From an optimization exercise on the open Yosys and OpenROAD flow, aimed at small area, a short achievable clock period and few clock cycles; shortcuts taken in it are not production practice. RTL that was checked went through simulation tests only; none was proved equivalent to the original. The series may have gaps, and a smaller design here may also do less where the tests do not look. Only the layout flow was run in runs 10 and 16 to 21; the RTL was not checked for function there.

`design/flow/design.v`:
```
module encrpytion        
    # (parameter k = 32)(
    input clk,               
    input rst,               
    input en,                
    input [k-1:0]a,          
    input [2*k-1:0]n,        
    input [k:0]e,            
    output [k-1:0]cipher,    
    output reg ready_flag    
    );
reg  [k-1:0] R;          
reg  [k-1:0] P;          
reg  [k-1:0] Ni;         
reg          bq;         
reg  [4:0]   cnt;        
reg  [4:0]   idx;        
reg          ebit;       
reg          sq;         
reg          run;        
assign cipher = R;
reg  [4:0] idx0;
integer i;
always @(*) begin
    idx0 = 5'd0;
    for (i = 1; i <= k; i = i + 1)
        if (e[i]) idx0 = i - 1;
end
wire [k+2:0] x  = {2'b00, P, 1'b0};
wire [k+2:0] y  = {3'b000, bq ? R : {k{1'b0}}};
wire [k+2:0] z1 = {3'b111, Ni};           
wire [k+2:0] z2 = {2'b11, Ni, 1'b1};      
wire [k+2:0] s1 = x ^ y ^ z1;
wire [k+2:0] c1 = (x & y) | (x & z1) | (y & z1);
wire [k+2:0] s2 = x ^ y ^ z2;
wire [k+2:0] c2 = (x & y) | (x & z2) | (y & z2);
wire [34:0] ad0_p0 = x ^ y;
wire [34:0] ad0_g0 = x & y;
wire [34:0] ad0_G0 = {ad0_g0[34:1], ad0_g0[0] | (ad0_p0[0] & 1'b0)};
wire [34:0] ad0_P0 = ad0_p0;
wire ad0_g1_1 = ad0_G0[1] | (ad0_P0[1] & ad0_G0[0]);
wire ad0_p1_1 = ad0_P0[1] & ad0_P0[0];
wire ad0_g1_3 = ad0_G0[3] | (ad0_P0[3] & ad0_G0[2]);
wire ad0_p1_3 = ad0_P0[3] & ad0_P0[2];
wire ad0_g1_5 = ad0_G0[5] | (ad0_P0[5] & ad0_G0[4]);
wire ad0_p1_5 = ad0_P0[5] & ad0_P0[4];
wire ad0_g1_7 = ad0_G0[7] | (ad0_P0[7] & ad0_G0[6]);
wire ad0_p1_7 = ad0_P0[7] & ad0_P0[6];
wire ad0_g1_9 = ad0_G0[9] | (ad0_P0[9] & ad0_G0[8]);
wire ad0_p1_9 = ad0_P0[9] & ad0_P0[8];
wire ad0_g1_11 = ad0_G0[11] | (ad0_P0[11] & ad0_G0[10]);
wire ad0_p1_11 = ad0_P0[11] & ad0_P0[10];
wire ad0_g1_13 = ad0_G0[13] | (ad0_P0[13] & ad0_G0[12]);
wire ad0_p1_13 = ad0_P0[13] & ad0_P0[12];
wire ad0_g1_15 = ad0_G0[15] | (ad0_P0[15] & ad0_G0[14]);
wire ad0_p1_15 = ad0_P0[15] & ad0_P0[14];
wire ad0_g1_17 = ad0_G0[17] | (ad0_P0[17] & ad0_G0[16]);
wire ad0_p1_17 = ad0_P0[17] & ad0_P0[16];
wire ad0_g1_19 = ad0_G0[19] | (ad0_P0[19] & ad0_G0[18]);
wire ad0_p1_19 = ad0_P0[19] & ad0_P0[18];
wire ad0_g1_21 = ad0_G0[21] | (ad0_P0[21] & ad0_G0[20]);
wire ad0_p1_21 = ad0_P0[21] & ad0_P0[20];
wire ad0_g1_23 = ad0_G0[23] | (ad0_P0[23] & ad0_G0[22]);
wire ad0_p1_23 = ad0_P0[23] & ad0_P0[22];
wire ad0_g1_25 = ad0_G0[25] | (ad0_P0[25] & ad0_G0[24]);
wire ad0_p1_25 = ad0_P0[25] & ad0_P0[24];
wire ad0_g1_27 = ad0_G0[27] | (ad0_P0[27] & ad0_G0[26]);
wire ad0_p1_27 = ad0_P0[27] & ad0_P0[26];
wire ad0_g1_29 = ad0_G0[29] | (ad0_P0[29] & ad0_G0[28]);
wire ad0_p1_29 = ad0_P0[29] & ad0_P0[28];
wire ad0_g1_31 = ad0_G0[31] | (ad0_P0[31] & ad0_G0[30]);
wire ad0_p1_31 = ad0_P0[31] & ad0_P0[30];
wire ad0_g1_33 = ad0_G0[33] | (ad0_P0[33] & ad0_G0[32]);
wire ad0_p1_33 = ad0_P0[33] & ad0_P0[32];
wire ad0_g2_2 = ad0_G0[2] | (ad0_P0[2] & ad0_g1_1);
wire ad0_p2_2 = ad0_P0[2] & ad0_p1_1;
wire ad0_g2_3 = ad0_g1_3 | (ad0_p1_3 & ad0_g1_1);
wire ad0_p2_3 = ad0_p1_3 & ad0_p1_1;
wire ad0_g2_6 = ad0_G0[6] | (ad0_P0[6] & ad0_g1_5);
wire ad0_p2_6 = ad0_P0[6] & ad0_p1_5;
wire ad0_g2_7 = ad0_g1_7 | (ad0_p1_7 & ad0_g1_5);
wire ad0_p2_7 = ad0_p1_7 & ad0_p1_5;
wire ad0_g2_10 = ad0_G0[10] | (ad0_P0[10] & ad0_g1_9);
wire ad0_p2_10 = ad0_P0[10] & ad0_p1_9;
wire ad0_g2_11 = ad0_g1_11 | (ad0_p1_11 & ad0_g1_9);
wire ad0_p2_11 = ad0_p1_11 & ad0_p1_9;
wire ad0_g2_14 = ad0_G0[14] | (ad0_P0[14] & ad0_g1_13);
wire ad0_p2_14 = ad0_P0[14] & ad0_p1_13;
wire ad0_g2_15 = ad0_g1_15 | (ad0_p1_15 & ad0_g1_13);
wire ad0_p2_15 = ad0_p1_15 & ad0_p1_13;
wire ad0_g2_18 = ad0_G0[18] | (ad0_P0[18] & ad0_g1_17);
wire ad0_p2_18 = ad0_P0[18] & ad0_p1_17;
wire ad0_g2_19 = ad0_g1_19 | (ad0_p1_19 & ad0_g1_17);
wire ad0_p2_19 = ad0_p1_19 & ad0_p1_17;
wire ad0_g2_22 = ad0_G0[22] | (ad0_P0[22] & ad0_g1_21);
wire ad0_p2_22 = ad0_P0[22] & ad0_p1_21;
wire ad0_g2_23 = ad0_g1_23 | (ad0_p1_23 & ad0_g1_21);
wire ad0_p2_23 = ad0_p1_23 & ad0_p1_21;
wire ad0_g2_26 = ad0_G0[26] | (ad0_P0[26] & ad0_g1_25);
wire ad0_p2_26 = ad0_P0[26] & ad0_p1_25;
wire ad0_g2_27 = ad0_g1_27 | (ad0_p1_27 & ad0_g1_25);
wire ad0_p2_27 = ad0_p1_27 & ad0_p1_25;
wire ad0_g2_30 = ad0_G0[30] | (ad0_P0[30] & ad0_g1_29);
wire ad0_p2_30 = ad0_P0[30] & ad0_p1_29;
wire ad0_g2_31 = ad0_g1_31 | (ad0_p1_31 & ad0_g1_29);
wire ad0_p2_31 = ad0_p1_31 & ad0_p1_29;
wire ad0_g2_34 = ad0_G0[34] | (ad0_P0[34] & ad0_g1_33);
wire ad0_p2_34 = ad0_P0[34] & ad0_p1_33;
wire ad0_g3_4 = ad0_G0[4] | (ad0_P0[4] & ad0_g2_3);
wire ad0_p3_4 = ad0_P0[4] & ad0_p2_3;
wire ad0_g3_5 = ad0_g1_5 | (ad0_p1_5 & ad0_g2_3);
wire ad0_p3_5 = ad0_p1_5 & ad0_p2_3;
wire ad0_g3_6 = ad0_g2_6 | (ad0_p2_6 & ad0_g2_3);
wire ad0_p3_6 = ad0_p2_6 & ad0_p2_3;
wire ad0_g3_7 = ad0_g2_7 | (ad0_p2_7 & ad0_g2_3);
wire ad0_p3_7 = ad0_p2_7 & ad0_p2_3;
wire ad0_g3_12 = ad0_G0[12] | (ad0_P0[12] & ad0_g2_11);
wire ad0_p3_12 = ad0_P0[12] & ad0_p2_11;
wire ad0_g3_13 = ad0_g1_13 | (ad0_p1_13 & ad0_g2_11);
wire ad0_p3_13 = ad0_p1_13 & ad0_p2_11;
wire ad0_g3_14 = ad0_g2_14 | (ad0_p2_14 & ad0_g2_11);
wire ad0_p3_14 = ad0_p2_14 & ad0_p2_11;
wire ad0_g3_15 = ad0_g2_15 | (ad0_p2_15 & ad0_g2_11);
wire ad0_p3_15 = ad0_p2_15 & ad0_p2_11;
wire ad0_g3_20 = ad0_G0[20] | (ad0_P0[20] & ad0_g2_19);
wire ad0_p3_20 = ad0_P0[20] & ad0_p2_19;
wire ad0_g3_21 = ad0_g1_21 | (ad0_p1_21 & ad0_g2_19);
wire ad0_p3_21 = ad0_p1_21 & ad0_p2_19;
wire ad0_g3_22 = ad0_g2_22 | (ad0_p2_22 & ad0_g2_19);
wire ad0_p3_22 = ad0_p2_22 & ad0_p2_19;
wire ad0_g3_23 = ad0_g2_23 | (ad0_p2_23 & ad0_g2_19);
wire ad0_p3_23 = ad0_p2_23 & ad0_p2_19;
wire ad0_g3_28 = ad0_G0[28] | (ad0_P0[28] & ad0_g2_27);
wire ad0_p3_28 = ad0_P0[28] & ad0_p2_27;
wire ad0_g3_29 = ad0_g1_29 | (ad0_p1_29 & ad0_g2_27);
wire ad0_p3_29 = ad0_p1_29 & ad0_p2_27;
wire ad0_g3_30 = ad0_g2_30 | (ad0_p2_30 & ad0_g2_27);
wire ad0_p3_30 = ad0_p2_30 & ad0_p2_27;
wire ad0_g3_31 = ad0_g2_31 | (ad0_p2_31 & ad0_g2_27);
wire ad0_p3_31 = ad0_p2_31 & ad0_p2_27;
wire ad0_g4_8 = ad0_G0[8] | (ad0_P0[8] & ad0_g3_7);
wire ad0_p4_8 = ad0_P0[8] & ad0_p3_7;
wire ad0_g4_9 = ad0_g1_9 | (ad0_p1_9 & ad0_g3_7);
wire ad0_p4_9 = ad0_p1_9 & ad0_p3_7;
wire ad0_g4_10 = ad0_g2_10 | (ad0_p2_10 & ad0_g3_7);
wire ad0_p4_10 = ad0_p2_10 & ad0_p3_7;
wire ad0_g4_11 = ad0_g2_11 | (ad0_p2_11 & ad0_g3_7);
wire ad0_p4_11 = ad0_p2_11 & ad0_p3_7;
wire ad0_g4_12 = ad0_g3_12 | (ad0_p3_12 & ad0_g3_7);
wire ad0_p4_12 = ad0_p3_12 & ad0_p3_7;
wire ad0_g4_13 = ad0_g3_13 | (ad0_p3_13 & ad0_g3_7);
wire ad0_p4_13 = ad0_p3_13 & ad0_p3_7;
wire ad0_g4_14 = ad0_g3_14 | (ad0_p3_14 & ad0_g3_7);
wire ad0_p4_14 = ad0_p3_14 & ad0_p3_7;
wire ad0_g4_15 = ad0_g3_15 | (ad0_p3_15 & ad0_g3_7);
wire ad0_p4_15 = ad0_p3_15 & ad0_p3_7;
wire ad0_g4_24 = ad0_G0[24] | (ad0_P0[24] & ad0_g3_23);
wire ad0_p4_24 = ad0_P0[24] & ad0_p3_23;
wire ad0_g4_25 = ad0_g1_25 | (ad0_p1_25 & ad0_g3_23);
wire ad0_p4_25 = ad0_p1_25 & ad0_p3_23;
wire ad0_g4_26 = ad0_g2_26 | (ad0_p2_26 & ad0_g3_23);
wire ad0_p4_26 = ad0_p2_26 & ad0_p3_23;
wire ad0_g4_27 = ad0_g2_27 | (ad0_p2_27 & ad0_g3_23);
wire ad0_p4_27 = ad0_p2_27 & ad0_p3_23;
wire ad0_g4_28 = ad0_g3_28 | (ad0_p3_28 & ad0_g3_23);
wire ad0_p4_28 = ad0_p3_28 & ad0_p3_23;
wire ad0_g4_29 = ad0_g3_29 | (ad0_p3_29 & ad0_g3_23);
wire ad0_p4_29 = ad0_p3_29 & ad0_p3_23;
wire ad0_g4_30 = ad0_g3_30 | (ad0_p3_30 & ad0_g3_23);
wire ad0_p4_30 = ad0_p3_30 & ad0_p3_23;
wire ad0_g4_31 = ad0_g3_31 | (ad0_p3_31 & ad0_g3_23);
wire ad0_p4_31 = ad0_p3_31 & ad0_p3_23;
wire ad0_g5_16 = ad0_G0[16] | (ad0_P0[16] & ad0_g4_15);
wire ad0_p5_16 = ad0_P0[16] & ad0_p4_15;
wire ad0_g5_17 = ad0_g1_17 | (ad0_p1_17 & ad0_g4_15);
wire ad0_p5_17 = ad0_p1_17 & ad0_p4_15;
wire ad0_g5_18 = ad0_g2_18 | (ad0_p2_18 & ad0_g4_15);
wire ad0_p5_18 = ad0_p2_18 & ad0_p4_15;
wire ad0_g5_19 = ad0_g2_19 | (ad0_p2_19 & ad0_g4_15);
wire ad0_p5_19 = ad0_p2_19 & ad0_p4_15;
wire ad0_g5_20 = ad0_g3_20 | (ad0_p3_20 & ad0_g4_15);
wire ad0_p5_20 = ad0_p3_20 & ad0_p4_15;
wire ad0_g5_21 = ad0_g3_21 | (ad0_p3_21 & ad0_g4_15);
wire ad0_p5_21 = ad0_p3_21 & ad0_p4_15;
wire ad0_g5_22 = ad0_g3_22 | (ad0_p3_22 & ad0_g4_15);
wire ad0_p5_22 = ad0_p3_22 & ad0_p4_15;
wire ad0_g5_23 = ad0_g3_23 | (ad0_p3_23 & ad0_g4_15);
wire ad0_p5_23 = ad0_p3_23 & ad0_p4_15;
wire ad0_g5_24 = ad0_g4_24 | (ad0_p4_24 & ad0_g4_15);
wire ad0_p5_24 = ad0_p4_24 & ad0_p4_15;
wire ad0_g5_25 = ad0_g4_25 | (ad0_p4_25 & ad0_g4_15);
wire ad0_p5_25 = ad0_p4_25 & ad0_p4_15;
wire ad0_g5_26 = ad0_g4_26 | (ad0_p4_26 & ad0_g4_15);
wire ad0_p5_26 = ad0_p4_26 & ad0_p4_15;
wire ad0_g5_27 = ad0_g4_27 | (ad0_p4_27 & ad0_g4_15);
wire ad0_p5_27 = ad0_p4_27 & ad0_p4_15;
wire ad0_g5_28 = ad0_g4_28 | (ad0_p4_28 & ad0_g4_15);
wire ad0_p5_28 = ad0_p4_28 & ad0_p4_15;
wire ad0_g5_29 = ad0_g4_29 | (ad0_p4_29 & ad0_g4_15);
wire ad0_p5_29 = ad0_p4_29 & ad0_p4_15;
wire ad0_g5_30 = ad0_g4_30 | (ad0_p4_30 & ad0_g4_15);
wire ad0_p5_30 = ad0_p4_30 & ad0_p4_15;
wire ad0_g5_31 = ad0_g4_31 | (ad0_p4_31 & ad0_g4_15);
wire ad0_p5_31 = ad0_p4_31 & ad0_p4_15;
wire ad0_g6_32 = ad0_G0[32] | (ad0_P0[32] & ad0_g5_31);
wire ad0_p6_32 = ad0_P0[32] & ad0_p5_31;
wire ad0_g6_33 = ad0_g1_33 | (ad0_p1_33 & ad0_g5_31);
wire ad0_p6_33 = ad0_p1_33 & ad0_p5_31;
wire ad0_g6_34 = ad0_g2_34 | (ad0_p2_34 & ad0_g5_31);
wire ad0_p6_34 = ad0_p2_34 & ad0_p5_31;
wire [34:0] t0 = ad0_p0 ^ {ad0_g6_33, ad0_g6_32, ad0_g5_31, ad0_g5_30, ad0_g5_29, ad0_g5_28, ad0_g5_27, ad0_g5_26, ad0_g5_25, ad0_g5_24, ad0_g5_23, ad0_g5_22, ad0_g5_21, ad0_g5_20, ad0_g5_19, ad0_g5_18, ad0_g5_17, ad0_g5_16, ad0_g4_15, ad0_g4_14, ad0_g4_13, ad0_g4_12, ad0_g4_11, ad0_g4_10, ad0_g4_9, ad0_g4_8, ad0_g3_7, ad0_g3_6, ad0_g3_5, ad0_g3_4, ad0_g2_3, ad0_g2_2, ad0_g1_1, ad0_G0[0], 1'b0};
wire [34:0] ad1_p0 = s1 ^ {c1[k+1:0], 1'b0};
wire [34:0] ad1_g0 = s1 & {c1[k+1:0], 1'b0};
wire [34:0] ad1_G0 = {ad1_g0[34:1], ad1_g0[0] | (ad1_p0[0] & 1'b1)};
wire [34:0] ad1_P0 = ad1_p0;
wire ad1_g1_1 = ad1_G0[1] | (ad1_P0[1] & ad1_G0[0]);
wire ad1_p1_1 = ad1_P0[1] & ad1_P0[0];
wire ad1_g1_3 = ad1_G0[3] | (ad1_P0[3] & ad1_G0[2]);
wire ad1_p1_3 = ad1_P0[3] & ad1_P0[2];
wire ad1_g1_5 = ad1_G0[5] | (ad1_P0[5] & ad1_G0[4]);
wire ad1_p1_5 = ad1_P0[5] & ad1_P0[4];
wire ad1_g1_7 = ad1_G0[7] | (ad1_P0[7] & ad1_G0[6]);
wire ad1_p1_7 = ad1_P0[7] & ad1_P0[6];
wire ad1_g1_9 = ad1_G0[9] | (ad1_P0[9] & ad1_G0[8]);
wire ad1_p1_9 = ad1_P0[9] & ad1_P0[8];
wire ad1_g1_11 = ad1_G0[11] | (ad1_P0[11] & ad1_G0[10]);
wire ad1_p1_11 = ad1_P0[11] & ad1_P0[10];
wire ad1_g1_13 = ad1_G0[13] | (ad1_P0[13] & ad1_G0[12]);
wire ad1_p1_13 = ad1_P0[13] & ad1_P0[12];
wire ad1_g1_15 = ad1_G0[15] | (ad1_P0[15] & ad1_G0[14]);
wire ad1_p1_15 = ad1_P0[15] & ad1_P0[14];
wire ad1_g1_17 = ad1_G0[17] | (ad1_P0[17] & ad1_G0[16]);
wire ad1_p1_17 = ad1_P0[17] & ad1_P0[16];
wire ad1_g1_19 = ad1_G0[19] | (ad1_P0[19] & ad1_G0[18]);
wire ad1_p1_19 = ad1_P0[19] & ad1_P0[18];
wire ad1_g1_21 = ad1_G0[21] | (ad1_P0[21] & ad1_G0[20]);
wire ad1_p1_21 = ad1_P0[21] & ad1_P0[20];
wire ad1_g1_23 = ad1_G0[23] | (ad1_P0[23] & ad1_G0[22]);
wire ad1_p1_23 = ad1_P0[23] & ad1_P0[22];
wire ad1_g1_25 = ad1_G0[25] | (ad1_P0[25] & ad1_G0[24]);
wire ad1_p1_25 = ad1_P0[25] & ad1_P0[24];
wire ad1_g1_27 = ad1_G0[27] | (ad1_P0[27] & ad1_G0[26]);
wire ad1_p1_27 = ad1_P0[27] & ad1_P0[26];
wire ad1_g1_29 = ad1_G0[29] | (ad1_P0[29] & ad1_G0[28]);
wire ad1_p1_29 = ad1_P0[29] & ad1_P0[28];
wire ad1_g1_31 = ad1_G0[31] | (ad1_P0[31] & ad1_G0[30]);
wire ad1_p1_31 = ad1_P0[31] & ad1_P0[30];
wire ad1_g1_33 = ad1_G0[33] | (ad1_P0[33] & ad1_G0[32]);
wire ad1_p1_33 = ad1_P0[33] & ad1_P0[32];
wire ad1_g2_2 = ad1_G0[2] | (ad1_P0[2] & ad1_g1_1);
wire ad1_p2_2 = ad1_P0[2] & ad1_p1_1;
wire ad1_g2_3 = ad1_g1_3 | (ad1_p1_3 & ad1_g1_1);
wire ad1_p2_3 = ad1_p1_3 & ad1_p1_1;
wire ad1_g2_6 = ad1_G0[6] | (ad1_P0[6] & ad1_g1_5);
wire ad1_p2_6 = ad1_P0[6] & ad1_p1_5;
wire ad1_g2_7 = ad1_g1_7 | (ad1_p1_7 & ad1_g1_5);
wire ad1_p2_7 = ad1_p1_7 & ad1_p1_5;
wire ad1_g2_10 = ad1_G0[10] | (ad1_P0[10] & ad1_g1_9);
wire ad1_p2_10 = ad1_P0[10] & ad1_p1_9;
wire ad1_g2_11 = ad1_g1_11 | (ad1_p1_11 & ad1_g1_9);
wire ad1_p2_11 = ad1_p1_11 & ad1_p1_9;
wire ad1_g2_14 = ad1_G0[14] | (ad1_P0[14] & ad1_g1_13);
wire ad1_p2_14 = ad1_P0[14] & ad1_p1_13;
wire ad1_g2_15 = ad1_g1_15 | (ad1_p1_15 & ad1_g1_13);
wire ad1_p2_15 = ad1_p1_15 & ad1_p1_13;
wire ad1_g2_18 = ad1_G0[18] | (ad1_P0[18] & ad1_g1_17);
wire ad1_p2_18 = ad1_P0[18] & ad1_p1_17;
wire ad1_g2_19 = ad1_g1_19 | (ad1_p1_19 & ad1_g1_17);
wire ad1_p2_19 = ad1_p1_19 & ad1_p1_17;
wire ad1_g2_22 = ad1_G0[22] | (ad1_P0[22] & ad1_g1_21);
wire ad1_p2_22 = ad1_P0[22] & ad1_p1_21;
wire ad1_g2_23 = ad1_g1_23 | (ad1_p1_23 & ad1_g1_21);
wire ad1_p2_23 = ad1_p1_23 & ad1_p1_21;
wire ad1_g2_26 = ad1_G0[26] | (ad1_P0[26] & ad1_g1_25);
wire ad1_p2_26 = ad1_P0[26] & ad1_p1_25;
wire ad1_g2_27 = ad1_g1_27 | (ad1_p1_27 & ad1_g1_25);
wire ad1_p2_27 = ad1_p1_27 & ad1_p1_25;
wire ad1_g2_30 = ad1_G0[30] | (ad1_P0[30] & ad1_g1_29);
wire ad1_p2_30 = ad1_P0[30] & ad1_p1_29;
wire ad1_g2_31 = ad1_g1_31 | (ad1_p1_31 & ad1_g1_29);
wire ad1_p2_31 = ad1_p1_31 & ad1_p1_29;
wire ad1_g2_34 = ad1_G0[34] | (ad1_P0[34] & ad1_g1_33);
wire ad1_p2_34 = ad1_P0[34] & ad1_p1_33;
wire ad1_g3_4 = ad1_G0[4] | (ad1_P0[4] & ad1_g2_3);
wire ad1_p3_4 = ad1_P0[4] & ad1_p2_3;
wire ad1_g3_5 = ad1_g1_5 | (ad1_p1_5 & ad1_g2_3);
wire ad1_p3_5 = ad1_p1_5 & ad1_p2_3;
wire ad1_g3_6 = ad1_g2_6 | (ad1_p2_6 & ad1_g2_3);
wire ad1_p3_6 = ad1_p2_6 & ad1_p2_3;
wire ad1_g3_7 = ad1_g2_7 | (ad1_p2_7 & ad1_g2_3);
wire ad1_p3_7 = ad1_p2_7 & ad1_p2_3;
wire ad1_g3_12 = ad1_G0[12] | (ad1_P0[12] & ad1_g2_11);
wire ad1_p3_12 = ad1_P0[12] & ad1_p2_11;
wire ad1_g3_13 = ad1_g1_13 | (ad1_p1_13 & ad1_g2_11);
wire ad1_p3_13 = ad1_p1_13 & ad1_p2_11;
wire ad1_g3_14 = ad1_g2_14 | (ad1_p2_14 & ad1_g2_11);
wire ad1_p3_14 = ad1_p2_14 & ad1_p2_11;
wire ad1_g3_15 = ad1_g2_15 | (ad1_p2_15 & ad1_g2_11);
wire ad1_p3_15 = ad1_p2_15 & ad1_p2_11;
wire ad1_g3_20 = ad1_G0[20] | (ad1_P0[20] & ad1_g2_19);
wire ad1_p3_20 = ad1_P0[20] & ad1_p2_19;
wire ad1_g3_21 = ad1_g1_21 | (ad1_p1_21 & ad1_g2_19);
wire ad1_p3_21 = ad1_p1_21 & ad1_p2_19;
wire ad1_g3_22 = ad1_g2_22 | (ad1_p2_22 & ad1_g2_19);
wire ad1_p3_22 = ad1_p2_22 & ad1_p2_19;
wire ad1_g3_23 = ad1_g2_23 | (ad1_p2_23 & ad1_g2_19);
wire ad1_p3_23 = ad1_p2_23 & ad1_p2_19;
wire ad1_g3_28 = ad1_G0[28] | (ad1_P0[28] & ad1_g2_27);
wire ad1_p3_28 = ad1_P0[28] & ad1_p2_27;
wire ad1_g3_29 = ad1_g1_29 | (ad1_p1_29 & ad1_g2_27);
wire ad1_p3_29 = ad1_p1_29 & ad1_p2_27;
wire ad1_g3_30 = ad1_g2_30 | (ad1_p2_30 & ad1_g2_27);
wire ad1_p3_30 = ad1_p2_30 & ad1_p2_27;
wire ad1_g3_31 = ad1_g2_31 | (ad1_p2_31 & ad1_g2_27);
wire ad1_p3_31 = ad1_p2_31 & ad1_p2_27;
wire ad1_g4_8 = ad1_G0[8] | (ad1_P0[8] & ad1_g3_7);
wire ad1_p4_8 = ad1_P0[8] & ad1_p3_7;
wire ad1_g4_9 = ad1_g1_9 | (ad1_p1_9 & ad1_g3_7);
wire ad1_p4_9 = ad1_p1_9 & ad1_p3_7;
wire ad1_g4_10 = ad1_g2_10 | (ad1_p2_10 & ad1_g3_7);
wire ad1_p4_10 = ad1_p2_10 & ad1_p3_7;
wire ad1_g4_11 = ad1_g2_11 | (ad1_p2_11 & ad1_g3_7);
wire ad1_p4_11 = ad1_p2_11 & ad1_p3_7;
wire ad1_g4_12 = ad1_g3_12 | (ad1_p3_12 & ad1_g3_7);
wire ad1_p4_12 = ad1_p3_12 & ad1_p3_7;
wire ad1_g4_13 = ad1_g3_13 | (ad1_p3_13 & ad1_g3_7);
wire ad1_p4_13 = ad1_p3_13 & ad1_p3_7;
wire ad1_g4_14 = ad1_g3_14 | (ad1_p3_14 & ad1_g3_7);
wire ad1_p4_14 = ad1_p3_14 & ad1_p3_7;
wire ad1_g4_15 = ad1_g3_15 | (ad1_p3_15 & ad1_g3_7);
wire ad1_p4_15 = ad1_p3_15 & ad1_p3_7;
wire ad1_g4_24 = ad1_G0[24] | (ad1_P0[24] & ad1_g3_23);
wire ad1_p4_24 = ad1_P0[24] & ad1_p3_23;
wire ad1_g4_25 = ad1_g1_25 | (ad1_p1_25 & ad1_g3_23);
wire ad1_p4_25 = ad1_p1_25 & ad1_p3_23;
wire ad1_g4_26 = ad1_g2_26 | (ad1_p2_26 & ad1_g3_23);
wire ad1_p4_26 = ad1_p2_26 & ad1_p3_23;
wire ad1_g4_27 = ad1_g2_27 | (ad1_p2_27 & ad1_g3_23);
wire ad1_p4_27 = ad1_p2_27 & ad1_p3_23;
wire ad1_g4_28 = ad1_g3_28 | (ad1_p3_28 & ad1_g3_23);
wire ad1_p4_28 = ad1_p3_28 & ad1_p3_23;
wire ad1_g4_29 = ad1_g3_29 | (ad1_p3_29 & ad1_g3_23);
wire ad1_p4_29 = ad1_p3_29 & ad1_p3_23;
wire ad1_g4_30 = ad1_g3_30 | (ad1_p3_30 & ad1_g3_23);
wire ad1_p4_30 = ad1_p3_30 & ad1_p3_23;
wire ad1_g4_31 = ad1_g3_31 | (ad1_p3_31 & ad1_g3_23);
wire ad1_p4_31 = ad1_p3_31 & ad1_p3_23;
wire ad1_g5_16 = ad1_G0[16] | (ad1_P0[16] & ad1_g4_15);
wire ad1_p5_16 = ad1_P0[16] & ad1_p4_15;
wire ad1_g5_17 = ad1_g1_17 | (ad1_p1_17 & ad1_g4_15);
wire ad1_p5_17 = ad1_p1_17 & ad1_p4_15;
wire ad1_g5_18 = ad1_g2_18 | (ad1_p2_18 & ad1_g4_15);
wire ad1_p5_18 = ad1_p2_18 & ad1_p4_15;
wire ad1_g5_19 = ad1_g2_19 | (ad1_p2_19 & ad1_g4_15);
wire ad1_p5_19 = ad1_p2_19 & ad1_p4_15;
wire ad1_g5_20 = ad1_g3_20 | (ad1_p3_20 & ad1_g4_15);
wire ad1_p5_20 = ad1_p3_20 & ad1_p4_15;
wire ad1_g5_21 = ad1_g3_21 | (ad1_p3_21 & ad1_g4_15);
wire ad1_p5_21 = ad1_p3_21 & ad1_p4_15;
wire ad1_g5_22 = ad1_g3_22 | (ad1_p3_22 & ad1_g4_15);
wire ad1_p5_22 = ad1_p3_22 & ad1_p4_15;
wire ad1_g5_23 = ad1_g3_23 | (ad1_p3_23 & ad1_g4_15);
wire ad1_p5_23 = ad1_p3_23 & ad1_p4_15;
wire ad1_g5_24 = ad1_g4_24 | (ad1_p4_24 & ad1_g4_15);
wire ad1_p5_24 = ad1_p4_24 & ad1_p4_15;
wire ad1_g5_25 = ad1_g4_25 | (ad1_p4_25 & ad1_g4_15);
wire ad1_p5_25 = ad1_p4_25 & ad1_p4_15;
wire ad1_g5_26 = ad1_g4_26 | (ad1_p4_26 & ad1_g4_15);
wire ad1_p5_26 = ad1_p4_26 & ad1_p4_15;
wire ad1_g5_27 = ad1_g4_27 | (ad1_p4_27 & ad1_g4_15);
wire ad1_p5_27 = ad1_p4_27 & ad1_p4_15;
wire ad1_g5_28 = ad1_g4_28 | (ad1_p4_28 & ad1_g4_15);
wire ad1_p5_28 = ad1_p4_28 & ad1_p4_15;
wire ad1_g5_29 = ad1_g4_29 | (ad1_p4_29 & ad1_g4_15);
wire ad1_p5_29 = ad1_p4_29 & ad1_p4_15;
wire ad1_g5_30 = ad1_g4_30 | (ad1_p4_30 & ad1_g4_15);
wire ad1_p5_30 = ad1_p4_30 & ad1_p4_15;
wire ad1_g5_31 = ad1_g4_31 | (ad1_p4_31 & ad1_g4_15);
wire ad1_p5_31 = ad1_p4_31 & ad1_p4_15;
wire ad1_g6_32 = ad1_G0[32] | (ad1_P0[32] & ad1_g5_31);
wire ad1_p6_32 = ad1_P0[32] & ad1_p5_31;
wire ad1_g6_33 = ad1_g1_33 | (ad1_p1_33 & ad1_g5_31);
wire ad1_p6_33 = ad1_p1_33 & ad1_p5_31;
wire ad1_g6_34 = ad1_g2_34 | (ad1_p2_34 & ad1_g5_31);
wire ad1_p6_34 = ad1_p2_34 & ad1_p5_31;
wire [34:0] t1 = ad1_p0 ^ {ad1_g6_33, ad1_g6_32, ad1_g5_31, ad1_g5_30, ad1_g5_29, ad1_g5_28, ad1_g5_27, ad1_g5_26, ad1_g5_25, ad1_g5_24, ad1_g5_23, ad1_g5_22, ad1_g5_21, ad1_g5_20, ad1_g5_19, ad1_g5_18, ad1_g5_17, ad1_g5_16, ad1_g4_15, ad1_g4_14, ad1_g4_13, ad1_g4_12, ad1_g4_11, ad1_g4_10, ad1_g4_9, ad1_g4_8, ad1_g3_7, ad1_g3_6, ad1_g3_5, ad1_g3_4, ad1_g2_3, ad1_g2_2, ad1_g1_1, ad1_G0[0], 1'b1};
wire [34:0] ad2_p0 = s2 ^ {c2[k+1:0], 1'b0};
wire [34:0] ad2_g0 = s2 & {c2[k+1:0], 1'b0};
wire [34:0] ad2_G0 = {ad2_g0[34:1], ad2_g0[0] | (ad2_p0[0] & 1'b1)};
wire [34:0] ad2_P0 = ad2_p0;
wire ad2_g1_1 = ad2_G0[1] | (ad2_P0[1] & ad2_G0[0]);
wire ad2_p1_1 = ad2_P0[1] & ad2_P0[0];
wire ad2_g1_3 = ad2_G0[3] | (ad2_P0[3] & ad2_G0[2]);
wire ad2_p1_3 = ad2_P0[3] & ad2_P0[2];
wire ad2_g1_5 = ad2_G0[5] | (ad2_P0[5] & ad2_G0[4]);
wire ad2_p1_5 = ad2_P0[5] & ad2_P0[4];
wire ad2_g1_7 = ad2_G0[7] | (ad2_P0[7] & ad2_G0[6]);
wire ad2_p1_7 = ad2_P0[7] & ad2_P0[6];
wire ad2_g1_9 = ad2_G0[9] | (ad2_P0[9] & ad2_G0[8]);
wire ad2_p1_9 = ad2_P0[9] & ad2_P0[8];
wire ad2_g1_11 = ad2_G0[11] | (ad2_P0[11] & ad2_G0[10]);
wire ad2_p1_11 = ad2_P0[11] & ad2_P0[10];
wire ad2_g1_13 = ad2_G0[13] | (ad2_P0[13] & ad2_G0[12]);
wire ad2_p1_13 = ad2_P0[13] & ad2_P0[12];
wire ad2_g1_15 = ad2_G0[15] | (ad2_P0[15] & ad2_G0[14]);
wire ad2_p1_15 = ad2_P0[15] & ad2_P0[14];
wire ad2_g1_17 = ad2_G0[17] | (ad2_P0[17] & ad2_G0[16]);
wire ad2_p1_17 = ad2_P0[17] & ad2_P0[16];
wire ad2_g1_19 = ad2_G0[19] | (ad2_P0[19] & ad2_G0[18]);
wire ad2_p1_19 = ad2_P0[19] & ad2_P0[18];
wire ad2_g1_21 = ad2_G0[21] | (ad2_P0[21] & ad2_G0[20]);
wire ad2_p1_21 = ad2_P0[21] & ad2_P0[20];
wire ad2_g1_23 = ad2_G0[23] | (ad2_P0[23] & ad2_G0[22]);
wire ad2_p1_23 = ad2_P0[23] & ad2_P0[22];
wire ad2_g1_25 = ad2_G0[25] | (ad2_P0[25] & ad2_G0[24]);
wire ad2_p1_25 = ad2_P0[25] & ad2_P0[24];
wire ad2_g1_27 = ad2_G0[27] | (ad2_P0[27] & ad2_G0[26]);
wire ad2_p1_27 = ad2_P0[27] & ad2_P0[26];
wire ad2_g1_29 = ad2_G0[29] | (ad2_P0[29] & ad2_G0[28]);
wire ad2_p1_29 = ad2_P0[29] & ad2_P0[28];
wire ad2_g1_31 = ad2_G0[31] | (ad2_P0[31] & ad2_G0[30]);
wire ad2_p1_31 = ad2_P0[31] & ad2_P0[30];
wire ad2_g1_33 = ad2_G0[33] | (ad2_P0[33] & ad2_G0[32]);
wire ad2_p1_33 = ad2_P0[33] & ad2_P0[32];
wire ad2_g2_2 = ad2_G0[2] | (ad2_P0[2] & ad2_g1_1);
wire ad2_p2_2 = ad2_P0[2] & ad2_p1_1;
wire ad2_g2_3 = ad2_g1_3 | (ad2_p1_3 & ad2_g1_1);
wire ad2_p2_3 = ad2_p1_3 & ad2_p1_1;
wire ad2_g2_6 = ad2_G0[6] | (ad2_P0[6] & ad2_g1_5);
wire ad2_p2_6 = ad2_P0[6] & ad2_p1_5;
wire ad2_g2_7 = ad2_g1_7 | (ad2_p1_7 & ad2_g1_5);
wire ad2_p2_7 = ad2_p1_7 & ad2_p1_5;
wire ad2_g2_10 = ad2_G0[10] | (ad2_P0[10] & ad2_g1_9);
wire ad2_p2_10 = ad2_P0[10] & ad2_p1_9;
wire ad2_g2_11 = ad2_g1_11 | (ad2_p1_11 & ad2_g1_9);
wire ad2_p2_11 = ad2_p1_11 & ad2_p1_9;
wire ad2_g2_14 = ad2_G0[14] | (ad2_P0[14] & ad2_g1_13);
wire ad2_p2_14 = ad2_P0[14] & ad2_p1_13;
wire ad2_g2_15 = ad2_g1_15 | (ad2_p1_15 & ad2_g1_13);
wire ad2_p2_15 = ad2_p1_15 & ad2_p1_13;
wire ad2_g2_18 = ad2_G0[18] | (ad2_P0[18] & ad2_g1_17);
wire ad2_p2_18 = ad2_P0[18] & ad2_p1_17;
wire ad2_g2_19 = ad2_g1_19 | (ad2_p1_19 & ad2_g1_17);
wire ad2_p2_19 = ad2_p1_19 & ad2_p1_17;
wire ad2_g2_22 = ad2_G0[22] | (ad2_P0[22] & ad2_g1_21);
wire ad2_p2_22 = ad2_P0[22] & ad2_p1_21;
wire ad2_g2_23 = ad2_g1_23 | (ad2_p1_23 & ad2_g1_21);
wire ad2_p2_23 = ad2_p1_23 & ad2_p1_21;
wire ad2_g2_26 = ad2_G0[26] | (ad2_P0[26] & ad2_g1_25);
wire ad2_p2_26 = ad2_P0[26] & ad2_p1_25;
wire ad2_g2_27 = ad2_g1_27 | (ad2_p1_27 & ad2_g1_25);
wire ad2_p2_27 = ad2_p1_27 & ad2_p1_25;
wire ad2_g2_30 = ad2_G0[30] | (ad2_P0[30] & ad2_g1_29);
wire ad2_p2_30 = ad2_P0[30] & ad2_p1_29;
wire ad2_g2_31 = ad2_g1_31 | (ad2_p1_31 & ad2_g1_29);
wire ad2_p2_31 = ad2_p1_31 & ad2_p1_29;
wire ad2_g2_34 = ad2_G0[34] | (ad2_P0[34] & ad2_g1_33);
wire ad2_p2_34 = ad2_P0[34] & ad2_p1_33;
wire ad2_g3_4 = ad2_G0[4] | (ad2_P0[4] & ad2_g2_3);
wire ad2_p3_4 = ad2_P0[4] & ad2_p2_3;
wire ad2_g3_5 = ad2_g1_5 | (ad2_p1_5 & ad2_g2_3);
wire ad2_p3_5 = ad2_p1_5 & ad2_p2_3;
wire ad2_g3_6 = ad2_g2_6 | (ad2_p2_6 & ad2_g2_3);
wire ad2_p3_6 = ad2_p2_6 & ad2_p2_3;
wire ad2_g3_7 = ad2_g2_7 | (ad2_p2_7 & ad2_g2_3);
wire ad2_p3_7 = ad2_p2_7 & ad2_p2_3;
wire ad2_g3_12 = ad2_G0[12] | (ad2_P0[12] & ad2_g2_11);
wire ad2_p3_12 = ad2_P0[12] & ad2_p2_11;
wire ad2_g3_13 = ad2_g1_13 | (ad2_p1_13 & ad2_g2_11);
wire ad2_p3_13 = ad2_p1_13 & ad2_p2_11;
wire ad2_g3_14 = ad2_g2_14 | (ad2_p2_14 & ad2_g2_11);
wire ad2_p3_14 = ad2_p2_14 & ad2_p2_11;
wire ad2_g3_15 = ad2_g2_15 | (ad2_p2_15 & ad2_g2_11);
wire ad2_p3_15 = ad2_p2_15 & ad2_p2_11;
wire ad2_g3_20 = ad2_G0[20] | (ad2_P0[20] & ad2_g2_19);
wire ad2_p3_20 = ad2_P0[20] & ad2_p2_19;
wire ad2_g3_21 = ad2_g1_21 | (ad2_p1_21 & ad2_g2_19);
wire ad2_p3_21 = ad2_p1_21 & ad2_p2_19;
wire ad2_g3_22 = ad2_g2_22 | (ad2_p2_22 & ad2_g2_19);
wire ad2_p3_22 = ad2_p2_22 & ad2_p2_19;
wire ad2_g3_23 = ad2_g2_23 | (ad2_p2_23 & ad2_g2_19);
wire ad2_p3_23 = ad2_p2_23 & ad2_p2_19;
wire ad2_g3_28 = ad2_G0[28] | (ad2_P0[28] & ad2_g2_27);
wire ad2_p3_28 = ad2_P0[28] & ad2_p2_27;
wire ad2_g3_29 = ad2_g1_29 | (ad2_p1_29 & ad2_g2_27);
wire ad2_p3_29 = ad2_p1_29 & ad2_p2_27;
wire ad2_g3_30 = ad2_g2_30 | (ad2_p2_30 & ad2_g2_27);
wire ad2_p3_30 = ad2_p2_30 & ad2_p2_27;
wire ad2_g3_31 = ad2_g2_31 | (ad2_p2_31 & ad2_g2_27);
wire ad2_p3_31 = ad2_p2_31 & ad2_p2_27;
wire ad2_g4_8 = ad2_G0[8] | (ad2_P0[8] & ad2_g3_7);
wire ad2_p4_8 = ad2_P0[8] & ad2_p3_7;
wire ad2_g4_9 = ad2_g1_9 | (ad2_p1_9 & ad2_g3_7);
wire ad2_p4_9 = ad2_p1_9 & ad2_p3_7;
wire ad2_g4_10 = ad2_g2_10 | (ad2_p2_10 & ad2_g3_7);
wire ad2_p4_10 = ad2_p2_10 & ad2_p3_7;
wire ad2_g4_11 = ad2_g2_11 | (ad2_p2_11 & ad2_g3_7);
wire ad2_p4_11 = ad2_p2_11 & ad2_p3_7;
wire ad2_g4_12 = ad2_g3_12 | (ad2_p3_12 & ad2_g3_7);
wire ad2_p4_12 = ad2_p3_12 & ad2_p3_7;
wire ad2_g4_13 = ad2_g3_13 | (ad2_p3_13 & ad2_g3_7);
wire ad2_p4_13 = ad2_p3_13 & ad2_p3_7;
wire ad2_g4_14 = ad2_g3_14 | (ad2_p3_14 & ad2_g3_7);
wire ad2_p4_14 = ad2_p3_14 & ad2_p3_7;
wire ad2_g4_15 = ad2_g3_15 | (ad2_p3_15 & ad2_g3_7);
wire ad2_p4_15 = ad2_p3_15 & ad2_p3_7;
wire ad2_g4_24 = ad2_G0[24] | (ad2_P0[24] & ad2_g3_23);
wire ad2_p4_24 = ad2_P0[24] & ad2_p3_23;
wire ad2_g4_25 = ad2_g1_25 | (ad2_p1_25 & ad2_g3_23);
wire ad2_p4_25 = ad2_p1_25 & ad2_p3_23;
wire ad2_g4_26 = ad2_g2_26 | (ad2_p2_26 & ad2_g3_23);
wire ad2_p4_26 = ad2_p2_26 & ad2_p3_23;
wire ad2_g4_27 = ad2_g2_27 | (ad2_p2_27 & ad2_g3_23);
wire ad2_p4_27 = ad2_p2_27 & ad2_p3_23;
wire ad2_g4_28 = ad2_g3_28 | (ad2_p3_28 & ad2_g3_23);
wire ad2_p4_28 = ad2_p3_28 & ad2_p3_23;
wire ad2_g4_29 = ad2_g3_29 | (ad2_p3_29 & ad2_g3_23);
wire ad2_p4_29 = ad2_p3_29 & ad2_p3_23;
wire ad2_g4_30 = ad2_g3_30 | (ad2_p3_30 & ad2_g3_23);
wire ad2_p4_30 = ad2_p3_30 & ad2_p3_23;
wire ad2_g4_31 = ad2_g3_31 | (ad2_p3_31 & ad2_g3_23);
wire ad2_p4_31 = ad2_p3_31 & ad2_p3_23;
wire ad2_g5_16 = ad2_G0[16] | (ad2_P0[16] & ad2_g4_15);
wire ad2_p5_16 = ad2_P0[16] & ad2_p4_15;
wire ad2_g5_17 = ad2_g1_17 | (ad2_p1_17 & ad2_g4_15);
wire ad2_p5_17 = ad2_p1_17 & ad2_p4_15;
wire ad2_g5_18 = ad2_g2_18 | (ad2_p2_18 & ad2_g4_15);
wire ad2_p5_18 = ad2_p2_18 & ad2_p4_15;
wire ad2_g5_19 = ad2_g2_19 | (ad2_p2_19 & ad2_g4_15);
wire ad2_p5_19 = ad2_p2_19 & ad2_p4_15;
wire ad2_g5_20 = ad2_g3_20 | (ad2_p3_20 & ad2_g4_15);
wire ad2_p5_20 = ad2_p3_20 & ad2_p4_15;
wire ad2_g5_21 = ad2_g3_21 | (ad2_p3_21 & ad2_g4_15);
wire ad2_p5_21 = ad2_p3_21 & ad2_p4_15;
wire ad2_g5_22 = ad2_g3_22 | (ad2_p3_22 & ad2_g4_15);
wire ad2_p5_22 = ad2_p3_22 & ad2_p4_15;
wire ad2_g5_23 = ad2_g3_23 | (ad2_p3_23 & ad2_g4_15);
wire ad2_p5_23 = ad2_p3_23 & ad2_p4_15;
wire ad2_g5_24 = ad2_g4_24 | (ad2_p4_24 & ad2_g4_15);
wire ad2_p5_24 = ad2_p4_24 & ad2_p4_15;
wire ad2_g5_25 = ad2_g4_25 | (ad2_p4_25 & ad2_g4_15);
wire ad2_p5_25 = ad2_p4_25 & ad2_p4_15;
wire ad2_g5_26 = ad2_g4_26 | (ad2_p4_26 & ad2_g4_15);
wire ad2_p5_26 = ad2_p4_26 & ad2_p4_15;
wire ad2_g5_27 = ad2_g4_27 | (ad2_p4_27 & ad2_g4_15);
wire ad2_p5_27 = ad2_p4_27 & ad2_p4_15;
wire ad2_g5_28 = ad2_g4_28 | (ad2_p4_28 & ad2_g4_15);
wire ad2_p5_28 = ad2_p4_28 & ad2_p4_15;
wire ad2_g5_29 = ad2_g4_29 | (ad2_p4_29 & ad2_g4_15);
wire ad2_p5_29 = ad2_p4_29 & ad2_p4_15;
wire ad2_g5_30 = ad2_g4_30 | (ad2_p4_30 & ad2_g4_15);
wire ad2_p5_30 = ad2_p4_30 & ad2_p4_15;
wire ad2_g5_31 = ad2_g4_31 | (ad2_p4_31 & ad2_g4_15);
wire ad2_p5_31 = ad2_p4_31 & ad2_p4_15;
wire ad2_g6_32 = ad2_G0[32] | (ad2_P0[32] & ad2_g5_31);
wire ad2_p6_32 = ad2_P0[32] & ad2_p5_31;
wire ad2_g6_33 = ad2_g1_33 | (ad2_p1_33 & ad2_g5_31);
wire ad2_p6_33 = ad2_p1_33 & ad2_p5_31;
wire ad2_g6_34 = ad2_g2_34 | (ad2_p2_34 & ad2_g5_31);
wire ad2_p6_34 = ad2_p2_34 & ad2_p5_31;
wire [34:0] t2 = ad2_p0 ^ {ad2_g6_33, ad2_g6_32, ad2_g5_31, ad2_g5_30, ad2_g5_29, ad2_g5_28, ad2_g5_27, ad2_g5_26, ad2_g5_25, ad2_g5_24, ad2_g5_23, ad2_g5_22, ad2_g5_21, ad2_g5_20, ad2_g5_19, ad2_g5_18, ad2_g5_17, ad2_g5_16, ad2_g4_15, ad2_g4_14, ad2_g4_13, ad2_g4_12, ad2_g4_11, ad2_g4_10, ad2_g4_9, ad2_g4_8, ad2_g3_7, ad2_g3_6, ad2_g3_5, ad2_g3_4, ad2_g2_3, ad2_g2_2, ad2_g1_1, ad2_G0[0], 1'b1};
wire [k-1:0] res = !t2[k+2] ? t2[k-1:0] : !t1[k+2] ? t1[k-1:0] : t0[k-1:0];
wire last   = (cnt == 5'd31);
wire domul  = sq & ebit;
wire finish = last & ~domul & (idx == 5'd0);
wire idle   = ~run & ~ready_flag;
always @(posedge clk or posedge rst) begin
    if (rst) begin
        run <= 1'b0;
        ready_flag <= 1'b0;
    end else begin
        run <= en & (idle | (run & ~finish));
        ready_flag <= en & (ready_flag | (run & finish));
    end
end
always @(posedge clk) begin
    ebit <= e[idx];
    if (idle) begin
        R   <= a;
        Ni  <= ~n[k-1:0];
        P   <= {k{1'b0}};
        bq  <= a[k-1];
        cnt <= 5'd30;
        idx <= idx0;
        sq  <= 1'b1;
    end else if (run) begin
        cnt <= cnt - 5'd1;
        if (last) begin
            R <= res;
            P <= {k{1'b0}};
            if (domul) begin
                sq <= 1'b0;
                bq <= a[k-1];
            end else begin
                sq  <= 1'b1;
                bq  <= res[k-1];
                idx <= idx - 5'd1;
            end
        end else begin
            P  <= res;
            bq <= sq ? R[cnt] : a[cnt];
        end
    end
end
endmodule
```
`design/flow/run.sh`:
```
#!/bin/bash
# synth_recipe.tcl (not shown) runs the flow's synth.tcl, then flattens the netlist and writes it again
# the make line also repeats each setting of config.mk as NAME=value (left out here)
make -C /OpenROAD-flow-scripts/flow DESIGN_CONFIG=/design/flow/config.mk WORK_HOME=/design/flow/orfs CLKGATE_MAP_FILE= SYNTH_SCRIPT=/design/flow/synth_recipe.tcl finish
```
`design/flow/config.mk`:
```
export PLATFORM = sky130hd
export DESIGN_NAME = encrpytion
export DESIGN_NICKNAME = encrpytion
export VERILOG_FILES = /design/flow/design.v
export SDC_FILE = /design/flow/constraint.sdc
export NUM_CORES = 4
export LEC_CHECK = 0
export CAP_MARGIN = 20
export CORE_MARGIN = 2
export CORE_UTILIZATION = 55
export PLACE_DENSITY = 0.7
export SETUP_SLACK_MARGIN = 5
export SLEW_MARGIN = 20
```
`design/flow/constraint.sdc`:
```
create_clock -name core_clock -period 10.0 [get_ports {clk}]
set_input_delay 2.0000 -clock core_clock [delete_from_list [all_inputs] [get_ports {clk}]]
set_output_delay 2.0000 -clock core_clock [all_outputs]
set_load 0.01 [all_outputs]
```
Fig. 1: run 1, placement density heat map
The die is cut into 15 by 15 equal tiles; dark blue is low, red is high, 0 to 100% covered.
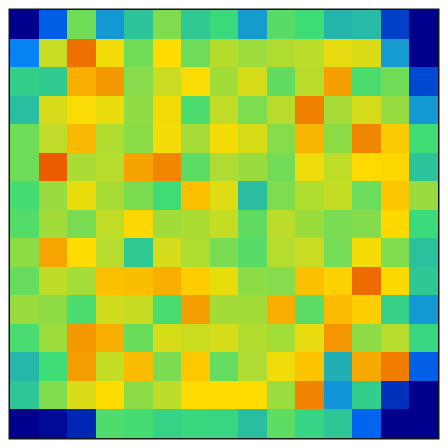
- mean over tiles: 59%
- nearly empty tiles: 3.1%
- fullest tile: 90%

Fig. 2: run 1, routing congestion
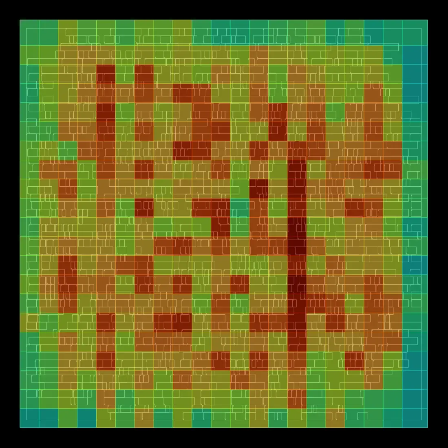
GRT Total Usage: 29.8%
average routed wire per standard cell: 20.5 um

==> results.toml, run 1 <==
[floorplan]
coreArea_sq_um = 20200
start_util_pct = 55.9
die_y_um = 147
die_area_sq_um = 21700
num_rows = 52
ios = 165

[synthesis]
synth_adder_area_share_pct = 24.3
synthSimpleGateAreaFrac_pct = 12.0
synthArstFlopShare_pct = 1.80
synth_top_family_by_area = "adder cells"
synth.distinct_cells = 72
synth_edf_count = 70
synth-compound-area-share_pct = 17.0
yosysSeqAreaShare_pct = 26.0
ys.flop_type = "edfxtp_1"
synth_fp_nets = 1440
synth.ff_latch_count = 111
yosys_warnings = 1
synth_cells = 1135
synthMuxAreaShare_pct = 10.4
syn_area_per_cell_sq_um = 9.93

[timing]
fin_crit_ns = 4.75
grt_setup_unrepaired = "false"
setup_violations = 0
max_freq_ghz = 0.211
maxSlewViolCount = 0
hold_violations = 0
setup_slack_ns = 5.25
fin_skew_ns = 0.0126
worst_pin_slew_ns = 0.840
tns_ns = 0
hold_ws_ns = 0.553
slew_headroom_pct = 43.6
min_period_over_period_pct = 47.5

[global_routing]
grt_pass1_vias = 9527
grt_max_degree = 46
grt_pass1_wl_mm = 50.5
grt_overflow = 0
antenna_found_initial = 0

[final_layout]
clock_area_share_pct = 1.99
synthToLayoutAreaGrowth_pct = 17.2
num-nonclk-buffers = 151
nClkBuffers = 9
multi_input_cells = 899
seq_area_sq_um = 2930
final_area_sq_um = 13200
multi_input_area_sq_um = 7880
layout_commonest_cell = "clkdlybuf4s50_1"
drive_gt1_share_pct = 7.27
final_util_pct = 65.5
antenna_cells = 0
inv_count = 89
multi_input_area_share_pct = 59.6

[clock_network]
clock_tree.buffer_depth = 2
cts_sinks = 111
clk_pin_slew_worst_paths_ns = 0.08
clk_latency_ns = 0.37
hold_buffers = 0
cts_buffers = 9
htreeDepth = 3
cts-root-buf = "clkbuf_16"
cts_tree = "built"

[drt]
drtIter0Drc = 626
vias = 9381
drc = 0
first_pass_iters = 8
vias_per_cell = 6.11
wl_mm = 31.5
ant_nets = 0

[setup_path]
slowest_stage = "fa_1"
cp.depth = 17
r2r_cells = 17
cp_top_family = "compound AO/OA/AOI/OAI gates"
cp_common_cell = "buf_4"
r2r_slack_ns = 5.25
startpoint = "bq$_DFFE_PP_"
cp_max_fo = 16
path_class = "reg -> reg"
start_kind = "flop"
r2r-start = "bq$_DFFE_PP_"
critical_path.max_stage_delay_ns = 0.47
required_ns = 10.09
critPathCaptureType = "flop"
path_buf_inv = 5
crit_arrival_ns = 4.84
r2r_end = "R[16]$_DFFE_PP_"

[place]
place_area_sq_um = 12900
io_buffers = 132
place_ws_ns = 4.00
gp_congestion = 0.907

[run_status]
status = "complete, no violations"

[worst_hold_path]
holdCritPathClass = "reg -> reg"
min-delay-start = "P[16]$_SDFFE_PP0P_"
holdPathEnd = "P[16]$_SDFFE_PP0P_"
whs_path_depth = 2

[flow_run]
drv_cap = 0
Testbench counts for the RTL of run 1, summed over its fixed seeds: cycles 6,240.
Fig. 3: run 1, cell placement
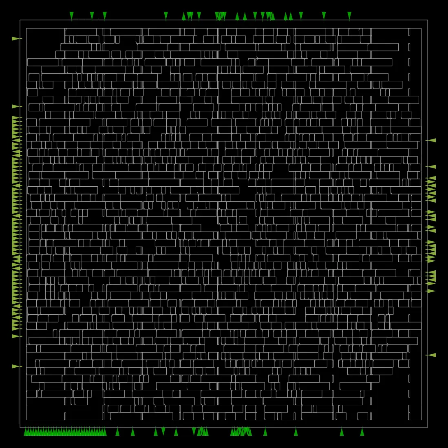
Final Non-Filler Cells: 1536
Seq cells: 111
Seq area share: 22.2%
Well Taps: 270
# fillers: 1712

## run 1: timing repair
item | 4_1_cts | 5_1_grt
pin swaps | 1 | 2
setup endpoints to repair | 65 | 35
resized for setup | 2 | 4
buffers inserted | 3 | 4
## run 1: metal layers
layer	track usage (%)	up-vias	wire length, um
met2	49.0	365	14800
met5	0	-	0
met1	40.7	4569	13700
met3	4.91	50	2210
li1	-	4397	-
met4	9.04	0	816
## run 1: logic make-up after synthesis
| logic type | after synthesis |
|---|---|
| multiplexers | 77 |
| AND/OR/NAND/NOR | 278 |
| flip-flops | 111 |
| buffers and inverters | 125 |
| XOR/XNOR | 76 |
| adder cells (fa/ha/maj) | 173 |
| AO/OA/AOI/OAI | 295 |
## run 1: synthesized netlist by cell type (4+ instances only)
| master | instances | area share [%] |
|---|---|---|
| a31oi_1 | 11 | 0.61 |
| and2_1 | 42 | 2.3 |
| a211oi_1 | 13 | 0.87 |
| xor2_1 | 33 | 2.6 |
| clkbuf_1 | 26 | 0.87 |
| or2_2 | 4 | 0.22 |
| ha_1 | 97 | 11 |
| o2111ai_1 | 4 | 0.31 |
| a21o_1 | 11 | 0.73 |
| mux4_2 | 31 | 6.2 |
| o22ai_1 | 6 | 0.33 |
| nor2_1 | 71 | 2.4 |
| o21ai_0 | 62 | 2.8 |
| nand2b_1 | 10 | 0.56 |
| fa_1 | 76 | 13 |
| nor4_1 | 9 | 0.50 |
| o21a_1 | 9 | 0.60 |
| o21ai_1 | 6 | 0.27 |
| o21bai_1 | 10 | 0.67 |
| dfxtp_1 | 39 | 6.9 |
| nand3_1 | 18 | 0.80 |
| o31ai_1 | 8 | 0.53 |
| mux2_2 | 8 | 0.80 |
| nor2b_1 | 7 | 0.39 |
| and3_1 | 4 | 0.22 |
| nand2_1 | 78 | 2.6 |
| mux2i_1 | 38 | 3.4 |
| edfxtp_1 | 70 | 19 |
| o211ai_1 | 16 | 1.1 |
| a22o_1 | 5 | 0.39 |
| inv_1 | 89 | 3.0 |
| xnor2_1 | 43 | 3.3 |
| a21oi_1 | 87 | 3.9 |
| nand4_1 | 9 | 0.50 |
| nor3_1 | 12 | 0.53 |
## run 1: flip-flops by register name (all words and copies together) (netlist names)
name        count
cnt             5
R              32
idx             5
P              32
run             1
sq              1
ebit            1
bq              1
Ni             32
ready_flag      1
Fig. 4: run 1, placement by cell class
Fill, decap, tap and diode cells in grey.
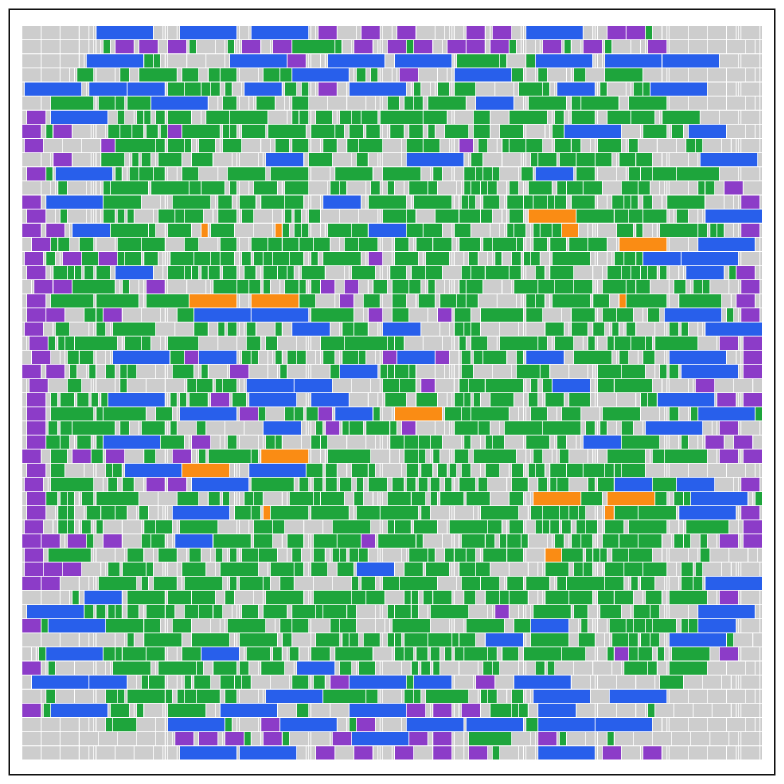

==> run 2: changes to the inputs <==
--- a/design/flow/design.v
+++ b/design/flow/design.v
@@ -574,10 +574,11 @@
     end
 end
+always @(posedge clk)
+    Ni <= ~n[k-1:0];
 always @(posedge clk) begin
     ebit <= e[idx];
+    P <= (idle | last) ? {k{1'b0}} : res;
     if (idle) begin
         R   <= a;
-        Ni  <= ~n[k-1:0];
-        P   <= {k{1'b0}};
         bq  <= a[k-1];
         cnt <= 5'd30;
@@ -588,5 +589,4 @@
         if (last) begin
             R <= res;
-            P <= {k{1'b0}};
             if (domul) begin
                 sq <= 1'b0;
@@ -598,5 +598,4 @@
             end
         end else begin
-            P  <= res;
             bq <= sq ? R[cnt] : a[cnt];
         end
--- a/design/flow/config.mk
+++ b/design/flow/config.mk
@@ -6,4 +6,5 @@
 export NUM_CORES = 4
 export LEC_CHECK = 0
+export ABC_AREA = 1
 export CAP_MARGIN = 20
 export CORE_MARGIN = 2
Fig. 5: run 2, placement by cell class
Fill, decap, tap and diode cells in grey.
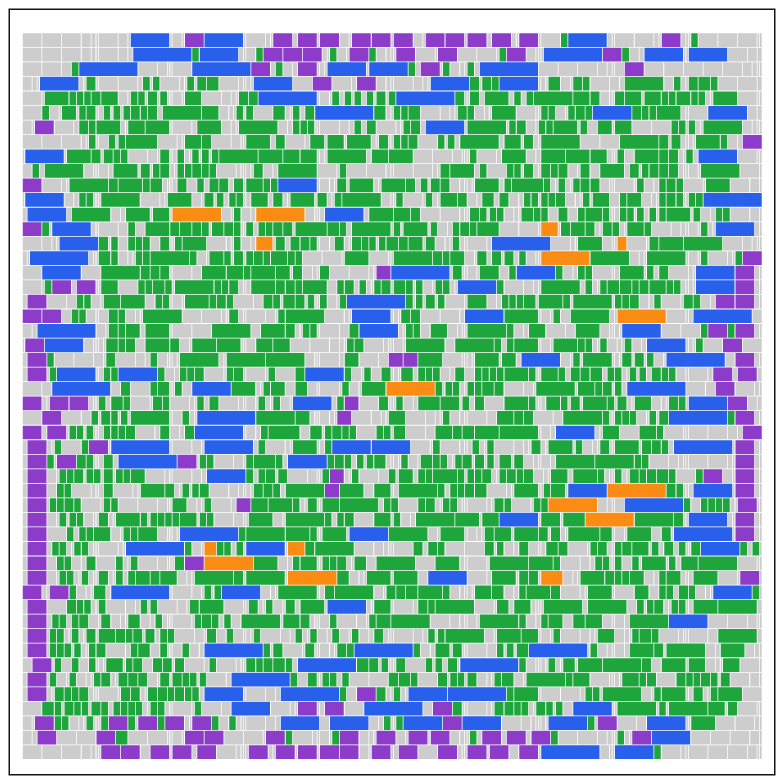
- purple: remaining buffers and delay cells (cells 140; share of their area 11%)
- orange: clock drivers and dummy loads (cells 16; share of their area 2.5%)
- green: remaining logic cells (cells 1227; share of their area 65%)
- blue: sequential cells (cells 111; share of their area 22%)
Seq area share: 21.0%
Design Area, Final: 12500 sq um

Fig. 6: run 2, cell placement
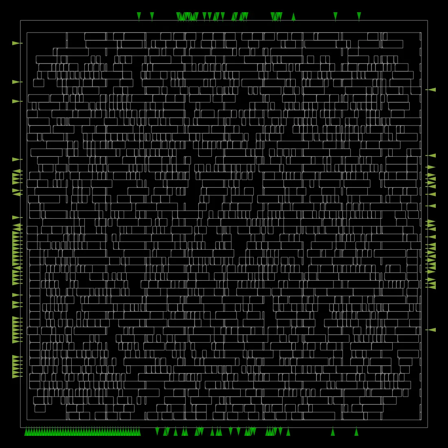
Placeable Area: 18800 sq um
Final Non-Filler Cells: 1754
Well Taps: 260
Core Util, Final: 66.2%
# fillers: 1660

Fig. 7: run 2, routing congestion
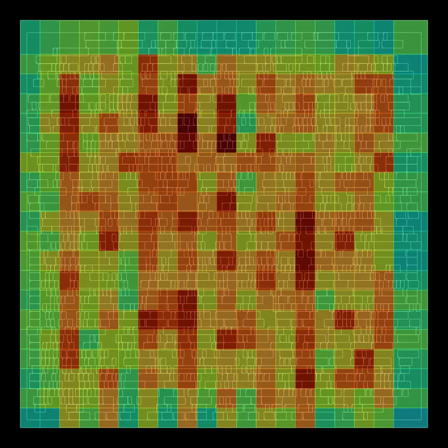
Top Usage Layer GRT: met2
M2 GR Usage: 48.5%

==> run 2 against run 1 <==
Critical path type unchanged. Sequential share of layout area is 1.2 points lower. Still clean. First-iteration DRC count increased by 23%. Clock-buffer cell count unchanged.
==> results.toml, run 2 <==
[clock_network]
cts_tree = "built"
clk_pin_slew_worst_paths_ns = 0.08
cts_resized = 1
cts-root-buf = "clkbuf_16"
clk_latency_ns = 0.37
cts_buffers = 9
htreeDepth = 3
cts_sinks = 111
post_cts_buffers = 1
hold_buffers = 0
clock_tree.buffer_depth = 2

[drt]
first_pass_iters = 5
vias_per_cell = 5.53
vias = 9695
drc = 0
ant_nets = 0
drtIter0Drc = 768
wl_mm = 29.5
wire_per_inst_um = 16.8

[synthesis]
yosys.area.top_type = "fa_1"
synth_edf_count = 38
synth_top_area_share_pct = 14.3
synth_cells = 1377
yosys_warnings = 1
ys.flop_type = "dfxtp_1"
synth.area.top_cells = "fa_1, dfxtp_1, ha_1, edfxtp_1, nand2_1"
syn_area_per_cell_sq_um = 7.72
synth.distinct_cells = 55
synth_fp_nets = 1682
synthArstFlopShare_pct = 1.80
synth.ff_latch_count = 111
ys_top_cells_by_count = "nand2_1, inv_1, nor2_1, o21ai_0, ha_1"
syn-cell-area_sq_um = 10600
yosysSeqAreaShare_pct = 24.6
yosysMostFrequentCell = "nand2_1"

[timing]
fin_crit_ns = 4.68
setup_violations = 0
slew_headroom_pct = 35.0
setup_slack_ns = 5.32
min_period_over_period_pct = 46.8
hold_violations = 0
tns_ns = 0
grt_setup_unrepaired = "false"
worst_pin_slew_ns = 0.969
fin_skew_ns = 0.00939
hold_ws_ns = 0.559
max_freq_ghz = 0.214
maxSlewViolCount = 0

[place]
io_buffers = 132
gp_congestion = 0.864
place_area_sq_um = 12100
place_ws_ns = 4.51
dp_hpwl_mm = 22.1
dpl.cell_count = 1736

[floorplan]
die_y_um = 143
num_rows = 50
die_area_sq_um = 20400
fp.dieW_um = 143
ios = 165
start_util_pct = 56.4

[global_routing]
grt_max_degree = 35
grt_overflow = 0
grtUsageTotal_pct = 29.8
grt_pass1_wl_mm = 47.3
antenna_found_initial = 0
grt_pass1_vias = 9380

[final_layout]
drive_gt1_share_pct = 5.35
reg_top3 = "Ni x32, P x32, R x32"
synthToLayoutAreaGrowth_pct = 17.2
antenna_cells = 0
layout_common_cells = "nand2_1, inv_1, nor2_1, clkdlybuf4s50_1, o21ai_0"
nNetsFinal = 1794
layout_commonest_cell = "nand2_1"

[setup_path]
r2r_end = "R[19]$_DFFE_PP_"
critPathCaptureType = "flop"
path_class = "reg -> reg"
crit_arrival_ns = 4.79
cp_max_fo = 31
r2r_cells = 26
start_kind = "flop"
required_ns = 10.10
r2r_slack_ns = 5.32
r2r-start = "bq$_DFFE_PP_"

[worst_hold_path]
min-delay-start = "idx[4]$_DFFE_PP_"
holdPathEnd = "ebit$_DFF_P_"
whs_path_depth = 2
holdCritPathClass = "reg -> reg"

[run_status]
status = "complete, no violations"

[flow_run]
drv_cap = 0
Testbench counts for the RTL of run 2, summed over its fixed seeds: cycles 6,240.
-- run 2: logic make-up (layout without fill, tap and decap cells) --
kind of cell	count (synthesis)	after routing	synth area share, %
flops	111	111	24.6
simple gates	513	514	20.3
buf+inv	244	360	9.29
compound gates	286	286	16.0
xor+xnor	50	50	4.12
fa+ha+maj	173	173	25.7
-- run 2: how the worst max path moves through the flow --
stage	start	slack (ns)	to
floorplan	bq$_DFFE_PP_	6.16	bq$_DFFE_PP_
global placement	bq$_DFFE_PP_	4.52	bq$_DFFE_PP_
detailed placement	bq$_DFFE_PP_	4.51	bq$_DFFE_PP_
CTS	bq$_DFFE_PP_	5.11	R[4]$_DFFE_PP_
global route	bq$_DFFE_PP_	5.02	R[6]$_DFFE_PP_
finish	bq$_DFFE_PP_	5.32	R[19]$_DFFE_PP_
-- run 2: worst max-delay path, stage by stage (launching register included) --
cell      delay (ns)
edfxtp_1        0.41
buf_4           0.23
nand2_1         0.08
inv_1           0.08
fa_1            0.50
inv_1           0.05
fa_1            0.36
inv_1           0.12
nand3_1         0.08
nand2_1         0.14
nand2_1         0.09
nand2_2         0.10
nand3_2         0.09
nand2_4         0.10
a21oi_4         0.08
inv_2           0.08
nand2_1         0.06
nand2_2         0.10
inv_2           0.08
o21ai_4         0.21
nand2_4         0.10
o21ai_4         0.17
nand2_2         0.11
nand3_4         0.24
inv_4           0.24
o21ai_0         0.38
a31oi_1         0.14
-- run 2: area by class of cell --
class	count	area (sq um)
inverter	204	781
multi-input combinational	1023	7050
sequential	111	2610
fill	1660	6370
clock inverter	7	78.8
clock buffer	9	225
timing repair buffer	140	1380
tap	260	325
-- run 2: per-layer routing --
| layer | vias to the layer above | GRT usage [%] | part of all wire, % |
|---|---|---|---|
| li1 | 4725 | - | - |
| met1 | 4541 | 41.3 | 44 |
| met2 | 367 | 48.5 | 46 |
| met3 | 62 | 4.09 | 7.6 |
| met4 | 0 | 8.91 | 2.5 |
| met5 | - | 0 | 0 |
Fig. 8: run 2, placement density heat map
The die is cut into 14 by 14 equal tiles; dark blue is low, red is high, 0 to 100% covered.
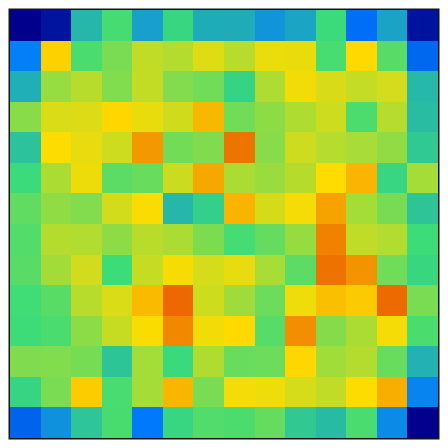

==> run 3: changes to the inputs <==
--- a/design/flow/config.mk
+++ b/design/flow/config.mk
@@ -6,5 +6,4 @@
 export NUM_CORES = 4
 export LEC_CHECK = 0
-export ABC_AREA = 1
 export CAP_MARGIN = 20
 export CORE_MARGIN = 2
Fig. 9: run 3, placement density heat map
The die is cut into 14 by 14 equal tiles; dark blue is low, red is high, 0 to 100% covered.
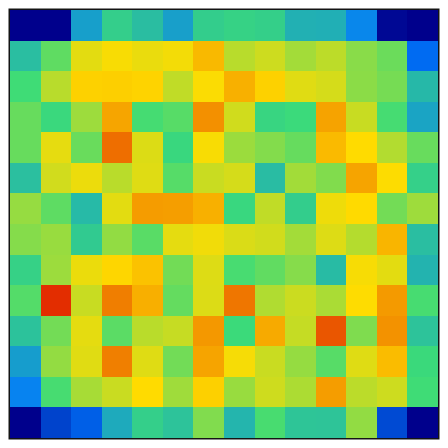
- fullest tile: 95%
- tiles over 75% full: 18%
- nearly empty tiles: 3.1%
- mean over tiles: 60%

Fig. 10: run 3, cell placement
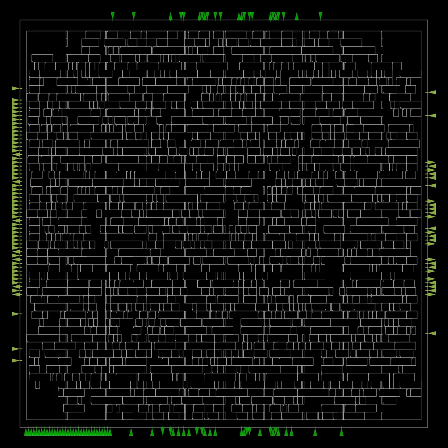
Seq area share: 21.0%
# fillers: 1549
Final Non-Filler Cells: 1441
Core Util, Final: 66.2%

Fig. 11: run 3, sequential cells coloured by netlist name
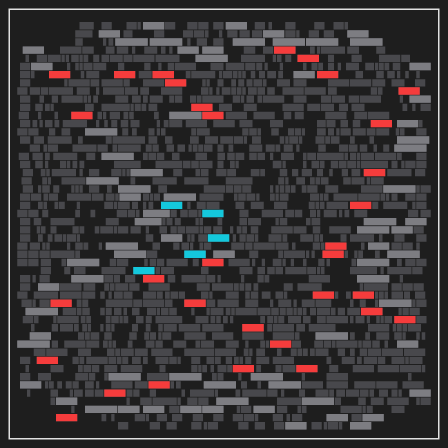
- red: `P` (placed flops 32; where spread over the die)
- cyan: `cnt` (placed flops 5; where centre)
- not coloured: 74
FF/Latch Area: 2610 sq um

==> run 3 against run 2 <==
Core utilization increased by 0.054 points. Critical path depth decreased by 12. Critical path type unchanged. Flip-flop and latch count unchanged. Non-clock buffer count increased by 3. Still clean.
==> results.toml, run 3 <==
[timing]
maxSlewViolCount = 0
fin_crit_ns = 4.79
max_freq_ghz = 0.209
worst_pin_slew_ns = 0.994
fin_skew_ns = 0.00995
min_period_over_period_pct = 47.9
grt_setup_unrepaired = "false"
setup_violations = 0
slew_headroom_pct = 33.8
tns_ns = 0
hold_violations = 0

[floorplan]
ios = 165
die_y_um = 143
fp.dieW_um = 143
die_area_sq_um = 20300
start_util_pct = 56.3
coreArea_sq_um = 18800
num_rows = 50

[final_layout]
layout_common_cells = "clkdlybuf4s50_1, ha_1, nor2_1, inv_1, nand2_1"
layout_commonest_cell = "clkdlybuf4s50_1"
antenna_cells = 0
nNetsFinal = 1507
drive_gt1_share_pct = 7.13
reg_top3 = "Ni x32, P x32, R x32"
synthToLayoutAreaGrowth_pct = 17.6

[synthesis]
synth.area.top_cells = "fa_1, dfxtp_1, ha_1, edfxtp_1, mux4_2"
yosysSeqAreaShare_pct = 24.7
synth_fp_nets = 1387
synthArstFlopShare_pct = 1.80
syn-cell-area_sq_um = 10600
yosys_warnings = 1
synth_top_area_share_pct = 14.4
syn_area_per_cell_sq_um = 9.76
synth_cells = 1082
yosys.area.top_type = "fa_1"
ys_top_cells_by_count = "ha_1, nor2_1, nand2_1, inv_1, fa_1"
ys.flop_type = "dfxtp_1"
synth_edf_count = 38
synth.ff_latch_count = 111
synth.distinct_cells = 77
yosysMostFrequentCell = "ha_1"

[clock_network]
clock_tree.buffer_depth = 2
htreeDepth = 3
clk_latency_ns = 0.36
clk_pin_slew_worst_paths_ns = 0.08
cts_tree = "built"
cts_sinks = 111
cts_buffers = 9
cts-root-buf = "clkbuf_16"
hold_buffers = 0

[global_routing]
grt_max_degree = 59
grt_overflow = 0
grt_busiest_layer = "met2"
antenna_found_initial = 0
grtUsageTotal_pct = 28.1
grt.met3_usage_pct = 5.48
grt_pass1_vias = 8626
use_met2_pct = 45.5
grt_use_met1_pct = 38.7
grt_pass1_wl_mm = 44.5

[drt]
ant_nets = 0
wire_per_inst_um = 18.8
drt-met1-wl_mm = 12.4
drtIter0Drc = 553
top_layer = "met4"
drc = 0
dr_wl_met2_mm = 12.4
vias_per_cell = 5.99
first_pass_iters = 5
wl_mm = 27.1
dr_wl_met3_mm = 1.80
vias = 8632

[setup_path]
r2r_end = "R[14]$_DFFE_PP_"
r2r_cells = 14
cp_max_fo = 58
path_class = "reg -> reg"
r2r_slack_ns = 5.21
startpoint = "bq$_DFFE_PP_"
critPathCaptureType = "flop"
start_kind = "flop"
crit_arrival_ns = 4.91
r2r-start = "bq$_DFFE_PP_"
cp-endpoint = "R[14]$_DFFE_PP_"
required_ns = 10.12

[place]
gp_congestion = 0.910
io_buffers = 132
dp_hpwl_mm = 20.9

[worst_hold_path]
min-delay-start = "cnt[4]$_SDFFE_PP1P_"
holdCritPathClass = "reg -> reg"
whs_path_depth = 2
holdPathEnd = "cnt[4]$_SDFFE_PP1P_"

[run_status]
status = "complete, no violations"

[flow_run]
drv_cap = 0
-- run 3: cell count changes after synthesis, sizes merged, moves of 30 or more --
cell / before / now
nand3: 60 / 17
nand2: 258 / 79
a21o: 2 / 32
and2: 2 / 38
o21ai: 133 / 63
inv: 203 / 78
nor2: 156 / 81
mux4: 0 / 31
-- run 3: cell type report --
| class | instances | area (sq um) | area share [%] |
|---|---|---|---|
| Tap cell | 234 | 293 | 2.36 |
| Clock inverter | 7 | 62.6 | 0.503 |
| Sequential cell | 111 | 2610 | 21.0 |
| Timing Repair Buffer | 143 | 1430 | 11.5 |
| Inverter | 78 | 293 | 2.36 |
| Multi-Input combinational cell | 859 | 7510 | 60.5 |
| Clock buffer | 9 | 225 | 1.81 |
-- run 3: kinds of logic after synthesis --
group | count (synthesis) | synth area share (%)
xor+xnor | 67 | 5.55
compound gates | 273 | 17.4
mux | 50 | 8.53
buf+inv | 112 | 4.37
flops | 111 | 24.7
fa+ha+maj | 173 | 25.9
simple gates | 296 | 13.5
-- run 3: worst max-delay path, cell delays in order (launching register included) --
cell       delay [ns]
edfxtp_1         0.44
buf_12           0.18
and2_1           0.19
fa_1             0.44
ha_1             0.32
o21ai_0          0.32
o21ai_2          0.16
a2111oi_4        0.55
or4_1            0.21
o21ai_2          0.08
a211o_4          0.40
a21oi_4          0.12
clkbuf_8         0.40
mux2_2           0.40
mux2_2           0.26
-- run 3: repair_timing --
action / CTS / global route
setup buffers: 3 / 1
gates resized for setup: 1 / 4
endpoints found under the setup margin: 65 / 36
gates cloned: 0 / 0
pin swaps: 0 / 1
-- run 3: stage by stage --
stage	std cells	hold WS (ns)	setup WS [ns]	cell area, sq um
final	1441	0.565	5.21	12400
after global routing	1441	0.604	5.01	12400
after CTS	1440	0.559	5.02	12400
after detailed placement	1421	0.540	4.41	12100
after global placement	1421	0.524	4.49	12100
after floorplan	1082	0.512	6.06	10600
Fig. 12: run 3, placement by cell class
Fill, decap, tap and diode cells in grey.
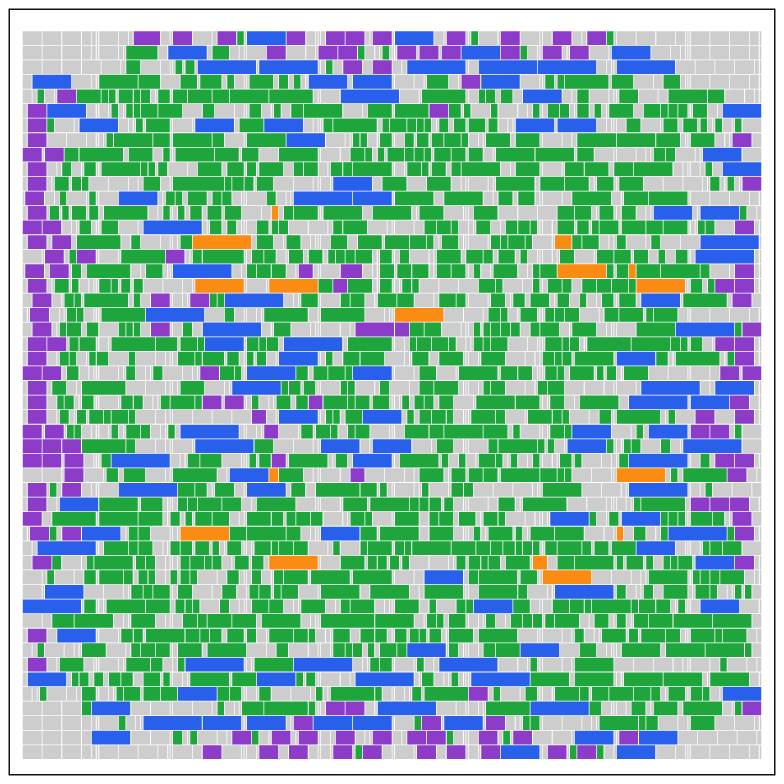

==> run 4: changes to the inputs <==
--- a/design/flow/config.mk
+++ b/design/flow/config.mk
@@ -8,6 +8,6 @@
 export CAP_MARGIN = 20
 export CORE_MARGIN = 2
-export CORE_UTILIZATION = 55
-export PLACE_DENSITY = 0.7
+export CORE_UTILIZATION = 70
+export PLACE_DENSITY = 0.8
 export SETUP_SLACK_MARGIN = 5
 export SLEW_MARGIN = 20
Fig. 13: run 4, placement by cell class
Fill, decap, tap and diode cells in grey.
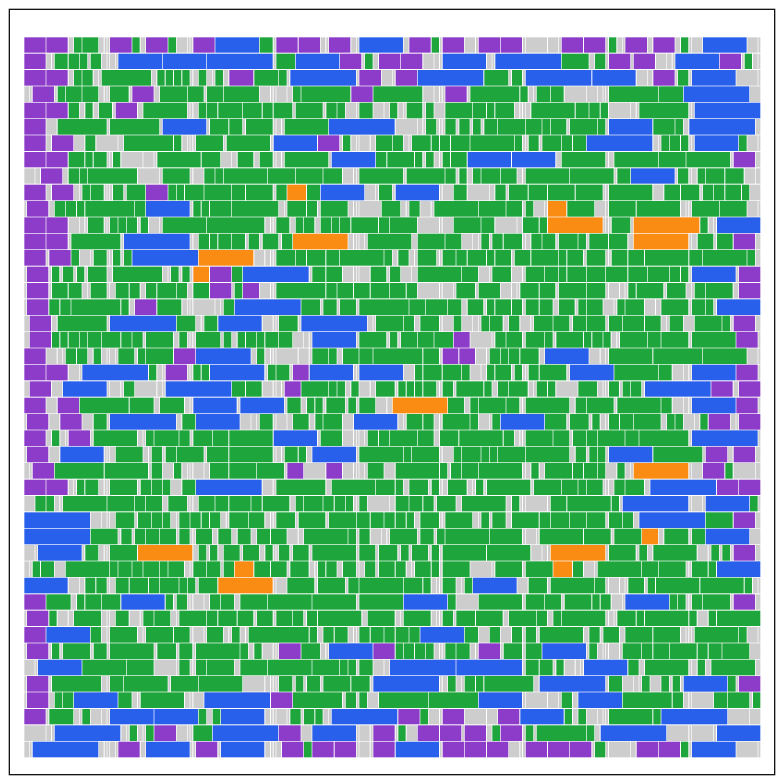
- orange: clock drivers and dummy loads (cells 16; share of their area 2.5%)
- purple: remaining buffers and delay cells (cells 141; share of their area 12%)
- green: remaining logic cells (cells 937; share of their area 64%)
- blue: sequential cells (cells 111; share of their area 22%)
Seq area share: 21.2%
Core Util, Final: 84.2%
cell row count: 44

Fig. 14: run 4, routed clock nets over the placement
Bar = 50 um.
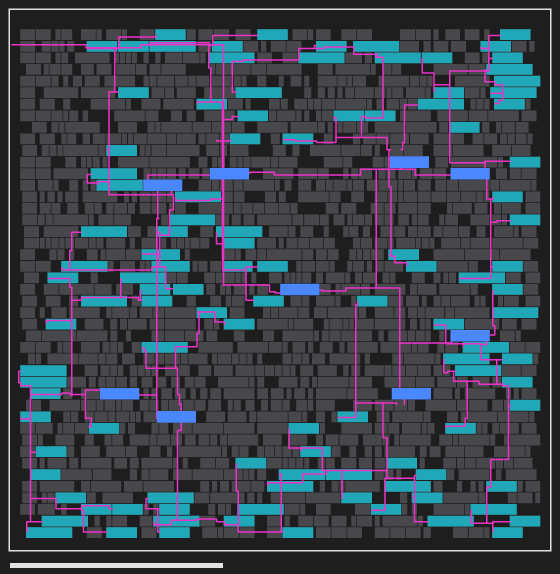
- blue: clock-net drivers (count 9)
- magenta: clock wires (length 1600 um)
- cyan: flip-flops (count 111)
- routed clock nets: 10
- flops lie: spread over the die
skew final: 0.00954 ns
Clock Latency Late Sink: 0.37 ns

==> run 4 against run 3 <==
Synthesized cell count is the same. Critical endpoint is now R[12]$_DFFE_PP_. Register-to-register slack lost 0.08 ns. Non-clock buffer count shrank 2. Clock skew is essentially flat. Via count grew 5.1%. Core utilization grew 18 points. Final area shrank 0.72%. Global-route usage grew 8.2 points.
==> results.toml, run 4 <==
[final_layout]
antenna_cells = 0
drive_gt1_share_pct = 7.14
fin_cells = 1389
synthToLayoutAreaGrowth_pct = 16.8
layout_common_cells = "clkdlybuf4s50_1, ha_1, nor2_1, nand2_1, inv_1"
final_area_sq_um = 12300
n_fill_cell = 882
seq_area_sq_um = 2610
multi_input_area_sq_um = 7500
layout_commonest_cell = "clkdlybuf4s50_1"
nNetsFinal = 1505
reg_top3 = "Ni x32, P x32, R x32"

[drt]
vias = 9071
ant_nets = 0
vias_per_cell = 6.53
drc = 0
first_pass_iters = 5
wire_per_inst_um = 20.2
drtIter0Drc = 785
wl_mm = 28.1

[place]
place_ws_ns = 4.66
gp_congestion = 0.934
io_buffers = 132
dp_hpwl_mm = 21.5
dpl.cell_count = 1371
place_area_sq_um = 12000

[timing]
min_period_over_period_pct = 48.7
fin_crit_ns = 4.87
max_freq_ghz = 0.205
tns_ns = 0
worst_pin_slew_ns = 1.00
setup_slack_ns = 5.13
hold_ws_ns = 0.582
setup_violations = 0
grt_setup_unrepaired = "false"
hold_violations = 0
slew_headroom_pct = 33.0
maxSlewViolCount = 0

[synthesis]
synth.ff_latch_count = 111
yosysMostFrequentCell = "ha_1"
synth_fp_nets = 1387
synth_edf_count = 38
syn-cell-area_sq_um = 10600
syn_area_per_cell_sq_um = 9.76
ys.flop_type = "dfxtp_1"
synth.distinct_cells = 77
synth_cells = 1082
synthArstFlopShare_pct = 1.80
synth.area.top_cells = "fa_1, dfxtp_1, ha_1, edfxtp_1, mux4_2"
yosys.area.top_type = "fa_1"
ys_top_cells_by_count = "ha_1, nor2_1, nand2_1, inv_1, fa_1"
yosysSeqAreaShare_pct = 24.7
synth_top_area_share_pct = 14.4

[setup_path]
r2r_end = "R[12]$_DFFE_PP_"
r2r_cells = 15
r2r-start = "bq$_DFFE_PP_"
r2r_slack_ns = 5.13
cp_max_fo = 33
start_kind = "flop"
critPathCaptureType = "flop"
cp_common_cell = "buf_4"
critical_path.max_stage_delay_ns = 0.45
crit_chain = "buf_4, and2_1, fa_1, ha_1, a21oi_1, o21bai_1, a211o_1, o22ai_2, o21ai_2, a221oi_4, buf_4, o21ai_0, o211ai_1, o31ai_1, mux2_2"
crit_arrival_ns = 5.00
required_ns = 10.13
path_class = "reg -> reg"
slowest_stage = "fa_1"

[clock_network]
cts_sinks = 111
clk_pin_slew_worst_paths_ns = 0.08
cts_buffers = 9
htreeDepth = 3
clock_tree.buffer_depth = 2
hold_buffers = 0
cts_tree = "built"
cts-root-buf = "clkbuf_16"

[floorplan]
die_y_um = 127
die_area_sq_um = 16100
start_util_pct = 72.1
ios = 165
coreArea_sq_um = 14600
fp.dieW_um = 127

[worst_hold_path]
whs_path_depth = 2
holdCritPathClass = "reg -> reg"
min-delay-start = "cnt[4]$_SDFFE_PP1P_"
holdPathEnd = "cnt[4]$_SDFFE_PP1P_"

[global_routing]
grt_max_degree = 59
antenna_found_initial = 0
grt_pass1_vias = 9194
grt_overflow = 0
grt_pass1_wl_mm = 45.7
grtUsageTotal_pct = 36.2

[run_status]
status = "complete, no violations"

[flow_run]
drv_cap = 0
Fig. 15: run 4, sequential cells coloured by netlist name
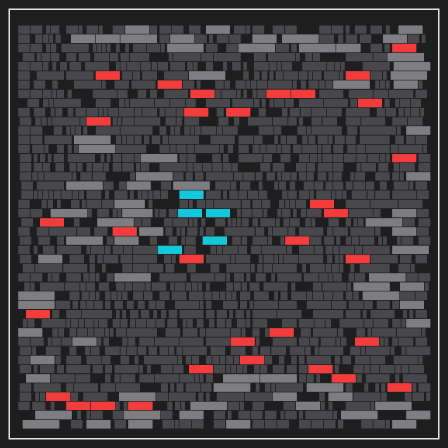
- cyan: `cnt` (placed flops 5; where centre)
- red: `P` (placed flops 32; where spread over the die)

-- run 4: cell counts after synthesis --
Identical to the previous run, type by type.
-- run 4: layout make-up --
class | count | area share [%]
multi-input cells | 859 | 60.8
flip-flops and latches | 111 | 21.2
repair buffers | 141 | 11.3
inverters | 78 | 2.37
well taps | 184 | 1.87
clock buffers | 9 | 1.83
clock inverters | 7 | 0.649
-- run 4: worst max-delay path, delay by kind of cell, from the launching register on --
family	cells	cell delay, ns
compound gates	9	2.17
fa+ha+maj	2	0.82
buf+inv	2	0.71
flops	1	0.37
mux	1	0.29
simple gates	1	0.25
-- run 4: metal layers --
metal	track usage [%]	vias up	wire, um
li1	-	4130	-
met1	47.0	4349	11300
met2	58.2	500	13000
met3	9.11	92	2710
met4	15.7	0	1130
met5	0	-	0
-- run 4: how the worst max path moves through the flow --
stage,startpoint,to,slack (ns),cells after the start
3_3_place_gp,bq$_DFFE_PP_,R[22]$_DFFE_PP_,4.75,13
6_report,bq$_DFFE_PP_,R[12]$_DFFE_PP_,5.13,15
2_1_floorplan,bq$_DFFE_PP_,R[22]$_DFFE_PP_,6.06,15
3_5_place_dp,bq$_DFFE_PP_,R[22]$_DFFE_PP_,4.66,13
4_1_cts,bq$_DFFE_PP_,R[22]$_DFFE_PP_,5.21,14
5_1_grt,bq$_DFFE_PP_,R[12]$_DFFE_PP_,5.02,15
-- run 4: kinds of logic after synthesis --
group           after synthesis  share of synthesized area (%)
buf+inv                     112                           4.37
simple gates                296                           13.5
xor+xnor                     67                           5.55
compound gates              273                           17.4
fa+ha+maj                   173                           25.9
flops                       111                           24.7
mux                          50                           8.53
-- run 4: metrics by stage --
stage | util [%]
5_1_grt | 84.2
4_1_cts | 84.2
3_3_place_gp | 82.0
6_report | 84.2
3_5_place_dp | 82.0
2_1_floorplan | -
-- run 4: repair_timing --
| item | 4_1_cts | 5_1_grt |
|---|---|---|
| gates cloned | 0 | 0 |
| setup endpoints to repair | 50 | 2 |
| gates resized for setup | 2 | 1 |
| buffers inserted | 2 | 0 |
| hold endpoints to repair | 0 | 0 |
Fig. 16: run 4, routing congestion
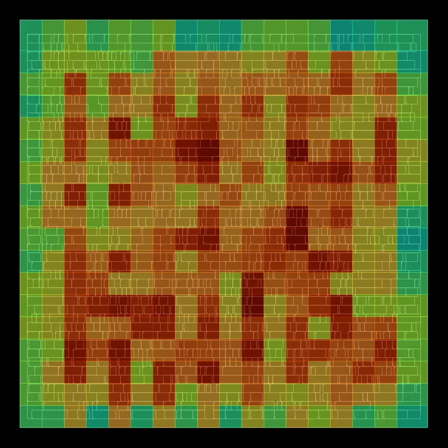

==> run 5: changes to the inputs <==
==> design/flow/flow/run.sh (new file) <==
#!/bin/bash
# Standard ORFS layout (standard.sh, unchanged synthesis) with
# ORFS's power/area recovery step enabled after global-route timing repair.
set -euo pipefail
export RECOVER_POWER=100
bash standard.sh > standard.log 2>&1
==> design/flow/standard.sh (new file) <==
#!/bin/bash
# synth_recipe.tcl (not shown) runs the flow's synth.tcl, then flattens the netlist and writes it again
# the make line also repeats each setting of config.mk as NAME=value (left out here)
make -C /OpenROAD-flow-scripts/flow DESIGN_CONFIG=/design/flow/config.mk WORK_HOME=/design/flow/orfs CLKGATE_MAP_FILE= SYNTH_SCRIPT=/design/flow/synth_recipe.tcl "${@:-finish}"
--- a/design/flow/config.mk
+++ b/design/flow/config.mk
@@ -6,8 +6,9 @@
 export NUM_CORES = 4
 export LEC_CHECK = 0
+export ABC_AREA = 1
 export CAP_MARGIN = 20
 export CORE_MARGIN = 2
-export CORE_UTILIZATION = 70
-export PLACE_DENSITY = 0.8
+export CORE_UTILIZATION = 55
+export PLACE_DENSITY = 0.7
 export SETUP_SLACK_MARGIN = 5
 export SLEW_MARGIN = 20
removed: design/flow/run.sh
Fig. 17: run 5, routing congestion
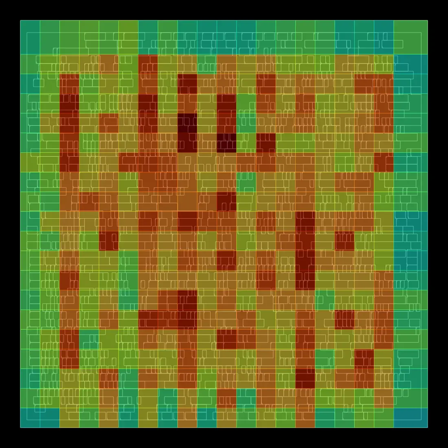
Core Util, Final: 65.6%
average routed wire per standard cell: 16.8 um

Fig. 18: run 5, placement by cell class
Fill, decap, tap and diode cells in grey.
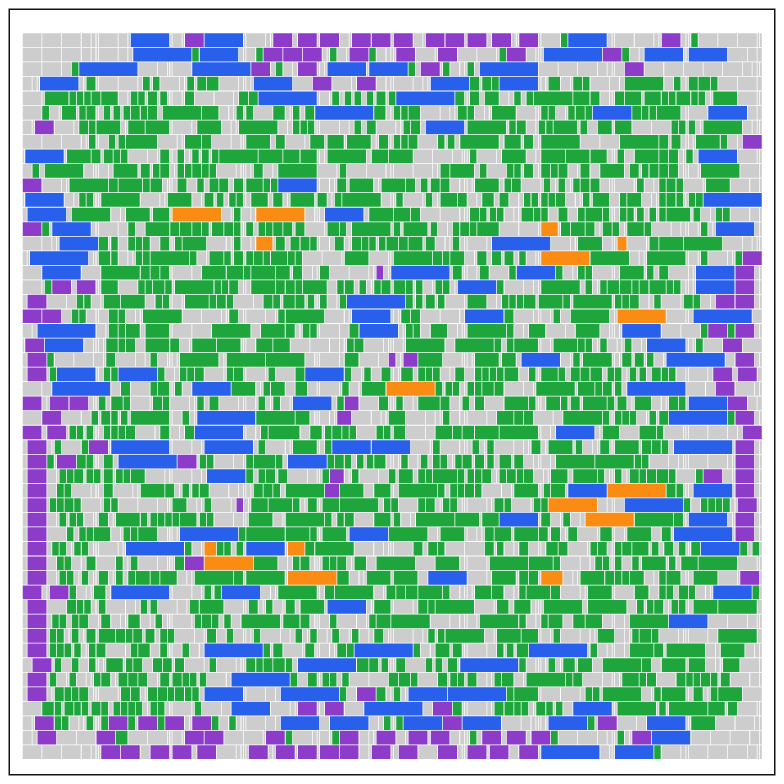
- green: remaining logic cells (cells 1227; share of their area 64%)
- orange: clock drivers and dummy loads (cells 16; share of their area 2.5%)
- blue: sequential cells (cells 111; share of their area 22%)
- purple: remaining buffers and delay cells (cells 140; share of their area 11%)
Seq area share: 21.2%
cell row count: 50
Design Area, Final: 12300 sq um

Fig. 19: run 5, placement density heat map
The die is cut into 14 by 14 equal tiles; dark blue is low, red is high, 0 to 100% covered.
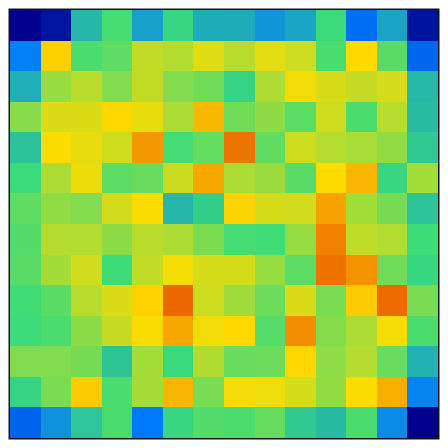
- mean over tiles: 59%
- nearly empty tiles: 1.0%
- tiles over 75% full: 12%
- fullest tile: 88%

==> run 5 against run 4 <==
The layout now fails its checks (capacitance limit, slew limit). Synthesized cell count grew 27%. Clock-buffer cell count stayed put. Hold slack worse by 0.022 ns. Final cell count rose by 26%. Maximum frequency shrank 29%. Global-route usage fell by 6.5 points. Highest routed layer unchanged.
==> results.toml, run 5 <==
[run_status]
status = "complete, but fails checks"
so.violations = "capacitance limit, slew limit"

[global_routing]
grt_overflow = 0
grt_max_degree = 35
grtUsageTotal_pct = 29.8
grt_pass1_wl_mm = 47.3
grt_pass1_vias = 9380
antenna_found_initial = 0

[timing]
setup_slack_ns = 3.16
slew_headroom_pct = -20.6
max_freq_ghz = 0.146
tns_ns = 0
setup_violations = 0
worst_pin_slew_ns = 1.81
fin_skew_ns = 0.00884
maxSlewViolCount = 23

[synthesis]
synth_adder_area_share_pct = 25.7
synth_edf_count = 38
synth_top_area_share_pct = 14.3
synth-compound-area-share_pct = 16.0
syn_area_per_cell_sq_um = 7.72
syn-cell-area_sq_um = 10600
synth_top_family_by_area = "adder cells"
synth_fp_nets = 1682
synthSimpleGateAreaFrac_pct = 20.3
yosysSeqAreaShare_pct = 24.6
yosys.area.top_type = "fa_1"
synth-xor-area-share_pct = 4.12
ys.flop_type = "dfxtp_1"
synthMuxAreaShare_pct = 0
synth.area.top_cells = "fa_1, dfxtp_1, ha_1, edfxtp_1, nand2_1"
synthArstFlopShare_pct = 1.80
ys_top_cells_by_count = "nand2_1, inv_1, nor2_1, o21ai_0, ha_1"

[worst_hold_path]
holdCritPathClass = "reg -> reg"
whs_path_depth = 2

[floorplan]
fp.dieW_um = 143
ios = 165
coreArea_sq_um = 18800
die_y_um = 143

[setup_path]
crit_arrival_ns = 6.94
critPathCaptureType = "flop"
start_kind = "flop"
cp_max_fo = 31
required_ns = 10.11

[final_layout]
synthToLayoutAreaGrowth_pct = 16.2
n_fill_cell = 1683
layout_common_cells = "nand2_1, inv_1, nor2_1, o21ai_0, ha_1"
seq_area_sq_um = 2610
fin_cells = 1754
nNetsFinal = 1794
layout_commonest_cell = "nand2_1"
reg_top3 = "Ni x32, P x32, R x32"

[flow_run]
drv_cap = 1

[place]
gp_congestion = 0.864
place_ws_ns = 4.51
dp_hpwl_mm = 22.1
place_area_sq_um = 12100

[clock_network]
clk_latency_ns = 0.37
cts-root-buf = "clkbuf_16"
clock_tree.buffer_depth = 2
cts_buffers = 9

[drt]
wl_mm = 29.4
drtIter0Drc = 733
drc = 0
vias_per_cell = 5.54
first_pass_iters = 6
## run 5: cell count changes in the layout (fill, tap and decap cells not counted), moves of 12 or more
cell	change
clkdlybuf4s50_1	-70
o21ai_1	-12
xnor2_1	-12
dlygate4sd3_1	+70
inv_1	+121
nand2_1	+170
mux4_2	-31
o21bai_1	-13
and2_1	-36
a21oi_1	+17
a21o_1	-30
nand3_1	+43
o21ai_0	+82
nor2_1	+74
## run 5: area by class of cell
cell class / count / share of cell area (%)
sequential: 111 / 21.2
inverter: 204 / 6.32
multi-input combinational: 1023 / 56.3
timing repair buffer: 140 / 11.1
clock buffer: 9 / 1.82
clock inverter: 7 / 0.638
tap: 260 / 2.64
## run 5: worst paths after layout
path / end / start
min in group asynchronous: run$_DFF_PP0_ / rst
max in group asynchronous: ready_flag$_DFF_PP0_ / rst
max: R[6]$_DFFE_PP_ / bq$_DFFE_PP_
max reg2reg: R[6]$_DFFE_PP_ / bq$_DFFE_PP_
min reg2reg: ebit$_DFF_P_ / idx[4]$_DFFE_PP_
min: ebit$_DFF_P_ / idx[4]$_DFFE_PP_
## run 5: kinds of logic after synthesis
family / count (synthesis)
and+or+nand+nor: 513
AOI/OAI and AO/OA: 286
buffers and inverters: 244
adders and majority gates: 173
DFF: 111
xor gates and xnor gates: 50
## run 5: metal layers
metal  vias to the layer above  part of all wire [%]  track usage [%]
met2                       400                    45             48.5
met3                        57                   8.2             4.09
met5                         -                     0                0
met4                         0                   2.5             8.91
met1                      4543                    44             41.3
li1                       4722                     -                -
## run 5: repair_timing
item / CTS / global route
cloned: 0 / 1
buffers inserted: 1 / 0
gates resized for setup: 1 / 4
endpoints found under the setup margin: 61 / 49
## run 5: critical path, cell delays in order, from the launching register on
cell,delay (ns)
edfxtp_1,0.37
clkbuf_1,0.76
nand2_1,0.23
inv_1,0.20
fa_1,0.48
ha_1,0.30
nand3_1,0.07
nand2_1,0.14
nand2_1,0.07
nand2_1,0.12
nand3_1,0.09
nand2_1,0.14
a21oi_1,0.17
clkinv_1,0.11
nand2_1,0.05
nand2_1,0.12
inv_1,0.11
o21ai_0,0.63
nand2_4,0.10
o21ai_0,0.42
nand2_2,0.12
nand3_1,0.71
inv_4,0.37
nand2_1,0.15
o21ai_0,0.09
o21ai_0,0.31
o21ai_0,0.14
Fig. 20: run 5, sequential cells coloured by netlist name
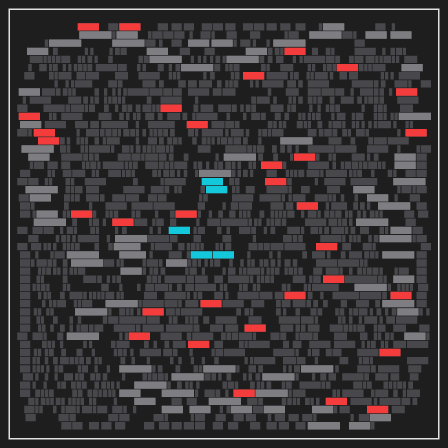

==> run 6: changes to the inputs <==
==> design/flow/flow/run.sh (replaced) <==
#!/bin/bash
set -euo pipefail
export BUFFER_PORTS_ARGS="-buffer_cell sky130_fd_sc_hd__buf_1"
export SETUP_SLACK_MARGIN=6
bash standard.sh > standard.log 2>&1
--- a/design/flow/config.mk
+++ b/design/flow/config.mk
@@ -11,4 +11,3 @@
 export CORE_UTILIZATION = 55
 export PLACE_DENSITY = 0.7
-export SETUP_SLACK_MARGIN = 5
 export SLEW_MARGIN = 20
Fig. 21: run 6, sequential cells coloured by netlist name
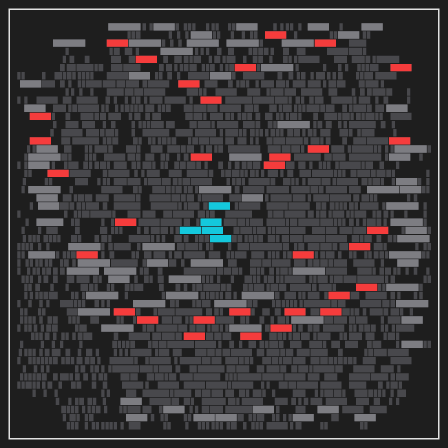
- red: `P` (placed flops 32; where spread over the die)
- cyan: `cnt` (placed flops 5; where centre)
Core Util, Final: 69.9%
Seq area share: 19.8%

Fig. 22: run 6, routed clock nets over the placement
Bar = 50 um.
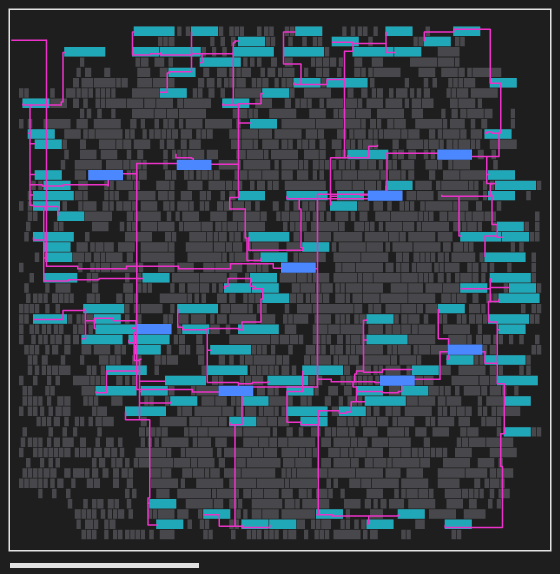
- magenta: clock wires (length 1660 um)
- blue: clock-net drivers (count 9)
- cyan: flip-flops (count 111)
- routed clock nets: 10
- flops lie: spread over the die

Fig. 23: run 6, cell placement
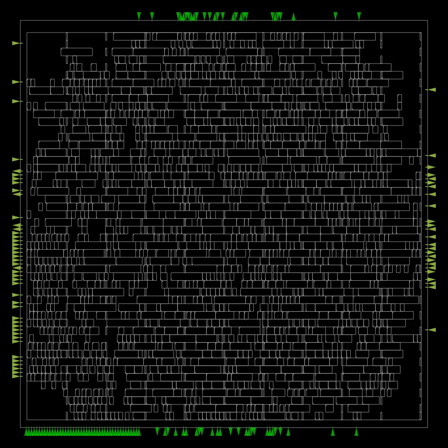
# fillers: 1507
Final Non-Filler Cells: 1843

==> run 6 against run 5 <==
Now clean on timing, DRC and antenna. First-iteration DRC count rose by 13%. Global-route usage rose by 1.1 points. Non-clock buffer count rose by 78. Hold slack got worse by 0.018 ns. Clock skew rose by 0.0045 ns. Flip-flop and latch count did not move. Critical endpoint is now R[20]$_DFFE_PP_. Clock-buffer cell count rose by 6. Final area rose by 6.6%. Final cell count rose by 5.1%. Register-to-register slack improved by 2.8 ns.
==> results.toml, run 6 <==
[worst_hold_path]
holdCritPathClass = "reg -> reg"

[synthesis]
synthArstFlopShare_pct = 1.80
yosys.area.top_type = "fa_1"
ys_top_cells_by_count = "nand2_1, inv_1, nor2_1, o21ai_0, ha_1"
synth-xor-area-share_pct = 4.12
syn-cell-area_sq_um = 10600
synth.area.top_cells = "fa_1, dfxtp_1, ha_1, edfxtp_1, nand2_1"
synth-compound-area-share_pct = 16.0
yosysSeqAreaShare_pct = 24.6
synth_edf_count = 38
syn_area_per_cell_sq_um = 7.72
ys.flop_type = "dfxtp_1"
synthSimpleGateAreaFrac_pct = 20.3
synthMuxAreaShare_pct = 0
synth_cells = 1377
synth_adder_area_share_pct = 25.7
synth_top_family_by_area = "adder cells"
yosys_warnings = 1
synth_fp_nets = 1682
synth_top_area_share_pct = 14.3
synth.distinct_cells = 55
yosysMostFrequentCell = "nand2_1"
synth.ff_latch_count = 111

[setup_path]
slowest_stage = "fa_2"
critical_path.max_stage_delay_ns = 0.57
start_kind = "flop"
path_class = "reg -> reg"
cp_common_cell = "nand2_2"
critPathCaptureType = "flop"
crit_arrival_ns = 4.20
required_ns = 10.12
cp_max_fo = 8

[global_routing]
grt_pass1_wl_mm = 48.7
grt_max_degree = 42
grt_pass1_vias = 9661
grt_overflow = 0
antenna_found_initial = 0
grtUsageTotal_pct = 30.9

[clock_network]
clk_latency_ns = 0.38
cts_tree = "built"
cts_sinks = 111
htreeDepth = 3
cts-root-buf = "clkbuf_16"
clock_tree.buffer_depth = 2
cts_buffers = 9
clk_pin_slew_worst_paths_ns = 0.08

[run_status]
status = "complete, no violations"

[place]
io_buffers = 132
gp_congestion = 0.891
place_ws_ns = 4.78
dp_hpwl_mm = 21.5

[floorplan]
num_rows = 50
start_util_pct = 56.4
die_y_um = 143
die_area_sq_um = 20400
coreArea_sq_um = 18800
ios = 165
fp.dieW_um = 143

[timing]
min_period_over_period_pct = 40.8
tns_ns = 0
slew_headroom_pct = 34.7
fin_crit_ns = 4.08
max_freq_ghz = 0.245
maxSlewViolCount = 0
worst_pin_slew_ns = 0.978
hold_violations = 0
fin_skew_ns = 0.0134
setup_violations = 0
grt_setup_unrepaired = "true"
setup_slack_ns = 5.92

[final_layout]
antenna_cells = 0
drive_gt1_share_pct = 16.4
synthToLayoutAreaGrowth_pct = 23.9
reg_top3 = "Ni x32, P x32, R x32"
layout_commonest_cell = "nand2_1"
nNetsFinal = 1883
layout_common_cells = "nand2_1, inv_1, nor2_1, buf_1, ha_1"

[drt]
wl_mm = 33.0
dr_wl_met3_mm = 2.74
top_layer = "met4"
first_pass_iters = 5
vias_per_cell = 5.61
drc = 0
drtIter0Drc = 831
wire_per_inst_um = 17.9
ant_nets = 0
drt-met1-wl_mm = 13.6
vias = 10338
dr_wl_met2_mm = 15.4

[flow_run]
drv_cap = 0
-- run 6: cell types whose count changed in the layout (fill, tap and decap cells not counted), moves of 19 or more --
cell,before,now
buf_1,0,132
buf_4,5,60
clkdlybuf4s50_1,62,0
dlygate4sd3_1,70,0
nand2_1,249,227
nand3_1,60,41
o21ai_0,125,73
o21ai_1,5,35
-- run 6: critical path: cells and delay by family, from the launching register on --
kind                     cells  cell delay [ns]
AND/OR/NAND/NOR             12             1.02
AO/OA/AOI/OAI                6             0.84
adder cells (fa/ha/maj)      2             0.79
buffers and inverters        6             0.77
flip-flops                   1             0.38
-- run 6: worst paths after layout --
check / from / end / slack, ns / cells past startpoint
setup reg to reg: bq$_DFFE_PP_ / R[20]$_DFFE_PP_ / 5.92 / 26
max in group asynchronous: rst / run$_DFF_PP0_ / 8.44 / 2
setup / recovery: bq$_DFFE_PP_ / R[20]$_DFFE_PP_ / 5.92 / 26
min in group asynchronous: rst / ready_flag$_DFF_PP0_ / 1.44 / 2
hold reg to reg: cnt[4]$_SDFFE_PP1P_ / cnt[4]$_SDFFE_PP1P_ / 0.54 / 1
hold / removal: cnt[4]$_SDFFE_PP1P_ / cnt[4]$_SDFFE_PP1P_ / 0.54 / 1
-- run 6: metrics by stage --
stage	hold WS (ns)	instances	area [sq um]
after detailed placement	0.520	1736	11300
after CTS	0.534	1804	12300
final	0.542	1843	13200
after global routing	0.586	1843	13200
after floorplan	0.477	1377	10600
after global placement	0.502	1736	11300
-- run 6: final cells by class --
class / instances / area, sq um / share of cell area [%]
clock inverters: 1 / 30.0 / 0.228
repair inverters: 6 / 103 / 0.779
repair buffers: 218 / 1330 / 10.1
multi-input cells: 1028 / 7700 / 58.5
flip-flops and latches: 111 / 2610 / 19.8
inverters: 204 / 807 / 6.13
clock buffers: 15 / 258 / 1.96
well taps: 260 / 325 / 2.47
-- run 6: routing by layer --
metal	vias up	track usage, %
met2	485	49.9
met3	107	5.60
met5	-	0
met1	4832	41.3
met4	0	11.6
li1	4914	-
-- run 6: timing repair --
item / 4_1_cts / 5_1_grt
cloned: 5 / 7
hold buffers: 0 / 0
pin swaps: 36 / 52
setup endpoints to repair: 65 / 65
setup buffers: 47 / 32
gates resized for setup: 78 / 111
Fig. 24: run 6, routing congestion
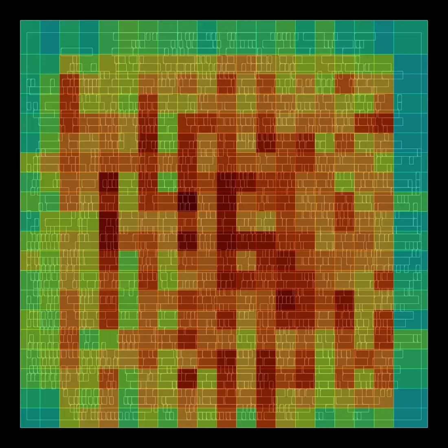

==> run 7: changes to the inputs <==
==> design/flow/flow/run.sh (replaced) <==
#!/bin/bash
# Standard ORFS layout (standard.sh, unchanged synthesis); every
# input and output port still gets its own buffer, but a plain buf_1
# instead of the delay buffer buffer_ports picks by itself.
set -euo pipefail
export BUFFER_PORTS_ARGS="-buffer_cell sky130_fd_sc_hd__buf_1"
bash standard.sh > standard.log 2>&1
--- a/design/flow/config.mk
+++ b/design/flow/config.mk
@@ -10,4 +10,7 @@
 export CORE_MARGIN = 2
 export CORE_UTILIZATION = 55
+export CTS_BUF_LIST = sky130_fd_sc_hd__clkbuf_8
+export CTS_CLUSTER_SIZE = 30
 export PLACE_DENSITY = 0.7
+export SETUP_SLACK_MARGIN = 5
 export SLEW_MARGIN = 20
Fig. 25: run 7, routing congestion
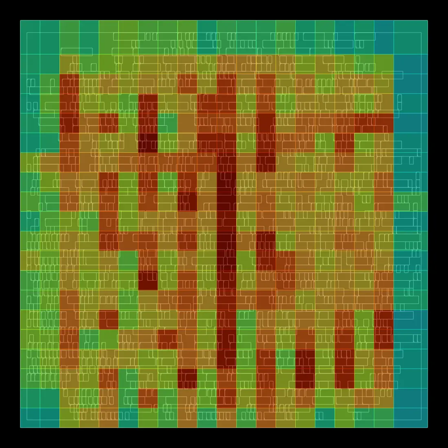
Core Util, Final: 61.1%
average routed wire per standard cell: 16.1 um
M2 GR Usage: 46.0%
GRT Total Usage: 28.3%
met1 usage: 38.9%

Fig. 26: run 7, placement by cell class
Fill, decap, tap and diode cells in grey.
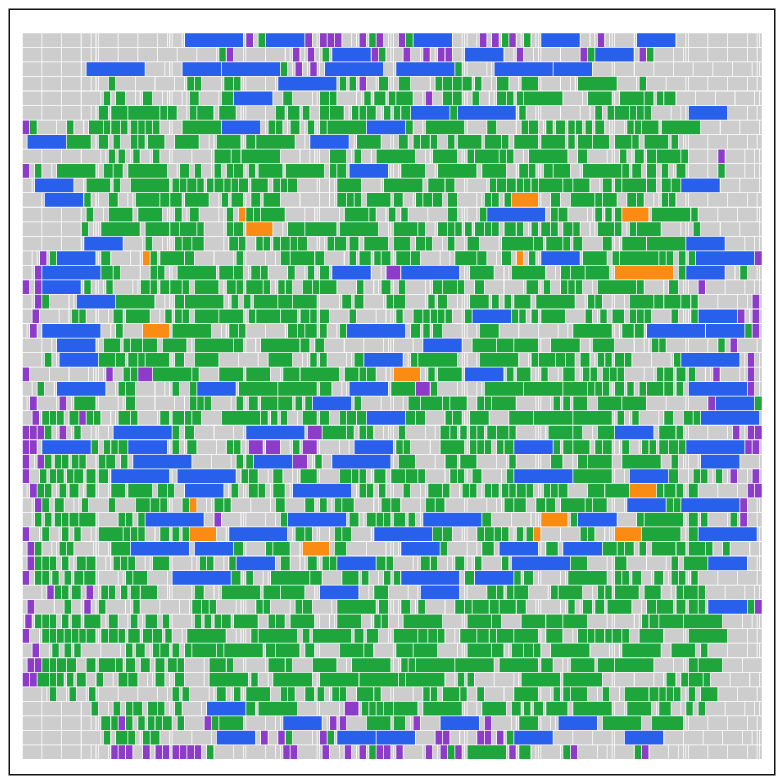
- orange: clock drivers and dummy loads (cells 16; share of their area 1.7%)
- blue: sequential cells (cells 111; share of their area 23%)
- green: remaining logic cells (cells 1227; share of their area 70%)
- purple: remaining buffers and delay cells (cells 141; share of their area 5.0%)
Seq area share: 22.7%
Design Area, Final: 11500 sq um

Fig. 27: run 7, sequential cells coloured by netlist name
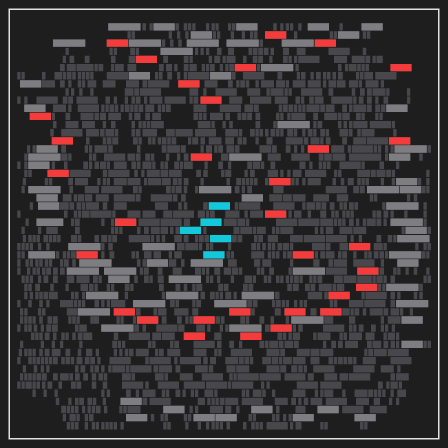
- red: `P` (placed flops 32; where spread over the die)
- cyan: `cnt` (placed flops 5; where centre)
- not coloured: 74

==> run 7 against run 6 <==
Sequential share of layout area up 2.9 points. Area after synthesis unchanged. Maximum frequency down 13%. Die area unchanged. Critical endpoint is now R[28]$_DFFE_PP_. Hold slack about the same. Clock skew up 0.0075 ns. Routed wire length down 14%. Final area down 13%. Largest cell class unchanged.
==> results.toml, run 7 <==
[drt]
vias = 9518
ant_nets = 0
dr_wl_met2_mm = 13.0
drt-met1-wl_mm = 12.7
drc = 0
drtIter0Drc = 566
first_pass_iters = 5
vias_per_cell = 5.42
wl_mm = 28.3
dr_wl_met3_mm = 1.96
top_layer = "met4"

[synthesis]
synthArstFlopShare_pct = 1.80
synth.distinct_cells = 55
synth-xor-area-share_pct = 4.12
yosysMostFrequentCell = "nand2_1"
synth_top_family_by_area = "adder cells"
synth_fp_nets = 1682
synth.area.top_cells = "fa_1, dfxtp_1, ha_1, edfxtp_1, nand2_1"
synth_top_area_share_pct = 14.3
ys_top_cells_by_count = "nand2_1, inv_1, nor2_1, o21ai_0, ha_1"
synthSimpleGateAreaFrac_pct = 20.3
synthMuxAreaShare_pct = 0
syn-cell-area_sq_um = 10600
yosys_warnings = 1
synth-compound-area-share_pct = 16.0
ys.flop_type = "dfxtp_1"
yosysSeqAreaShare_pct = 24.6
synth_edf_count = 38
synth_cells = 1377
syn_area_per_cell_sq_um = 7.72
synth_adder_area_share_pct = 25.7
synth.ff_latch_count = 111
yosys.area.top_type = "fa_1"

[final_layout]
fin_cells = 1755
synthToLayoutAreaGrowth_pct = 8.27
reg_top3 = "Ni x32, P x32, R x32"
antenna_cells = 0
nNetsFinal = 1795
n_fill_cell = 1762
layout_commonest_cell = "nand2_1"
drive_gt1_share_pct = 5.08
seq_area_sq_um = 2610
layout_common_cells = "nand2_1, inv_1, nor2_1, buf_1, o21ai_0"
multi_input_area_sq_um = 7040

[timing]
min_period_over_period_pct = 47.2
setup_slack_ns = 5.28
grt_setup_unrepaired = "true"
setup_violations = 0
hold_violations = 0
tns_ns = 0
fin_crit_ns = 4.72
worst_pin_slew_ns = 0.881
maxSlewViolCount = 0
slew_headroom_pct = 41.2
max_freq_ghz = 0.212
fin_skew_ns = 0.0208

[global_routing]
grt_max_degree = 42
grt_pass1_wl_mm = 45.2
grt_pass1_vias = 9095
antenna_found_initial = 0
grt_overflow = 0

[setup_path]
required_ns = 10.14
critPathCaptureType = "flop"
crit_arrival_ns = 4.86
crit_chain = "buf_4, nand2_1, inv_1, fa_1, ha_1, a21oi_1, nand2_2, nand2_2, nand2_2, nand2_2, nand2_2, a21oi_2, o21a_4, o21ai_4, inv_2, o21ai_2, nand2_1, nand2_1, nand2_2, nand2_4, inv_6, nand3_1, o21ai_1, o21ai_1"
slowest_stage = "edfxtp_1"
cp_common_cell = "nand2_2"
path_class = "reg -> reg"
critical_path.max_stage_delay_ns = 0.56
start_kind = "flop"
cp_top_family = "compound AO/OA/AOI/OAI gates"
path_buf_inv = 4
cp_max_fo = 33

[clock_network]
cts_tree = "built"
clock_tree.buffer_depth = 2
cts-root-buf = "clkbuf_8"
clk_pin_slew_worst_paths_ns = 0.12
cts_sinks = 111
clk_latency_ns = 0.41
htreeDepth = 3
cts_buffers = 9

[floorplan]
die_area_sq_um = 20400
die_y_um = 143
ios = 165
coreArea_sq_um = 18800
fp.dieW_um = 143
num_rows = 50
start_util_pct = 56.4

[place]
dp_hpwl_mm = 21.5
place_ws_ns = 4.78
gp_congestion = 0.891
dpl.cell_count = 1736
io_buffers = 132

[run_status]
status = "complete, no violations"

[flow_run]
drv_cap = 0

[worst_hold_path]
holdCritPathClass = "reg -> reg"
run 7: cell counts after synthesis:
No cell type changed its count.
run 7: what timing repair did:
action                     in CTS  in global routing
setup endpoints to repair      42                 31
hold buffers                    0                  0
buffers inserted                2                  0
gates cloned                    0                  1
resized for setup               1                  1
run 7: per-stage QoR:
step / hold WS [ns] / util (%) / cell area (sq um)
finish: 0.542 / 61.1 / 11500
global route: 0.591 / 61.1 / 11500
CTS: 0.539 / 61.0 / 11500
detailed placement: 0.520 / 59.9 / 11300
global placement: 0.502 / 59.9 / 11300
floorplan: 0.477 / - / 10600
run 7: final timing paths:
| path | from | end | slack (ns) | depth (start not counted) |
|---|---|---|---|---|
| min in group asynchronous | rst | ready_flag$_DFF_PP0_ | 1.40 | 2 |
| max in group asynchronous | rst | run$_DFF_PP0_ | 8.48 | 2 |
| worst min register to register | cnt[4]$_SDFFE_PP1P_ | cnt[4]$_SDFFE_PP1P_ | 0.54 | 1 |
| worst min-delay path | cnt[4]$_SDFFE_PP1P_ | cnt[4]$_SDFFE_PP1P_ | 0.54 | 1 |
| worst max-delay path | bq$_DFFE_PP_ | R[28]$_DFFE_PP_ | 5.28 | 24 |
| worst max register to register | bq$_DFFE_PP_ | R[28]$_DFFE_PP_ | 5.28 | 24 |
run 7: cells by family (layout without fill, tap and decap cells):
kind of cell    count (synthesis)  in the layout
buf+inv                       244            361
simple gates                  513            514
flops                         111            111
fa+ha+maj                     173            173
xor+xnor                       50             50
compound gates                286            286
run 7: routing by layer:
metal  global-route usage [%]  up-vias
met5                        0        -
met4                     8.55        0
met3                     4.69       50
met2                     46.0      324
met1                     38.9     4425
li1                         -     4719
run 7: area by class of cell:
cell class                 instances  share of cell area [%]
multi-input combinational       1023                    61.2
clock inverter                     6                   0.424
inverter                         204                    6.72
clock buffer                      10                    1.20
sequential                       111                    22.7
timing repair buffer             141                    4.89
tap                              260                    2.83
==> run 8: changes to the inputs <==
--- a/design/flow/config.mk
+++ b/design/flow/config.mk
@@ -11,5 +11,4 @@
 export CORE_UTILIZATION = 55
 export CTS_BUF_LIST = sky130_fd_sc_hd__clkbuf_8
-export CTS_CLUSTER_SIZE = 30
 export PLACE_DENSITY = 0.7
 export SETUP_SLACK_MARGIN = 5
Fig. 28: run 8, routed clock nets over the placement
Bar = 50 um.
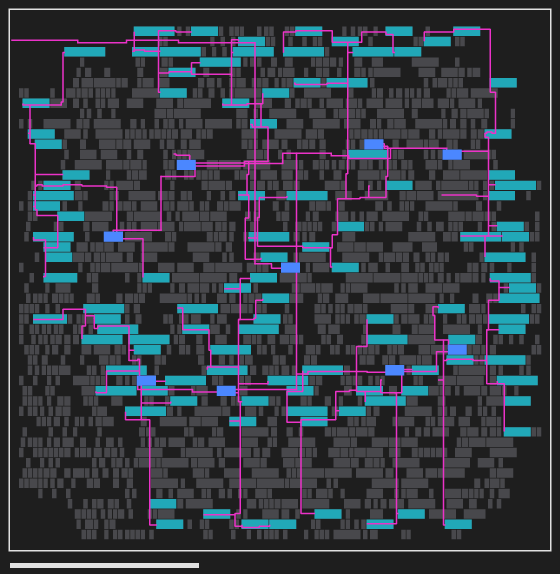
- blue: clock-net drivers (count 9)
- magenta: clock wires (length 1680 um)
- cyan: flip-flops (count 111)
- flops lie: spread over the die
Clock Latency Late Sink: 0.41 ns
skew final: 0.0208 ns

Fig. 29: run 8, cell placement
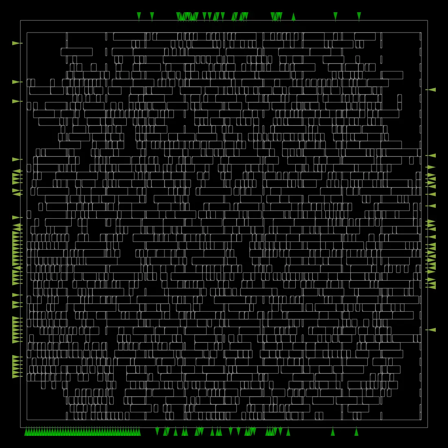
Final Non-Filler Cells: 1755
# fillers: 1762

Fig. 30: run 8, placement density heat map
The die is cut into 14 by 14 equal tiles; dark blue is low, red is high, 0 to 100% covered.
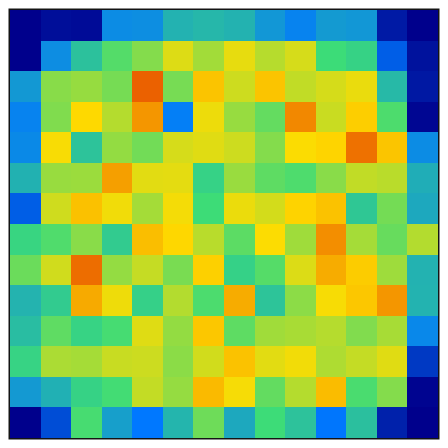
- fullest tile: 89%
- mean over tiles: 55%
- nearly empty tiles: 3.6%
- tiles over 75% full: 15%

==> run 8 against run 7 <==
Final cell count is the same. Die area stayed put. Clock skew did not move. Via count unchanged. Maximum frequency stayed put. Final area is the same. Non-clock buffer count unchanged. Sequential share of layout area unchanged. Critical path depth did not move. Area after synthesis is the same. Largest cell class unchanged. Highest routed layer unchanged.
==> results.toml, run 8 <==
[clock_network]
clk_pin_slew_worst_paths_ns = 0.12
htreeDepth = 3
hold_buffers = 0
cts_buffers = 9
cts_sinks = 111

[synthesis]
synth.ff_latch_count = 111
ys_top_cells_by_count = "nand2_1, inv_1, nor2_1, o21ai_0, ha_1"
synthSimpleGateAreaFrac_pct = 20.3
yosys.area.top_type = "fa_1"
yosys_warnings = 1
synth-compound-area-share_pct = 16.0
synth-xor-area-share_pct = 4.12
synth_cells = 1377
synth_top_area_share_pct = 14.3
syn_area_per_cell_sq_um = 7.72
synth_top_family_by_area = "adder cells"
synthMuxAreaShare_pct = 0

[final_layout]
multi_input_area_sq_um = 7040
nNetsFinal = 1795
reg_top3 = "Ni x32, P x32, R x32"
layout_commonest_cell = "nand2_1"
layout_common_cells = "nand2_1, inv_1, nor2_1, buf_1, o21ai_0"
synthToLayoutAreaGrowth_pct = 8.27

[place]
place_area_sq_um = 11300
dp_hpwl_mm = 21.5
dpl.cell_count = 1736
gp_congestion = 0.891

[floorplan]
die_area_sq_um = 20400
die_y_um = 143
fp.dieW_um = 143
coreArea_sq_um = 18800
start_util_pct = 56.4
num_rows = 50

[drt]
vias = 9518
vias_per_cell = 5.42
first_pass_iters = 5

[setup_path]
crit_arrival_ns = 4.86
start_kind = "flop"
critPathCaptureType = "flop"
r2r_slack_ns = 5.28

[global_routing]
grt_use_met1_pct = 38.9
antenna_found_initial = 0
grt_max_degree = 42
use_met2_pct = 46.0
grt_pass1_vias = 9095
grt.met3_usage_pct = 4.69
grtUsageTotal_pct = 28.3
grt_overflow = 0
grt_busiest_layer = "met2"
grt_pass1_wl_mm = 45.2

[run_status]
status = "complete, no violations"

[timing]
max_freq_ghz = 0.212
grt_setup_unrepaired = "true"
setup_violations = 0
worst_pin_slew_ns = 0.881
maxSlewViolCount = 0
slew_headroom_pct = 41.2
==> run 8: cell counts after synthesis <==
No cell type changed its count.
==> run 8: worst max-delay path: stages, from the launching register on <==
cell      delay, ns
edfxtp_1       0.56
buf_4          0.22
nand2_1        0.05
inv_1          0.12
fa_1           0.45
ha_1           0.34
a21oi_1        0.17
nand2_2        0.10
nand2_2        0.07
nand2_2        0.06
nand2_2        0.06
nand2_2        0.08
a21oi_2        0.30
o21a_4         0.25
o21ai_4        0.10
inv_2          0.11
o21ai_2        0.07
nand2_1        0.08
nand2_1        0.06
nand2_2        0.07
nand2_4        0.28
inv_6          0.42
nand3_1        0.12
o21ai_1        0.17
o21ai_1        0.09
==> run 8: kinds of logic after synthesis <==
group	count (synthesis)
XOR/XNOR	50
flip-flops	111
AO/OA/AOI/OAI	286
adder cells (fa/ha/maj)	173
buffers and inverters	244
AND/OR/NAND/NOR	513
==> run 8: final timing paths <==
| kind | start | to | cells past startpoint |
|---|---|---|---|
| max reg2reg | bq$_DFFE_PP_ | R[28]$_DFFE_PP_ | 24 |
| max in group asynchronous | rst | run$_DFF_PP0_ | 2 |
| max | bq$_DFFE_PP_ | R[28]$_DFFE_PP_ | 24 |
| min | cnt[4]$_SDFFE_PP1P_ | cnt[4]$_SDFFE_PP1P_ | 1 |
| min reg2reg | cnt[4]$_SDFFE_PP1P_ | cnt[4]$_SDFFE_PP1P_ | 1 |
| min in group asynchronous | rst | ready_flag$_DFF_PP0_ | 2 |
==> run 8: metal layers <==
layer,vias to the layer above,wire [um]
li1,4719,-
met1,4425,12700
met2,324,13000
met3,50,1960
met4,0,683
met5,-,0
==> run 8: final cells by class <==
class	count	area share, %
Multi-Input combinational cell	1023	61.2
Sequential cell	111	22.7
Inverter	204	6.72
Timing Repair Buffer	141	4.89
Tap cell	260	2.83
Clock buffer	10	1.20
Clock inverter	6	0.424
==> run 8: repair_timing <==
action | CTS | global route
setup endpoints to repair | 42 | 31
gates cloned | 0 | 1
resized for setup | 1 | 1
pin swaps | 0 | 0
buffers inserted | 2 | 0
==> run 9: changes to the inputs <==
--- a/design/flow/config.mk
+++ b/design/flow/config.mk
@@ -10,5 +10,4 @@
 export CORE_MARGIN = 2
 export CORE_UTILIZATION = 55
-export CTS_BUF_LIST = sky130_fd_sc_hd__clkbuf_8
 export PLACE_DENSITY = 0.7
 export SETUP_SLACK_MARGIN = 5
Fig. 31: run 9, placement by cell class
Fill, decap, tap and diode cells in grey.
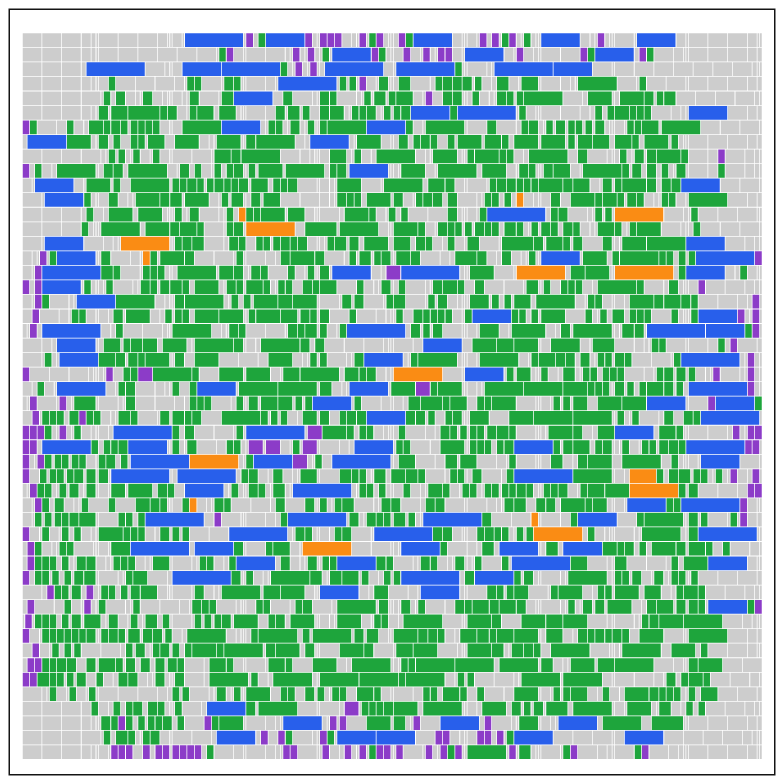
- green: remaining logic cells (cells 1227; share of their area 69%)
- purple: remaining buffers and delay cells (cells 141; share of their area 5.0%)
- orange: clock drivers and dummy loads (cells 16; share of their area 2.6%)
- blue: sequential cells (cells 111; share of their area 23%)
Design Area, Final: 11600 sq um
Core Util, Final: 61.6%
Seq area share: 22.5%

Fig. 32: run 9, placement density heat map
The die is cut into 14 by 14 equal tiles; dark blue is low, red is high, 0 to 100% covered.
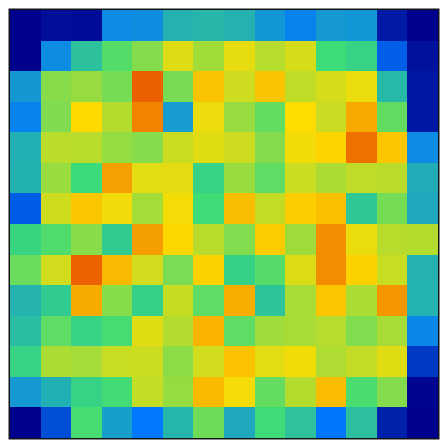
- mean over tiles: 55%
- tiles over 75% full: 16%
- nearly empty tiles: 3.1%
- fullest tile: 89%

Fig. 33: run 9, sequential cells coloured by netlist name
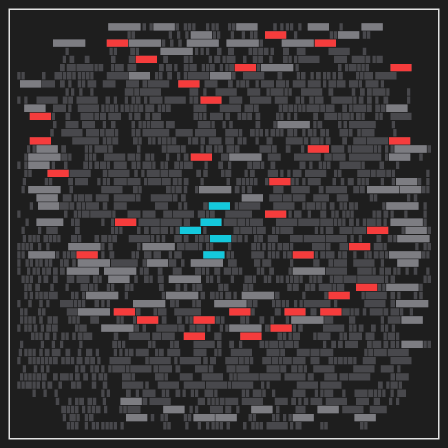
- red: `P` (placed flops 32; where spread over the die)
- cyan: `cnt` (placed flops 5; where centre)

==> run 9 against run 8 <==
Still clean on timing, DRC and antenna. Non-clock buffer count is the same. Critical path depth stayed put. Clock skew decreased by 0.0085 ns. Routed wire length increased by 0.55%. Clock-buffer cell count is 5 higher. Die area unchanged. First-iteration DRC count rose by 8.7%. Final area grew 0.88%.
==> results.toml, run 9 <==
[flow_run]
drv_cap = 0

[drt]
vias_per_cell = 5.43
vias = 9538
wire_per_inst_um = 16.2
first_pass_iters = 5

[global_routing]
grt_pass1_wl_mm = 45.3
grtUsageTotal_pct = 28.5
grt_overflow = 0
grt_max_degree = 42
grt_pass1_vias = 9120
antenna_found_initial = 0

[setup_path]
cp.depth = 24
critical_path.max_stage_delay_ns = 0.56
path_buf_inv = 4
critPathCaptureType = "flop"
crit_arrival_ns = 4.80
r2r_cells = 24
cp_common_cell = "nand2_2"
slowest_stage = "edfxtp_1"
start_kind = "flop"
cp_top_family = "compound AO/OA/AOI/OAI gates"
crit_chain = "buf_4, nand2_1, inv_1, fa_1, ha_1, a21oi_1, nand2_2, nand2_2, nand2_2, nand2_2, nand2_2, a21oi_2, o21a_4, o21ai_4, inv_2, o21ai_2, nand2_1, nand2_1, nand2_2, nand2_4, inv_6, nand3_1, o21ai_1, o21ai_1"

[run_status]
status = "complete, no violations"

[floorplan]
coreArea_sq_um = 18800
start_util_pct = 56.4
fp.dieW_um = 143
die_area_sq_um = 20400
num_rows = 50
die_y_um = 143

[final_layout]
fin_cells = 1755
nNetsFinal = 1795
layout_commonest_cell = "nand2_1"
synthToLayoutAreaGrowth_pct = 9.22
reg_top3 = "Ni x32, P x32, R x32"
layout_common_cells = "nand2_1, inv_1, nor2_1, buf_1, o21ai_0"

[synthesis]
synth.area.top_cells = "fa_1, dfxtp_1, ha_1, edfxtp_1, nand2_1"
yosys_warnings = 1
syn-cell-area_sq_um = 10600
synth-compound-area-share_pct = 16.0
synth_cells = 1377
syn_area_per_cell_sq_um = 7.72
ys.flop_type = "dfxtp_1"
synth_top_family_by_area = "adder cells"
synth-xor-area-share_pct = 4.12
synthSimpleGateAreaFrac_pct = 20.3
yosys.area.top_type = "fa_1"
synthMuxAreaShare_pct = 0
synth_fp_nets = 1682
ys_top_cells_by_count = "nand2_1, inv_1, nor2_1, o21ai_0, ha_1"
synth.ff_latch_count = 111
synth_top_area_share_pct = 14.3

[place]
dp_hpwl_mm = 21.5
gp_congestion = 0.891
dpl.cell_count = 1736

[timing]
worst_pin_slew_ns = 0.901
grt_setup_unrepaired = "true"
max_freq_ghz = 0.213
maxSlewViolCount = 0
setup_violations = 0
fin_skew_ns = 0.0124
setup_slack_ns = 5.30
slew_headroom_pct = 39.9

[clock_network]
cts-root-buf = "clkbuf_16"
clk_latency_ns = 0.37
cts_sinks = 111
cts_buffers = 9
clk_pin_slew_worst_paths_ns = 0.08
clock_tree.buffer_depth = 2
htreeDepth = 3

[worst_hold_path]
whs_path_depth = 1
run 9: cell counts after synthesis:
No cell type changed its count.
run 9: stage by stage:
step                      hold slack [ns]  instance area (sq um)  utilization (%)
after floorplan                     0.477                  10600                -
after global routing                0.586                  11600             61.6
after CTS                           0.534                  11600             61.6
after detailed placement            0.520                  11300             59.9
final                               0.547                  11600             61.6
after global placement              0.502                  11300             59.9
run 9: logic make-up after synthesis:
kind of cell / Yosys count
adder cells (fa/ha/maj): 173
flip-flops: 111
AND/OR/NAND/NOR: 513
XOR/XNOR: 50
AO/OA/AOI/OAI: 286
buffers and inverters: 244
run 9: cell type report:
type | instances | area (sq um)
multi-input combinational | 1023 | 7040
fill | 1756 | 7220
inverter | 204 | 773
sequential | 111 | 2610
clock inverter | 1 | 30.0
clock buffer | 15 | 258
timing repair buffer | 141 | 563
tap | 260 | 325
run 9: what timing repair did:
action | in CTS | in global routing
setup endpoints to repair | 44 | 33
hold buffers | 0 | 0
buffers inserted | 2 | 0
gates resized for setup | 1 | 1
cloned | 0 | 1
run 9: layer usage:
| metal | vias to the layer above | track usage [%] | share of wire (%) |
|---|---|---|---|
| met4 | 0 | 9.22 | 2.6 |
| met1 | 4412 | 38.8 | 45 |
| met2 | 344 | 46.3 | 46 |
| li1 | 4725 | - | - |
| met5 | - | 0 | 0 |
| met3 | 57 | 4.69 | 7.2 |
run 9: worst paths after layout:
path                                startpoint  slack, ns                    to
max                               bq$_DFFE_PP_       5.30       R[28]$_DFFE_PP_
min                        cnt[4]$_SDFFE_PP1P_       0.55   cnt[4]$_SDFFE_PP1P_
max reg2reg                       bq$_DFFE_PP_       5.30       R[28]$_DFFE_PP_
min reg2reg                cnt[4]$_SDFFE_PP1P_       0.55   cnt[4]$_SDFFE_PP1P_
max in group asynchronous                  rst       8.44         run$_DFF_PP0_
min in group asynchronous                  rst       1.45  ready_flag$_DFF_PP0_
Fig. 34: run 9, routed clock nets over the placement
Bar = 50 um.
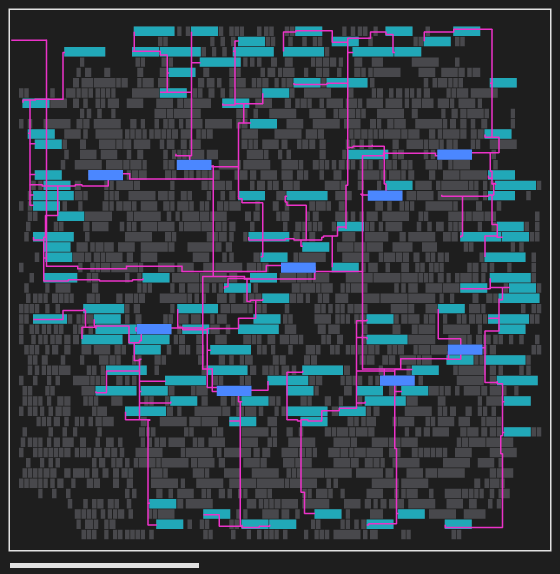

==> run 10: changes to the inputs <==
--- a/design/flow/design.v
+++ b/design/flow/design.v
@@ -19,12 +19,6 @@
 reg          sq;         
 reg          run;        
+reg          srch;       
 assign cipher = R;
-reg  [4:0] idx0;
-integer i;
-always @(*) begin
-    idx0 = 5'd0;
-    for (i = 1; i <= k; i = i + 1)
-        if (e[i]) idx0 = i - 1;
-end
 wire [k+2:0] x  = {2'b00, P, 1'b0};
 wire [k+2:0] y  = {3'b000, bq ? R : {k{1'b0}}};
@@ -580,11 +574,16 @@
     P <= (idle | last) ? {k{1'b0}} : res;
     if (idle) begin
-        R   <= a;
-        bq  <= a[k-1];
-        cnt <= 5'd30;
-        idx <= idx0;
-        sq  <= 1'b1;
+        R    <= a;
+        bq   <= a[k-1];
+        cnt  <= 5'd30;
+        idx  <= e[k] ? 5'd31 : 5'd30;
+        srch <= ~e[k] & ~e[k-1];
+        sq   <= 1'b1;
     end else if (run) begin
         cnt <= cnt - 5'd1;
+        if (srch) begin
+            idx  <= idx - 5'd1;
+            srch <= ~e[idx];
+        end
         if (last) begin
             R <= res;
Fig. 35: run 10, routed clock nets over the placement
Bar = 50 um.
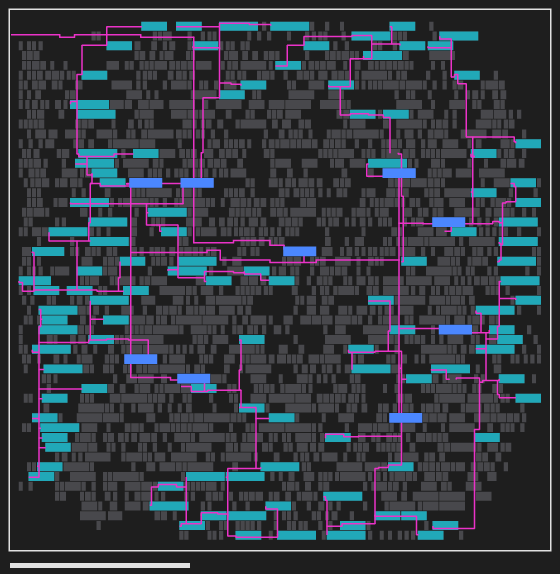
- blue: clock-net drivers (count 9)
- magenta: clock wires (length 1700 um)
- cyan: flip-flops (count 112)
- routed clock nets: 10
- flops lie: spread over the die
skew final: 0.0130 ns
Clock Latency Late Sink: 0.37 ns

Fig. 36: run 10, cell placement
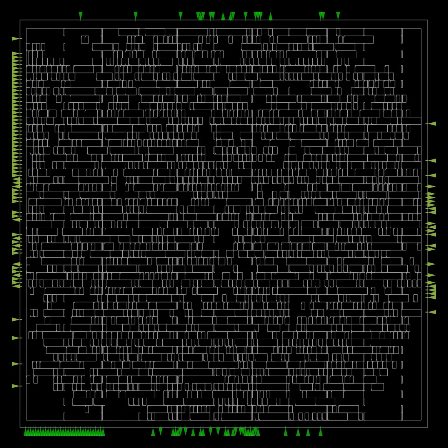
Seq area share: 20.7%
Placeable Area: 21000 sq um
Well Taps: 275
Seq cells: 112

==> run 10 against run 9 <==
Worst setup slack better by 0.043 ns. Global-route usage is 1.5 points higher. Hold slack worse by 0.011 ns. Routed wire length is 14% higher. Flip-flop and latch count is 1 higher. Register-to-register slack better by 0.04 ns. Final area is 9.9% higher. Non-clock buffer count is 1 higher. Clock skew is 0.00061 ns higher. Highest routed layer unchanged.
==> results.toml, run 10 <==
[flow_run]
drv_cap = 0

[timing]
min_period_over_period_pct = 46.6
worst_pin_slew_ns = 1.10
grt_setup_unrepaired = "false"
fin_crit_ns = 4.66
setup_slack_ns = 5.34
max_freq_ghz = 0.215
maxSlewViolCount = 0
slew_headroom_pct = 26.8
tns_ns = 0
hold_violations = 0
hold_ws_ns = 0.536
setup_violations = 0

[drt]
drtIter0Drc = 922
ant_nets = 0
wl_mm = 32.3
wire_per_inst_um = 15.6
vias = 11117
drc = 0
vias_per_cell = 5.35
first_pass_iters = 5

[setup_path]
critical_path.max_stage_delay_ns = 0.85
crit_chain = "buf_4, buf_4, nand2_1, fa_1, inv_1, ha_1, a21oi_2, o21ai_1, a21oi_1, nand2_1, a21oi_2, nand2_4, a21oi_4, nand3_1, nand3_1, nand2_1"
start_kind = "flop"
slowest_stage = "a21oi_4"
critPathCaptureType = "flop"
cp_max_fo = 30
path_class = "reg -> reg"
required_ns = 10.12
cp_top_family = "compound AO/OA/AOI/OAI gates"
cp_common_cell = "nand2_1"
crit_arrival_ns = 4.78
path_buf_inv = 3

[clock_network]
cts_tree = "built"
clk_pin_slew_worst_paths_ns = 0.09
cts_buffers = 9
htreeDepth = 3
hold_buffers = 0
post_cts_buffers = 3
cts_sinks = 112
cts_resized = 2
cts-root-buf = "clkbuf_16"
clock_tree.buffer_depth = 2

[run_status]
status = "complete, no violations"

[synthesis]
yosys.area.top_type = "nand2_1"
yosysSeqAreaShare_pct = 22.5
synth.area.top_cells = "nand2_1, fa_1, dfxtp_1, ha_1, edfxtp_1"
yosys_warnings = 1
synth.distinct_cells = 47
ys_top_cells_by_count = "nand2_1, inv_1, nand3_1, nor2_1, a21oi_1"
yosysMostFrequentCell = "nand2_1"
synth_top_area_share_pct = 14.0
syn-cell-area_sq_um = 11700
synth_cells = 1692
synth.ff_latch_count = 112
syn_area_per_cell_sq_um = 6.93
synthArstFlopShare_pct = 1.79
synth_fp_nets = 1991
synth_edf_count = 39
ys.flop_type = "dfxtp_1"

[floorplan]
start_util_pct = 56.0
die_area_sq_um = 22500
die_y_um = 150
fp.dieW_um = 150
ios = 165
num_rows = 53

[global_routing]
grt_pass1_wl_mm = 53.0
antenna_found_initial = 0
grt_overflow = 0
grt_max_degree = 48
grtUsageTotal_pct = 29.9
grt_pass1_vias = 10624

[final_layout]
drive_gt1_share_pct = 3.72
multi_input_area_sq_um = 7720
final_area_sq_um = 12800
final_util_pct = 60.9
layout_commonest_cell = "nand2_1"
fin_cells = 2078
n_fill_cell = 2036
layout_common_cells = "nand2_1, inv_1, buf_1, nand3_1, nor2_1"
antenna_cells = 0
synthToLayoutAreaGrowth_pct = 8.74
nNetsFinal = 2097
reg_top3 = "Ni x32, P x32, R x32"
seq_area_sq_um = 2640

[place]
dpl.cell_count = 2059
place_area_sq_um = 12400
gp_congestion = 0.882
place_ws_ns = 4.57
dp_hpwl_mm = 24.9
io_buffers = 132

[worst_hold_path]
holdCritPathClass = "reg -> reg"
Fig. 37: run 10, placement by cell class
Fill, decap, tap and diode cells in grey.
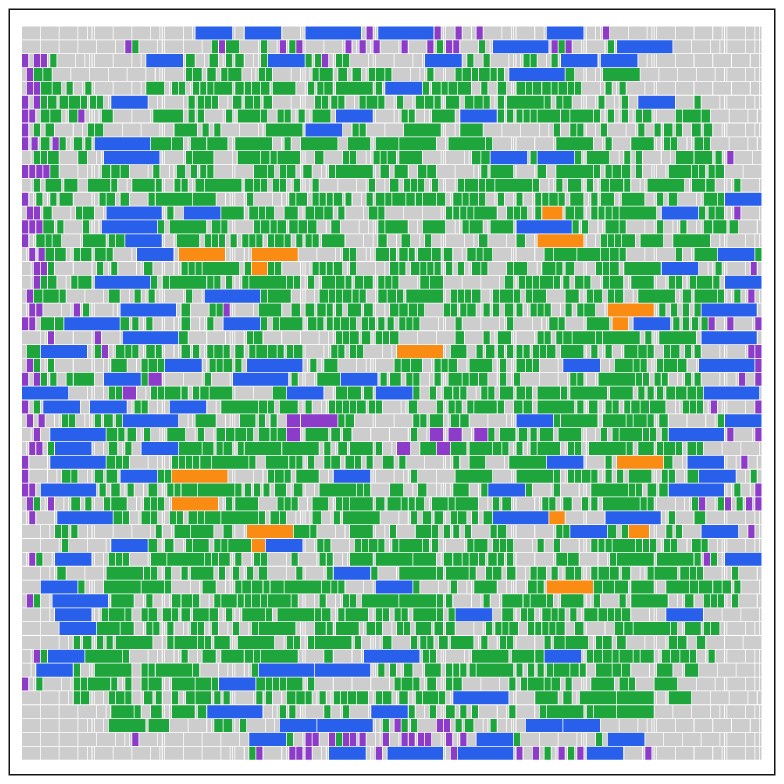
- green: remaining logic cells (cells 1533; share of their area 71%)
- purple: remaining buffers and delay cells (cells 142; share of their area 4.7%)
- orange: clock drivers and dummy loads (cells 16; share of their area 2.5%)
- blue: sequential cells (cells 112; share of their area 21%)

==> run 10: cell count changes in the layout (fill, tap and decap cells not counted), sizes merged, moves of 11 or more <==
| cell | change |
|---|---|
| nand2 | +197 |
| inv | +104 |
| nand3 | +76 |
| o21ai | -37 |
| nor2 | -27 |
| nand3b | +20 |
| a21oi | +15 |
| xnor2 | -12 |
| a21boi | +11 |
| o21bai | +11 |
| xor2 | -11 |
==> run 10: worst paths after layout <==
check	startpoint	depth (start not counted)	slack, ns	endpoint
worst min-delay path	cnt[4]$_SDFFE_PP1P_	2	0.54	cnt[4]$_SDFFE_PP1P_
worst max-delay path	bq$_DFFE_PP_	16	5.34	R[18]$_DFFE_PP_
worst min register to register	cnt[4]$_SDFFE_PP1P_	2	0.54	cnt[4]$_SDFFE_PP1P_
worst max register to register	bq$_DFFE_PP_	16	5.34	R[18]$_DFFE_PP_
min in group asynchronous	rst	2	1.43	run$_DFF_PP0_
max in group asynchronous	rst	2	8.46	ready_flag$_DFF_PP0_
==> run 10: cells by family (layout without fill, tap and decap cells) <==
family / after synthesis / count (layout) / synth area share (%)
DFF: 112 / 112 / 22.5
buffers and inverters: 351 / 462 / 11.7
AOI/OAI and AO/OA: 271 / 271 / 13.3
adders and majority gates: 167 / 167 / 22.4
xor gates and xnor gates: 27 / 27 / 2.02
and+or+nand+nor: 764 / 764 / 28.0
==> run 10: per-layer routing <==
metal  GRT usage (%)  wire length [um]  share of wire, %
met5               0                 0                 0
met4            9.25               890               2.8
met3            5.67              2860               8.9
met2            47.6             14300                44
met1            41.4             14200                44
==> run 10: layout make-up <==
| type | instances | area share, % |
|---|---|---|
| inverters | 304 | 8.99 |
| multi-input cells | 1229 | 60.6 |
| clock inverters | 7 | 0.677 |
| clock buffers | 9 | 1.77 |
| flip-flops and latches | 112 | 20.7 |
| well taps | 275 | 2.70 |
| repair buffers | 142 | 4.57 |
==> run 10: worst min-delay path, delay by kind of cell (launching register included) <==
kind	cells	cell delay (ns)
AO/OA/AOI/OAI	1	0.08
flip-flops	1	0.35
AND/OR/NAND/NOR	1	0.06
Fig. 38: run 10, routing congestion
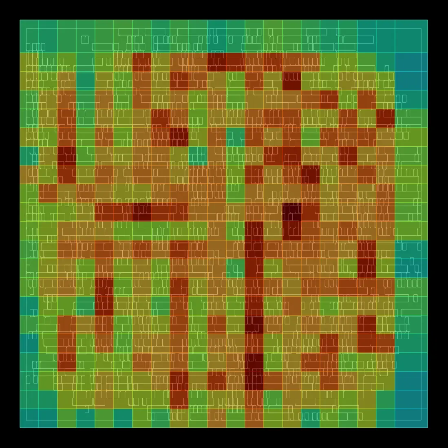

==> run 11: changes to the inputs <==
--- a/design/flow/design.v
+++ b/design/flow/design.v
@@ -19,6 +19,12 @@
 reg          sq;         
 reg          run;        
-reg          srch;       
 assign cipher = R;
+reg  [4:0] idx0;
+integer i;
+always @(*) begin
+    idx0 = 5'd0;
+    for (i = 1; i <= k; i = i + 1)
+        if (e[i]) idx0 = i - 1;
+end
 wire [k+2:0] x  = {2'b00, P, 1'b0};
 wire [k+2:0] y  = {3'b000, bq ? R : {k{1'b0}}};
@@ -570,28 +576,32 @@
 always @(posedge clk)
     Ni <= ~n[k-1:0];
+function [5:0] first_bit;      
+    input [2:0] top;           
+    begin
+        if (top[2])      first_bit = {1'b1, 5'd30};
+        else if (top[1]) first_bit = {1'b1, 5'd29};
+        else             first_bit = {top[0], 5'd28};
+    end
+endfunction
+wire [5:0] fa = first_bit(a[k-1:k-3]);
+wire [5:0] fr = first_bit(res[k-1:k-3]);
 always @(posedge clk) begin
     ebit <= e[idx];
     P <= (idle | last) ? {k{1'b0}} : res;
     if (idle) begin
-        R    <= a;
-        bq   <= a[k-1];
-        cnt  <= 5'd30;
-        idx  <= e[k] ? 5'd31 : 5'd30;
-        srch <= ~e[k] & ~e[k-1];
-        sq   <= 1'b1;
+        R   <= a;
+        {bq, cnt} <= fa;
+        idx <= idx0;
+        sq  <= 1'b1;
     end else if (run) begin
         cnt <= cnt - 5'd1;
-        if (srch) begin
-            idx  <= idx - 5'd1;
-            srch <= ~e[idx];
-        end
         if (last) begin
             R <= res;
             if (domul) begin
                 sq <= 1'b0;
-                bq <= a[k-1];
+                {bq, cnt} <= fa;
             end else begin
                 sq  <= 1'b1;
-                bq  <= res[k-1];
+                {bq, cnt} <= fr;
                 idx <= idx - 5'd1;
             end
Fig. 39: run 11, routing congestion
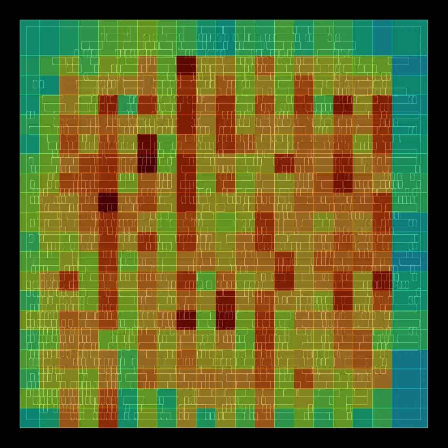
GRT Total Usage: 28.6%
Core Util, Final: 60.9%
GRT met3 Usage: 3.40%

Fig. 40: run 11, cell placement
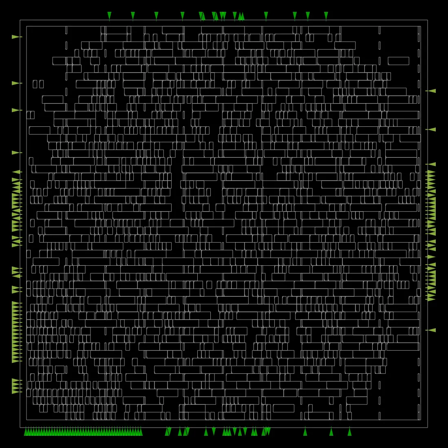
Final Non-Filler Cells: 1764
Placeable Area: 19300 sq um
Seq area share: 22.7%
Well Taps: 265
cell row count: 51

Fig. 41: run 11, placement by cell class
Fill, decap, tap and diode cells in grey.
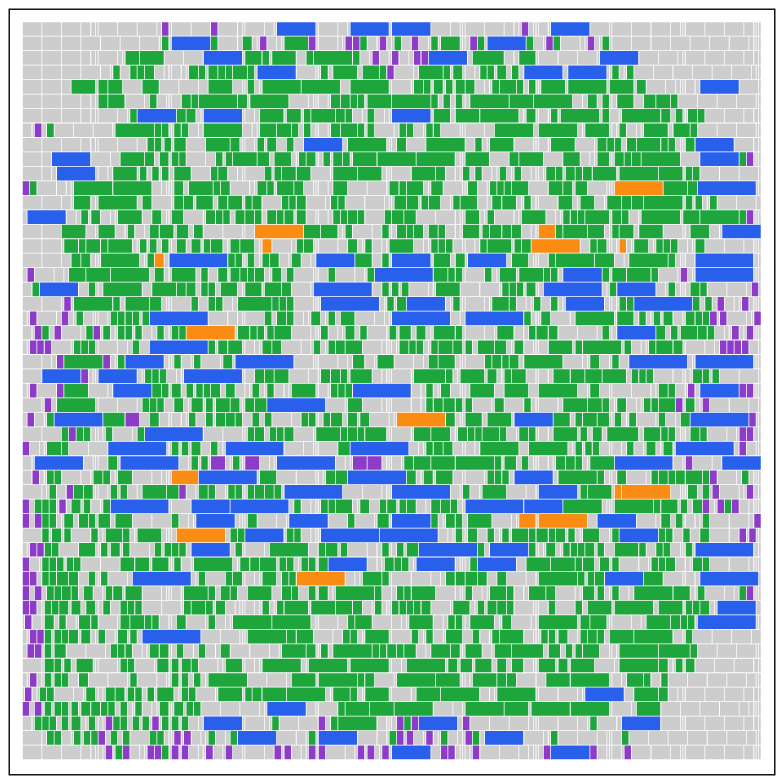
- green: remaining logic cells (cells 1235; share of their area 70%)
- blue: sequential cells (cells 111; share of their area 23%)
- orange: clock drivers and dummy loads (cells 16; share of their area 2.4%)
- purple: remaining buffers and delay cells (cells 137; share of their area 4.7%)

==> run 11 against run 10 <==
Maximum frequency barely moved. Synthesized cell count down 18%. Sequential share of layout area grew 2.0 points. Worst setup slack gained 0.0028 ns.
==> results.toml, run 11 <==
[timing]
setup_slack_ns = 5.34
min_period_over_period_pct = 46.6
maxSlewViolCount = 0
fin_crit_ns = 4.66
setup_violations = 0
hold_ws_ns = 0.541
max_freq_ghz = 0.215
slew_headroom_pct = 24.0
hold_violations = 0

[synthesis]
yosys_warnings = 1
synth_top_area_share_pct = 14.2
synth.distinct_cells = 54
synth_fp_nets = 1692
synth.ff_latch_count = 111
synth_edf_count = 43
ys.flop_type = "dfxtp_1"
yosys.area.top_type = "fa_1"
syn_area_per_cell_sq_um = 7.73
synth.area.top_cells = "fa_1, dfxtp_1, edfxtp_1, ha_1, nand2_1"

[clock_network]
cts_tree = "built"
post_cts_buffers = 0
cts-root-buf = "clkbuf_16"
cts_buffers = 9
cts_sinks = 111
clk_latency_ns = 0.37
htreeDepth = 3
clock_tree.buffer_depth = 2

[setup_path]
start_kind = "flop"
startpoint = "bq$_DFFE_PP_"
r2r-start = "bq$_DFFE_PP_"
critPathCaptureType = "flop"
required_ns = 10.25

[flow_run]
drv_cap = 0

[drt]
ant_nets = 0
vias = 9674
vias_per_cell = 5.48
wire_per_inst_um = 16.2
dr_wl_met2_mm = 13.3
top_layer = "met4"
dr_wl_met3_mm = 1.99
drt-met1-wl_mm = 12.8
drtIter0Drc = 708

[floorplan]
die_y_um = 144
start_util_pct = 55.7
die_area_sq_um = 20600

[final_layout]
synthToLayoutAreaGrowth_pct = 9.34
nNetsFinal = 1799
reg_top3 = "Ni x32, P x32, R x32"
layout_commonest_cell = "nand2_1"
drive_gt1_share_pct = 3.14
n_fill_cell = 1865
final_area_sq_um = 11700
multi_input_area_sq_um = 7150

[worst_hold_path]
whs_path_depth = 2
holdCritPathClass = "reg -> reg"
min-delay-start = "idx[4]$_DFFE_PP_"
holdPathEnd = "ebit$_DFF_P_"

[place]
place_ws_ns = 4.73
io_buffers = 132
place_area_sq_um = 11400
dp_hpwl_mm = 21.8

[global_routing]
grt_max_degree = 49
grt_pass1_vias = 9494
antenna_found_initial = 0

[run_status]
status = "complete, no violations"
Testbench counts for the RTL of run 11, summed over its fixed seeds: cycles 6,039.
==> run 11: worst max-delay path, stage by stage (launching register included) <==
cell	delay [ns]
edfxtp_1	0.57
buf_4	0.40
nand2_1	0.09
inv_1	0.14
fa_1	0.43
ha_1	0.36
a21oi_1	0.25
o21bai_1	0.09
a21oi_1	0.12
inv_1	0.09
a221o_1	0.33
a21oi_4	0.28
o21ai_2	0.10
nand2_1	0.18
nand2_8	0.23
inv_8	0.28
nand3_1	0.11
nand2_1	0.15
inv_1	0.07
nand3_1	0.10
nand2_1	0.06
nand2_1	0.06
==> run 11: final cells by class <==
| type | instances | share of cell area (%) |
|---|---|---|
| Clock buffer | 10 | 2.04 |
| Clock inverter | 6 | 0.299 |
| Inverter | 203 | 6.62 |
| Multi-Input combinational cell | 1032 | 61.0 |
| Sequential cell | 111 | 22.7 |
| Tap cell | 265 | 2.83 |
| Timing Repair Buffer | 137 | 4.54 |
==> run 11: through the flow <==
step	std cells
2_1_floorplan	1387
3_3_place_gp	1747
3_5_place_dp	1747
4_1_cts	1763
5_1_grt	1764
6_report	1764
==> run 11: metal layers <==
layer  global-route usage [%]  vias up
met2                     48.2      348
li1                         -     4776
met5                        0        -
met3                     3.40       35
met1                     39.1     4515
met4                     7.53        0
==> run 11: repair_timing <==
item	4_1_cts	5_1_grt
pin swaps	0	1
cloned	0	1
resized for setup	5	5
setup endpoints to repair	46	38
==> run 11: how the worst max path moves through the flow <==
stage          cells past startpoint                to
2_1_floorplan                     22   R[17]$_DFFE_PP_
3_3_place_gp                      20      bq$_DFFE_PP_
3_5_place_dp                      20  cnt[0]$_DFFE_PP_
4_1_cts                           20      bq$_DFFE_PP_
5_1_grt                           20  cnt[0]$_DFFE_PP_
6_report                          21      bq$_DFFE_PP_
==> run 11: logic make-up after synthesis <==
family / share of synthesized area (%)
compound gates: 17.3
xor+xnor: 4.90
simple gates: 18.1
buf+inv: 8.91
fa+ha+maj: 25.5
mux: 0.478
flops: 24.8
Fig. 42: run 11, sequential cells coloured by netlist name
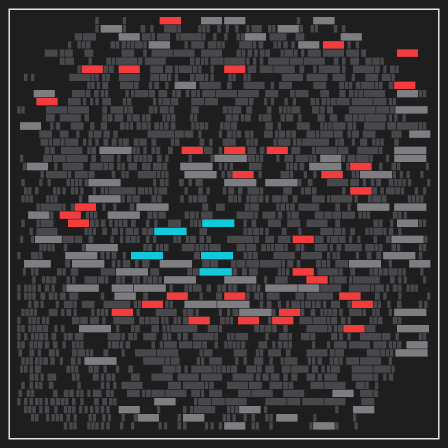

==> run 12: changes to the inputs <==
==> design/flow/flow/run.sh (replaced) <==
#!/bin/bash
set -euo pipefail
export BUFFER_PORTS_ARGS="-buffer_cell sky130_fd_sc_hd__buf_1"
export SETUP_SLACK_MARGIN=7
bash standard.sh > standard.log 2>&1
--- a/design/flow/config.mk
+++ b/design/flow/config.mk
@@ -11,4 +11,3 @@
 export CORE_UTILIZATION = 55
 export PLACE_DENSITY = 0.7
-export SETUP_SLACK_MARGIN = 5
 export SLEW_MARGIN = 20
Fig. 43: run 12, sequential cells coloured by netlist name
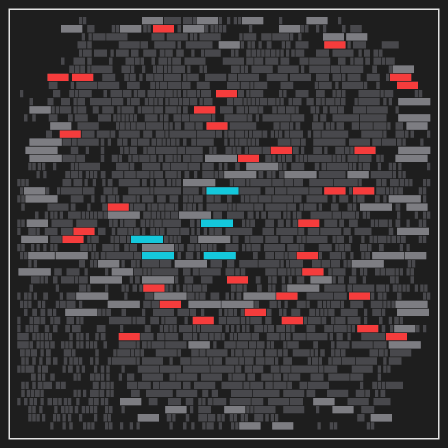
- cyan: `cnt` (placed flops 5; where centre)
- red: `P` (placed flops 32)
- not coloured: 74
Seq area share: 19.7%
FF/Latch Area: 2660 sq um
Core Util, Final: 70.0%

Fig. 44: run 12, placement density heat map
The die is cut into 14 by 14 equal tiles; dark blue is low, red is high, 0 to 100% covered.
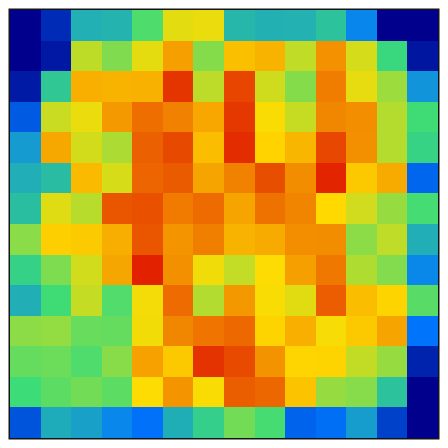
- mean over tiles: 64%
- nearly empty tiles: 3.1%
- densest ninth of the die: centre

==> run 12 against run 11 <==
Die area unchanged. Core utilization rose by 9.1 points. Hold slack got worse by 0.00077 ns. Routed wire length grew 15%. Critical path type unchanged.
==> results.toml, run 12 <==
[run_status]
status = "complete, no violations"

[setup_path]
path_class = "reg -> reg"
slowest_stage = "edfxtp_1"
start_kind = "flop"
cp_common_cell = "nand2_4"
r2r_end = "bq$_DFFE_PP_"
r2r_cells = 22
crit_arrival_ns = 4.03
critical_path.max_stage_delay_ns = 0.44
r2r_slack_ns = 6.10
cp_max_fo = 7
crit_chain = "buf_6, nand2_1, inv_1, fa_1, ha_1, a21oi_1, nand2_2, nand3_2, nand2_4, a21oi_4, o21ai_4, a21oi_4, o21ai_2, nand2_4, buf_6, nand2_8, nand2_4, nand2_4, nor2_4, nand3_2, nand2_1, nand2_1"
r2r-start = "bq$_DFFE_PP_"
required_ns = 10.13
critPathCaptureType = "flop"

[synthesis]
yosys.area.top_type = "fa_1"
ys_top_cells_by_count = "nand2_1, inv_1, nor2_1, ha_1, o21ai_0"
syn_area_per_cell_sq_um = 7.73
synth.distinct_cells = 54
synth_top_area_share_pct = 14.2
syn-cell-area_sq_um = 10700
yosys_warnings = 1
yosysMostFrequentCell = "nand2_1"
synth.ff_latch_count = 111
synth_fp_nets = 1692
yosysSeqAreaShare_pct = 24.8
synth_edf_count = 43
synth.area.top_cells = "fa_1, dfxtp_1, edfxtp_1, ha_1, nand2_1"
synthArstFlopShare_pct = 1.80
ys.flop_type = "dfxtp_1"
synth_cells = 1387

[drt]
ant_nets = 0
wire_per_inst_um = 17.7
first_pass_iters = 7
vias = 10394
wl_mm = 32.8
drc = 0
vias_per_cell = 5.61
drtIter0Drc = 893

[place]
io_buffers = 132
gp_congestion = 0.907
dpl.cell_count = 1747
dp_hpwl_mm = 21.4

[floorplan]
start_util_pct = 55.7
die_area_sq_um = 20600
die_y_um = 144
coreArea_sq_um = 19300
num_rows = 51
ios = 165
fp.dieW_um = 144

[final_layout]
synthToLayoutAreaGrowth_pct = 25.7
multi_input_area_sq_um = 7940
antenna_cells = 0
drive_gt1_share_pct = 17.4
nNetsFinal = 1889
fin_cells = 1854
layout_common_cells = "nand2_1, inv_1, nor2_1, buf_1, ha_1"
n_fill_cell = 1538
layout_commonest_cell = "nand2_1"
reg_top3 = "Ni x32, P x32, R x32"

[timing]
hold_violations = 0
max_freq_ghz = 0.257
min_period_over_period_pct = 39.0
slew_headroom_pct = 30.8
tns_ns = 0
hold_ws_ns = 0.540
grt_setup_unrepaired = "true"
setup_violations = 0
worst_pin_slew_ns = 1.04
fin_crit_ns = 3.90
maxSlewViolCount = 0

[worst_hold_path]
holdCritPathClass = "reg -> reg"
holdPathEnd = "ebit$_DFF_P_"
whs_path_depth = 2
min-delay-start = "idx[4]$_DFFE_PP_"

[clock_network]
cts-root-buf = "clkbuf_16"
clk_latency_ns = 0.37
clk_pin_slew_worst_paths_ns = 0.08
cts_tree = "built"
cts_buffers = 9
clock_tree.buffer_depth = 2
cts_sinks = 111
hold_buffers = 0
htreeDepth = 3

[global_routing]
grt_pass1_wl_mm = 49.6
grt_overflow = 0
antenna_found_initial = 0
grt_max_degree = 49
grtUsageTotal_pct = 30.9
grt_pass1_vias = 9985

[flow_run]
drv_cap = 0
Fig. 45: run 12, routed clock nets over the placement
Bar = 50 um.
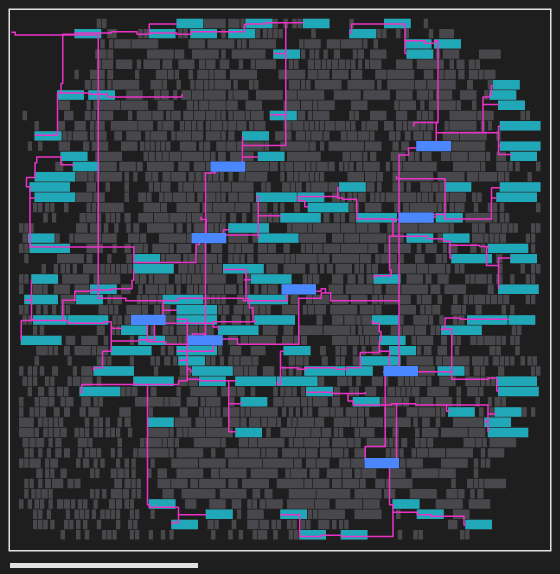
- cyan: flip-flops (count 111)
- magenta: clock wires (length 1690 um)
- blue: clock-net drivers (count 9)
- routed clock nets: 10
skew final: 0.0141 ns

==> run 12: layout make-up <==
class,instances,share of cell area (%)
sequential,111,19.7
inverter,203,5.91
clock inverter,7,0.585
timing repair inverter,4,0.418
multi-input combinational,1035,58.9
tap,265,2.46
clock buffer,9,1.67
timing repair buffer,220,10.4
==> run 12: timing repair <==
action | CTS | global route
resized for setup | 95 | 130
gates cloned | 6 | 3
pin swaps | 23 | 34
buffers inserted | 52 | 30
setup endpoints to repair | 72 | 108
==> run 12: routing by layer <==
layer / GRT usage (%) / vias to the layer above / wire, um
met3: 6.13 / 102 / 3340
met4: 10.7 / 0 / 1180
met2: 50.2 / 512 / 15000
met1: 41.3 / 4807 / 13300
met5: 0 / - / 0
li1: - / 4973 / -
==> run 12: kinds of logic (layout without fill, tap and decap cells) <==
kind of cell	after synthesis	after routing	share of synthesized area, %
DFF	111	111	24.8
muxes	5	5	0.478
AOI/OAI and AO/OA	313	313	17.3
adders and majority gates	173	173	25.5
xor gates and xnor gates	60	60	4.90
and+or+nand+nor	480	484	18.1
buffers and inverters	245	443	8.91
==> run 12: worst max path at each step <==
stage	from	to	slack, ns	cells after the start
floorplan	bq$_DFFE_PP_	R[16]$_DFFE_PP_	6.49	20
global placement	bq$_DFFE_PP_	bq$_DFFE_PP_	4.66	21
detailed placement	bq$_DFFE_PP_	bq$_DFFE_PP_	4.70	20
CTS	bq$_DFFE_PP_	bq$_DFFE_PP_	6.13	24
global route	bq$_DFFE_PP_	R[25]$_DFFE_PP_	5.94	21
finish	bq$_DFFE_PP_	bq$_DFFE_PP_	6.10	22
==> run 12: per-stage QoR <==
stage	worst slack (ns)	cell area (sq um)	util, %
floorplan	6.49	10800	-
global placement	4.66	11500	59.6
detailed placement	4.70	11500	59.6
CTS	6.13	12700	65.9
global route	5.94	13500	70.0
finish	6.10	13500	70.0
==> run 12: worst max-delay path: cells and delay by family (launching register included) <==
family          cells  cell delay, ns
flops               1            0.44
simple gates       12            1.07
compound gates      5            0.91
fa+ha+maj           2            0.77
buf+inv             3            0.45
Fig. 46: run 12, cell placement
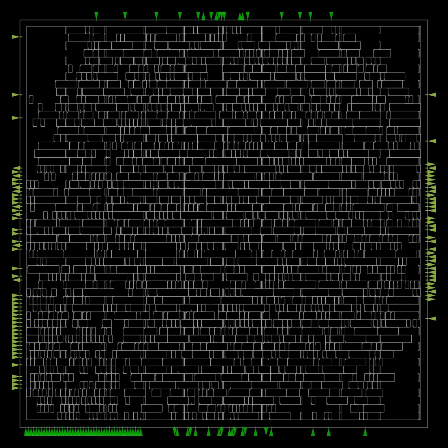

==> run 13: changes to the inputs <==
==> design/flow/flow/run.sh (replaced) <==
#!/bin/bash
set -euo pipefail
export BUFFER_PORTS_ARGS="-buffer_cell sky130_fd_sc_hd__buf_1"
export SETUP_SLACK_MARGIN=6
bash standard.sh > standard.log 2>&1
Fig. 47: run 13, cell placement
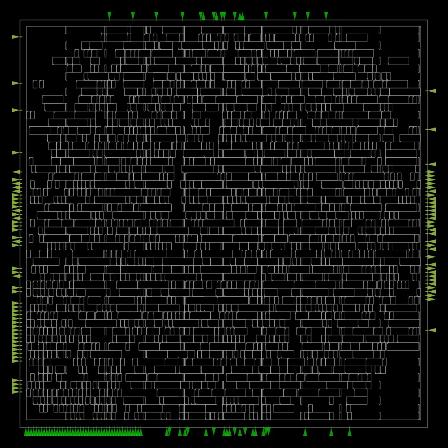
Core Util, Final: 65.4%
Seq area share: 21.1%

Fig. 48: run 13, sequential cells coloured by netlist name
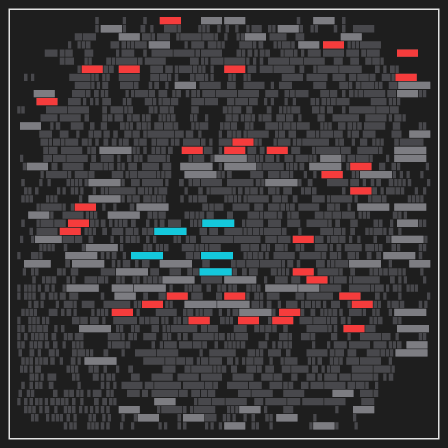
- red: `P` (placed flops 32)
- cyan: `cnt` (placed flops 5; where centre)

==> run 13 against run 12 <==
Area after synthesis unchanged. Final area decreased by 6.6%. Maximum frequency down 2.8%. Worst setup slack lost 0.11 ns. Hold slack about the same. Core utilization shrank 4.6 points.
==> results.toml, run 13 <==
[setup_path]
required_ns = 10.11
start_kind = "flop"
r2r_cells = 23
r2r_end = "R[13]$_DFFE_PP_"
r2r_slack_ns = 5.99
r2r-start = "bq$_DFFE_PP_"
cp_max_fo = 6
critPathCaptureType = "flop"
startpoint = "bq$_DFFE_PP_"
crit_arrival_ns = 4.12
path_class = "reg -> reg"
cp-endpoint = "R[13]$_DFFE_PP_"

[clock_network]
cts_sinks = 111
hold_buffers = 0
htreeDepth = 3
clock_tree.buffer_depth = 2
clk_latency_ns = 0.37
cts_buffers = 9
cts_tree = "built"
cts-root-buf = "clkbuf_16"
clk_pin_slew_worst_paths_ns = 0.08

[final_layout]
layout_common_cells = "nand2_1, inv_1, nor2_1, buf_1, ha_1"
fin_cells = 1815
final_area_sq_um = 12600
nNetsFinal = 1850
antenna_cells = 0
layout_commonest_cell = "nand2_1"
reg_top3 = "Ni x32, P x32, R x32"
synthToLayoutAreaGrowth_pct = 17.5
drive_gt1_share_pct = 10.1

[floorplan]
start_util_pct = 55.7
fp.dieW_um = 144
die_y_um = 144
num_rows = 51
coreArea_sq_um = 19300
die_area_sq_um = 20600
ios = 165

[drt]
drtIter0Drc = 738
ant_nets = 0
vias_per_cell = 5.57
drc = 0
wl_mm = 31.4
first_pass_iters = 6
vias = 10108

[timing]
worst_pin_slew_ns = 1.19
setup_slack_ns = 5.99
fin_skew_ns = 0.00803
slew_headroom_pct = 20.5
fin_crit_ns = 4.01
tns_ns = 0
setup_violations = 0
grt_setup_unrepaired = "true"
maxSlewViolCount = 0
hold_violations = 0
min_period_over_period_pct = 40.1
max_freq_ghz = 0.250

[synthesis]
synth_cells = 1387
synth.area.top_cells = "fa_1, dfxtp_1, edfxtp_1, ha_1, nand2_1"
syn-cell-area_sq_um = 10700
synth_edf_count = 43
ys.flop_type = "dfxtp_1"
synth.distinct_cells = 54
syn_area_per_cell_sq_um = 7.73
yosys.area.top_type = "fa_1"
synth_fp_nets = 1692
yosysMostFrequentCell = "nand2_1"
synth.ff_latch_count = 111
ys_top_cells_by_count = "nand2_1, inv_1, nor2_1, ha_1, o21ai_0"
yosys_warnings = 1
yosysSeqAreaShare_pct = 24.8
synthArstFlopShare_pct = 1.80
synth_top_area_share_pct = 14.2

[global_routing]
antenna_found_initial = 0
grt_max_degree = 49
grt_overflow = 0
grt_pass1_vias = 9665
grt_pass1_wl_mm = 47.7
grtUsageTotal_pct = 29.7

[worst_hold_path]
whs_path_depth = 2
min-delay-start = "idx[4]$_DFFE_PP_"
holdPathEnd = "ebit$_DFF_P_"
holdCritPathClass = "reg -> reg"

[place]
place_ws_ns = 4.73
dp_hpwl_mm = 21.8
gp_congestion = 0.909
io_buffers = 132
place_area_sq_um = 11400
dpl.cell_count = 1747

[run_status]
status = "complete, no violations"

[flow_run]
drv_cap = 0
Fig. 49: run 13, routing congestion
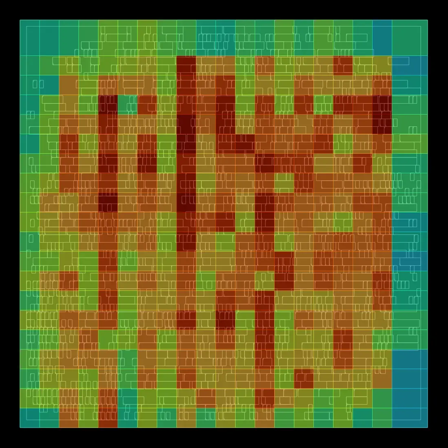
average routed wire per standard cell: 17.3 um
M2 GR Usage: 49.3%
GRT met3 Usage: 3.67%

## run 13: cell counts after synthesis
No cell type changed its count.
## run 13: repair_timing
action                                  in CTS  in global routing
endpoints found under the setup margin      67                 66
buffers inserted                            17                 30
resized for setup                           35                 71
pin swaps                                    9                 36
gates cloned                                 2                  3
## run 13: logic make-up (layout without fill, tap and decap cells)
logic type	count (synthesis)	in the layout	synth area share, %
AO/OA/AOI/OAI	313	313	17.3
buffers and inverters	245	406	8.91
adder cells (fa/ha/maj)	173	173	25.5
XOR/XNOR	60	60	4.90
flip-flops	111	111	24.8
AND/OR/NAND/NOR	480	482	18.1
multiplexers	5	5	0.478
## run 13: routing by layer
layer,vias up,track usage [%],part of all wire (%)
met1,4711,40.8,42
li1,4881,-,-
met2,455,49.3,47
met3,61,3.67,8.5
met4,0,8.98,2.4
met5,-,0,0
## run 13: through the flow
step,hold slack [ns]
after CTS,0.539
after global routing,0.585
after floorplan,0.480
after detailed placement,0.516
after global placement,0.507
final,0.540
## run 13: area by class of cell
class,count,area [sq um]
Fill cell,1741,6670
Inverter,203,801
Timing Repair inverter,2,25.0
Multi-Input combinational cell,1033,7460
Tap cell,265,332
Clock inverter,6,35.0
Sequential cell,111,2660
Clock buffer,10,239
Timing Repair Buffer,185,1040
## run 13: worst max-delay path, stage by stage, from the launching register on
cell and delay [ns]:
edfxtp_1 0.48, buf_6 0.17, buf_6 0.12, nand2_1 0.05
inv_1 0.08, fa_1 0.47, ha_1 0.34, a21oi_1 0.25
nand2_4 0.10, nand3_2 0.08, nand2_2 0.07, a21oi_4 0.21
o21ai_4 0.13, nand3_4 0.14, nand3_4 0.19, buf_6 0.20
buf_6 0.11, buf_6 0.10, nor2_2 0.09, nor2_1 0.04
o21ai_1 0.08, o21ai_1 0.08, inv_1 0.10, o21ai_1 0.06
Fig. 50: run 13, placement by cell class
Fill, decap, tap and diode cells in grey.
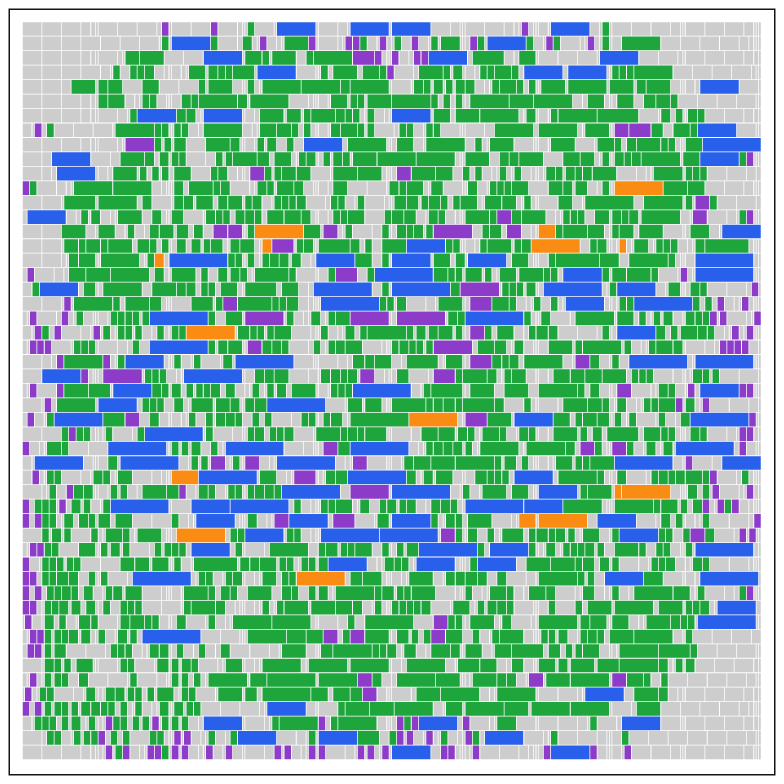

==> run 14: changes to the inputs <==
--- a/design/flow/config.mk
+++ b/design/flow/config.mk
@@ -9,5 +9,5 @@
 export CAP_MARGIN = 20
 export CORE_MARGIN = 2
-export CORE_UTILIZATION = 55
-export PLACE_DENSITY = 0.7
+export CORE_UTILIZATION = 45
+export PLACE_DENSITY = 0.6
 export SLEW_MARGIN = 20
Fig. 51: run 14, placement by cell class
Fill, decap, tap and diode cells in grey.
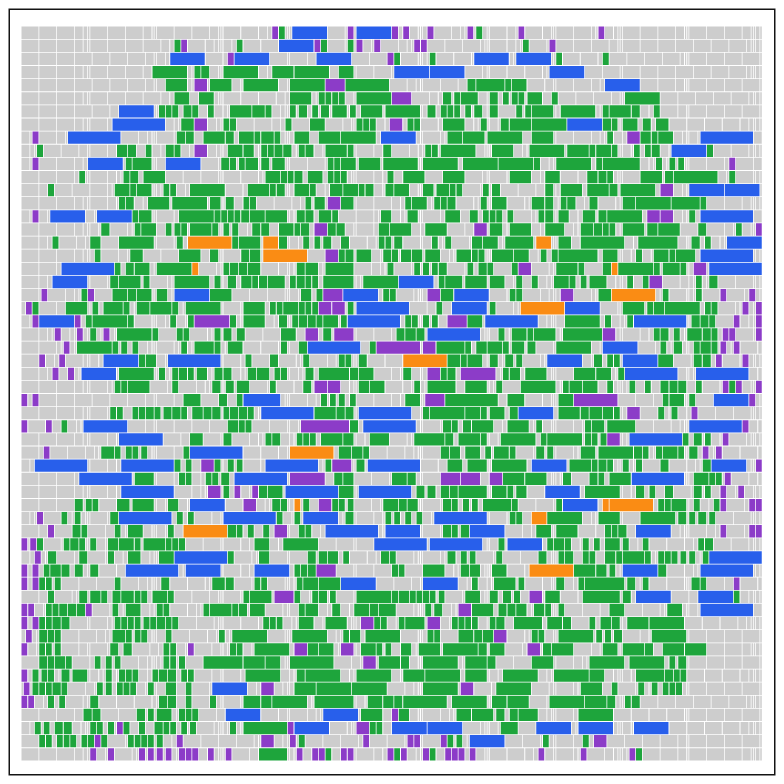
- purple: remaining buffers and delay cells (cells 196; share of their area 8.9%)
- green: remaining logic cells (cells 1241; share of their area 68%)
- blue: sequential cells (cells 111; share of their area 21%)
- orange: clock drivers and dummy loads (cells 16; share of their area 2.1%)
cell row count: 56
Core Util, Final: 54.9%
Placeable Area: 23400 sq um
Design Area, Final: 12800 sq um
Seq area share: 20.7%

Fig. 52: run 14, cell placement
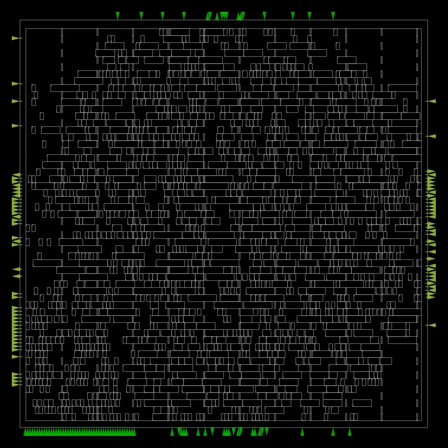
# fillers: 2247
Well Taps: 319
Final Non-Filler Cells: 1883
Seq cells: 111

==> run 14 against run 13 <==
Still clean on timing, DRC and antenna. Hold slack got worse by 0.0017 ns. Via count fell by 0.67%. Core utilization fell by 10 points. Critical path depth fell by 2. Register-to-register slack improved by 0.07 ns. Critical path type unchanged. Largest cell class unchanged.
==> results.toml, run 14 <==
[synthesis]
yosysSeqAreaShare_pct = 24.8
synth_top_area_share_pct = 14.2
synth.ff_latch_count = 111
synth_cells = 1387
syn-cell-area_sq_um = 10700
yosys.area.top_type = "fa_1"
synth_edf_count = 43
yosysMostFrequentCell = "nand2_1"
yosys_warnings = 1
synth.distinct_cells = 54
synthArstFlopShare_pct = 1.80
synth_fp_nets = 1692
synth.area.top_cells = "fa_1, dfxtp_1, edfxtp_1, ha_1, nand2_1"
ys.flop_type = "dfxtp_1"
ys_top_cells_by_count = "nand2_1, inv_1, nor2_1, ha_1, o21ai_0"
syn_area_per_cell_sq_um = 7.73

[drt]
vias = 10040
ant_nets = 0
vias_per_cell = 5.33
wire_per_inst_um = 17.3
drtIter0Drc = 852
wl_mm = 32.6
drc = 0
first_pass_iters = 5

[global_routing]
grt_pass1_vias = 9587
grt_max_degree = 49
grt_pass1_wl_mm = 49.8
grt_overflow = 0
grtUsageTotal_pct = 25.7
antenna_found_initial = 0

[floorplan]
fp.dieW_um = 158
die_area_sq_um = 25100
start_util_pct = 45.8
die_y_um = 158
ios = 165

[place]
place_ws_ns = 4.59
dp_hpwl_mm = 22.7
gp_congestion = 0.848
dpl.cell_count = 1801
place_area_sq_um = 11500
io_buffers = 132

[final_layout]
reg_top3 = "Ni x32, P x32, R x32"
layout_commonest_cell = "nand2_1"
layout_common_cells = "nand2_1, inv_1, nor2_1, buf_1, ha_1"
nNetsFinal = 1864
drive_gt1_share_pct = 11.6
antenna_cells = 0
synthToLayoutAreaGrowth_pct = 19.8

[timing]
tns_ns = 0
hold_violations = 0
hold_ws_ns = 0.538
max_freq_ghz = 0.254
grt_setup_unrepaired = "true"
slew_headroom_pct = 34.8
setup_slack_ns = 6.06
maxSlewViolCount = 0
min_period_over_period_pct = 39.4
worst_pin_slew_ns = 0.977
fin_crit_ns = 3.94
setup_violations = 0
fin_skew_ns = 0.00918

[setup_path]
path_buf_inv = 7
cp_top_family = "compound AO/OA/AOI/OAI gates"
start_kind = "flop"
required_ns = 10.23
cp.depth = 21
r2r_cells = 21
cp_max_fo = 8
slowest_stage = "fa_1"
critPathCaptureType = "flop"
crit_arrival_ns = 4.17
crit_chain = "buf_6, buf_12, nand2_4, inv_4, fa_1, ha_4, a21oi_4, o21bai_1, a21oi_1, inv_1, a221o_1, a21oi_4, o21ai_2, nand2_4, nand2_8, buf_6, clkinv_8, nand3_2, o211ai_1, buf_4, nor2_1"
path_class = "reg -> reg"
critical_path.max_stage_delay_ns = 0.56

[worst_hold_path]
whs_path_depth = 2
holdCritPathClass = "reg -> reg"

[clock_network]
clk_pin_slew_worst_paths_ns = 0.08
htreeDepth = 3
clk_latency_ns = 0.36
cts_sinks = 111
cts_buffers = 9
cts-root-buf = "clkbuf_16"
clock_tree.buffer_depth = 2
cts_tree = "built"
hold_buffers = 0

[flow_run]
drv_cap = 0

[run_status]
status = "complete, no violations"
Fig. 53: run 14, sequential cells coloured by netlist name
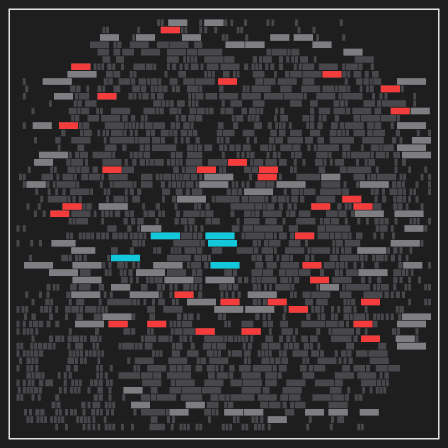
- cyan: `cnt` (placed flops 5; where centre)
- red: `P` (placed flops 32)
FF/Latch Area: 2660 sq um

run 14: cell counts after synthesis:
No cell type changed its count.
run 14: area by class of cell:
class                           instances  area (sq um)
Inverter                              203           793
Multi-Input combinational cell       1034          7540
Fill cell                            2247         10600
Sequential cell                       111          2660
Clock inverter                          5          33.8
Timing Repair inverter                  4          71.3
Timing Repair Buffer                  196          1110
Clock buffer                           11           233
Tap cell                              319           399
run 14: logic make-up after synthesis:
| logic type | share of synthesized area, % |
|---|---|
| and+or+nand+nor | 18.1 |
| buffers and inverters | 8.91 |
| AOI/OAI and AO/OA | 17.3 |
| DFF | 24.8 |
| xor gates and xnor gates | 4.90 |
| muxes | 0.478 |
| adders and majority gates | 25.5 |
run 14: worst paths after layout:
path	startpoint	to	slack, ns
hold / removal	idx[4]$_DFFE_PP_	ebit$_DFF_P_	0.54
hold reg to reg	idx[4]$_DFFE_PP_	ebit$_DFF_P_	0.54
min in group asynchronous	rst	ready_flag$_DFF_PP0_	1.45
setup reg to reg	bq$_DFFE_PP_	P[14]$_SDFF_PN0_	6.06
max in group asynchronous	rst	run$_DFF_PP0_	8.44
setup / recovery	bq$_DFFE_PP_	P[14]$_SDFF_PN0_	6.06
run 14: layer usage:
metal	part of all wire, %	global-route usage [%]	up-vias
met5	0	0	-
met4	1.8	5.36	0
met3	6.6	4.27	35
met2	48	44.0	334
met1	44	34.5	4761
li1	-	-	4910
run 14: worst register-to-register path, stage by stage (launching register included):
cell,delay [ns]
edfxtp_1,0.44
buf_6,0.17
buf_12,0.15
nand2_4,0.07
inv_4,0.04
fa_1,0.56
ha_4,0.23
a21oi_4,0.13
o21bai_1,0.09
a21oi_1,0.18
inv_1,0.09
a221o_1,0.36
a21oi_4,0.23
o21ai_2,0.12
nand2_4,0.13
nand2_8,0.14
buf_6,0.22
clkinv_8,0.07
nand3_2,0.07
o211ai_1,0.13
buf_4,0.17
nor2_1,0.03
run 14: what timing repair did:
item                                    in CTS  in global routing
endpoints found under the setup margin      67                 67
hold endpoints to repair                     0                  0
pin swaps                                   10                 41
gates cloned                                 5                  4
setup buffers                               19                 38
resized for setup                           31                 91
Fig. 54: run 14, routing congestion
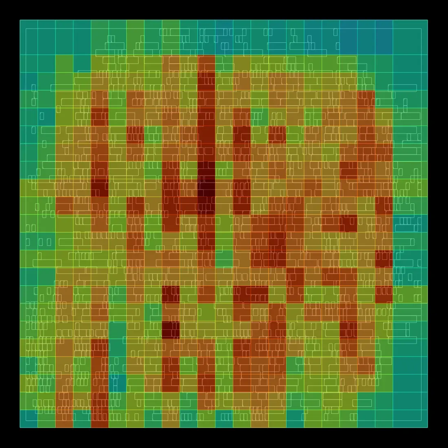

==> run 15: changes to the inputs <==
--- a/design/flow/config.mk
+++ b/design/flow/config.mk
@@ -9,5 +9,5 @@
 export CAP_MARGIN = 20
 export CORE_MARGIN = 2
-export CORE_UTILIZATION = 45
-export PLACE_DENSITY = 0.6
+export CORE_UTILIZATION = 65
+export PLACE_DENSITY = 0.75
 export SLEW_MARGIN = 20
Fig. 55: run 15, routing congestion
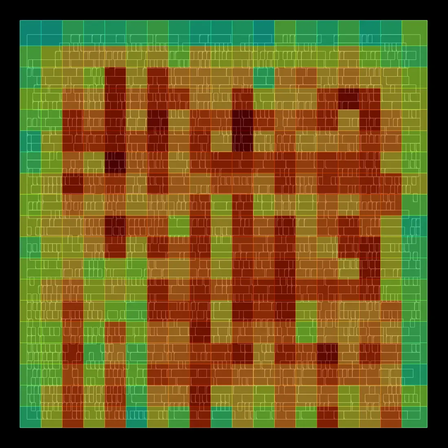
M2 GR Usage: 55.5%
average routed wire per standard cell: 18.1 um
met1 usage: 44.9%

Fig. 56: run 15, placement density heat map
The die is cut into 13 by 13 equal tiles; dark blue is low, red is high, 0 to 100% covered.
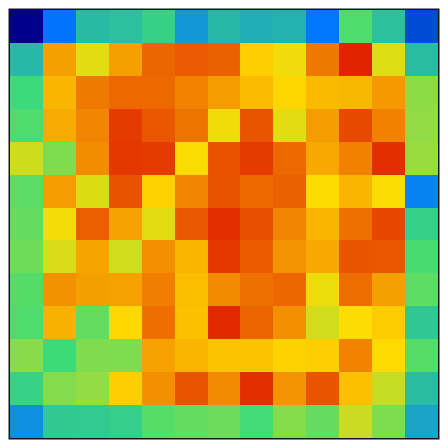
- densest ninth of the die: centre
- fullest tile: 96%
- nearly empty tiles: 0.60%
- mean over tiles: 72%
Core Util, Final: 80.3%
Initial Util: 67.0%

==> run 15 against run 14 <==
Maximum frequency down 3.0%. Final area about the same. Worst setup slack worse by 0.12 ns. Sequential share of layout area about the same. Core utilization up 25 points. Still clean. Critical path depth unchanged. Highest routed layer unchanged. Die area down 30%. Flip-flop and latch count unchanged.
==> results.toml, run 15 <==
[synthesis]
synth.ff_latch_count = 111
yosys_warnings = 1
yosysSeqAreaShare_pct = 24.8
ys_top_cells_by_count = "nand2_1, inv_1, nor2_1, ha_1, o21ai_0"
synth.area.top_cells = "fa_1, dfxtp_1, edfxtp_1, ha_1, nand2_1"
syn-cell-area_sq_um = 10700
synth.distinct_cells = 54
synth_top_area_share_pct = 14.2
syn_area_per_cell_sq_um = 7.73
ys.flop_type = "dfxtp_1"
synth_edf_count = 43
yosysMostFrequentCell = "nand2_1"
synth_fp_nets = 1692
yosys.area.top_type = "fa_1"
synthArstFlopShare_pct = 1.80
synth_cells = 1387

[clock_network]
clk_latency_ns = 0.37
cts_sinks = 111
htreeDepth = 3
cts_buffers = 9
clock_tree.buffer_depth = 2
cts_tree = "built"
clk_pin_slew_worst_paths_ns = 0.08
hold_buffers = 0
cts-root-buf = "clkbuf_16"

[timing]
fin_skew_ns = 0.0142
setup_violations = 0
worst_pin_slew_ns = 1.07
fin_crit_ns = 4.06
slew_headroom_pct = 28.8
maxSlewViolCount = 0
max_freq_ghz = 0.246
min_period_over_period_pct = 40.6
grt_setup_unrepaired = "true"
tns_ns = 0
hold_violations = 0
setup_slack_ns = 5.94

[setup_path]
r2r_slack_ns = 5.94
r2r_end = "R[17]$_DFFE_PP_"
slowest_stage = "fa_1"
cp_max_fo = 6
start_kind = "flop"
r2r-start = "bq$_DFFE_PP_"
crit_chain = "buf_6, buf_6, nand2_4, inv_4, fa_1, ha_4, nand3_2, nand2_2, nand2_2, nand2_2, nand3_2, nand2_4, a21oi_4, o21ai_4, buf_4, buf_4, inv_1, fa_1, xnor2_1, mux2i_1, o21ai_0"
r2r_cells = 21
startpoint = "bq$_DFFE_PP_"
required_ns = 10.10
path_class = "reg -> reg"
crit_arrival_ns = 4.16
critical_path.max_stage_delay_ns = 0.49
critPathCaptureType = "flop"

[drt]
drc = 0
drtIter0Drc = 1084
vias_per_cell = 5.92
vias = 10489
first_pass_iters = 7
wl_mm = 32.1

[place]
place_ws_ns = 4.74
io_buffers = 132
gp_congestion = 0.938
dp_hpwl_mm = 21.2

[worst_hold_path]
min-delay-start = "idx[4]$_DFFE_PP_"
whs_path_depth = 2
holdCritPathClass = "reg -> reg"
holdPathEnd = "ebit$_DFF_P_"

[global_routing]
grt_pass1_wl_mm = 47.9
grt_overflow = 0
grtUsageTotal_pct = 34.1
grt_max_degree = 49
grt_pass1_vias = 9880
antenna_found_initial = 0

[final_layout]
synthToLayoutAreaGrowth_pct = 19.7
layout_commonest_cell = "nand2_1"
drive_gt1_share_pct = 12.4
multi_input_area_sq_um = 7590
layout_common_cells = "nand2_1, inv_1, nor2_1, buf_1, ha_1"
antenna_cells = 0
reg_top3 = "Ni x32, P x32, R x32"
nNetsFinal = 1857

[floorplan]
ios = 165
die_y_um = 132
fp.dieW_um = 132
die_area_sq_um = 17500

[run_status]
status = "complete, no violations"

[flow_run]
drv_cap = 0
Fig. 57: run 15, cell placement
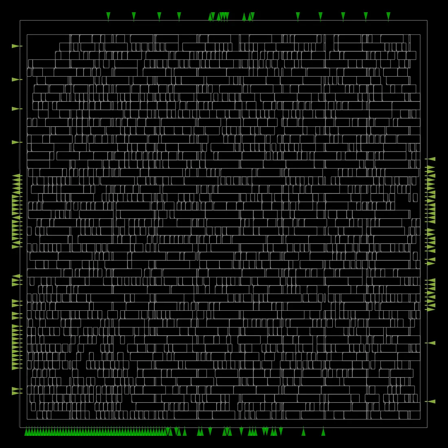
Seq area share: 20.7%
cell row count: 46
Well Taps: 216
Final Non-Filler Cells: 1773
# fillers: 1152

run 15: worst max path at each step:
| stage | to | slack [ns] | depth (start not counted) |
|---|---|---|---|
| 3_5_place_dp | bq$_DFFE_PP_ | 4.74 | 20 |
| 5_1_grt | R[27]$_DFFE_PP_ | 5.83 | 25 |
| 2_1_floorplan | R[17]$_DFFE_PP_ | 6.25 | 22 |
| 4_1_cts | bq$_DFFE_PP_ | 5.95 | 27 |
| 3_3_place_gp | bq$_DFFE_PP_ | 4.85 | 20 |
| 6_report | R[17]$_DFFE_PP_ | 5.94 | 21 |
run 15: cell families after synthesis:
logic type | after synthesis | synth area share (%)
muxes | 5 | 0.478
AOI/OAI and AO/OA | 313 | 17.3
and+or+nand+nor | 480 | 18.1
DFF | 111 | 24.8
adders and majority gates | 173 | 25.5
buffers and inverters | 245 | 8.91
xor gates and xnor gates | 60 | 4.90
run 15: repair_timing:
action,in CTS,in global routing
resized for setup,32,111
setup endpoints to repair,67,67
cloned,2,4
pin swaps,9,48
endpoints found under the hold margin,0,0
setup buffers,21,30
run 15: critical path, delay by kind of cell (launching register included):
kind | cells | cell delay [ns]
xor gates and xnor gates | 1 | 0.17
muxes | 1 | 0.22
adders and majority gates | 3 | 1.26
buffers and inverters | 6 | 0.71
and+or+nand+nor | 7 | 0.60
DFF | 1 | 0.39
AOI/OAI and AO/OA | 3 | 0.44
run 15: metal layers:
metal | GRT usage [%] | part of all wire, % | vias up
li1 | - | - | 4905
met1 | 44.9 | 38 | 4837
met2 | 55.5 | 47 | 628
met3 | 7.78 | 11 | 119
met4 | 12.5 | 4.2 | 0
met5 | 0 | 0 | -
run 15: cell type report:
cell class	instances	share of cell area, %
multi-input cells	1032	59.1
flip-flops and latches	111	20.7
repair buffers	193	8.98
inverters	203	6.22
well taps	216	2.10
clock buffers	9	1.75
clock inverters	7	0.926
repair inverters	2	0.214
run 15: stage by stage:
step	hold WS [ns]	instance area, sq um	instances	util [%]
after floorplan	0.480	10700	1387	-
after global placement	0.507	11400	1699	70.9
after detailed placement	0.504	11400	1699	70.9
after CTS	0.521	12100	1738	75.3
after global routing	0.555	12800	1773	80.3
final	0.520	12800	1773	80.3
Fig. 58: run 15, routed clock nets over the placement
Bar = 50 um.
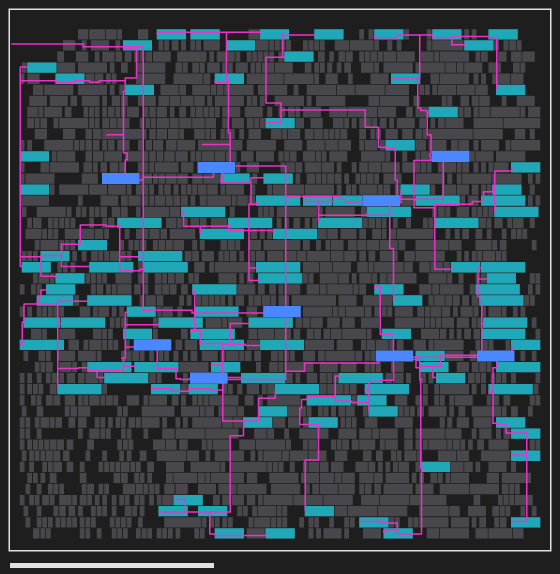

==> run 16: changes to the inputs <==
--- a/design/flow/design.v
+++ b/design/flow/design.v
@@ -585,5 +585,6 @@
 endfunction
 wire [5:0] fa = first_bit(a[k-1:k-3]);
-wire [5:0] fr = first_bit(res[k-1:k-3]);
+wire       fr_d = !t2[k+2] ? |t2[k-1:k-3] : !t1[k+2] ? |t1[k-1:k-3] : |t0[k-1:k-3];
+wire [5:0] fr = {fr_d, 3'b111, res[k-1], ~res[k-1] & res[k-2]};
 always @(posedge clk) begin
     ebit <= e[idx];
--- a/design/flow/config.mk
+++ b/design/flow/config.mk
@@ -9,5 +9,5 @@
 export CAP_MARGIN = 20
 export CORE_MARGIN = 2
-export CORE_UTILIZATION = 65
-export PLACE_DENSITY = 0.75
+export CORE_UTILIZATION = 55
+export PLACE_DENSITY = 0.7
 export SLEW_MARGIN = 20
Fig. 59: run 16, routed clock nets over the placement
Bar = 50 um.
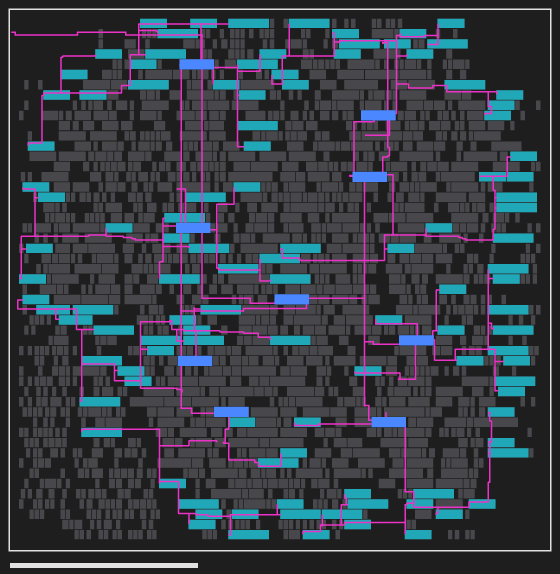
- magenta: clock wires (length 1670 um)
- cyan: flip-flops (count 111)
- blue: clock-net drivers (count 9)
- routed clock nets: 10
skew final: 0.00783 ns

Fig. 60: run 16, sequential cells coloured by netlist name
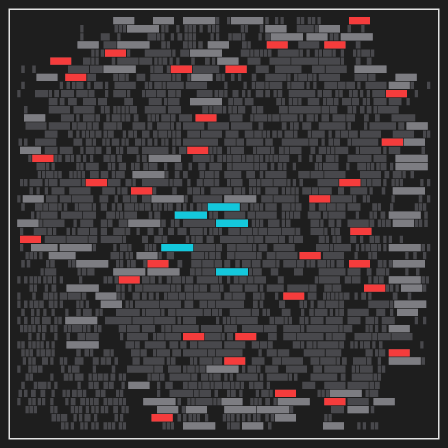
- red: `P` (placed flops 32; where spread over the die)
- cyan: `cnt` (placed flops 5; where centre)
- not coloured: 74

Fig. 61: run 16, placement density heat map
The die is cut into 14 by 14 equal tiles; dark blue is low, red is high, 0 to 100% covered.
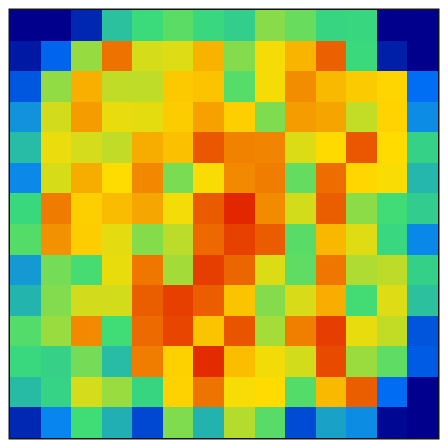
- nearly empty tiles: 4.1%
- mean over tiles: 62%
- tiles over 75% full: 37%
- fullest tile: 96%
- densest ninth of the die: centre
Placeable Area: 19300 sq um
Core Util, Final: 68.0%

==> run 16 against run 15 <==
Still clean. Global-route usage shrank 2.4 points. Clock-buffer cell count grew 2. Register-to-register slack lost 0.08 ns. Sequential share of layout area shrank 0.42 points. Final cell count grew 2.9%. First-iteration DRC count shrank 34%. Maximum frequency shrank 1.9%. Clock skew shrank 0.0063 ns. Flip-flop and latch count is the same.
==> results.toml, run 16 <==
[final_layout]
fin_cells = 1825
synthToLayoutAreaGrowth_pct = 22.2
layout_common_cells = "nand2_1, inv_1, nor2_1, buf_1, ha_1"
drive_gt1_share_pct = 15.7
nNetsFinal = 1860
reg_top3 = "Ni x32, P x32, R x32"
antenna_cells = 0
n_fill_cell = 1648
final_area_sq_um = 13100
layout_commonest_cell = "nand2_1"

[synthesis]
synth.ff_latch_count = 111
yosys.area.top_type = "fa_1"
syn-cell-area_sq_um = 10700
synth_edf_count = 43
yosys_warnings = 1
synth_cells = 1370
syn_area_per_cell_sq_um = 7.83
synthArstFlopShare_pct = 1.80
synth_top_area_share_pct = 14.2
yosysMostFrequentCell = "nand2_1"
synth.distinct_cells = 59
ys.flop_type = "dfxtp_1"
yosysSeqAreaShare_pct = 24.8
synth.area.top_cells = "fa_1, dfxtp_1, edfxtp_1, ha_1, nand2_1"
synth_fp_nets = 1675
ys_top_cells_by_count = "nand2_1, inv_1, nor2_1, ha_1, o21ai_0"

[worst_hold_path]
holdCritPathClass = "reg -> reg"
holdPathEnd = "ebit$_DFF_P_"
whs_path_depth = 2
min-delay-start = "idx[4]$_DFFE_PP_"

[clock_network]
htreeDepth = 3
cts-root-buf = "clkbuf_16"
hold_buffers = 0
clk_latency_ns = 0.37
cts_resized = 76
cts_tree = "built"
clock_tree.buffer_depth = 2
cts_sinks = 111
cts_buffers = 9
clk_pin_slew_worst_paths_ns = 0.08
post_cts_buffers = 52

[place]
place_area_sq_um = 11400
place_ws_ns = 4.68
dpl.cell_count = 1738
dp_hpwl_mm = 22.2
io_buffers = 132
gp_congestion = 0.897

[timing]
hold_violations = 0
hold_ws_ns = 0.575
maxSlewViolCount = 0
max_freq_ghz = 0.242
worst_pin_slew_ns = 1.13
min_period_over_period_pct = 41.4
setup_slack_ns = 5.86
grt_setup_unrepaired = "true"
slew_headroom_pct = 24.4
setup_violations = 0
tns_ns = 0
fin_crit_ns = 4.14

[floorplan]
start_util_pct = 55.7
ios = 165
fp.dieW_um = 144
die_area_sq_um = 20600
die_y_um = 144
num_rows = 51

[setup_path]
r2r_cells = 28
crit_arrival_ns = 4.25
required_ns = 10.11
cp_common_cell = "nand2_2"
critical_path.max_stage_delay_ns = 0.56
r2r-start = "bq$_DFFE_PP_"
slowest_stage = "fa_2"
critPathCaptureType = "flop"
cp_max_fo = 8
start_kind = "flop"
r2r_end = "R[29]$_DFFE_PP_"
r2r_slack_ns = 5.86
path_class = "reg -> reg"

[global_routing]
antenna_found_initial = 0
grt_pass1_wl_mm = 50.0
grt_overflow = 0
grt_pass1_vias = 9788
grt_max_degree = 47
grtUsageTotal_pct = 31.8

[run_status]
status = "complete, no violations"

[drt]
ant_nets = 0
wire_per_inst_um = 17.8
drtIter0Drc = 719
vias_per_cell = 5.58
vias = 10177
first_pass_iters = 5
wl_mm = 32.5
drc = 0

[flow_run]
drv_cap = 0
-- run 16: cell count changes after synthesis, sizes merged, moves of 6 or more --
cell	previous run	this run
a31oi	18	12
nor2	157	165
nand2	251	242
o221ai	11	19
xnor2	20	27
xor2	40	32
o21bai	18	8
o21ai	136	115
inv	201	220
o211ai	10	16
buf	14	8
-- run 16: logic make-up (layout without fill, tap and decap cells) --
group	Yosys count	after routing	share of synthesized area, %
adder cells (fa/ha/maj)	173	173	25.5
XOR/XNOR	59	59	4.82
flip-flops	111	111	24.8
AO/OA/AOI/OAI	288	288	16.5
multiplexers	1	1	0.0933
buffers and inverters	257	446	9.46
AND/OR/NAND/NOR	481	482	18.8
-- run 16: critical path, delay by kind of cell, from the launching register on --
kind                     cells  cell delay (ns)
adder cells (fa/ha/maj)      2             0.78
flip-flops                   1             0.46
buffers and inverters        7             0.77
AND/OR/NAND/NOR             14             1.10
AO/OA/AOI/OAI                5             0.78
-- run 16: layer usage --
layer	routed length, um	vias up	part of all wire [%]	global-route usage, %
met1	13300	4764	41	41.8
li1	-	4864	-	-
met2	15100	444	46	51.7
met3	2490	105	7.7	5.03
met5	0	-	0	0
met4	1610	0	4.9	14.2
-- run 16: how the worst max path moves through the flow --
stage	start	cells past startpoint	endpoint	slack, ns
6_report	bq$_DFFE_PP_	28	R[29]$_DFFE_PP_	5.86
5_1_grt	bq$_DFFE_PP_	31	R[23]$_DFFE_PP_	5.73
4_1_cts	bq$_DFFE_PP_	28	R[29]$_DFFE_PP_	5.93
3_5_place_dp	bq$_DFFE_PP_	23	R[4]$_DFFE_PP_	4.68
3_3_place_gp	bq$_DFFE_PP_	23	R[4]$_DFFE_PP_	4.81
2_1_floorplan	bq$_DFFE_PP_	29	R[29]$_DFFE_PP_	6.18
-- run 16: cell type report --
class | instances | area, sq um | area share (%)
sequential | 111 | 2660 | 20.3
multi-input combinational | 1003 | 7640 | 58.3
clock buffer | 11 | 264 | 2.01
tap | 265 | 332 | 2.53
timing repair inverter | 2 | 20.0 | 0.153
inverter | 222 | 900 | 6.86
timing repair buffer | 206 | 1200 | 9.19
clock inverter | 5 | 85.1 | 0.649
Fig. 62: run 16, cell placement
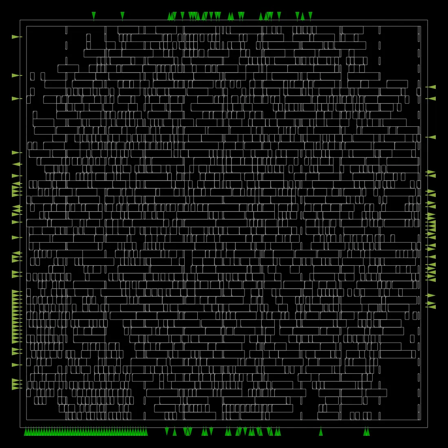

==> run 17: changes to the inputs <==
--- a/design/flow/design.v
+++ b/design/flow/design.v
@@ -19,4 +19,5 @@
 reg          sq;         
 reg          run;        
+reg          zp;         
 assign cipher = R;
 reg  [4:0] idx0;
@@ -27,5 +28,5 @@
         if (e[i]) idx0 = i - 1;
 end
-wire [k+2:0] x  = {2'b00, P, 1'b0};
+wire [k+2:0] x  = {2'b00, P & {k{~zp}}, 1'b0};
 wire [k+2:0] y  = {3'b000, bq ? R : {k{1'b0}}};
 wire [k+2:0] z1 = {3'b111, Ni};           
@@ -584,12 +585,22 @@
     end
 endfunction
+function [5:0] next_bit;       
+    input [3:0] top;           
+    begin
+        if (top[3])      next_bit = {top[2], 5'd29};
+        else if (top[2]) next_bit = {top[1], 5'd28};
+        else             next_bit = {top[0], 5'd27};
+    end
+endfunction
 wire [5:0] fa = first_bit(a[k-1:k-3]);
-wire       fr_d = !t2[k+2] ? |t2[k-1:k-3] : !t1[k+2] ? |t1[k-1:k-3] : |t0[k-1:k-3];
-wire [5:0] fr = {fr_d, 3'b111, res[k-1], ~res[k-1] & res[k-2]};
+wire [5:0] na = next_bit(a[k-1:k-4]);
+wire [5:0] nr = next_bit(res[k-1:k-4]);
 always @(posedge clk) begin
     ebit <= e[idx];
-    P <= (idle | last) ? {k{1'b0}} : res;
+    P    <= res;
+    zp   <= 1'b0;
     if (idle) begin
         R   <= a;
+        zp  <= 1'b1;
         {bq, cnt} <= fa;
         idx <= idx0;
@@ -601,8 +612,10 @@
             if (domul) begin
                 sq <= 1'b0;
-                {bq, cnt} <= fa;
+                zp <= ~|a[k-1:k-3];
+                {bq, cnt} <= na;
             end else begin
                 sq  <= 1'b1;
-                {bq, cnt} <= fr;
+                zp  <= ~|res[k-1:k-3];
+                {bq, cnt} <= nr;
                 idx <= idx - 5'd1;
             end
==> design/flow/flow/run.sh (replaced) <==
#!/bin/bash
# Standard ORFS layout (standard.sh, unchanged synthesis); every
# input and output port still gets its own buffer, but a plain buf_1
# instead of the delay buffer buffer_ports picks by itself.
set -euo pipefail
export BUFFER_PORTS_ARGS="-buffer_cell sky130_fd_sc_hd__buf_1"
bash standard.sh > standard.log 2>&1
--- a/design/flow/config.mk
+++ b/design/flow/config.mk
@@ -11,3 +11,4 @@
 export CORE_UTILIZATION = 55
 export PLACE_DENSITY = 0.7
+export SETUP_SLACK_MARGIN = 5
 export SLEW_MARGIN = 20
Fig. 63: run 17, cell placement
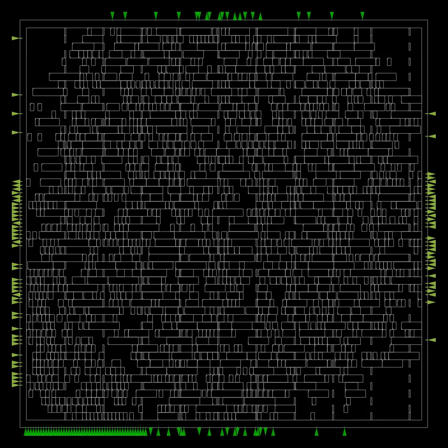
Well Taps: 270
# fillers: 1918
Seq area share: 21.8%
Placeable Area: 20200 sq um
Core Util, Final: 60.9%

Fig. 64: run 17, sequential cells coloured by netlist name
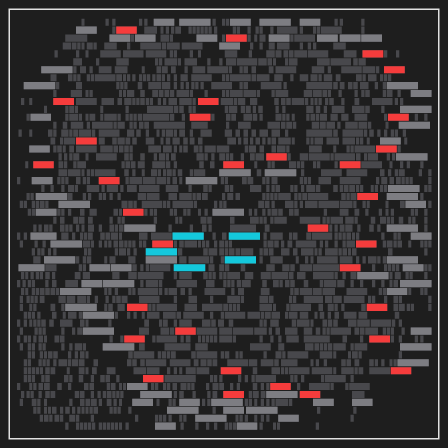
- red: `P` (placed flops 32; where spread over the die)
- cyan: `cnt` (placed flops 5; where centre)

==> run 17 against run 16 <==
Hold slack better by 0.023 ns. Clock skew is 0.0047 ns higher. Critical path depth is 4 lower. Register-to-register slack worse by 0.66 ns. Largest cell class unchanged. Sequential share of layout area is 1.5 points higher.
==> results.toml, run 17 <==
[run_status]
status = "complete, no violations"

[synthesis]
ys.flop_type = "dfxtp_1"
yosys_warnings = 1
syn_area_per_cell_sq_um = 7.42
ys_top_cells_by_count = "nand2_1, inv_1, nor2_1, ha_1, o21ai_0"
yosys.area.top_type = "fa_1"
synthArstFlopShare_pct = 1.79
synth_fp_nets = 1820
synth.ff_latch_count = 112
syn-cell-area_sq_um = 11200
synth_cells = 1515
yosysMostFrequentCell = "nand2_1"
synth.distinct_cells = 60
synth.area.top_cells = "fa_1, dfxtp_1, edfxtp_1, ha_1, nand2_1"
synth_edf_count = 43
yosysSeqAreaShare_pct = 23.8
synth_top_area_share_pct = 13.5

[worst_hold_path]
whs_path_depth = 2
holdCritPathClass = "reg -> reg"

[global_routing]
grt_pass1_wl_mm = 48.4
grt_overflow = 0
grtUsageTotal_pct = 28.0
grt_pass1_vias = 10032
grt_busiest_layer = "met2"
grt_max_degree = 46
antenna_found_initial = 0
grt_use_met1_pct = 37.1
use_met2_pct = 46.8
grt.met3_usage_pct = 4.32

[clock_network]
cts_sinks = 112
htreeDepth = 3
cts-root-buf = "clkbuf_16"
clock_tree.buffer_depth = 2
post_cts_buffers = 0
cts_buffers = 9
clk_pin_slew_worst_paths_ns = 0.09
cts_tree = "built"
clk_latency_ns = 0.37

[timing]
slew_headroom_pct = 38.5
tns_ns = 0
grt_setup_unrepaired = "false"
maxSlewViolCount = 0
max_freq_ghz = 0.208
worst_pin_slew_ns = 0.922
fin_crit_ns = 4.80
setup_slack_ns = 5.20
hold_ws_ns = 0.598
min_period_over_period_pct = 48.0
hold_violations = 0
setup_violations = 0
fin_skew_ns = 0.0126

[final_layout]
multi_input_area_sq_um = 7360
layout_common_cells = "nand2_1, inv_1, nor2_1, buf_1, ha_1"
seq_area_sq_um = 2680
antenna_cells = 0
nNetsFinal = 1930
fin_cells = 1900
drive_gt1_share_pct = 5.15
synthToLayoutAreaGrowth_pct = 9.27
final_area_sq_um = 12300
layout_commonest_cell = "nand2_1"
reg_top3 = "Ni x32, P x32, R x32"

[floorplan]
die_y_um = 147
start_util_pct = 55.8
ios = 165
die_area_sq_um = 21600
num_rows = 52
fp.dieW_um = 147

[drt]
vias = 10216
dr_wl_met2_mm = 13.6
first_pass_iters = 5
drc = 0
wire_per_inst_um = 15.6
dr_wl_met3_mm = 2.08
wl_mm = 29.6
ant_nets = 0
top_layer = "met4"
vias_per_cell = 5.38
drtIter0Drc = 636
drt-met1-wl_mm = 13.2

[place]
io_buffers = 132
dpl.cell_count = 1884
place_ws_ns = 4.68
dp_hpwl_mm = 22.4
gp_congestion = 0.915
place_area_sq_um = 11900

[setup_path]
path_class = "reg -> reg"
start_kind = "flop"
cp_max_fo = 35
critPathCaptureType = "flop"
r2r_cells = 24
crit_arrival_ns = 4.89
required_ns = 10.09

[flow_run]
drv_cap = 0
Fig. 65: run 17, placement by cell class
Fill, decap, tap and diode cells in grey.
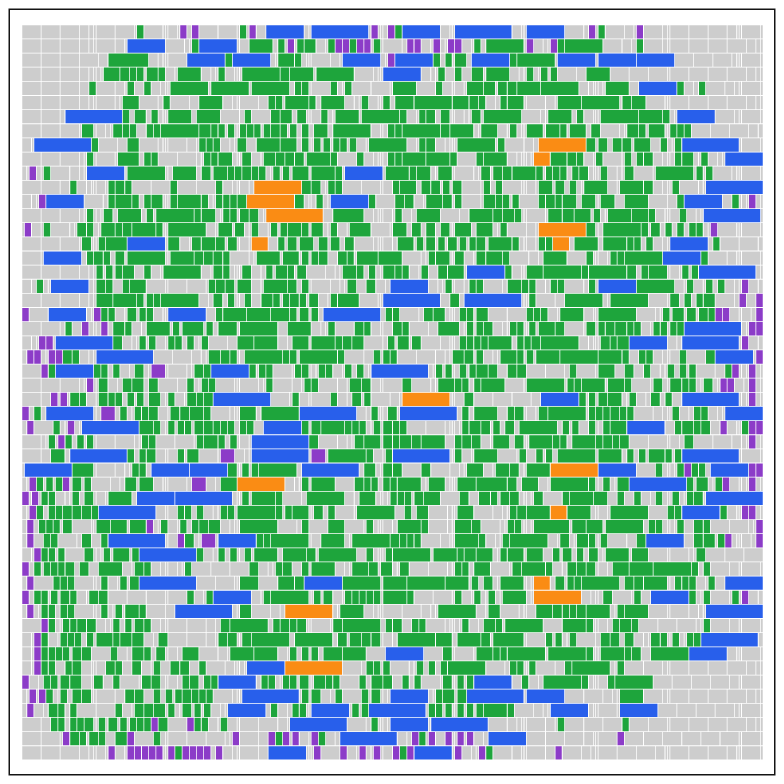
- green: remaining logic cells (cells 1364; share of their area 70%)
- orange: clock drivers and dummy loads (cells 16; share of their area 2.8%)
- blue: sequential cells (cells 112; share of their area 22%)
- purple: remaining buffers and delay cells (cells 138; share of their area 4.5%)

[run 17: changes by cell type in the layout (fill, tap and decap cells not counted), sizes merged, moves of 5 or more]
| cell | delta |
|---|---|
| buf | -67 |
| a21oi | +8 |
| xor2 | -6 |
| nand2 | +69 |
| o22ai | +17 |
| o221ai | -15 |
| nand3 | +22 |
| inv | +49 |
| o21bai | +10 |
| nor3 | -5 |
| o211ai | -11 |
| and2 | -6 |
| o21ai | +8 |
[run 17: worst paths after layout]
path	slack [ns]	start	to
min in group asynchronous	1.43	rst	run$_DFF_PP0_
max	5.20	bq$_DFFE_PP_	cnt[2]$_SDFFCE_PP1P_
min	0.60	ebit$_DFF_P_	zp$_SDFF_PP1_
min reg2reg	0.60	ebit$_DFF_P_	zp$_SDFF_PP1_
max reg2reg	5.20	bq$_DFFE_PP_	cnt[2]$_SDFFCE_PP1P_
max in group asynchronous	8.46	rst	ready_flag$_DFF_PP0_
[run 17: cell type report]
cell class                      instances  share of cell area [%]
Timing Repair Buffer                  138                    4.40
Tap cell                              270                    2.75
Clock buffer                            9                    1.83
Inverter                              273                    8.43
Multi-Input combinational cell       1091                    59.9
Clock inverter                          7                   0.845
Sequential cell                       112                    21.8
[run 17: cell families after synthesis]
logic type / synth area share (%)
flip-flops: 23.8
adder cells (fa/ha/maj): 24.3
multiplexers: 0.178
AO/OA/AOI/OAI: 15.7
buffers and inverters: 10.9
AND/OR/NAND/NOR: 21.1
XOR/XNOR: 3.97
[run 17: worst max-delay path, stage by stage (launching register included)]
cell	delay (ns)
edfxtp_1	0.33
buf_4	0.42
nand2_1	0.23
fa_1	0.55
inv_1	0.04
ha_1	0.19
a21oi_1	0.26
nor2_1	0.08
nor2_2	0.15
nor2_1	0.07
nor2_2	0.15
o21a_1	0.14
inv_2	0.05
a21oi_2	0.13
nor2_1	0.05
nor2_1	0.18
nand3_1	0.12
nand2_1	0.18
nand2_8	0.25
inv_6	0.33
nand3_2	0.15
nand2_4	0.12
nand3_1	0.07
o211ai_1	0.14
nand3_1	0.11
[run 17: timing repair]
| item | 4_1_cts | 5_1_grt |
|---|---|---|
| pin swaps | 0 | 0 |
| endpoints found under the setup margin | 24 | 10 |
| resized for setup | 3 | 3 |
| hold buffers | 0 | 0 |
Fig. 66: run 17, placement density heat map
The die is cut into 15 by 15 equal tiles; dark blue is low, red is high, 0 to 100% covered.
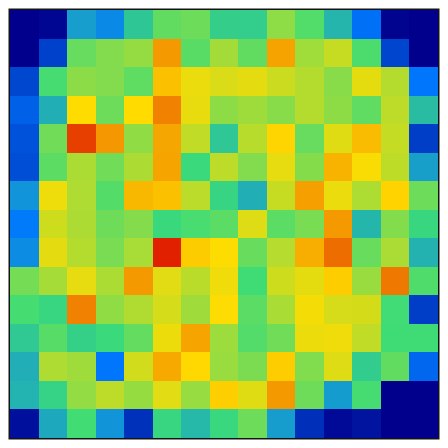

==> run 18: changes to the inputs <==
--- a/design/flow/design.v
+++ b/design/flow/design.v
@@ -19,5 +19,5 @@
 reg          sq;         
 reg          run;        
-reg          zp;         
+reg          clr;        
 assign cipher = R;
 reg  [4:0] idx0;
@@ -28,5 +28,5 @@
         if (e[i]) idx0 = i - 1;
 end
-wire [k+2:0] x  = {2'b00, P & {k{~zp}}, 1'b0};
+wire [k+2:0] x  = {2'b00, P, 1'b0};
 wire [k+2:0] y  = {3'b000, bq ? R : {k{1'b0}}};
 wire [k+2:0] z1 = {3'b111, Ni};           
@@ -598,23 +598,22 @@
 always @(posedge clk) begin
     ebit <= e[idx];
-    P    <= res;
-    zp   <= 1'b0;
+    P    <= (idle | clr) ? {k{1'b0}} : res;
+    clr  <= 1'b0;
     if (idle) begin
         R   <= a;
-        zp  <= 1'b1;
         {bq, cnt} <= fa;
         idx <= idx0;
         sq  <= 1'b1;
-    end else if (run) begin
+    end else if (run & ~clr) begin
         cnt <= cnt - 5'd1;
         if (last) begin
             R <= res;
             if (domul) begin
-                sq <= 1'b0;
-                zp <= ~|a[k-1:k-3];
+                sq  <= 1'b0;
+                clr <= ~|a[k-1:k-3];
                 {bq, cnt} <= na;
             end else begin
                 sq  <= 1'b1;
-                zp  <= ~|res[k-1:k-3];
+                clr <= ~|res[k-1:k-3];
                 {bq, cnt} <= nr;
                 idx <= idx - 5'd1;
Fig. 67: run 18, placement density heat map
The die is cut into 15 by 15 equal tiles; dark blue is low, red is high, 0 to 100% covered.
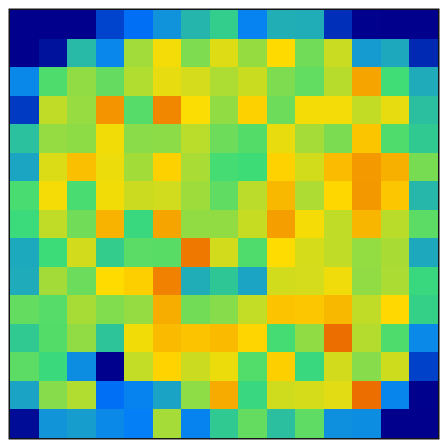
- fullest tile: 88%
- mean over tiles: 55%
- tiles over 75% full: 17%
- nearly empty tiles: 4.9%

Fig. 68: run 18, sequential cells coloured by netlist name
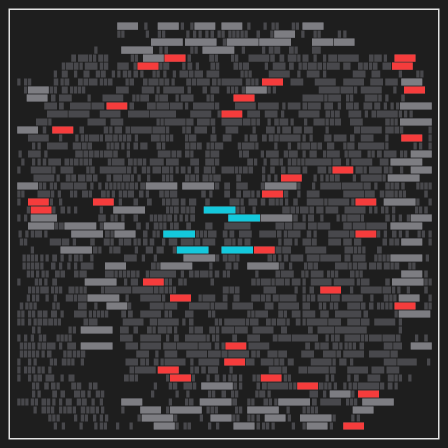
- cyan: `cnt` (placed flops 5; where centre)
- red: `P` (placed flops 32; where spread over the die)
Seq area share: 22.3%
Core Util, Final: 61.5%

Fig. 69: run 18, routing congestion
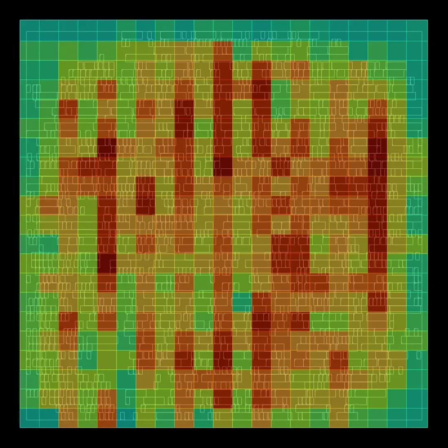
GRT Total Usage: 28.4%
met1 usage: 37.6%
M2 GR Usage: 46.8%
average routed wire per standard cell: 16.3 um
GRT met3 Usage: 5.61%

==> run 18 against run 17 <==
Clock skew up 0.00054 ns. Highest routed layer is now met5. Final area down 2.0%. Synthesized cell count down 5.3%. Register-to-register slack better by 0.12 ns. Core utilization up 0.52 points. Worst setup slack better by 0.12 ns. Largest cell class unchanged.
==> results.toml, run 18 <==
[run_status]
status = "complete, no violations"

[synthesis]
synth.ff_latch_count = 112
syn-cell-area_sq_um = 11000
synth.area.top_cells = "fa_1, dfxtp_1, edfxtp_1, ha_1, nand2_1"
synth_fp_nets = 1739
ys_top_cells_by_count = "nand2_1, inv_1, nor2_1, a21oi_1, ha_1"
syn_area_per_cell_sq_um = 7.68
yosysSeqAreaShare_pct = 24.3
yosys_warnings = 1
yosys.area.top_type = "fa_1"
synth_edf_count = 43
ys.flop_type = "dfxtp_1"
synth.distinct_cells = 59
synth_top_area_share_pct = 13.8
yosysMostFrequentCell = "nand2_1"
synth_cells = 1434
synthArstFlopShare_pct = 1.79

[global_routing]
grt_pass1_vias = 9717
grt_pass1_wl_mm = 48.2
antenna_found_initial = 1
grt_max_degree = 54
grt_overflow = 0

[final_layout]
nNetsFinal = 1849
antenna_cells = 0
layout_common_cells = "nand2_1, inv_1, nor2_1, buf_1"
drive_gt1_share_pct = 4.84
reg_top3 = "Ni x32, P x32, R x32"
final_area_sq_um = 12000
fin_cells = 1814
synthToLayoutAreaGrowth_pct = 9.29
layout_commonest_cell = "nand2_1"

[floorplan]
ios = 165
die_area_sq_um = 21200
num_rows = 51
coreArea_sq_um = 19600
die_y_um = 146
fp.dieW_um = 146
start_util_pct = 56.2

[place]
place_area_sq_um = 11700
dp_hpwl_mm = 22.4
place_ws_ns = 4.50
io_buffers = 132
gp_congestion = 0.890
dpl.cell_count = 1796

[timing]
hold_violations = 0
grt_setup_unrepaired = "false"
fin_skew_ns = 0.0131
hold_ws_ns = 0.544
worst_pin_slew_ns = 0.904
tns_ns = 0
min_period_over_period_pct = 46.8
setup_violations = 0
fin_crit_ns = 4.68
slew_headroom_pct = 39.1
maxSlewViolCount = 0
setup_slack_ns = 5.32
max_freq_ghz = 0.214

[setup_path]
r2r_end = "bq$_DFFE_PN_"
required_ns = 10.14
r2r-start = "bq$_DFFE_PN_"
cp-endpoint = "bq$_DFFE_PN_"
start_kind = "flop"
crit_arrival_ns = 4.82
startpoint = "bq$_DFFE_PN_"
cp_max_fo = 40
r2r_slack_ns = 5.32
critPathCaptureType = "flop"
r2r_cells = 21
path_class = "reg -> reg"

[clock_network]
cts_buffers = 9
cts_sinks = 112
htreeDepth = 3
clk_pin_slew_worst_paths_ns = 0.08
clk_latency_ns = 0.38
clock_tree.buffer_depth = 2
cts_tree = "built"
cts-root-buf = "clkbuf_16"

[drt]
ant_nets = 0
drt-met1-wl_mm = 12.8
first_pass_iters = 5
top_layer = "met5"
vias = 10023
dr_wl_met2_mm = 13.7
drtIter0Drc = 627
dr_wl_met3_mm = 2.37
wl_mm = 29.6
drc = 0
vias_per_cell = 5.53

[worst_hold_path]
holdCritPathClass = "reg -> reg"

[flow_run]
drv_cap = 0
## run 18: changes by cell type after synthesis, sizes merged, moves of 9 or more
cell,previous run,this run
o22ai,22,11
nor2,163,154
xor2,26,40
xnor2,25,16
nand2,312,287
nand3,61,74
inv,270,201
## run 18: kinds of logic after synthesis
kind of cell | Yosys count | share of synthesized area, %
compound gates | 304 | 16.8
xor+xnor | 56 | 4.45
fa+ha+maj | 173 | 24.8
buf+inv | 246 | 8.90
flops | 112 | 24.3
mux | 1 | 0.0909
simple gates | 542 | 20.6
## run 18: layout make-up
type / count / area (sq um)
clock buffers: 11 / 253
clock inverters: 5 / 63.8
fillers: 1833 / 7550
inverters: 204 / 778
multi-input cells: 1076 / 7370
flip-flops and latches: 112 / 2680
well taps: 265 / 332
repair buffers: 141 / 563
## run 18: critical path: stages (launching register included)
cell      delay (ns)
edfxtp_1        0.39
buf_4           0.28
nand2_1         0.08
inv_1           0.13
fa_1            0.44
ha_1            0.33
a21oi_1         0.26
o21bai_1        0.10
a21oi_1         0.20
o21ai_0         0.30
a211oi_1        0.32
nand2_1         0.10
nand2_1         0.10
nand2_4         0.24
inv_6           0.42
nand3_1         0.14
nand2_1         0.20
nand2_1         0.09
nand2_1         0.07
nand3_1         0.09
nand2_1         0.08
nand2_1         0.05
## run 18: worst min path at each step
stage / start / end / slack [ns] / cells past startpoint
6_report: sq$_SDFFE_PP1P_ / sq$_SDFFE_PP1P_ / 0.54 / 2
5_1_grt: sq$_SDFFE_PP1P_ / sq$_SDFFE_PP1P_ / 0.56 / 2
4_1_cts: sq$_SDFFE_PP1P_ / sq$_SDFFE_PP1P_ / 0.54 / 2
3_5_place_dp: sq$_SDFFE_PP1P_ / sq$_SDFFE_PP1P_ / 0.53 / 2
3_3_place_gp: sq$_SDFFE_PP1P_ / sq$_SDFFE_PP1P_ / 0.51 / 2
2_1_floorplan: idx[4]$_DFFE_PP_ / ebit$_DFF_P_ / 0.48 / 2
## run 18: repair_timing
action / 4_1_cts / 5_1_grt
resized for setup: 3 / 3
endpoints found under the setup margin: 61 / 6
setup buffers: 2 / 0
hold buffers: 0 / 0
pin swaps: 0 / 0
## run 18: routing by layer
| layer | up-vias | global-route usage (%) |
|---|---|---|
| li1 | 4943 | - |
| met5 | - | 0 |
| met2 | 376 | 46.8 |
| met3 | 53 | 5.61 |
| met1 | 4649 | 37.6 |
| met4 | 2 | 9.46 |
Fig. 70: run 18, routed clock nets over the placement
Bar = 50 um.
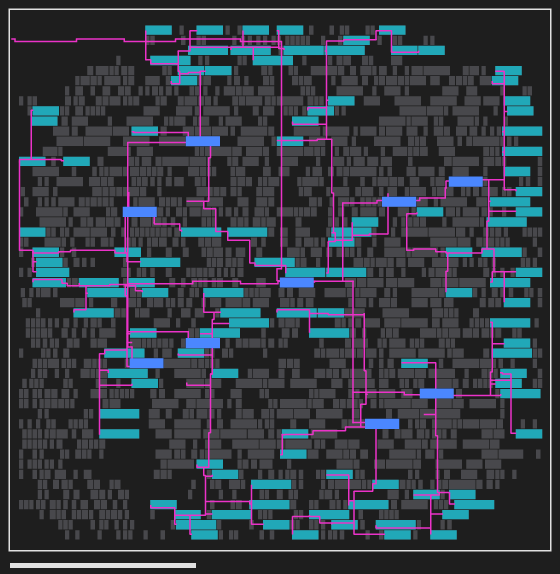

==> run 19: changes to the inputs <==
==> design/flow/flow/run.sh (replaced) <==
#!/bin/bash
set -euo pipefail
export BUFFER_PORTS_ARGS="-buffer_cell sky130_fd_sc_hd__buf_1"
export SETUP_SLACK_MARGIN=6
bash standard.sh > standard.log 2>&1
--- a/design/flow/config.mk
+++ b/design/flow/config.mk
@@ -11,4 +11,3 @@
 export CORE_UTILIZATION = 55
 export PLACE_DENSITY = 0.7
-export SETUP_SLACK_MARGIN = 5
 export SLEW_MARGIN = 20
Fig. 71: run 19, routed clock nets over the placement
Bar = 50 um.
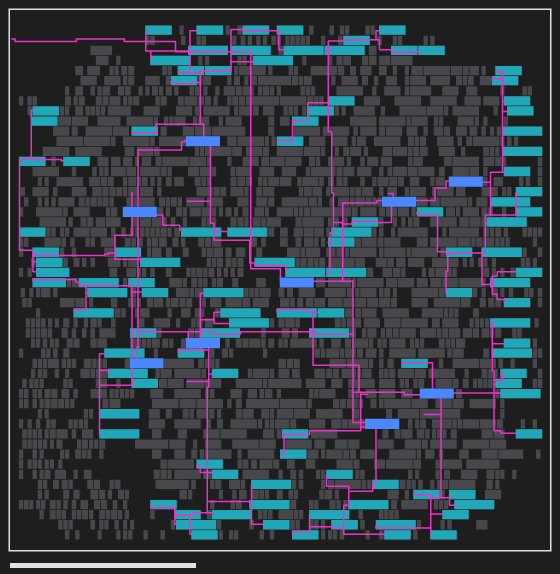
- blue: clock-net drivers (count 9)
- magenta: clock wires (length 1640 um)
- cyan: flip-flops (count 112)
- flops lie: spread over the die
- routed clock nets: 10

Fig. 72: run 19, routing congestion
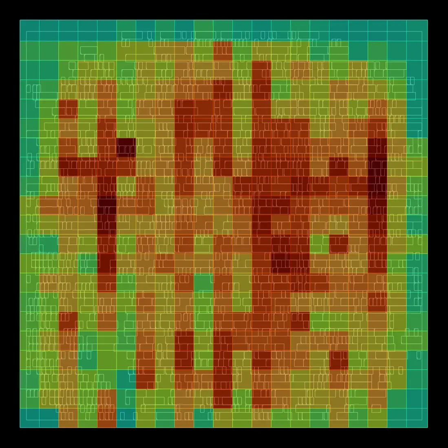
M2 GR Usage: 48.3%
GRT met3 Usage: 6.65%
Core Util, Final: 66.5%

Fig. 73: run 19, cell placement
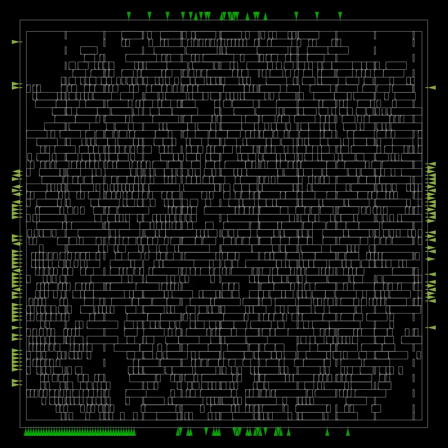
Well Taps: 265
cell row count: 51

==> run 19 against run 18 <==
Still clean. Register-to-register slack improved by 0.71 ns. Worst setup slack improved by 0.71 ns. Global-route usage rose by 1.6 points. Final cell count rose by 2.9%. Area after synthesis did not move. Synthesized cell count did not move. Critical endpoint unchanged.
==> results.toml, run 19 <==
[timing]
max_freq_ghz = 0.252
tns_ns = 0
fin_crit_ns = 3.97
hold_ws_ns = 0.540
grt_setup_unrepaired = "true"
worst_pin_slew_ns = 0.920
hold_violations = 0
fin_skew_ns = 0.0148
slew_headroom_pct = 38.0
setup_violations = 0
min_period_over_period_pct = 39.7
maxSlewViolCount = 0
setup_slack_ns = 6.03

[synthesis]
synth-compound-area-share_pct = 16.8
synth_edf_count = 43
yosys_warnings = 1
synth-xor-area-share_pct = 4.45
synth_top_area_share_pct = 13.8
synth_cells = 1434
synth_fp_nets = 1739
synthArstFlopShare_pct = 1.79
synth_top_family_by_area = "adder cells"
yosys.area.top_type = "fa_1"
synth_adder_area_share_pct = 24.8
syn_area_per_cell_sq_um = 7.68
synth.ff_latch_count = 112
ys_top_cells_by_count = "nand2_1, inv_1, nor2_1, a21oi_1, ha_1"
syn-cell-area_sq_um = 11000
synthSimpleGateAreaFrac_pct = 20.6
ys.flop_type = "dfxtp_1"
synth.distinct_cells = 59
synth.area.top_cells = "fa_1, dfxtp_1, edfxtp_1, ha_1, nand2_1"
synthMuxAreaShare_pct = 0.0909
yosysSeqAreaShare_pct = 24.3
yosysMostFrequentCell = "nand2_1"

[global_routing]
grt_max_degree = 54
grtUsageTotal_pct = 30.0
grt_overflow = 0
antenna_found_initial = 1
grt_pass1_wl_mm = 50.4
grt_pass1_vias = 10004

[place]
dp_hpwl_mm = 22.4
io_buffers = 132
gp_congestion = 0.890
place_ws_ns = 4.50

[setup_path]
r2r_slack_ns = 6.03
required_ns = 10.14
cp.depth = 21
slowest_stage = "edfxtp_1"
cp_max_fo = 18
cp_top_family = "compound AO/OA/AOI/OAI gates"
r2r_cells = 21
path_class = "reg -> reg"
critPathCaptureType = "flop"
path_buf_inv = 3
r2r_end = "bq$_DFFE_PN_"
r2r-start = "bq$_DFFE_PN_"
crit_arrival_ns = 4.11
critical_path.max_stage_delay_ns = 0.48
crit_chain = "buf_12, nand2_1, inv_1, fa_1, ha_1, a21o_1, a21oi_1, o21bai_2, a21oi_2, o21bai_4, a21oi_2, nand3_4, buf_8, nand3_1, nand3_2, nand2_2, nand2_2, nand2_2, nand3_2, nand2_1, nand2_1"
start_kind = "flop"

[worst_hold_path]
holdCritPathClass = "reg -> reg"
holdPathEnd = "sq$_SDFFE_PP1P_"
min-delay-start = "sq$_SDFFE_PP1P_"
whs_path_depth = 2

[drt]
vias = 10497
wl_mm = 33.2
drtIter0Drc = 944
ant_nets = 0
vias_per_cell = 5.63
drc = 0
first_pass_iters = 6
wire_per_inst_um = 17.8

[clock_network]
clk_pin_slew_worst_paths_ns = 0.09
cts_sinks = 112
clk_latency_ns = 0.37
cts_buffers = 9
htreeDepth = 3
clock_tree.buffer_depth = 2
cts-root-buf = "clkbuf_16"
cts_tree = "built"

[floorplan]
fp.dieW_um = 146
start_util_pct = 56.2
coreArea_sq_um = 19600
die_y_um = 146
die_area_sq_um = 21200
ios = 165

[flow_run]
drv_cap = 0

[final_layout]
drive_gt1_share_pct = 12.7
layout_commonest_cell = "nand2_1"
antenna_cells = 0
reg_top3 = "Ni x32, P x32, R x32"
n_fill_cell = 1693
multi_input_area_sq_um = 7820
layout_common_cells = "nand2_1, inv_1, nor2_1, buf_1, ha_1"
nNetsFinal = 1901
synthToLayoutAreaGrowth_pct = 18.2
seq_area_sq_um = 2680

[run_status]
status = "complete, no violations"
## run 19: per-layer routing
metal,routed length (um),GRT usage (%)
met1,13300,39.5
met2,15200,48.3
met3,3310,6.65
met4,1380,12.0
met5,13,0
## run 19: how the worst max path moves through the flow
stage	slack (ns)	startpoint	end
after floorplan	6.27	bq$_DFFE_PN_	R[17]$_DFFE_PP_
after CTS	6.00	bq$_DFFE_PN_	cnt[1]$_DFFE_PN_
after global routing	5.88	bq$_DFFE_PN_	bq$_DFFE_PN_
after detailed placement	4.50	bq$_DFFE_PN_	bq$_DFFE_PN_
after global placement	4.50	bq$_DFFE_PN_	cnt[0]$_DFFE_PN_
final	6.03	bq$_DFFE_PN_	bq$_DFFE_PN_
## run 19: stage by stage
stage	utilization (%)	cells	instance area, sq um
after floorplan	-	1434	11000
after global placement	59.7	1796	11700
after detailed placement	59.7	1796	11700
after CTS	63.0	1836	12300
after global routing	66.5	1866	13000
final	66.5	1866	13000
## run 19: kinds of logic (layout without fill, tap and decap cells)
group / after synthesis / count (layout)
and+or+nand+nor: 542 / 544
AOI/OAI and AO/OA: 304 / 304
buffers and inverters: 246 / 411
adders and majority gates: 173 / 173
DFF: 112 / 112
xor gates and xnor gates: 56 / 56
muxes: 1 / 1
## run 19: layout make-up
type / instances / area share, %
Inverter: 204 / 6.23
Timing Repair inverter: 4 / 0.327
Clock inverter: 5 / 0.490
Multi-Input combinational cell: 1078 / 60.1
Sequential cell: 112 / 20.6
Tap cell: 265 / 2.55
Clock buffer: 11 / 1.94
Timing Repair Buffer: 187 / 7.81
## run 19: repair_timing
action	CTS	global route
pin swaps	10	38
resized for setup	34	96
cloned	4	2
hold buffers	0	0
setup buffers	20	28
endpoints found under the setup margin	69	62
Fig. 74: run 19, placement density heat map
The die is cut into 15 by 15 equal tiles; dark blue is low, red is high, 0 to 100% covered.
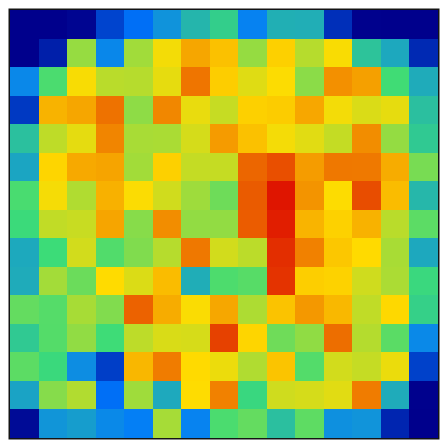

==> run 20: changes to the inputs <==
--- a/design/flow/design.v
+++ b/design/flow/design.v
@@ -13,5 +13,6 @@
 reg  [k-1:0] P;          
 reg  [k-1:0] Ni;         
-reg          bq;         
+reg  [k-1:0] Y;          
+reg          clr;        
 reg  [4:0]   cnt;        
 reg  [4:0]   idx;        
@@ -19,5 +20,4 @@
 reg          sq;         
 reg          run;        
-reg          clr;        
 assign cipher = R;
 reg  [4:0] idx0;
@@ -29,5 +29,5 @@
 end
 wire [k+2:0] x  = {2'b00, P, 1'b0};
-wire [k+2:0] y  = {3'b000, bq ? R : {k{1'b0}}};
+wire [k+2:0] y  = {3'b000, Y};
 wire [k+2:0] z1 = {3'b111, Ni};           
 wire [k+2:0] z2 = {2'b11, Ni, 1'b1};      
@@ -580,45 +580,37 @@
     input [2:0] top;           
     begin
-        if (top[2])      first_bit = {1'b1, 5'd30};
-        else if (top[1]) first_bit = {1'b1, 5'd29};
-        else             first_bit = {top[0], 5'd28};
-    end
-endfunction
-function [5:0] next_bit;       
-    input [3:0] top;           
-    begin
-        if (top[3])      next_bit = {top[2], 5'd29};
-        else if (top[2]) next_bit = {top[1], 5'd28};
-        else             next_bit = {top[0], 5'd27};
+        if (top[2])      first_bit = {1'b0, 5'd30};
+        else if (top[1]) first_bit = {1'b0, 5'd29};
+        else             first_bit = {~top[0], 5'd28};
     end
 endfunction
 wire [5:0] fa = first_bit(a[k-1:k-3]);
-wire [5:0] na = next_bit(a[k-1:k-4]);
-wire [5:0] nr = next_bit(res[k-1:k-4]);
+wire [5:0] fr = first_bit(res[k-1:k-3]);
+wire       xb = sq ? R[cnt] : a[cnt];        
 always @(posedge clk) begin
     ebit <= e[idx];
-    P    <= (idle | clr) ? {k{1'b0}} : res;
-    clr  <= 1'b0;
+    P   <= (idle | last | clr) ? {k{1'b0}} : res;
+    clr <= 1'b0;
     if (idle) begin
         R   <= a;
-        {bq, cnt} <= fa;
+        Y   <= a;
+        {clr, cnt} <= fa;
         idx <= idx0;
         sq  <= 1'b1;
-    end else if (run & ~clr) begin
+    end else if (run) begin
         cnt <= cnt - 5'd1;
         if (last) begin
             R <= res;
+            Y <= res;
             if (domul) begin
-                sq  <= 1'b0;
-                clr <= ~|a[k-1:k-3];
-                {bq, cnt} <= na;
+                sq <= 1'b0;
+                {clr, cnt} <= fa;
             end else begin
                 sq  <= 1'b1;
-                clr <= ~|res[k-1:k-3];
-                {bq, cnt} <= nr;
+                {clr, cnt} <= fr;
                 idx <= idx - 5'd1;
             end
         end else begin
-            bq <= sq ? R[cnt] : a[cnt];
+            Y <= xb ? R : {k{1'b0}};
         end
     end
Fig. 75: run 20, placement density heat map
The die is cut into 15 by 15 equal tiles; dark blue is low, red is high, 0 to 100% covered.
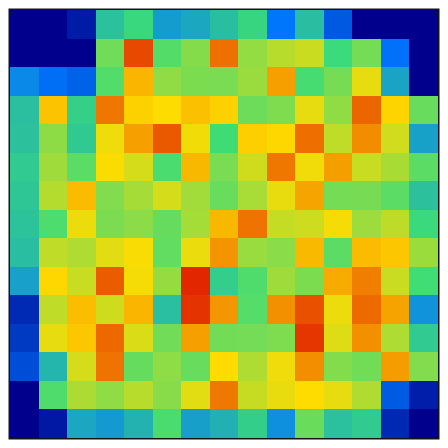
- fullest tile: 96%
- nearly empty tiles: 5.8%
- tiles over 75% full: 23%
- mean over tiles: 57%
Placeable Area: 21900 sq um
Core Util, Final: 63.7%
Initial Util: 56.4%

Fig. 76: run 20, routing congestion
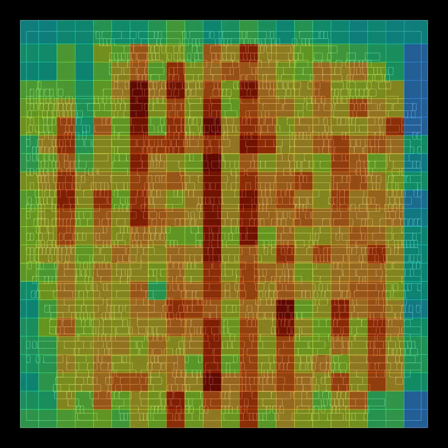
average routed wire per standard cell: 17.8 um
M2 GR Usage: 47.2%
met1 usage: 39.7%
GRT Total Usage: 29.1%

==> run 20 against run 19 <==
Area after synthesis up 12%. Core utilization down 2.8 points. Register-to-register slack better by 0.15 ns. Clock-buffer cell count up 9. Global-route usage down 0.91 points. Flip-flop and latch count up 31. Sequential share of layout area up 5.3 points. Critical path depth down 5. Worst setup slack better by 0.15 ns. Final cell count up 3.0%. Non-clock buffer count down 28. Largest cell class unchanged.
==> results.toml, run 20 <==
[clock_network]
clk_pin_slew_worst_paths_ns = 0.06
cts_tree = "built"
cts_sinks = 143
clock_tree.buffer_depth = 2
cts_buffers = 17
cts-root-buf = "clkbuf_16"
hold_buffers = 0
htreeDepth = 4
clk_latency_ns = 0.43

[setup_path]
cp.depth = 16
critPathCaptureType = "flop"
critical_path.max_stage_delay_ns = 0.49
cp_max_fo = 6
crit_chain = "fa_1, ha_1, a21o_1, a21oi_1, o21bai_1, a31oi_1, o21ai_2, a21oi_4, nand3_4, buf_8, buf_4, o21ai_2, a21oi_1, a21oi_2, nor2_1, or2_1"
cp_top_family = "compound AO/OA/AOI/OAI gates"
path_buf_inv = 2
path_class = "reg -> reg"
start_kind = "flop"
required_ns = 10.17
slowest_stage = "fa_1"
crit_arrival_ns = 4.00
r2r_cells = 16

[worst_hold_path]
holdCritPathClass = "reg -> reg"
whs_path_depth = 2

[drt]
drc = 0
first_pass_iters = 5
wl_mm = 34.2
vias = 10977
ant_nets = 0
vias_per_cell = 5.71
drtIter0Drc = 1045

[synthesis]
ys_top_cells_by_count = "nand2_1, inv_1, nor2_1, a21oi_1, ha_1"
synthArstFlopShare_pct = 1.40
synth_top_area_share_pct = 18.0
synth.distinct_cells = 54
yosysMostFrequentCell = "nand2_1"
syn-cell-area_sq_um = 12300
synth.ff_latch_count = 143
syn_area_per_cell_sq_um = 8.24
synth_cells = 1497
yosysSeqAreaShare_pct = 29.3
ys.flop_type = "edfxtp_1"
yosys_warnings = 1
synth_fp_nets = 1804
synth.area.top_cells = "edfxtp_1, fa_1, dfxtp_1, ha_1, nand2_1"
yosys.area.top_type = "edfxtp_1"
synth_edf_count = 74

[global_routing]
grt_pass1_vias = 10607
grt_overflow = 0
grt_pass1_wl_mm = 54.5
grt_max_degree = 51
antenna_found_initial = 1

[place]
io_buffers = 132
gp_congestion = 0.910
dp_hpwl_mm = 24.4

[final_layout]
layout_commonest_cell = "nand2_1"
antenna_cells = 0
layout_common_cells = "nand2_1, inv_1, nor2_1, buf_1, a21oi_1"
nNetsFinal = 1936
drive_gt1_share_pct = 8.28
synthToLayoutAreaGrowth_pct = 13.1

[timing]
maxSlewViolCount = 0
min_period_over_period_pct = 38.2
worst_pin_slew_ns = 1.01
hold_violations = 0
max_freq_ghz = 0.261
fin_skew_ns = 0.0106
tns_ns = 0
setup_violations = 0
slew_headroom_pct = 32.3
fin_crit_ns = 3.82
grt_setup_unrepaired = "false"

[floorplan]
fp.dieW_um = 154
die_y_um = 154
num_rows = 54
die_area_sq_um = 23600
ios = 165

[run_status]
status = "complete, no violations"

[flow_run]
drv_cap = 0
Fig. 77: run 20, cell placement
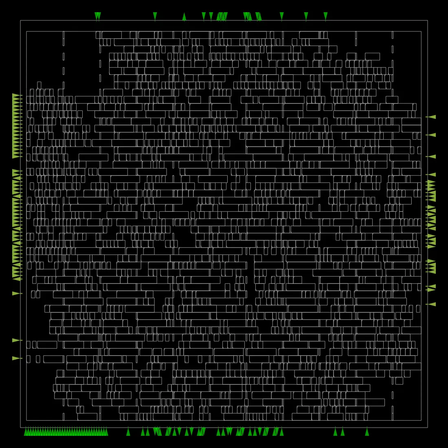
Final Non-Filler Cells: 1922
# fillers: 1936
Well Taps: 280
Seq area share: 25.9%

[run 20: timing repair]
action                     in CTS  in global routing
gates cloned                    1                  1
pin swaps                       8                 15
resized for setup              14                 28
setup buffers                  12                  9
setup endpoints to repair      92                 66
[run 20: worst paths after layout]
| path | from | endpoint | slack, ns |
|---|---|---|---|
| worst min register to register | idx[4]$_DFFE_PP_ | ebit$_DFF_P_ | 0.53 |
| min in group asynchronous | rst | ready_flag$_DFF_PP0_ | 1.40 |
| max in group asynchronous | rst | run$_DFF_PP0_ | 8.49 |
| worst min-delay path | idx[4]$_DFFE_PP_ | ebit$_DFF_P_ | 0.53 |
| worst max register to register | Y[17]$_DFFE_PP_ | R[13]$_DFFE_PP_ | 6.18 |
| worst max-delay path | Y[17]$_DFFE_PP_ | R[13]$_DFFE_PP_ | 6.18 |
[run 20: cells by family after synthesis]
logic type | Yosys count | synth area share (%)
xor+xnor | 52 | 3.69
buf+inv | 255 | 8.44
flops | 143 | 29.3
fa+ha+maj | 175 | 22.4
compound gates | 379 | 19.0
simple gates | 493 | 17.2
[run 20: per-layer routing]
| layer | global-route usage [%] | routed length, um | share of wire, % |
|---|---|---|---|
| met1 | 39.7 | 14700 | 43 |
| met2 | 47.2 | 15700 | 46 |
| met3 | 5.21 | 2830 | 8.3 |
| met4 | 9.48 | 921 | 2.7 |
| met5 | 0 | 13 | 0.038 |
[run 20: stage by stage]
| stage | instances | setup WS (ns) | cell area, sq um | hold slack (ns) |
|---|---|---|---|---|
| 2_1_floorplan | 1497 | 6.48 | 12300 | 0.486 |
| 3_3_place_gp | 1867 | 5.51 | 13000 | 0.521 |
| 3_5_place_dp | 1867 | 5.44 | 13000 | 0.524 |
| 4_1_cts | 1912 | 5.96 | 13800 | 0.539 |
| 5_1_grt | 1922 | 6.00 | 14000 | 0.578 |
| 6_report | 1922 | 6.18 | 14000 | 0.530 |
[run 20: cell type report]
| cell class | count | area, sq um |
|---|---|---|
| fill | 1936 | 7940 |
| multi-input combinational | 1101 | 7860 |
| sequential | 143 | 3610 |
| inverter | 207 | 798 |
| timing repair buffer | 159 | 742 |
| clock buffer | 20 | 458 |
| tap | 280 | 350 |
| clock inverter | 12 | 133 |
Fig. 78: run 20, sequential cells coloured by netlist name
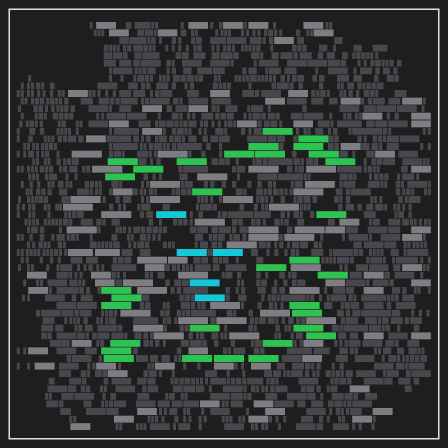

==> run 21: changes to the inputs <==
==> design/flow/flow/run.sh (replaced) <==
#!/bin/bash
# Standard ORFS layout (standard.sh, unchanged synthesis); every
# input and output port still gets its own buffer, but a plain buf_1
# instead of the delay buffer buffer_ports picks by itself.
set -euo pipefail
export BUFFER_PORTS_ARGS="-buffer_cell sky130_fd_sc_hd__buf_1"
bash standard.sh > standard.log 2>&1
--- a/design/flow/config.mk
+++ b/design/flow/config.mk
@@ -11,3 +11,4 @@
 export CORE_UTILIZATION = 55
 export PLACE_DENSITY = 0.7
+export SETUP_SLACK_MARGIN = 5
 export SLEW_MARGIN = 20
Fig. 79: run 21, sequential cells coloured by netlist name
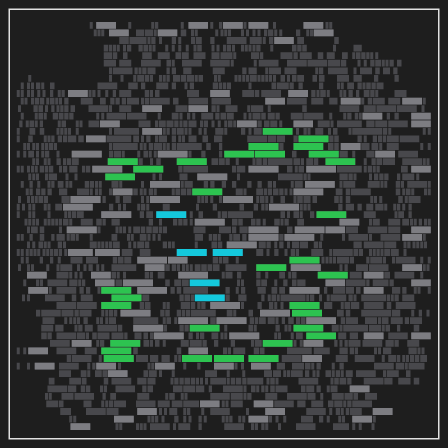
- cyan: `cnt` (placed flops 5; where centre)
- green: `Y` (placed flops 32)
- not coloured: 106

Fig. 80: run 21, placement density heat map
The die is cut into 15 by 15 equal tiles; dark blue is low, red is high, 0 to 100% covered.
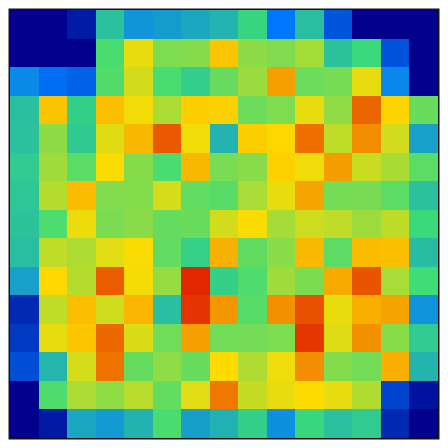
- tiles over 75% full: 21%
- emptiest ninth of the die: north-west
- fullest tile: 96%
- mean over tiles: 56%
- nearly empty tiles: 5.8%

==> run 21 against run 20 <==
First-iteration DRC count decreased by 6.3%. Area after synthesis is the same. Critical path depth increased by 5. Maximum frequency fell by 17%. Largest cell class unchanged. Highest routed layer unchanged.
==> results.toml, run 21 <==
[clock_network]
hold_buffers = 0
cts_sinks = 143
post_cts_buffers = 0
cts_resized = 0
clock_tree.buffer_depth = 2
cts_buffers = 17
cts-root-buf = "clkbuf_16"
htreeDepth = 4
clk_latency_ns = 0.43
cts_tree = "built"

[floorplan]
num_rows = 54
die_y_um = 154
die_area_sq_um = 23600
start_util_pct = 56.4
ios = 165
coreArea_sq_um = 21900
fp.dieW_um = 154

[final_layout]
synthToLayoutAreaGrowth_pct = 10.1
antenna_cells = 0
fin_cells = 1899
final_util_pct = 62.0
final_area_sq_um = 13600
layout_common_cells = "nand2_1, inv_1, nor2_1, buf_1, a21oi_1"
n_fill_cell = 1966
drive_gt1_share_pct = 5.87
nNetsFinal = 1913
layout_commonest_cell = "nand2_1"

[global_routing]
grt_overflow = 0
grt_max_degree = 51
grtUsageTotal_pct = 28.3
antenna_found_initial = 1
grt_pass1_wl_mm = 53.4
grt_pass1_vias = 10577

[setup_path]
crit_arrival_ns = 4.73
path_class = "reg -> reg"
required_ns = 10.15
slowest_stage = "fa_1"
crit_chain = "fa_1, inv_1, fa_1, inv_1, nand3_1, nand2_2, nand2_2, nand2_4, nand2_4, a21oi_4, a21oi_4, o21ai_4, nand3_2, nand3_4, inv_4, nand3_1, o21ai_0, nand2_1, nand2_1, nand2_1, o21ai_0"
critPathCaptureType = "flop"
critical_path.max_stage_delay_ns = 0.55
cp_max_fo = 33
start_kind = "flop"

[timing]
max_freq_ghz = 0.218
hold_ws_ns = 0.532
fin_skew_ns = 0.0116
setup_slack_ns = 5.42
maxSlewViolCount = 0
setup_violations = 0
slew_headroom_pct = 34.7
grt_setup_unrepaired = "false"
worst_pin_slew_ns = 0.978
fin_crit_ns = 4.58
min_period_over_period_pct = 45.8
tns_ns = 0
hold_violations = 0

[place]
place_ws_ns = 5.44
gp_congestion = 0.910
place_area_sq_um = 13000
dp_hpwl_mm = 24.4
io_buffers = 132

[synthesis]
synth_top_area_share_pct = 18.0
yosys.area.top_type = "edfxtp_1"
yosysMostFrequentCell = "nand2_1"
yosys_warnings = 1
syn_area_per_cell_sq_um = 8.24
synth_edf_count = 74
synth.ff_latch_count = 143
synth_fp_nets = 1804
yosysSeqAreaShare_pct = 29.3
ys.flop_type = "edfxtp_1"
synth_cells = 1497
synth.distinct_cells = 54
syn-cell-area_sq_um = 12300
synthArstFlopShare_pct = 1.40
synth.area.top_cells = "edfxtp_1, fa_1, dfxtp_1, ha_1, nand2_1"
ys_top_cells_by_count = "nand2_1, inv_1, nor2_1, a21oi_1, ha_1"

[drt]
vias_per_cell = 5.68
ant_nets = 0
vias = 10795
drtIter0Drc = 979
wire_per_inst_um = 17.2
wl_mm = 32.7
drc = 0

[worst_hold_path]
holdCritPathClass = "reg -> reg"

[flow_run]
drv_cap = 0

[run_status]
status = "complete, no violations"
Fig. 81: run 21, routed clock nets over the placement
Bar = 50 um.
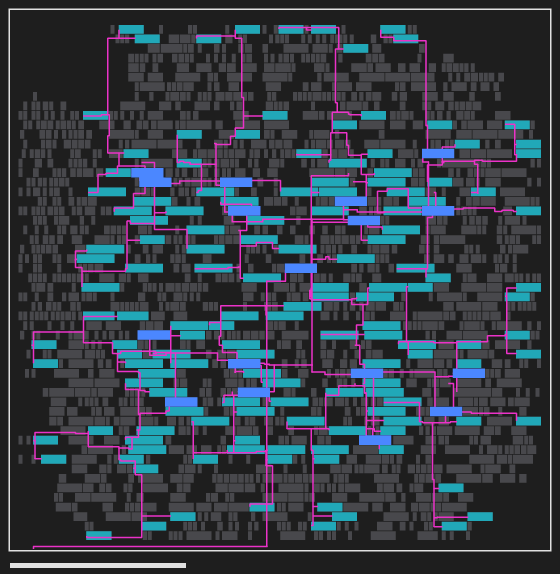
- magenta: clock wires (length 2100 um)
- cyan: flip-flops (count 143)
- blue: clock-net drivers (count 17)
- routed clock nets: 18
- flops lie: spread over the die

## run 21: cell counts after synthesis
No cell type changed its count.
## run 21: layer usage
| metal | wire length (um) | track usage [%] | part of all wire (%) |
|---|---|---|---|
| met5 | 13 | 0 | 0.040 |
| met4 | 686 | 8.17 | 2.1 |
| met3 | 2560 | 4.85 | 7.8 |
| met2 | 15100 | 46.7 | 46 |
| met1 | 14300 | 38.6 | 44 |
## run 21: cell families (layout without fill, tap and decap cells)
logic type / count (synthesis) / in the layout / share of synthesized area [%]
and+or+nand+nor: 493 / 493 / 17.2
DFF: 143 / 143 / 29.3
adders and majority gates: 175 / 175 / 22.4
buffers and inverters: 255 / 377 / 8.44
xor gates and xnor gates: 52 / 52 / 3.69
AOI/OAI and AO/OA: 379 / 379 / 19.0
## run 21: final timing paths
| check | startpoint | endpoint | slack [ns] | depth (start not counted) |
|---|---|---|---|---|
| max reg2reg | Y[1]$_DFFE_PP_ | Y[29]$_DFFE_PP_ | 5.42 | 21 |
| max in group asynchronous | rst | ready_flag$_DFF_PP0_ | 8.49 | 2 |
| max | Y[1]$_DFFE_PP_ | Y[29]$_DFFE_PP_ | 5.42 | 21 |
| min reg2reg | idx[4]$_DFFE_PP_ | ebit$_DFF_P_ | 0.53 | 2 |
| min in group asynchronous | rst | run$_DFF_PP0_ | 1.40 | 2 |
| min | idx[4]$_DFFE_PP_ | ebit$_DFF_P_ | 0.53 | 2 |
## run 21: critical path: cells and delay by family (launching register included)
| kind | cells | cell delay [ns] |
|---|---|---|
| AOI/OAI and AO/OA | 5 | 0.95 |
| adders and majority gates | 2 | 0.90 |
| buffers and inverters | 3 | 0.49 |
| DFF | 1 | 0.47 |
| and+or+nand+nor | 11 | 1.42 |
## run 21: cell type report
class | instances | area, sq um | share of cell area [%]
multi-input combinational | 1099 | 7700 | 56.7
sequential | 143 | 3610 | 26.6
inverter | 207 | 782 | 5.76
timing repair buffer | 138 | 541 | 3.98
clock buffer | 20 | 458 | 3.37
tap | 280 | 350 | 2.58
clock inverter | 12 | 133 | 0.977

==> gallery <==
Routing congestion.
picture 1
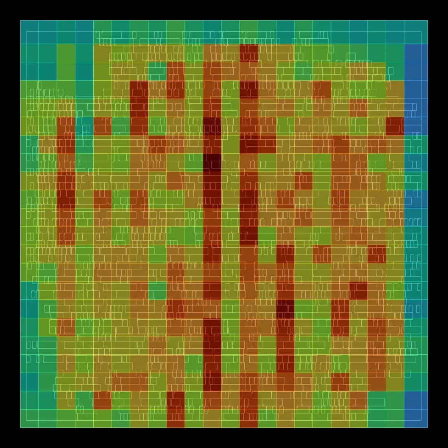
picture 2
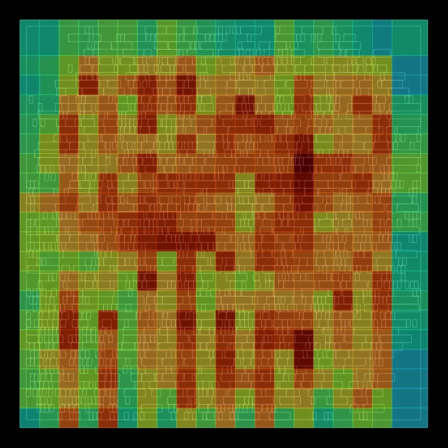
picture 3
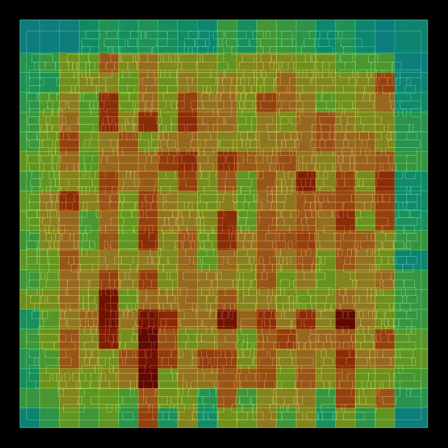
picture 4
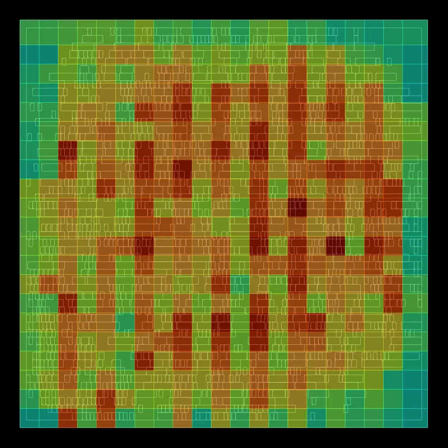
picture 5
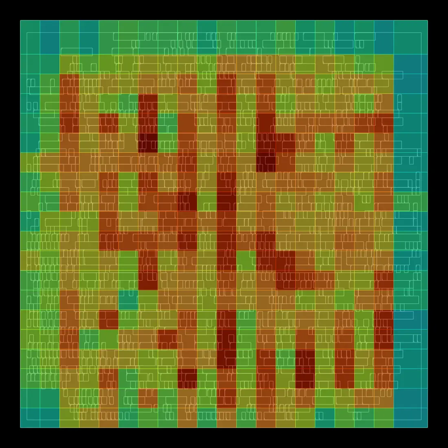
picture 6
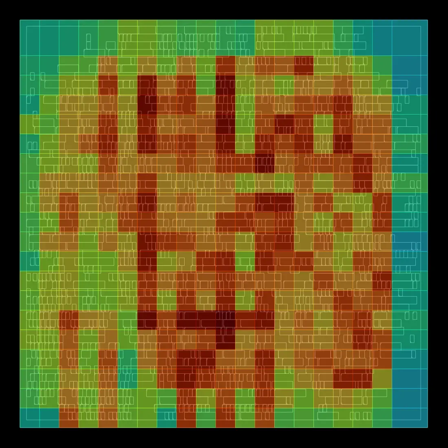
run 3: picture 3
run 9: picture 5
run 17: picture 4
run 12: picture 2
run 21: picture 1
run 16: picture 6


==> layout pictures side by side <==
Sequential cells coloured by netlist name.
image #1
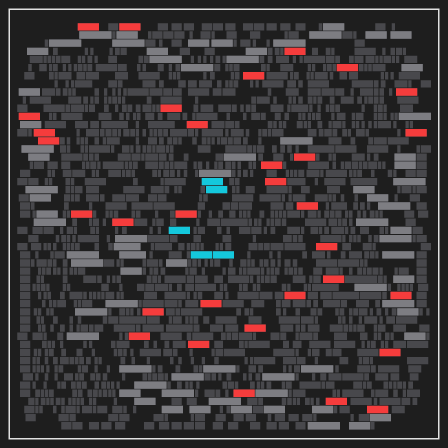
image #2
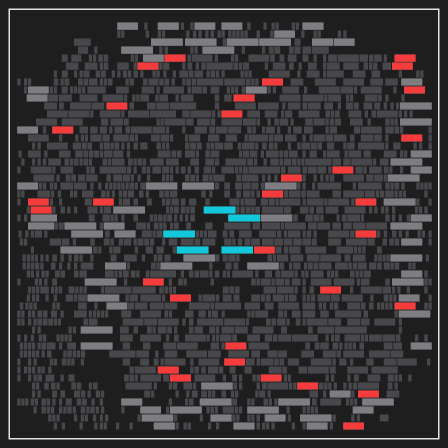
image #3
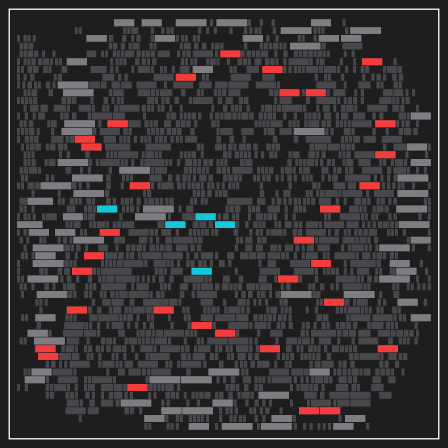
image #4
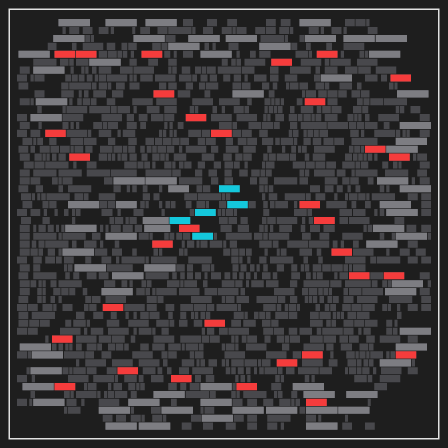
image #5
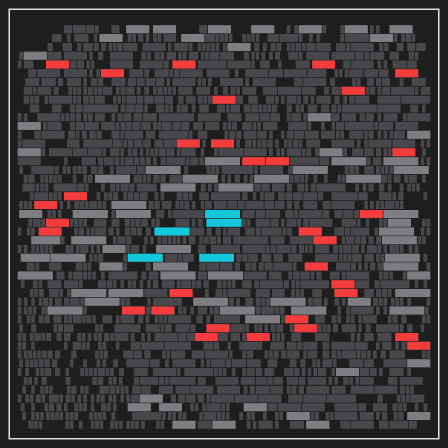
For run 15, see image #5.
For run 10, see image #3.
For run 2, see image #1.
For run 1, see image #4.
For run 19, see image #2.

Key to image #1:
- cyan: `cnt` (placed flops 5; where centre)
- red: `P` (placed flops 32; where spread over the die)

## afterwards: timing with drivers on the ports
No port has a modelled driver above. Below, the same layouts with a new extraction and two added sets of constraints.
Step 1 assumes that a clkbuf_16 drives the clock port and a buf_2 every other input.
Step 2, shift: input delay + t, output delay - t, t = (earliest + latest rising clock arrival at the registers) / 2. This alone moves slack from input paths to output paths.
Slacks: ideal / step 1 / step 2; pairs: ideal / step 1.
run	shift t [ns]	setup WS [ns]	latest minus earliest clock arrival (ns)	worst data-port slew with drivers (ns)
run 1	0.407	5.255 / 5.255 / 5.255	0.012 / 0.013	0.06
run 2	0.410	5.316 / 5.316 / 5.316	0.010 / 0.010	0.05
run 3	0.408	5.213 / 5.213 / 5.213	0.010 / 0.010	0.06
run 4	0.411	5.130 / 5.130 / 5.130	0.009 / 0.010	0.06
run 5	0.410	3.165 / 3.165 / 3.165	0.009 / 0.009	0.05
run 6	0.412	5.918 / 5.918 / 5.918	0.013 / 0.013	0.05
run 7	0.444	5.282 / 5.282 / 5.282	0.021 / 0.020	0.05
run 8	0.444	5.282 / 5.282 / 5.282	0.021 / 0.020	0.05
run 9	0.409	5.295 / 5.295 / 5.295	0.012 / 0.012	0.05
run 10	0.414	5.338 / 5.338 / 5.338	0.013 / 0.013	0.05
run 11	0.415	5.341 / 5.341 / 5.341	0.011 / 0.010	0.04
run 12	0.417	6.104 / 6.104 / 6.104	0.014 / 0.014	0.04
run 13	0.418	5.992 / 5.992 / 5.992	0.008 / 0.008	0.04
run 14	0.407	6.060 / 6.060 / 6.060	0.009 / 0.009	0.04
run 15	0.411	5.938 / 5.938 / 5.938	0.015 / 0.014	0.04
run 16	0.414	5.860 / 5.860 / 5.860	0.008 / 0.007	0.04
run 17	0.413	5.198 / 5.198 / 5.198	0.012 / 0.012	0.05
run 18	0.415	5.321 / 5.321 / 5.321	0.013 / 0.013	0.07
run 19	0.414	6.028 / 6.028 / 6.028	0.015 / 0.014	0.07
run 20	0.472	6.176 / 6.176 / 5.998	0.010 / 0.010	0.07
run 21	0.473	5.419 / 5.419 / 5.419	0.011 / 0.012	0.07
The setup slack of run 20, which loses most, moves by 0.000 ns with the drivers and by -0.178 ns with both steps.
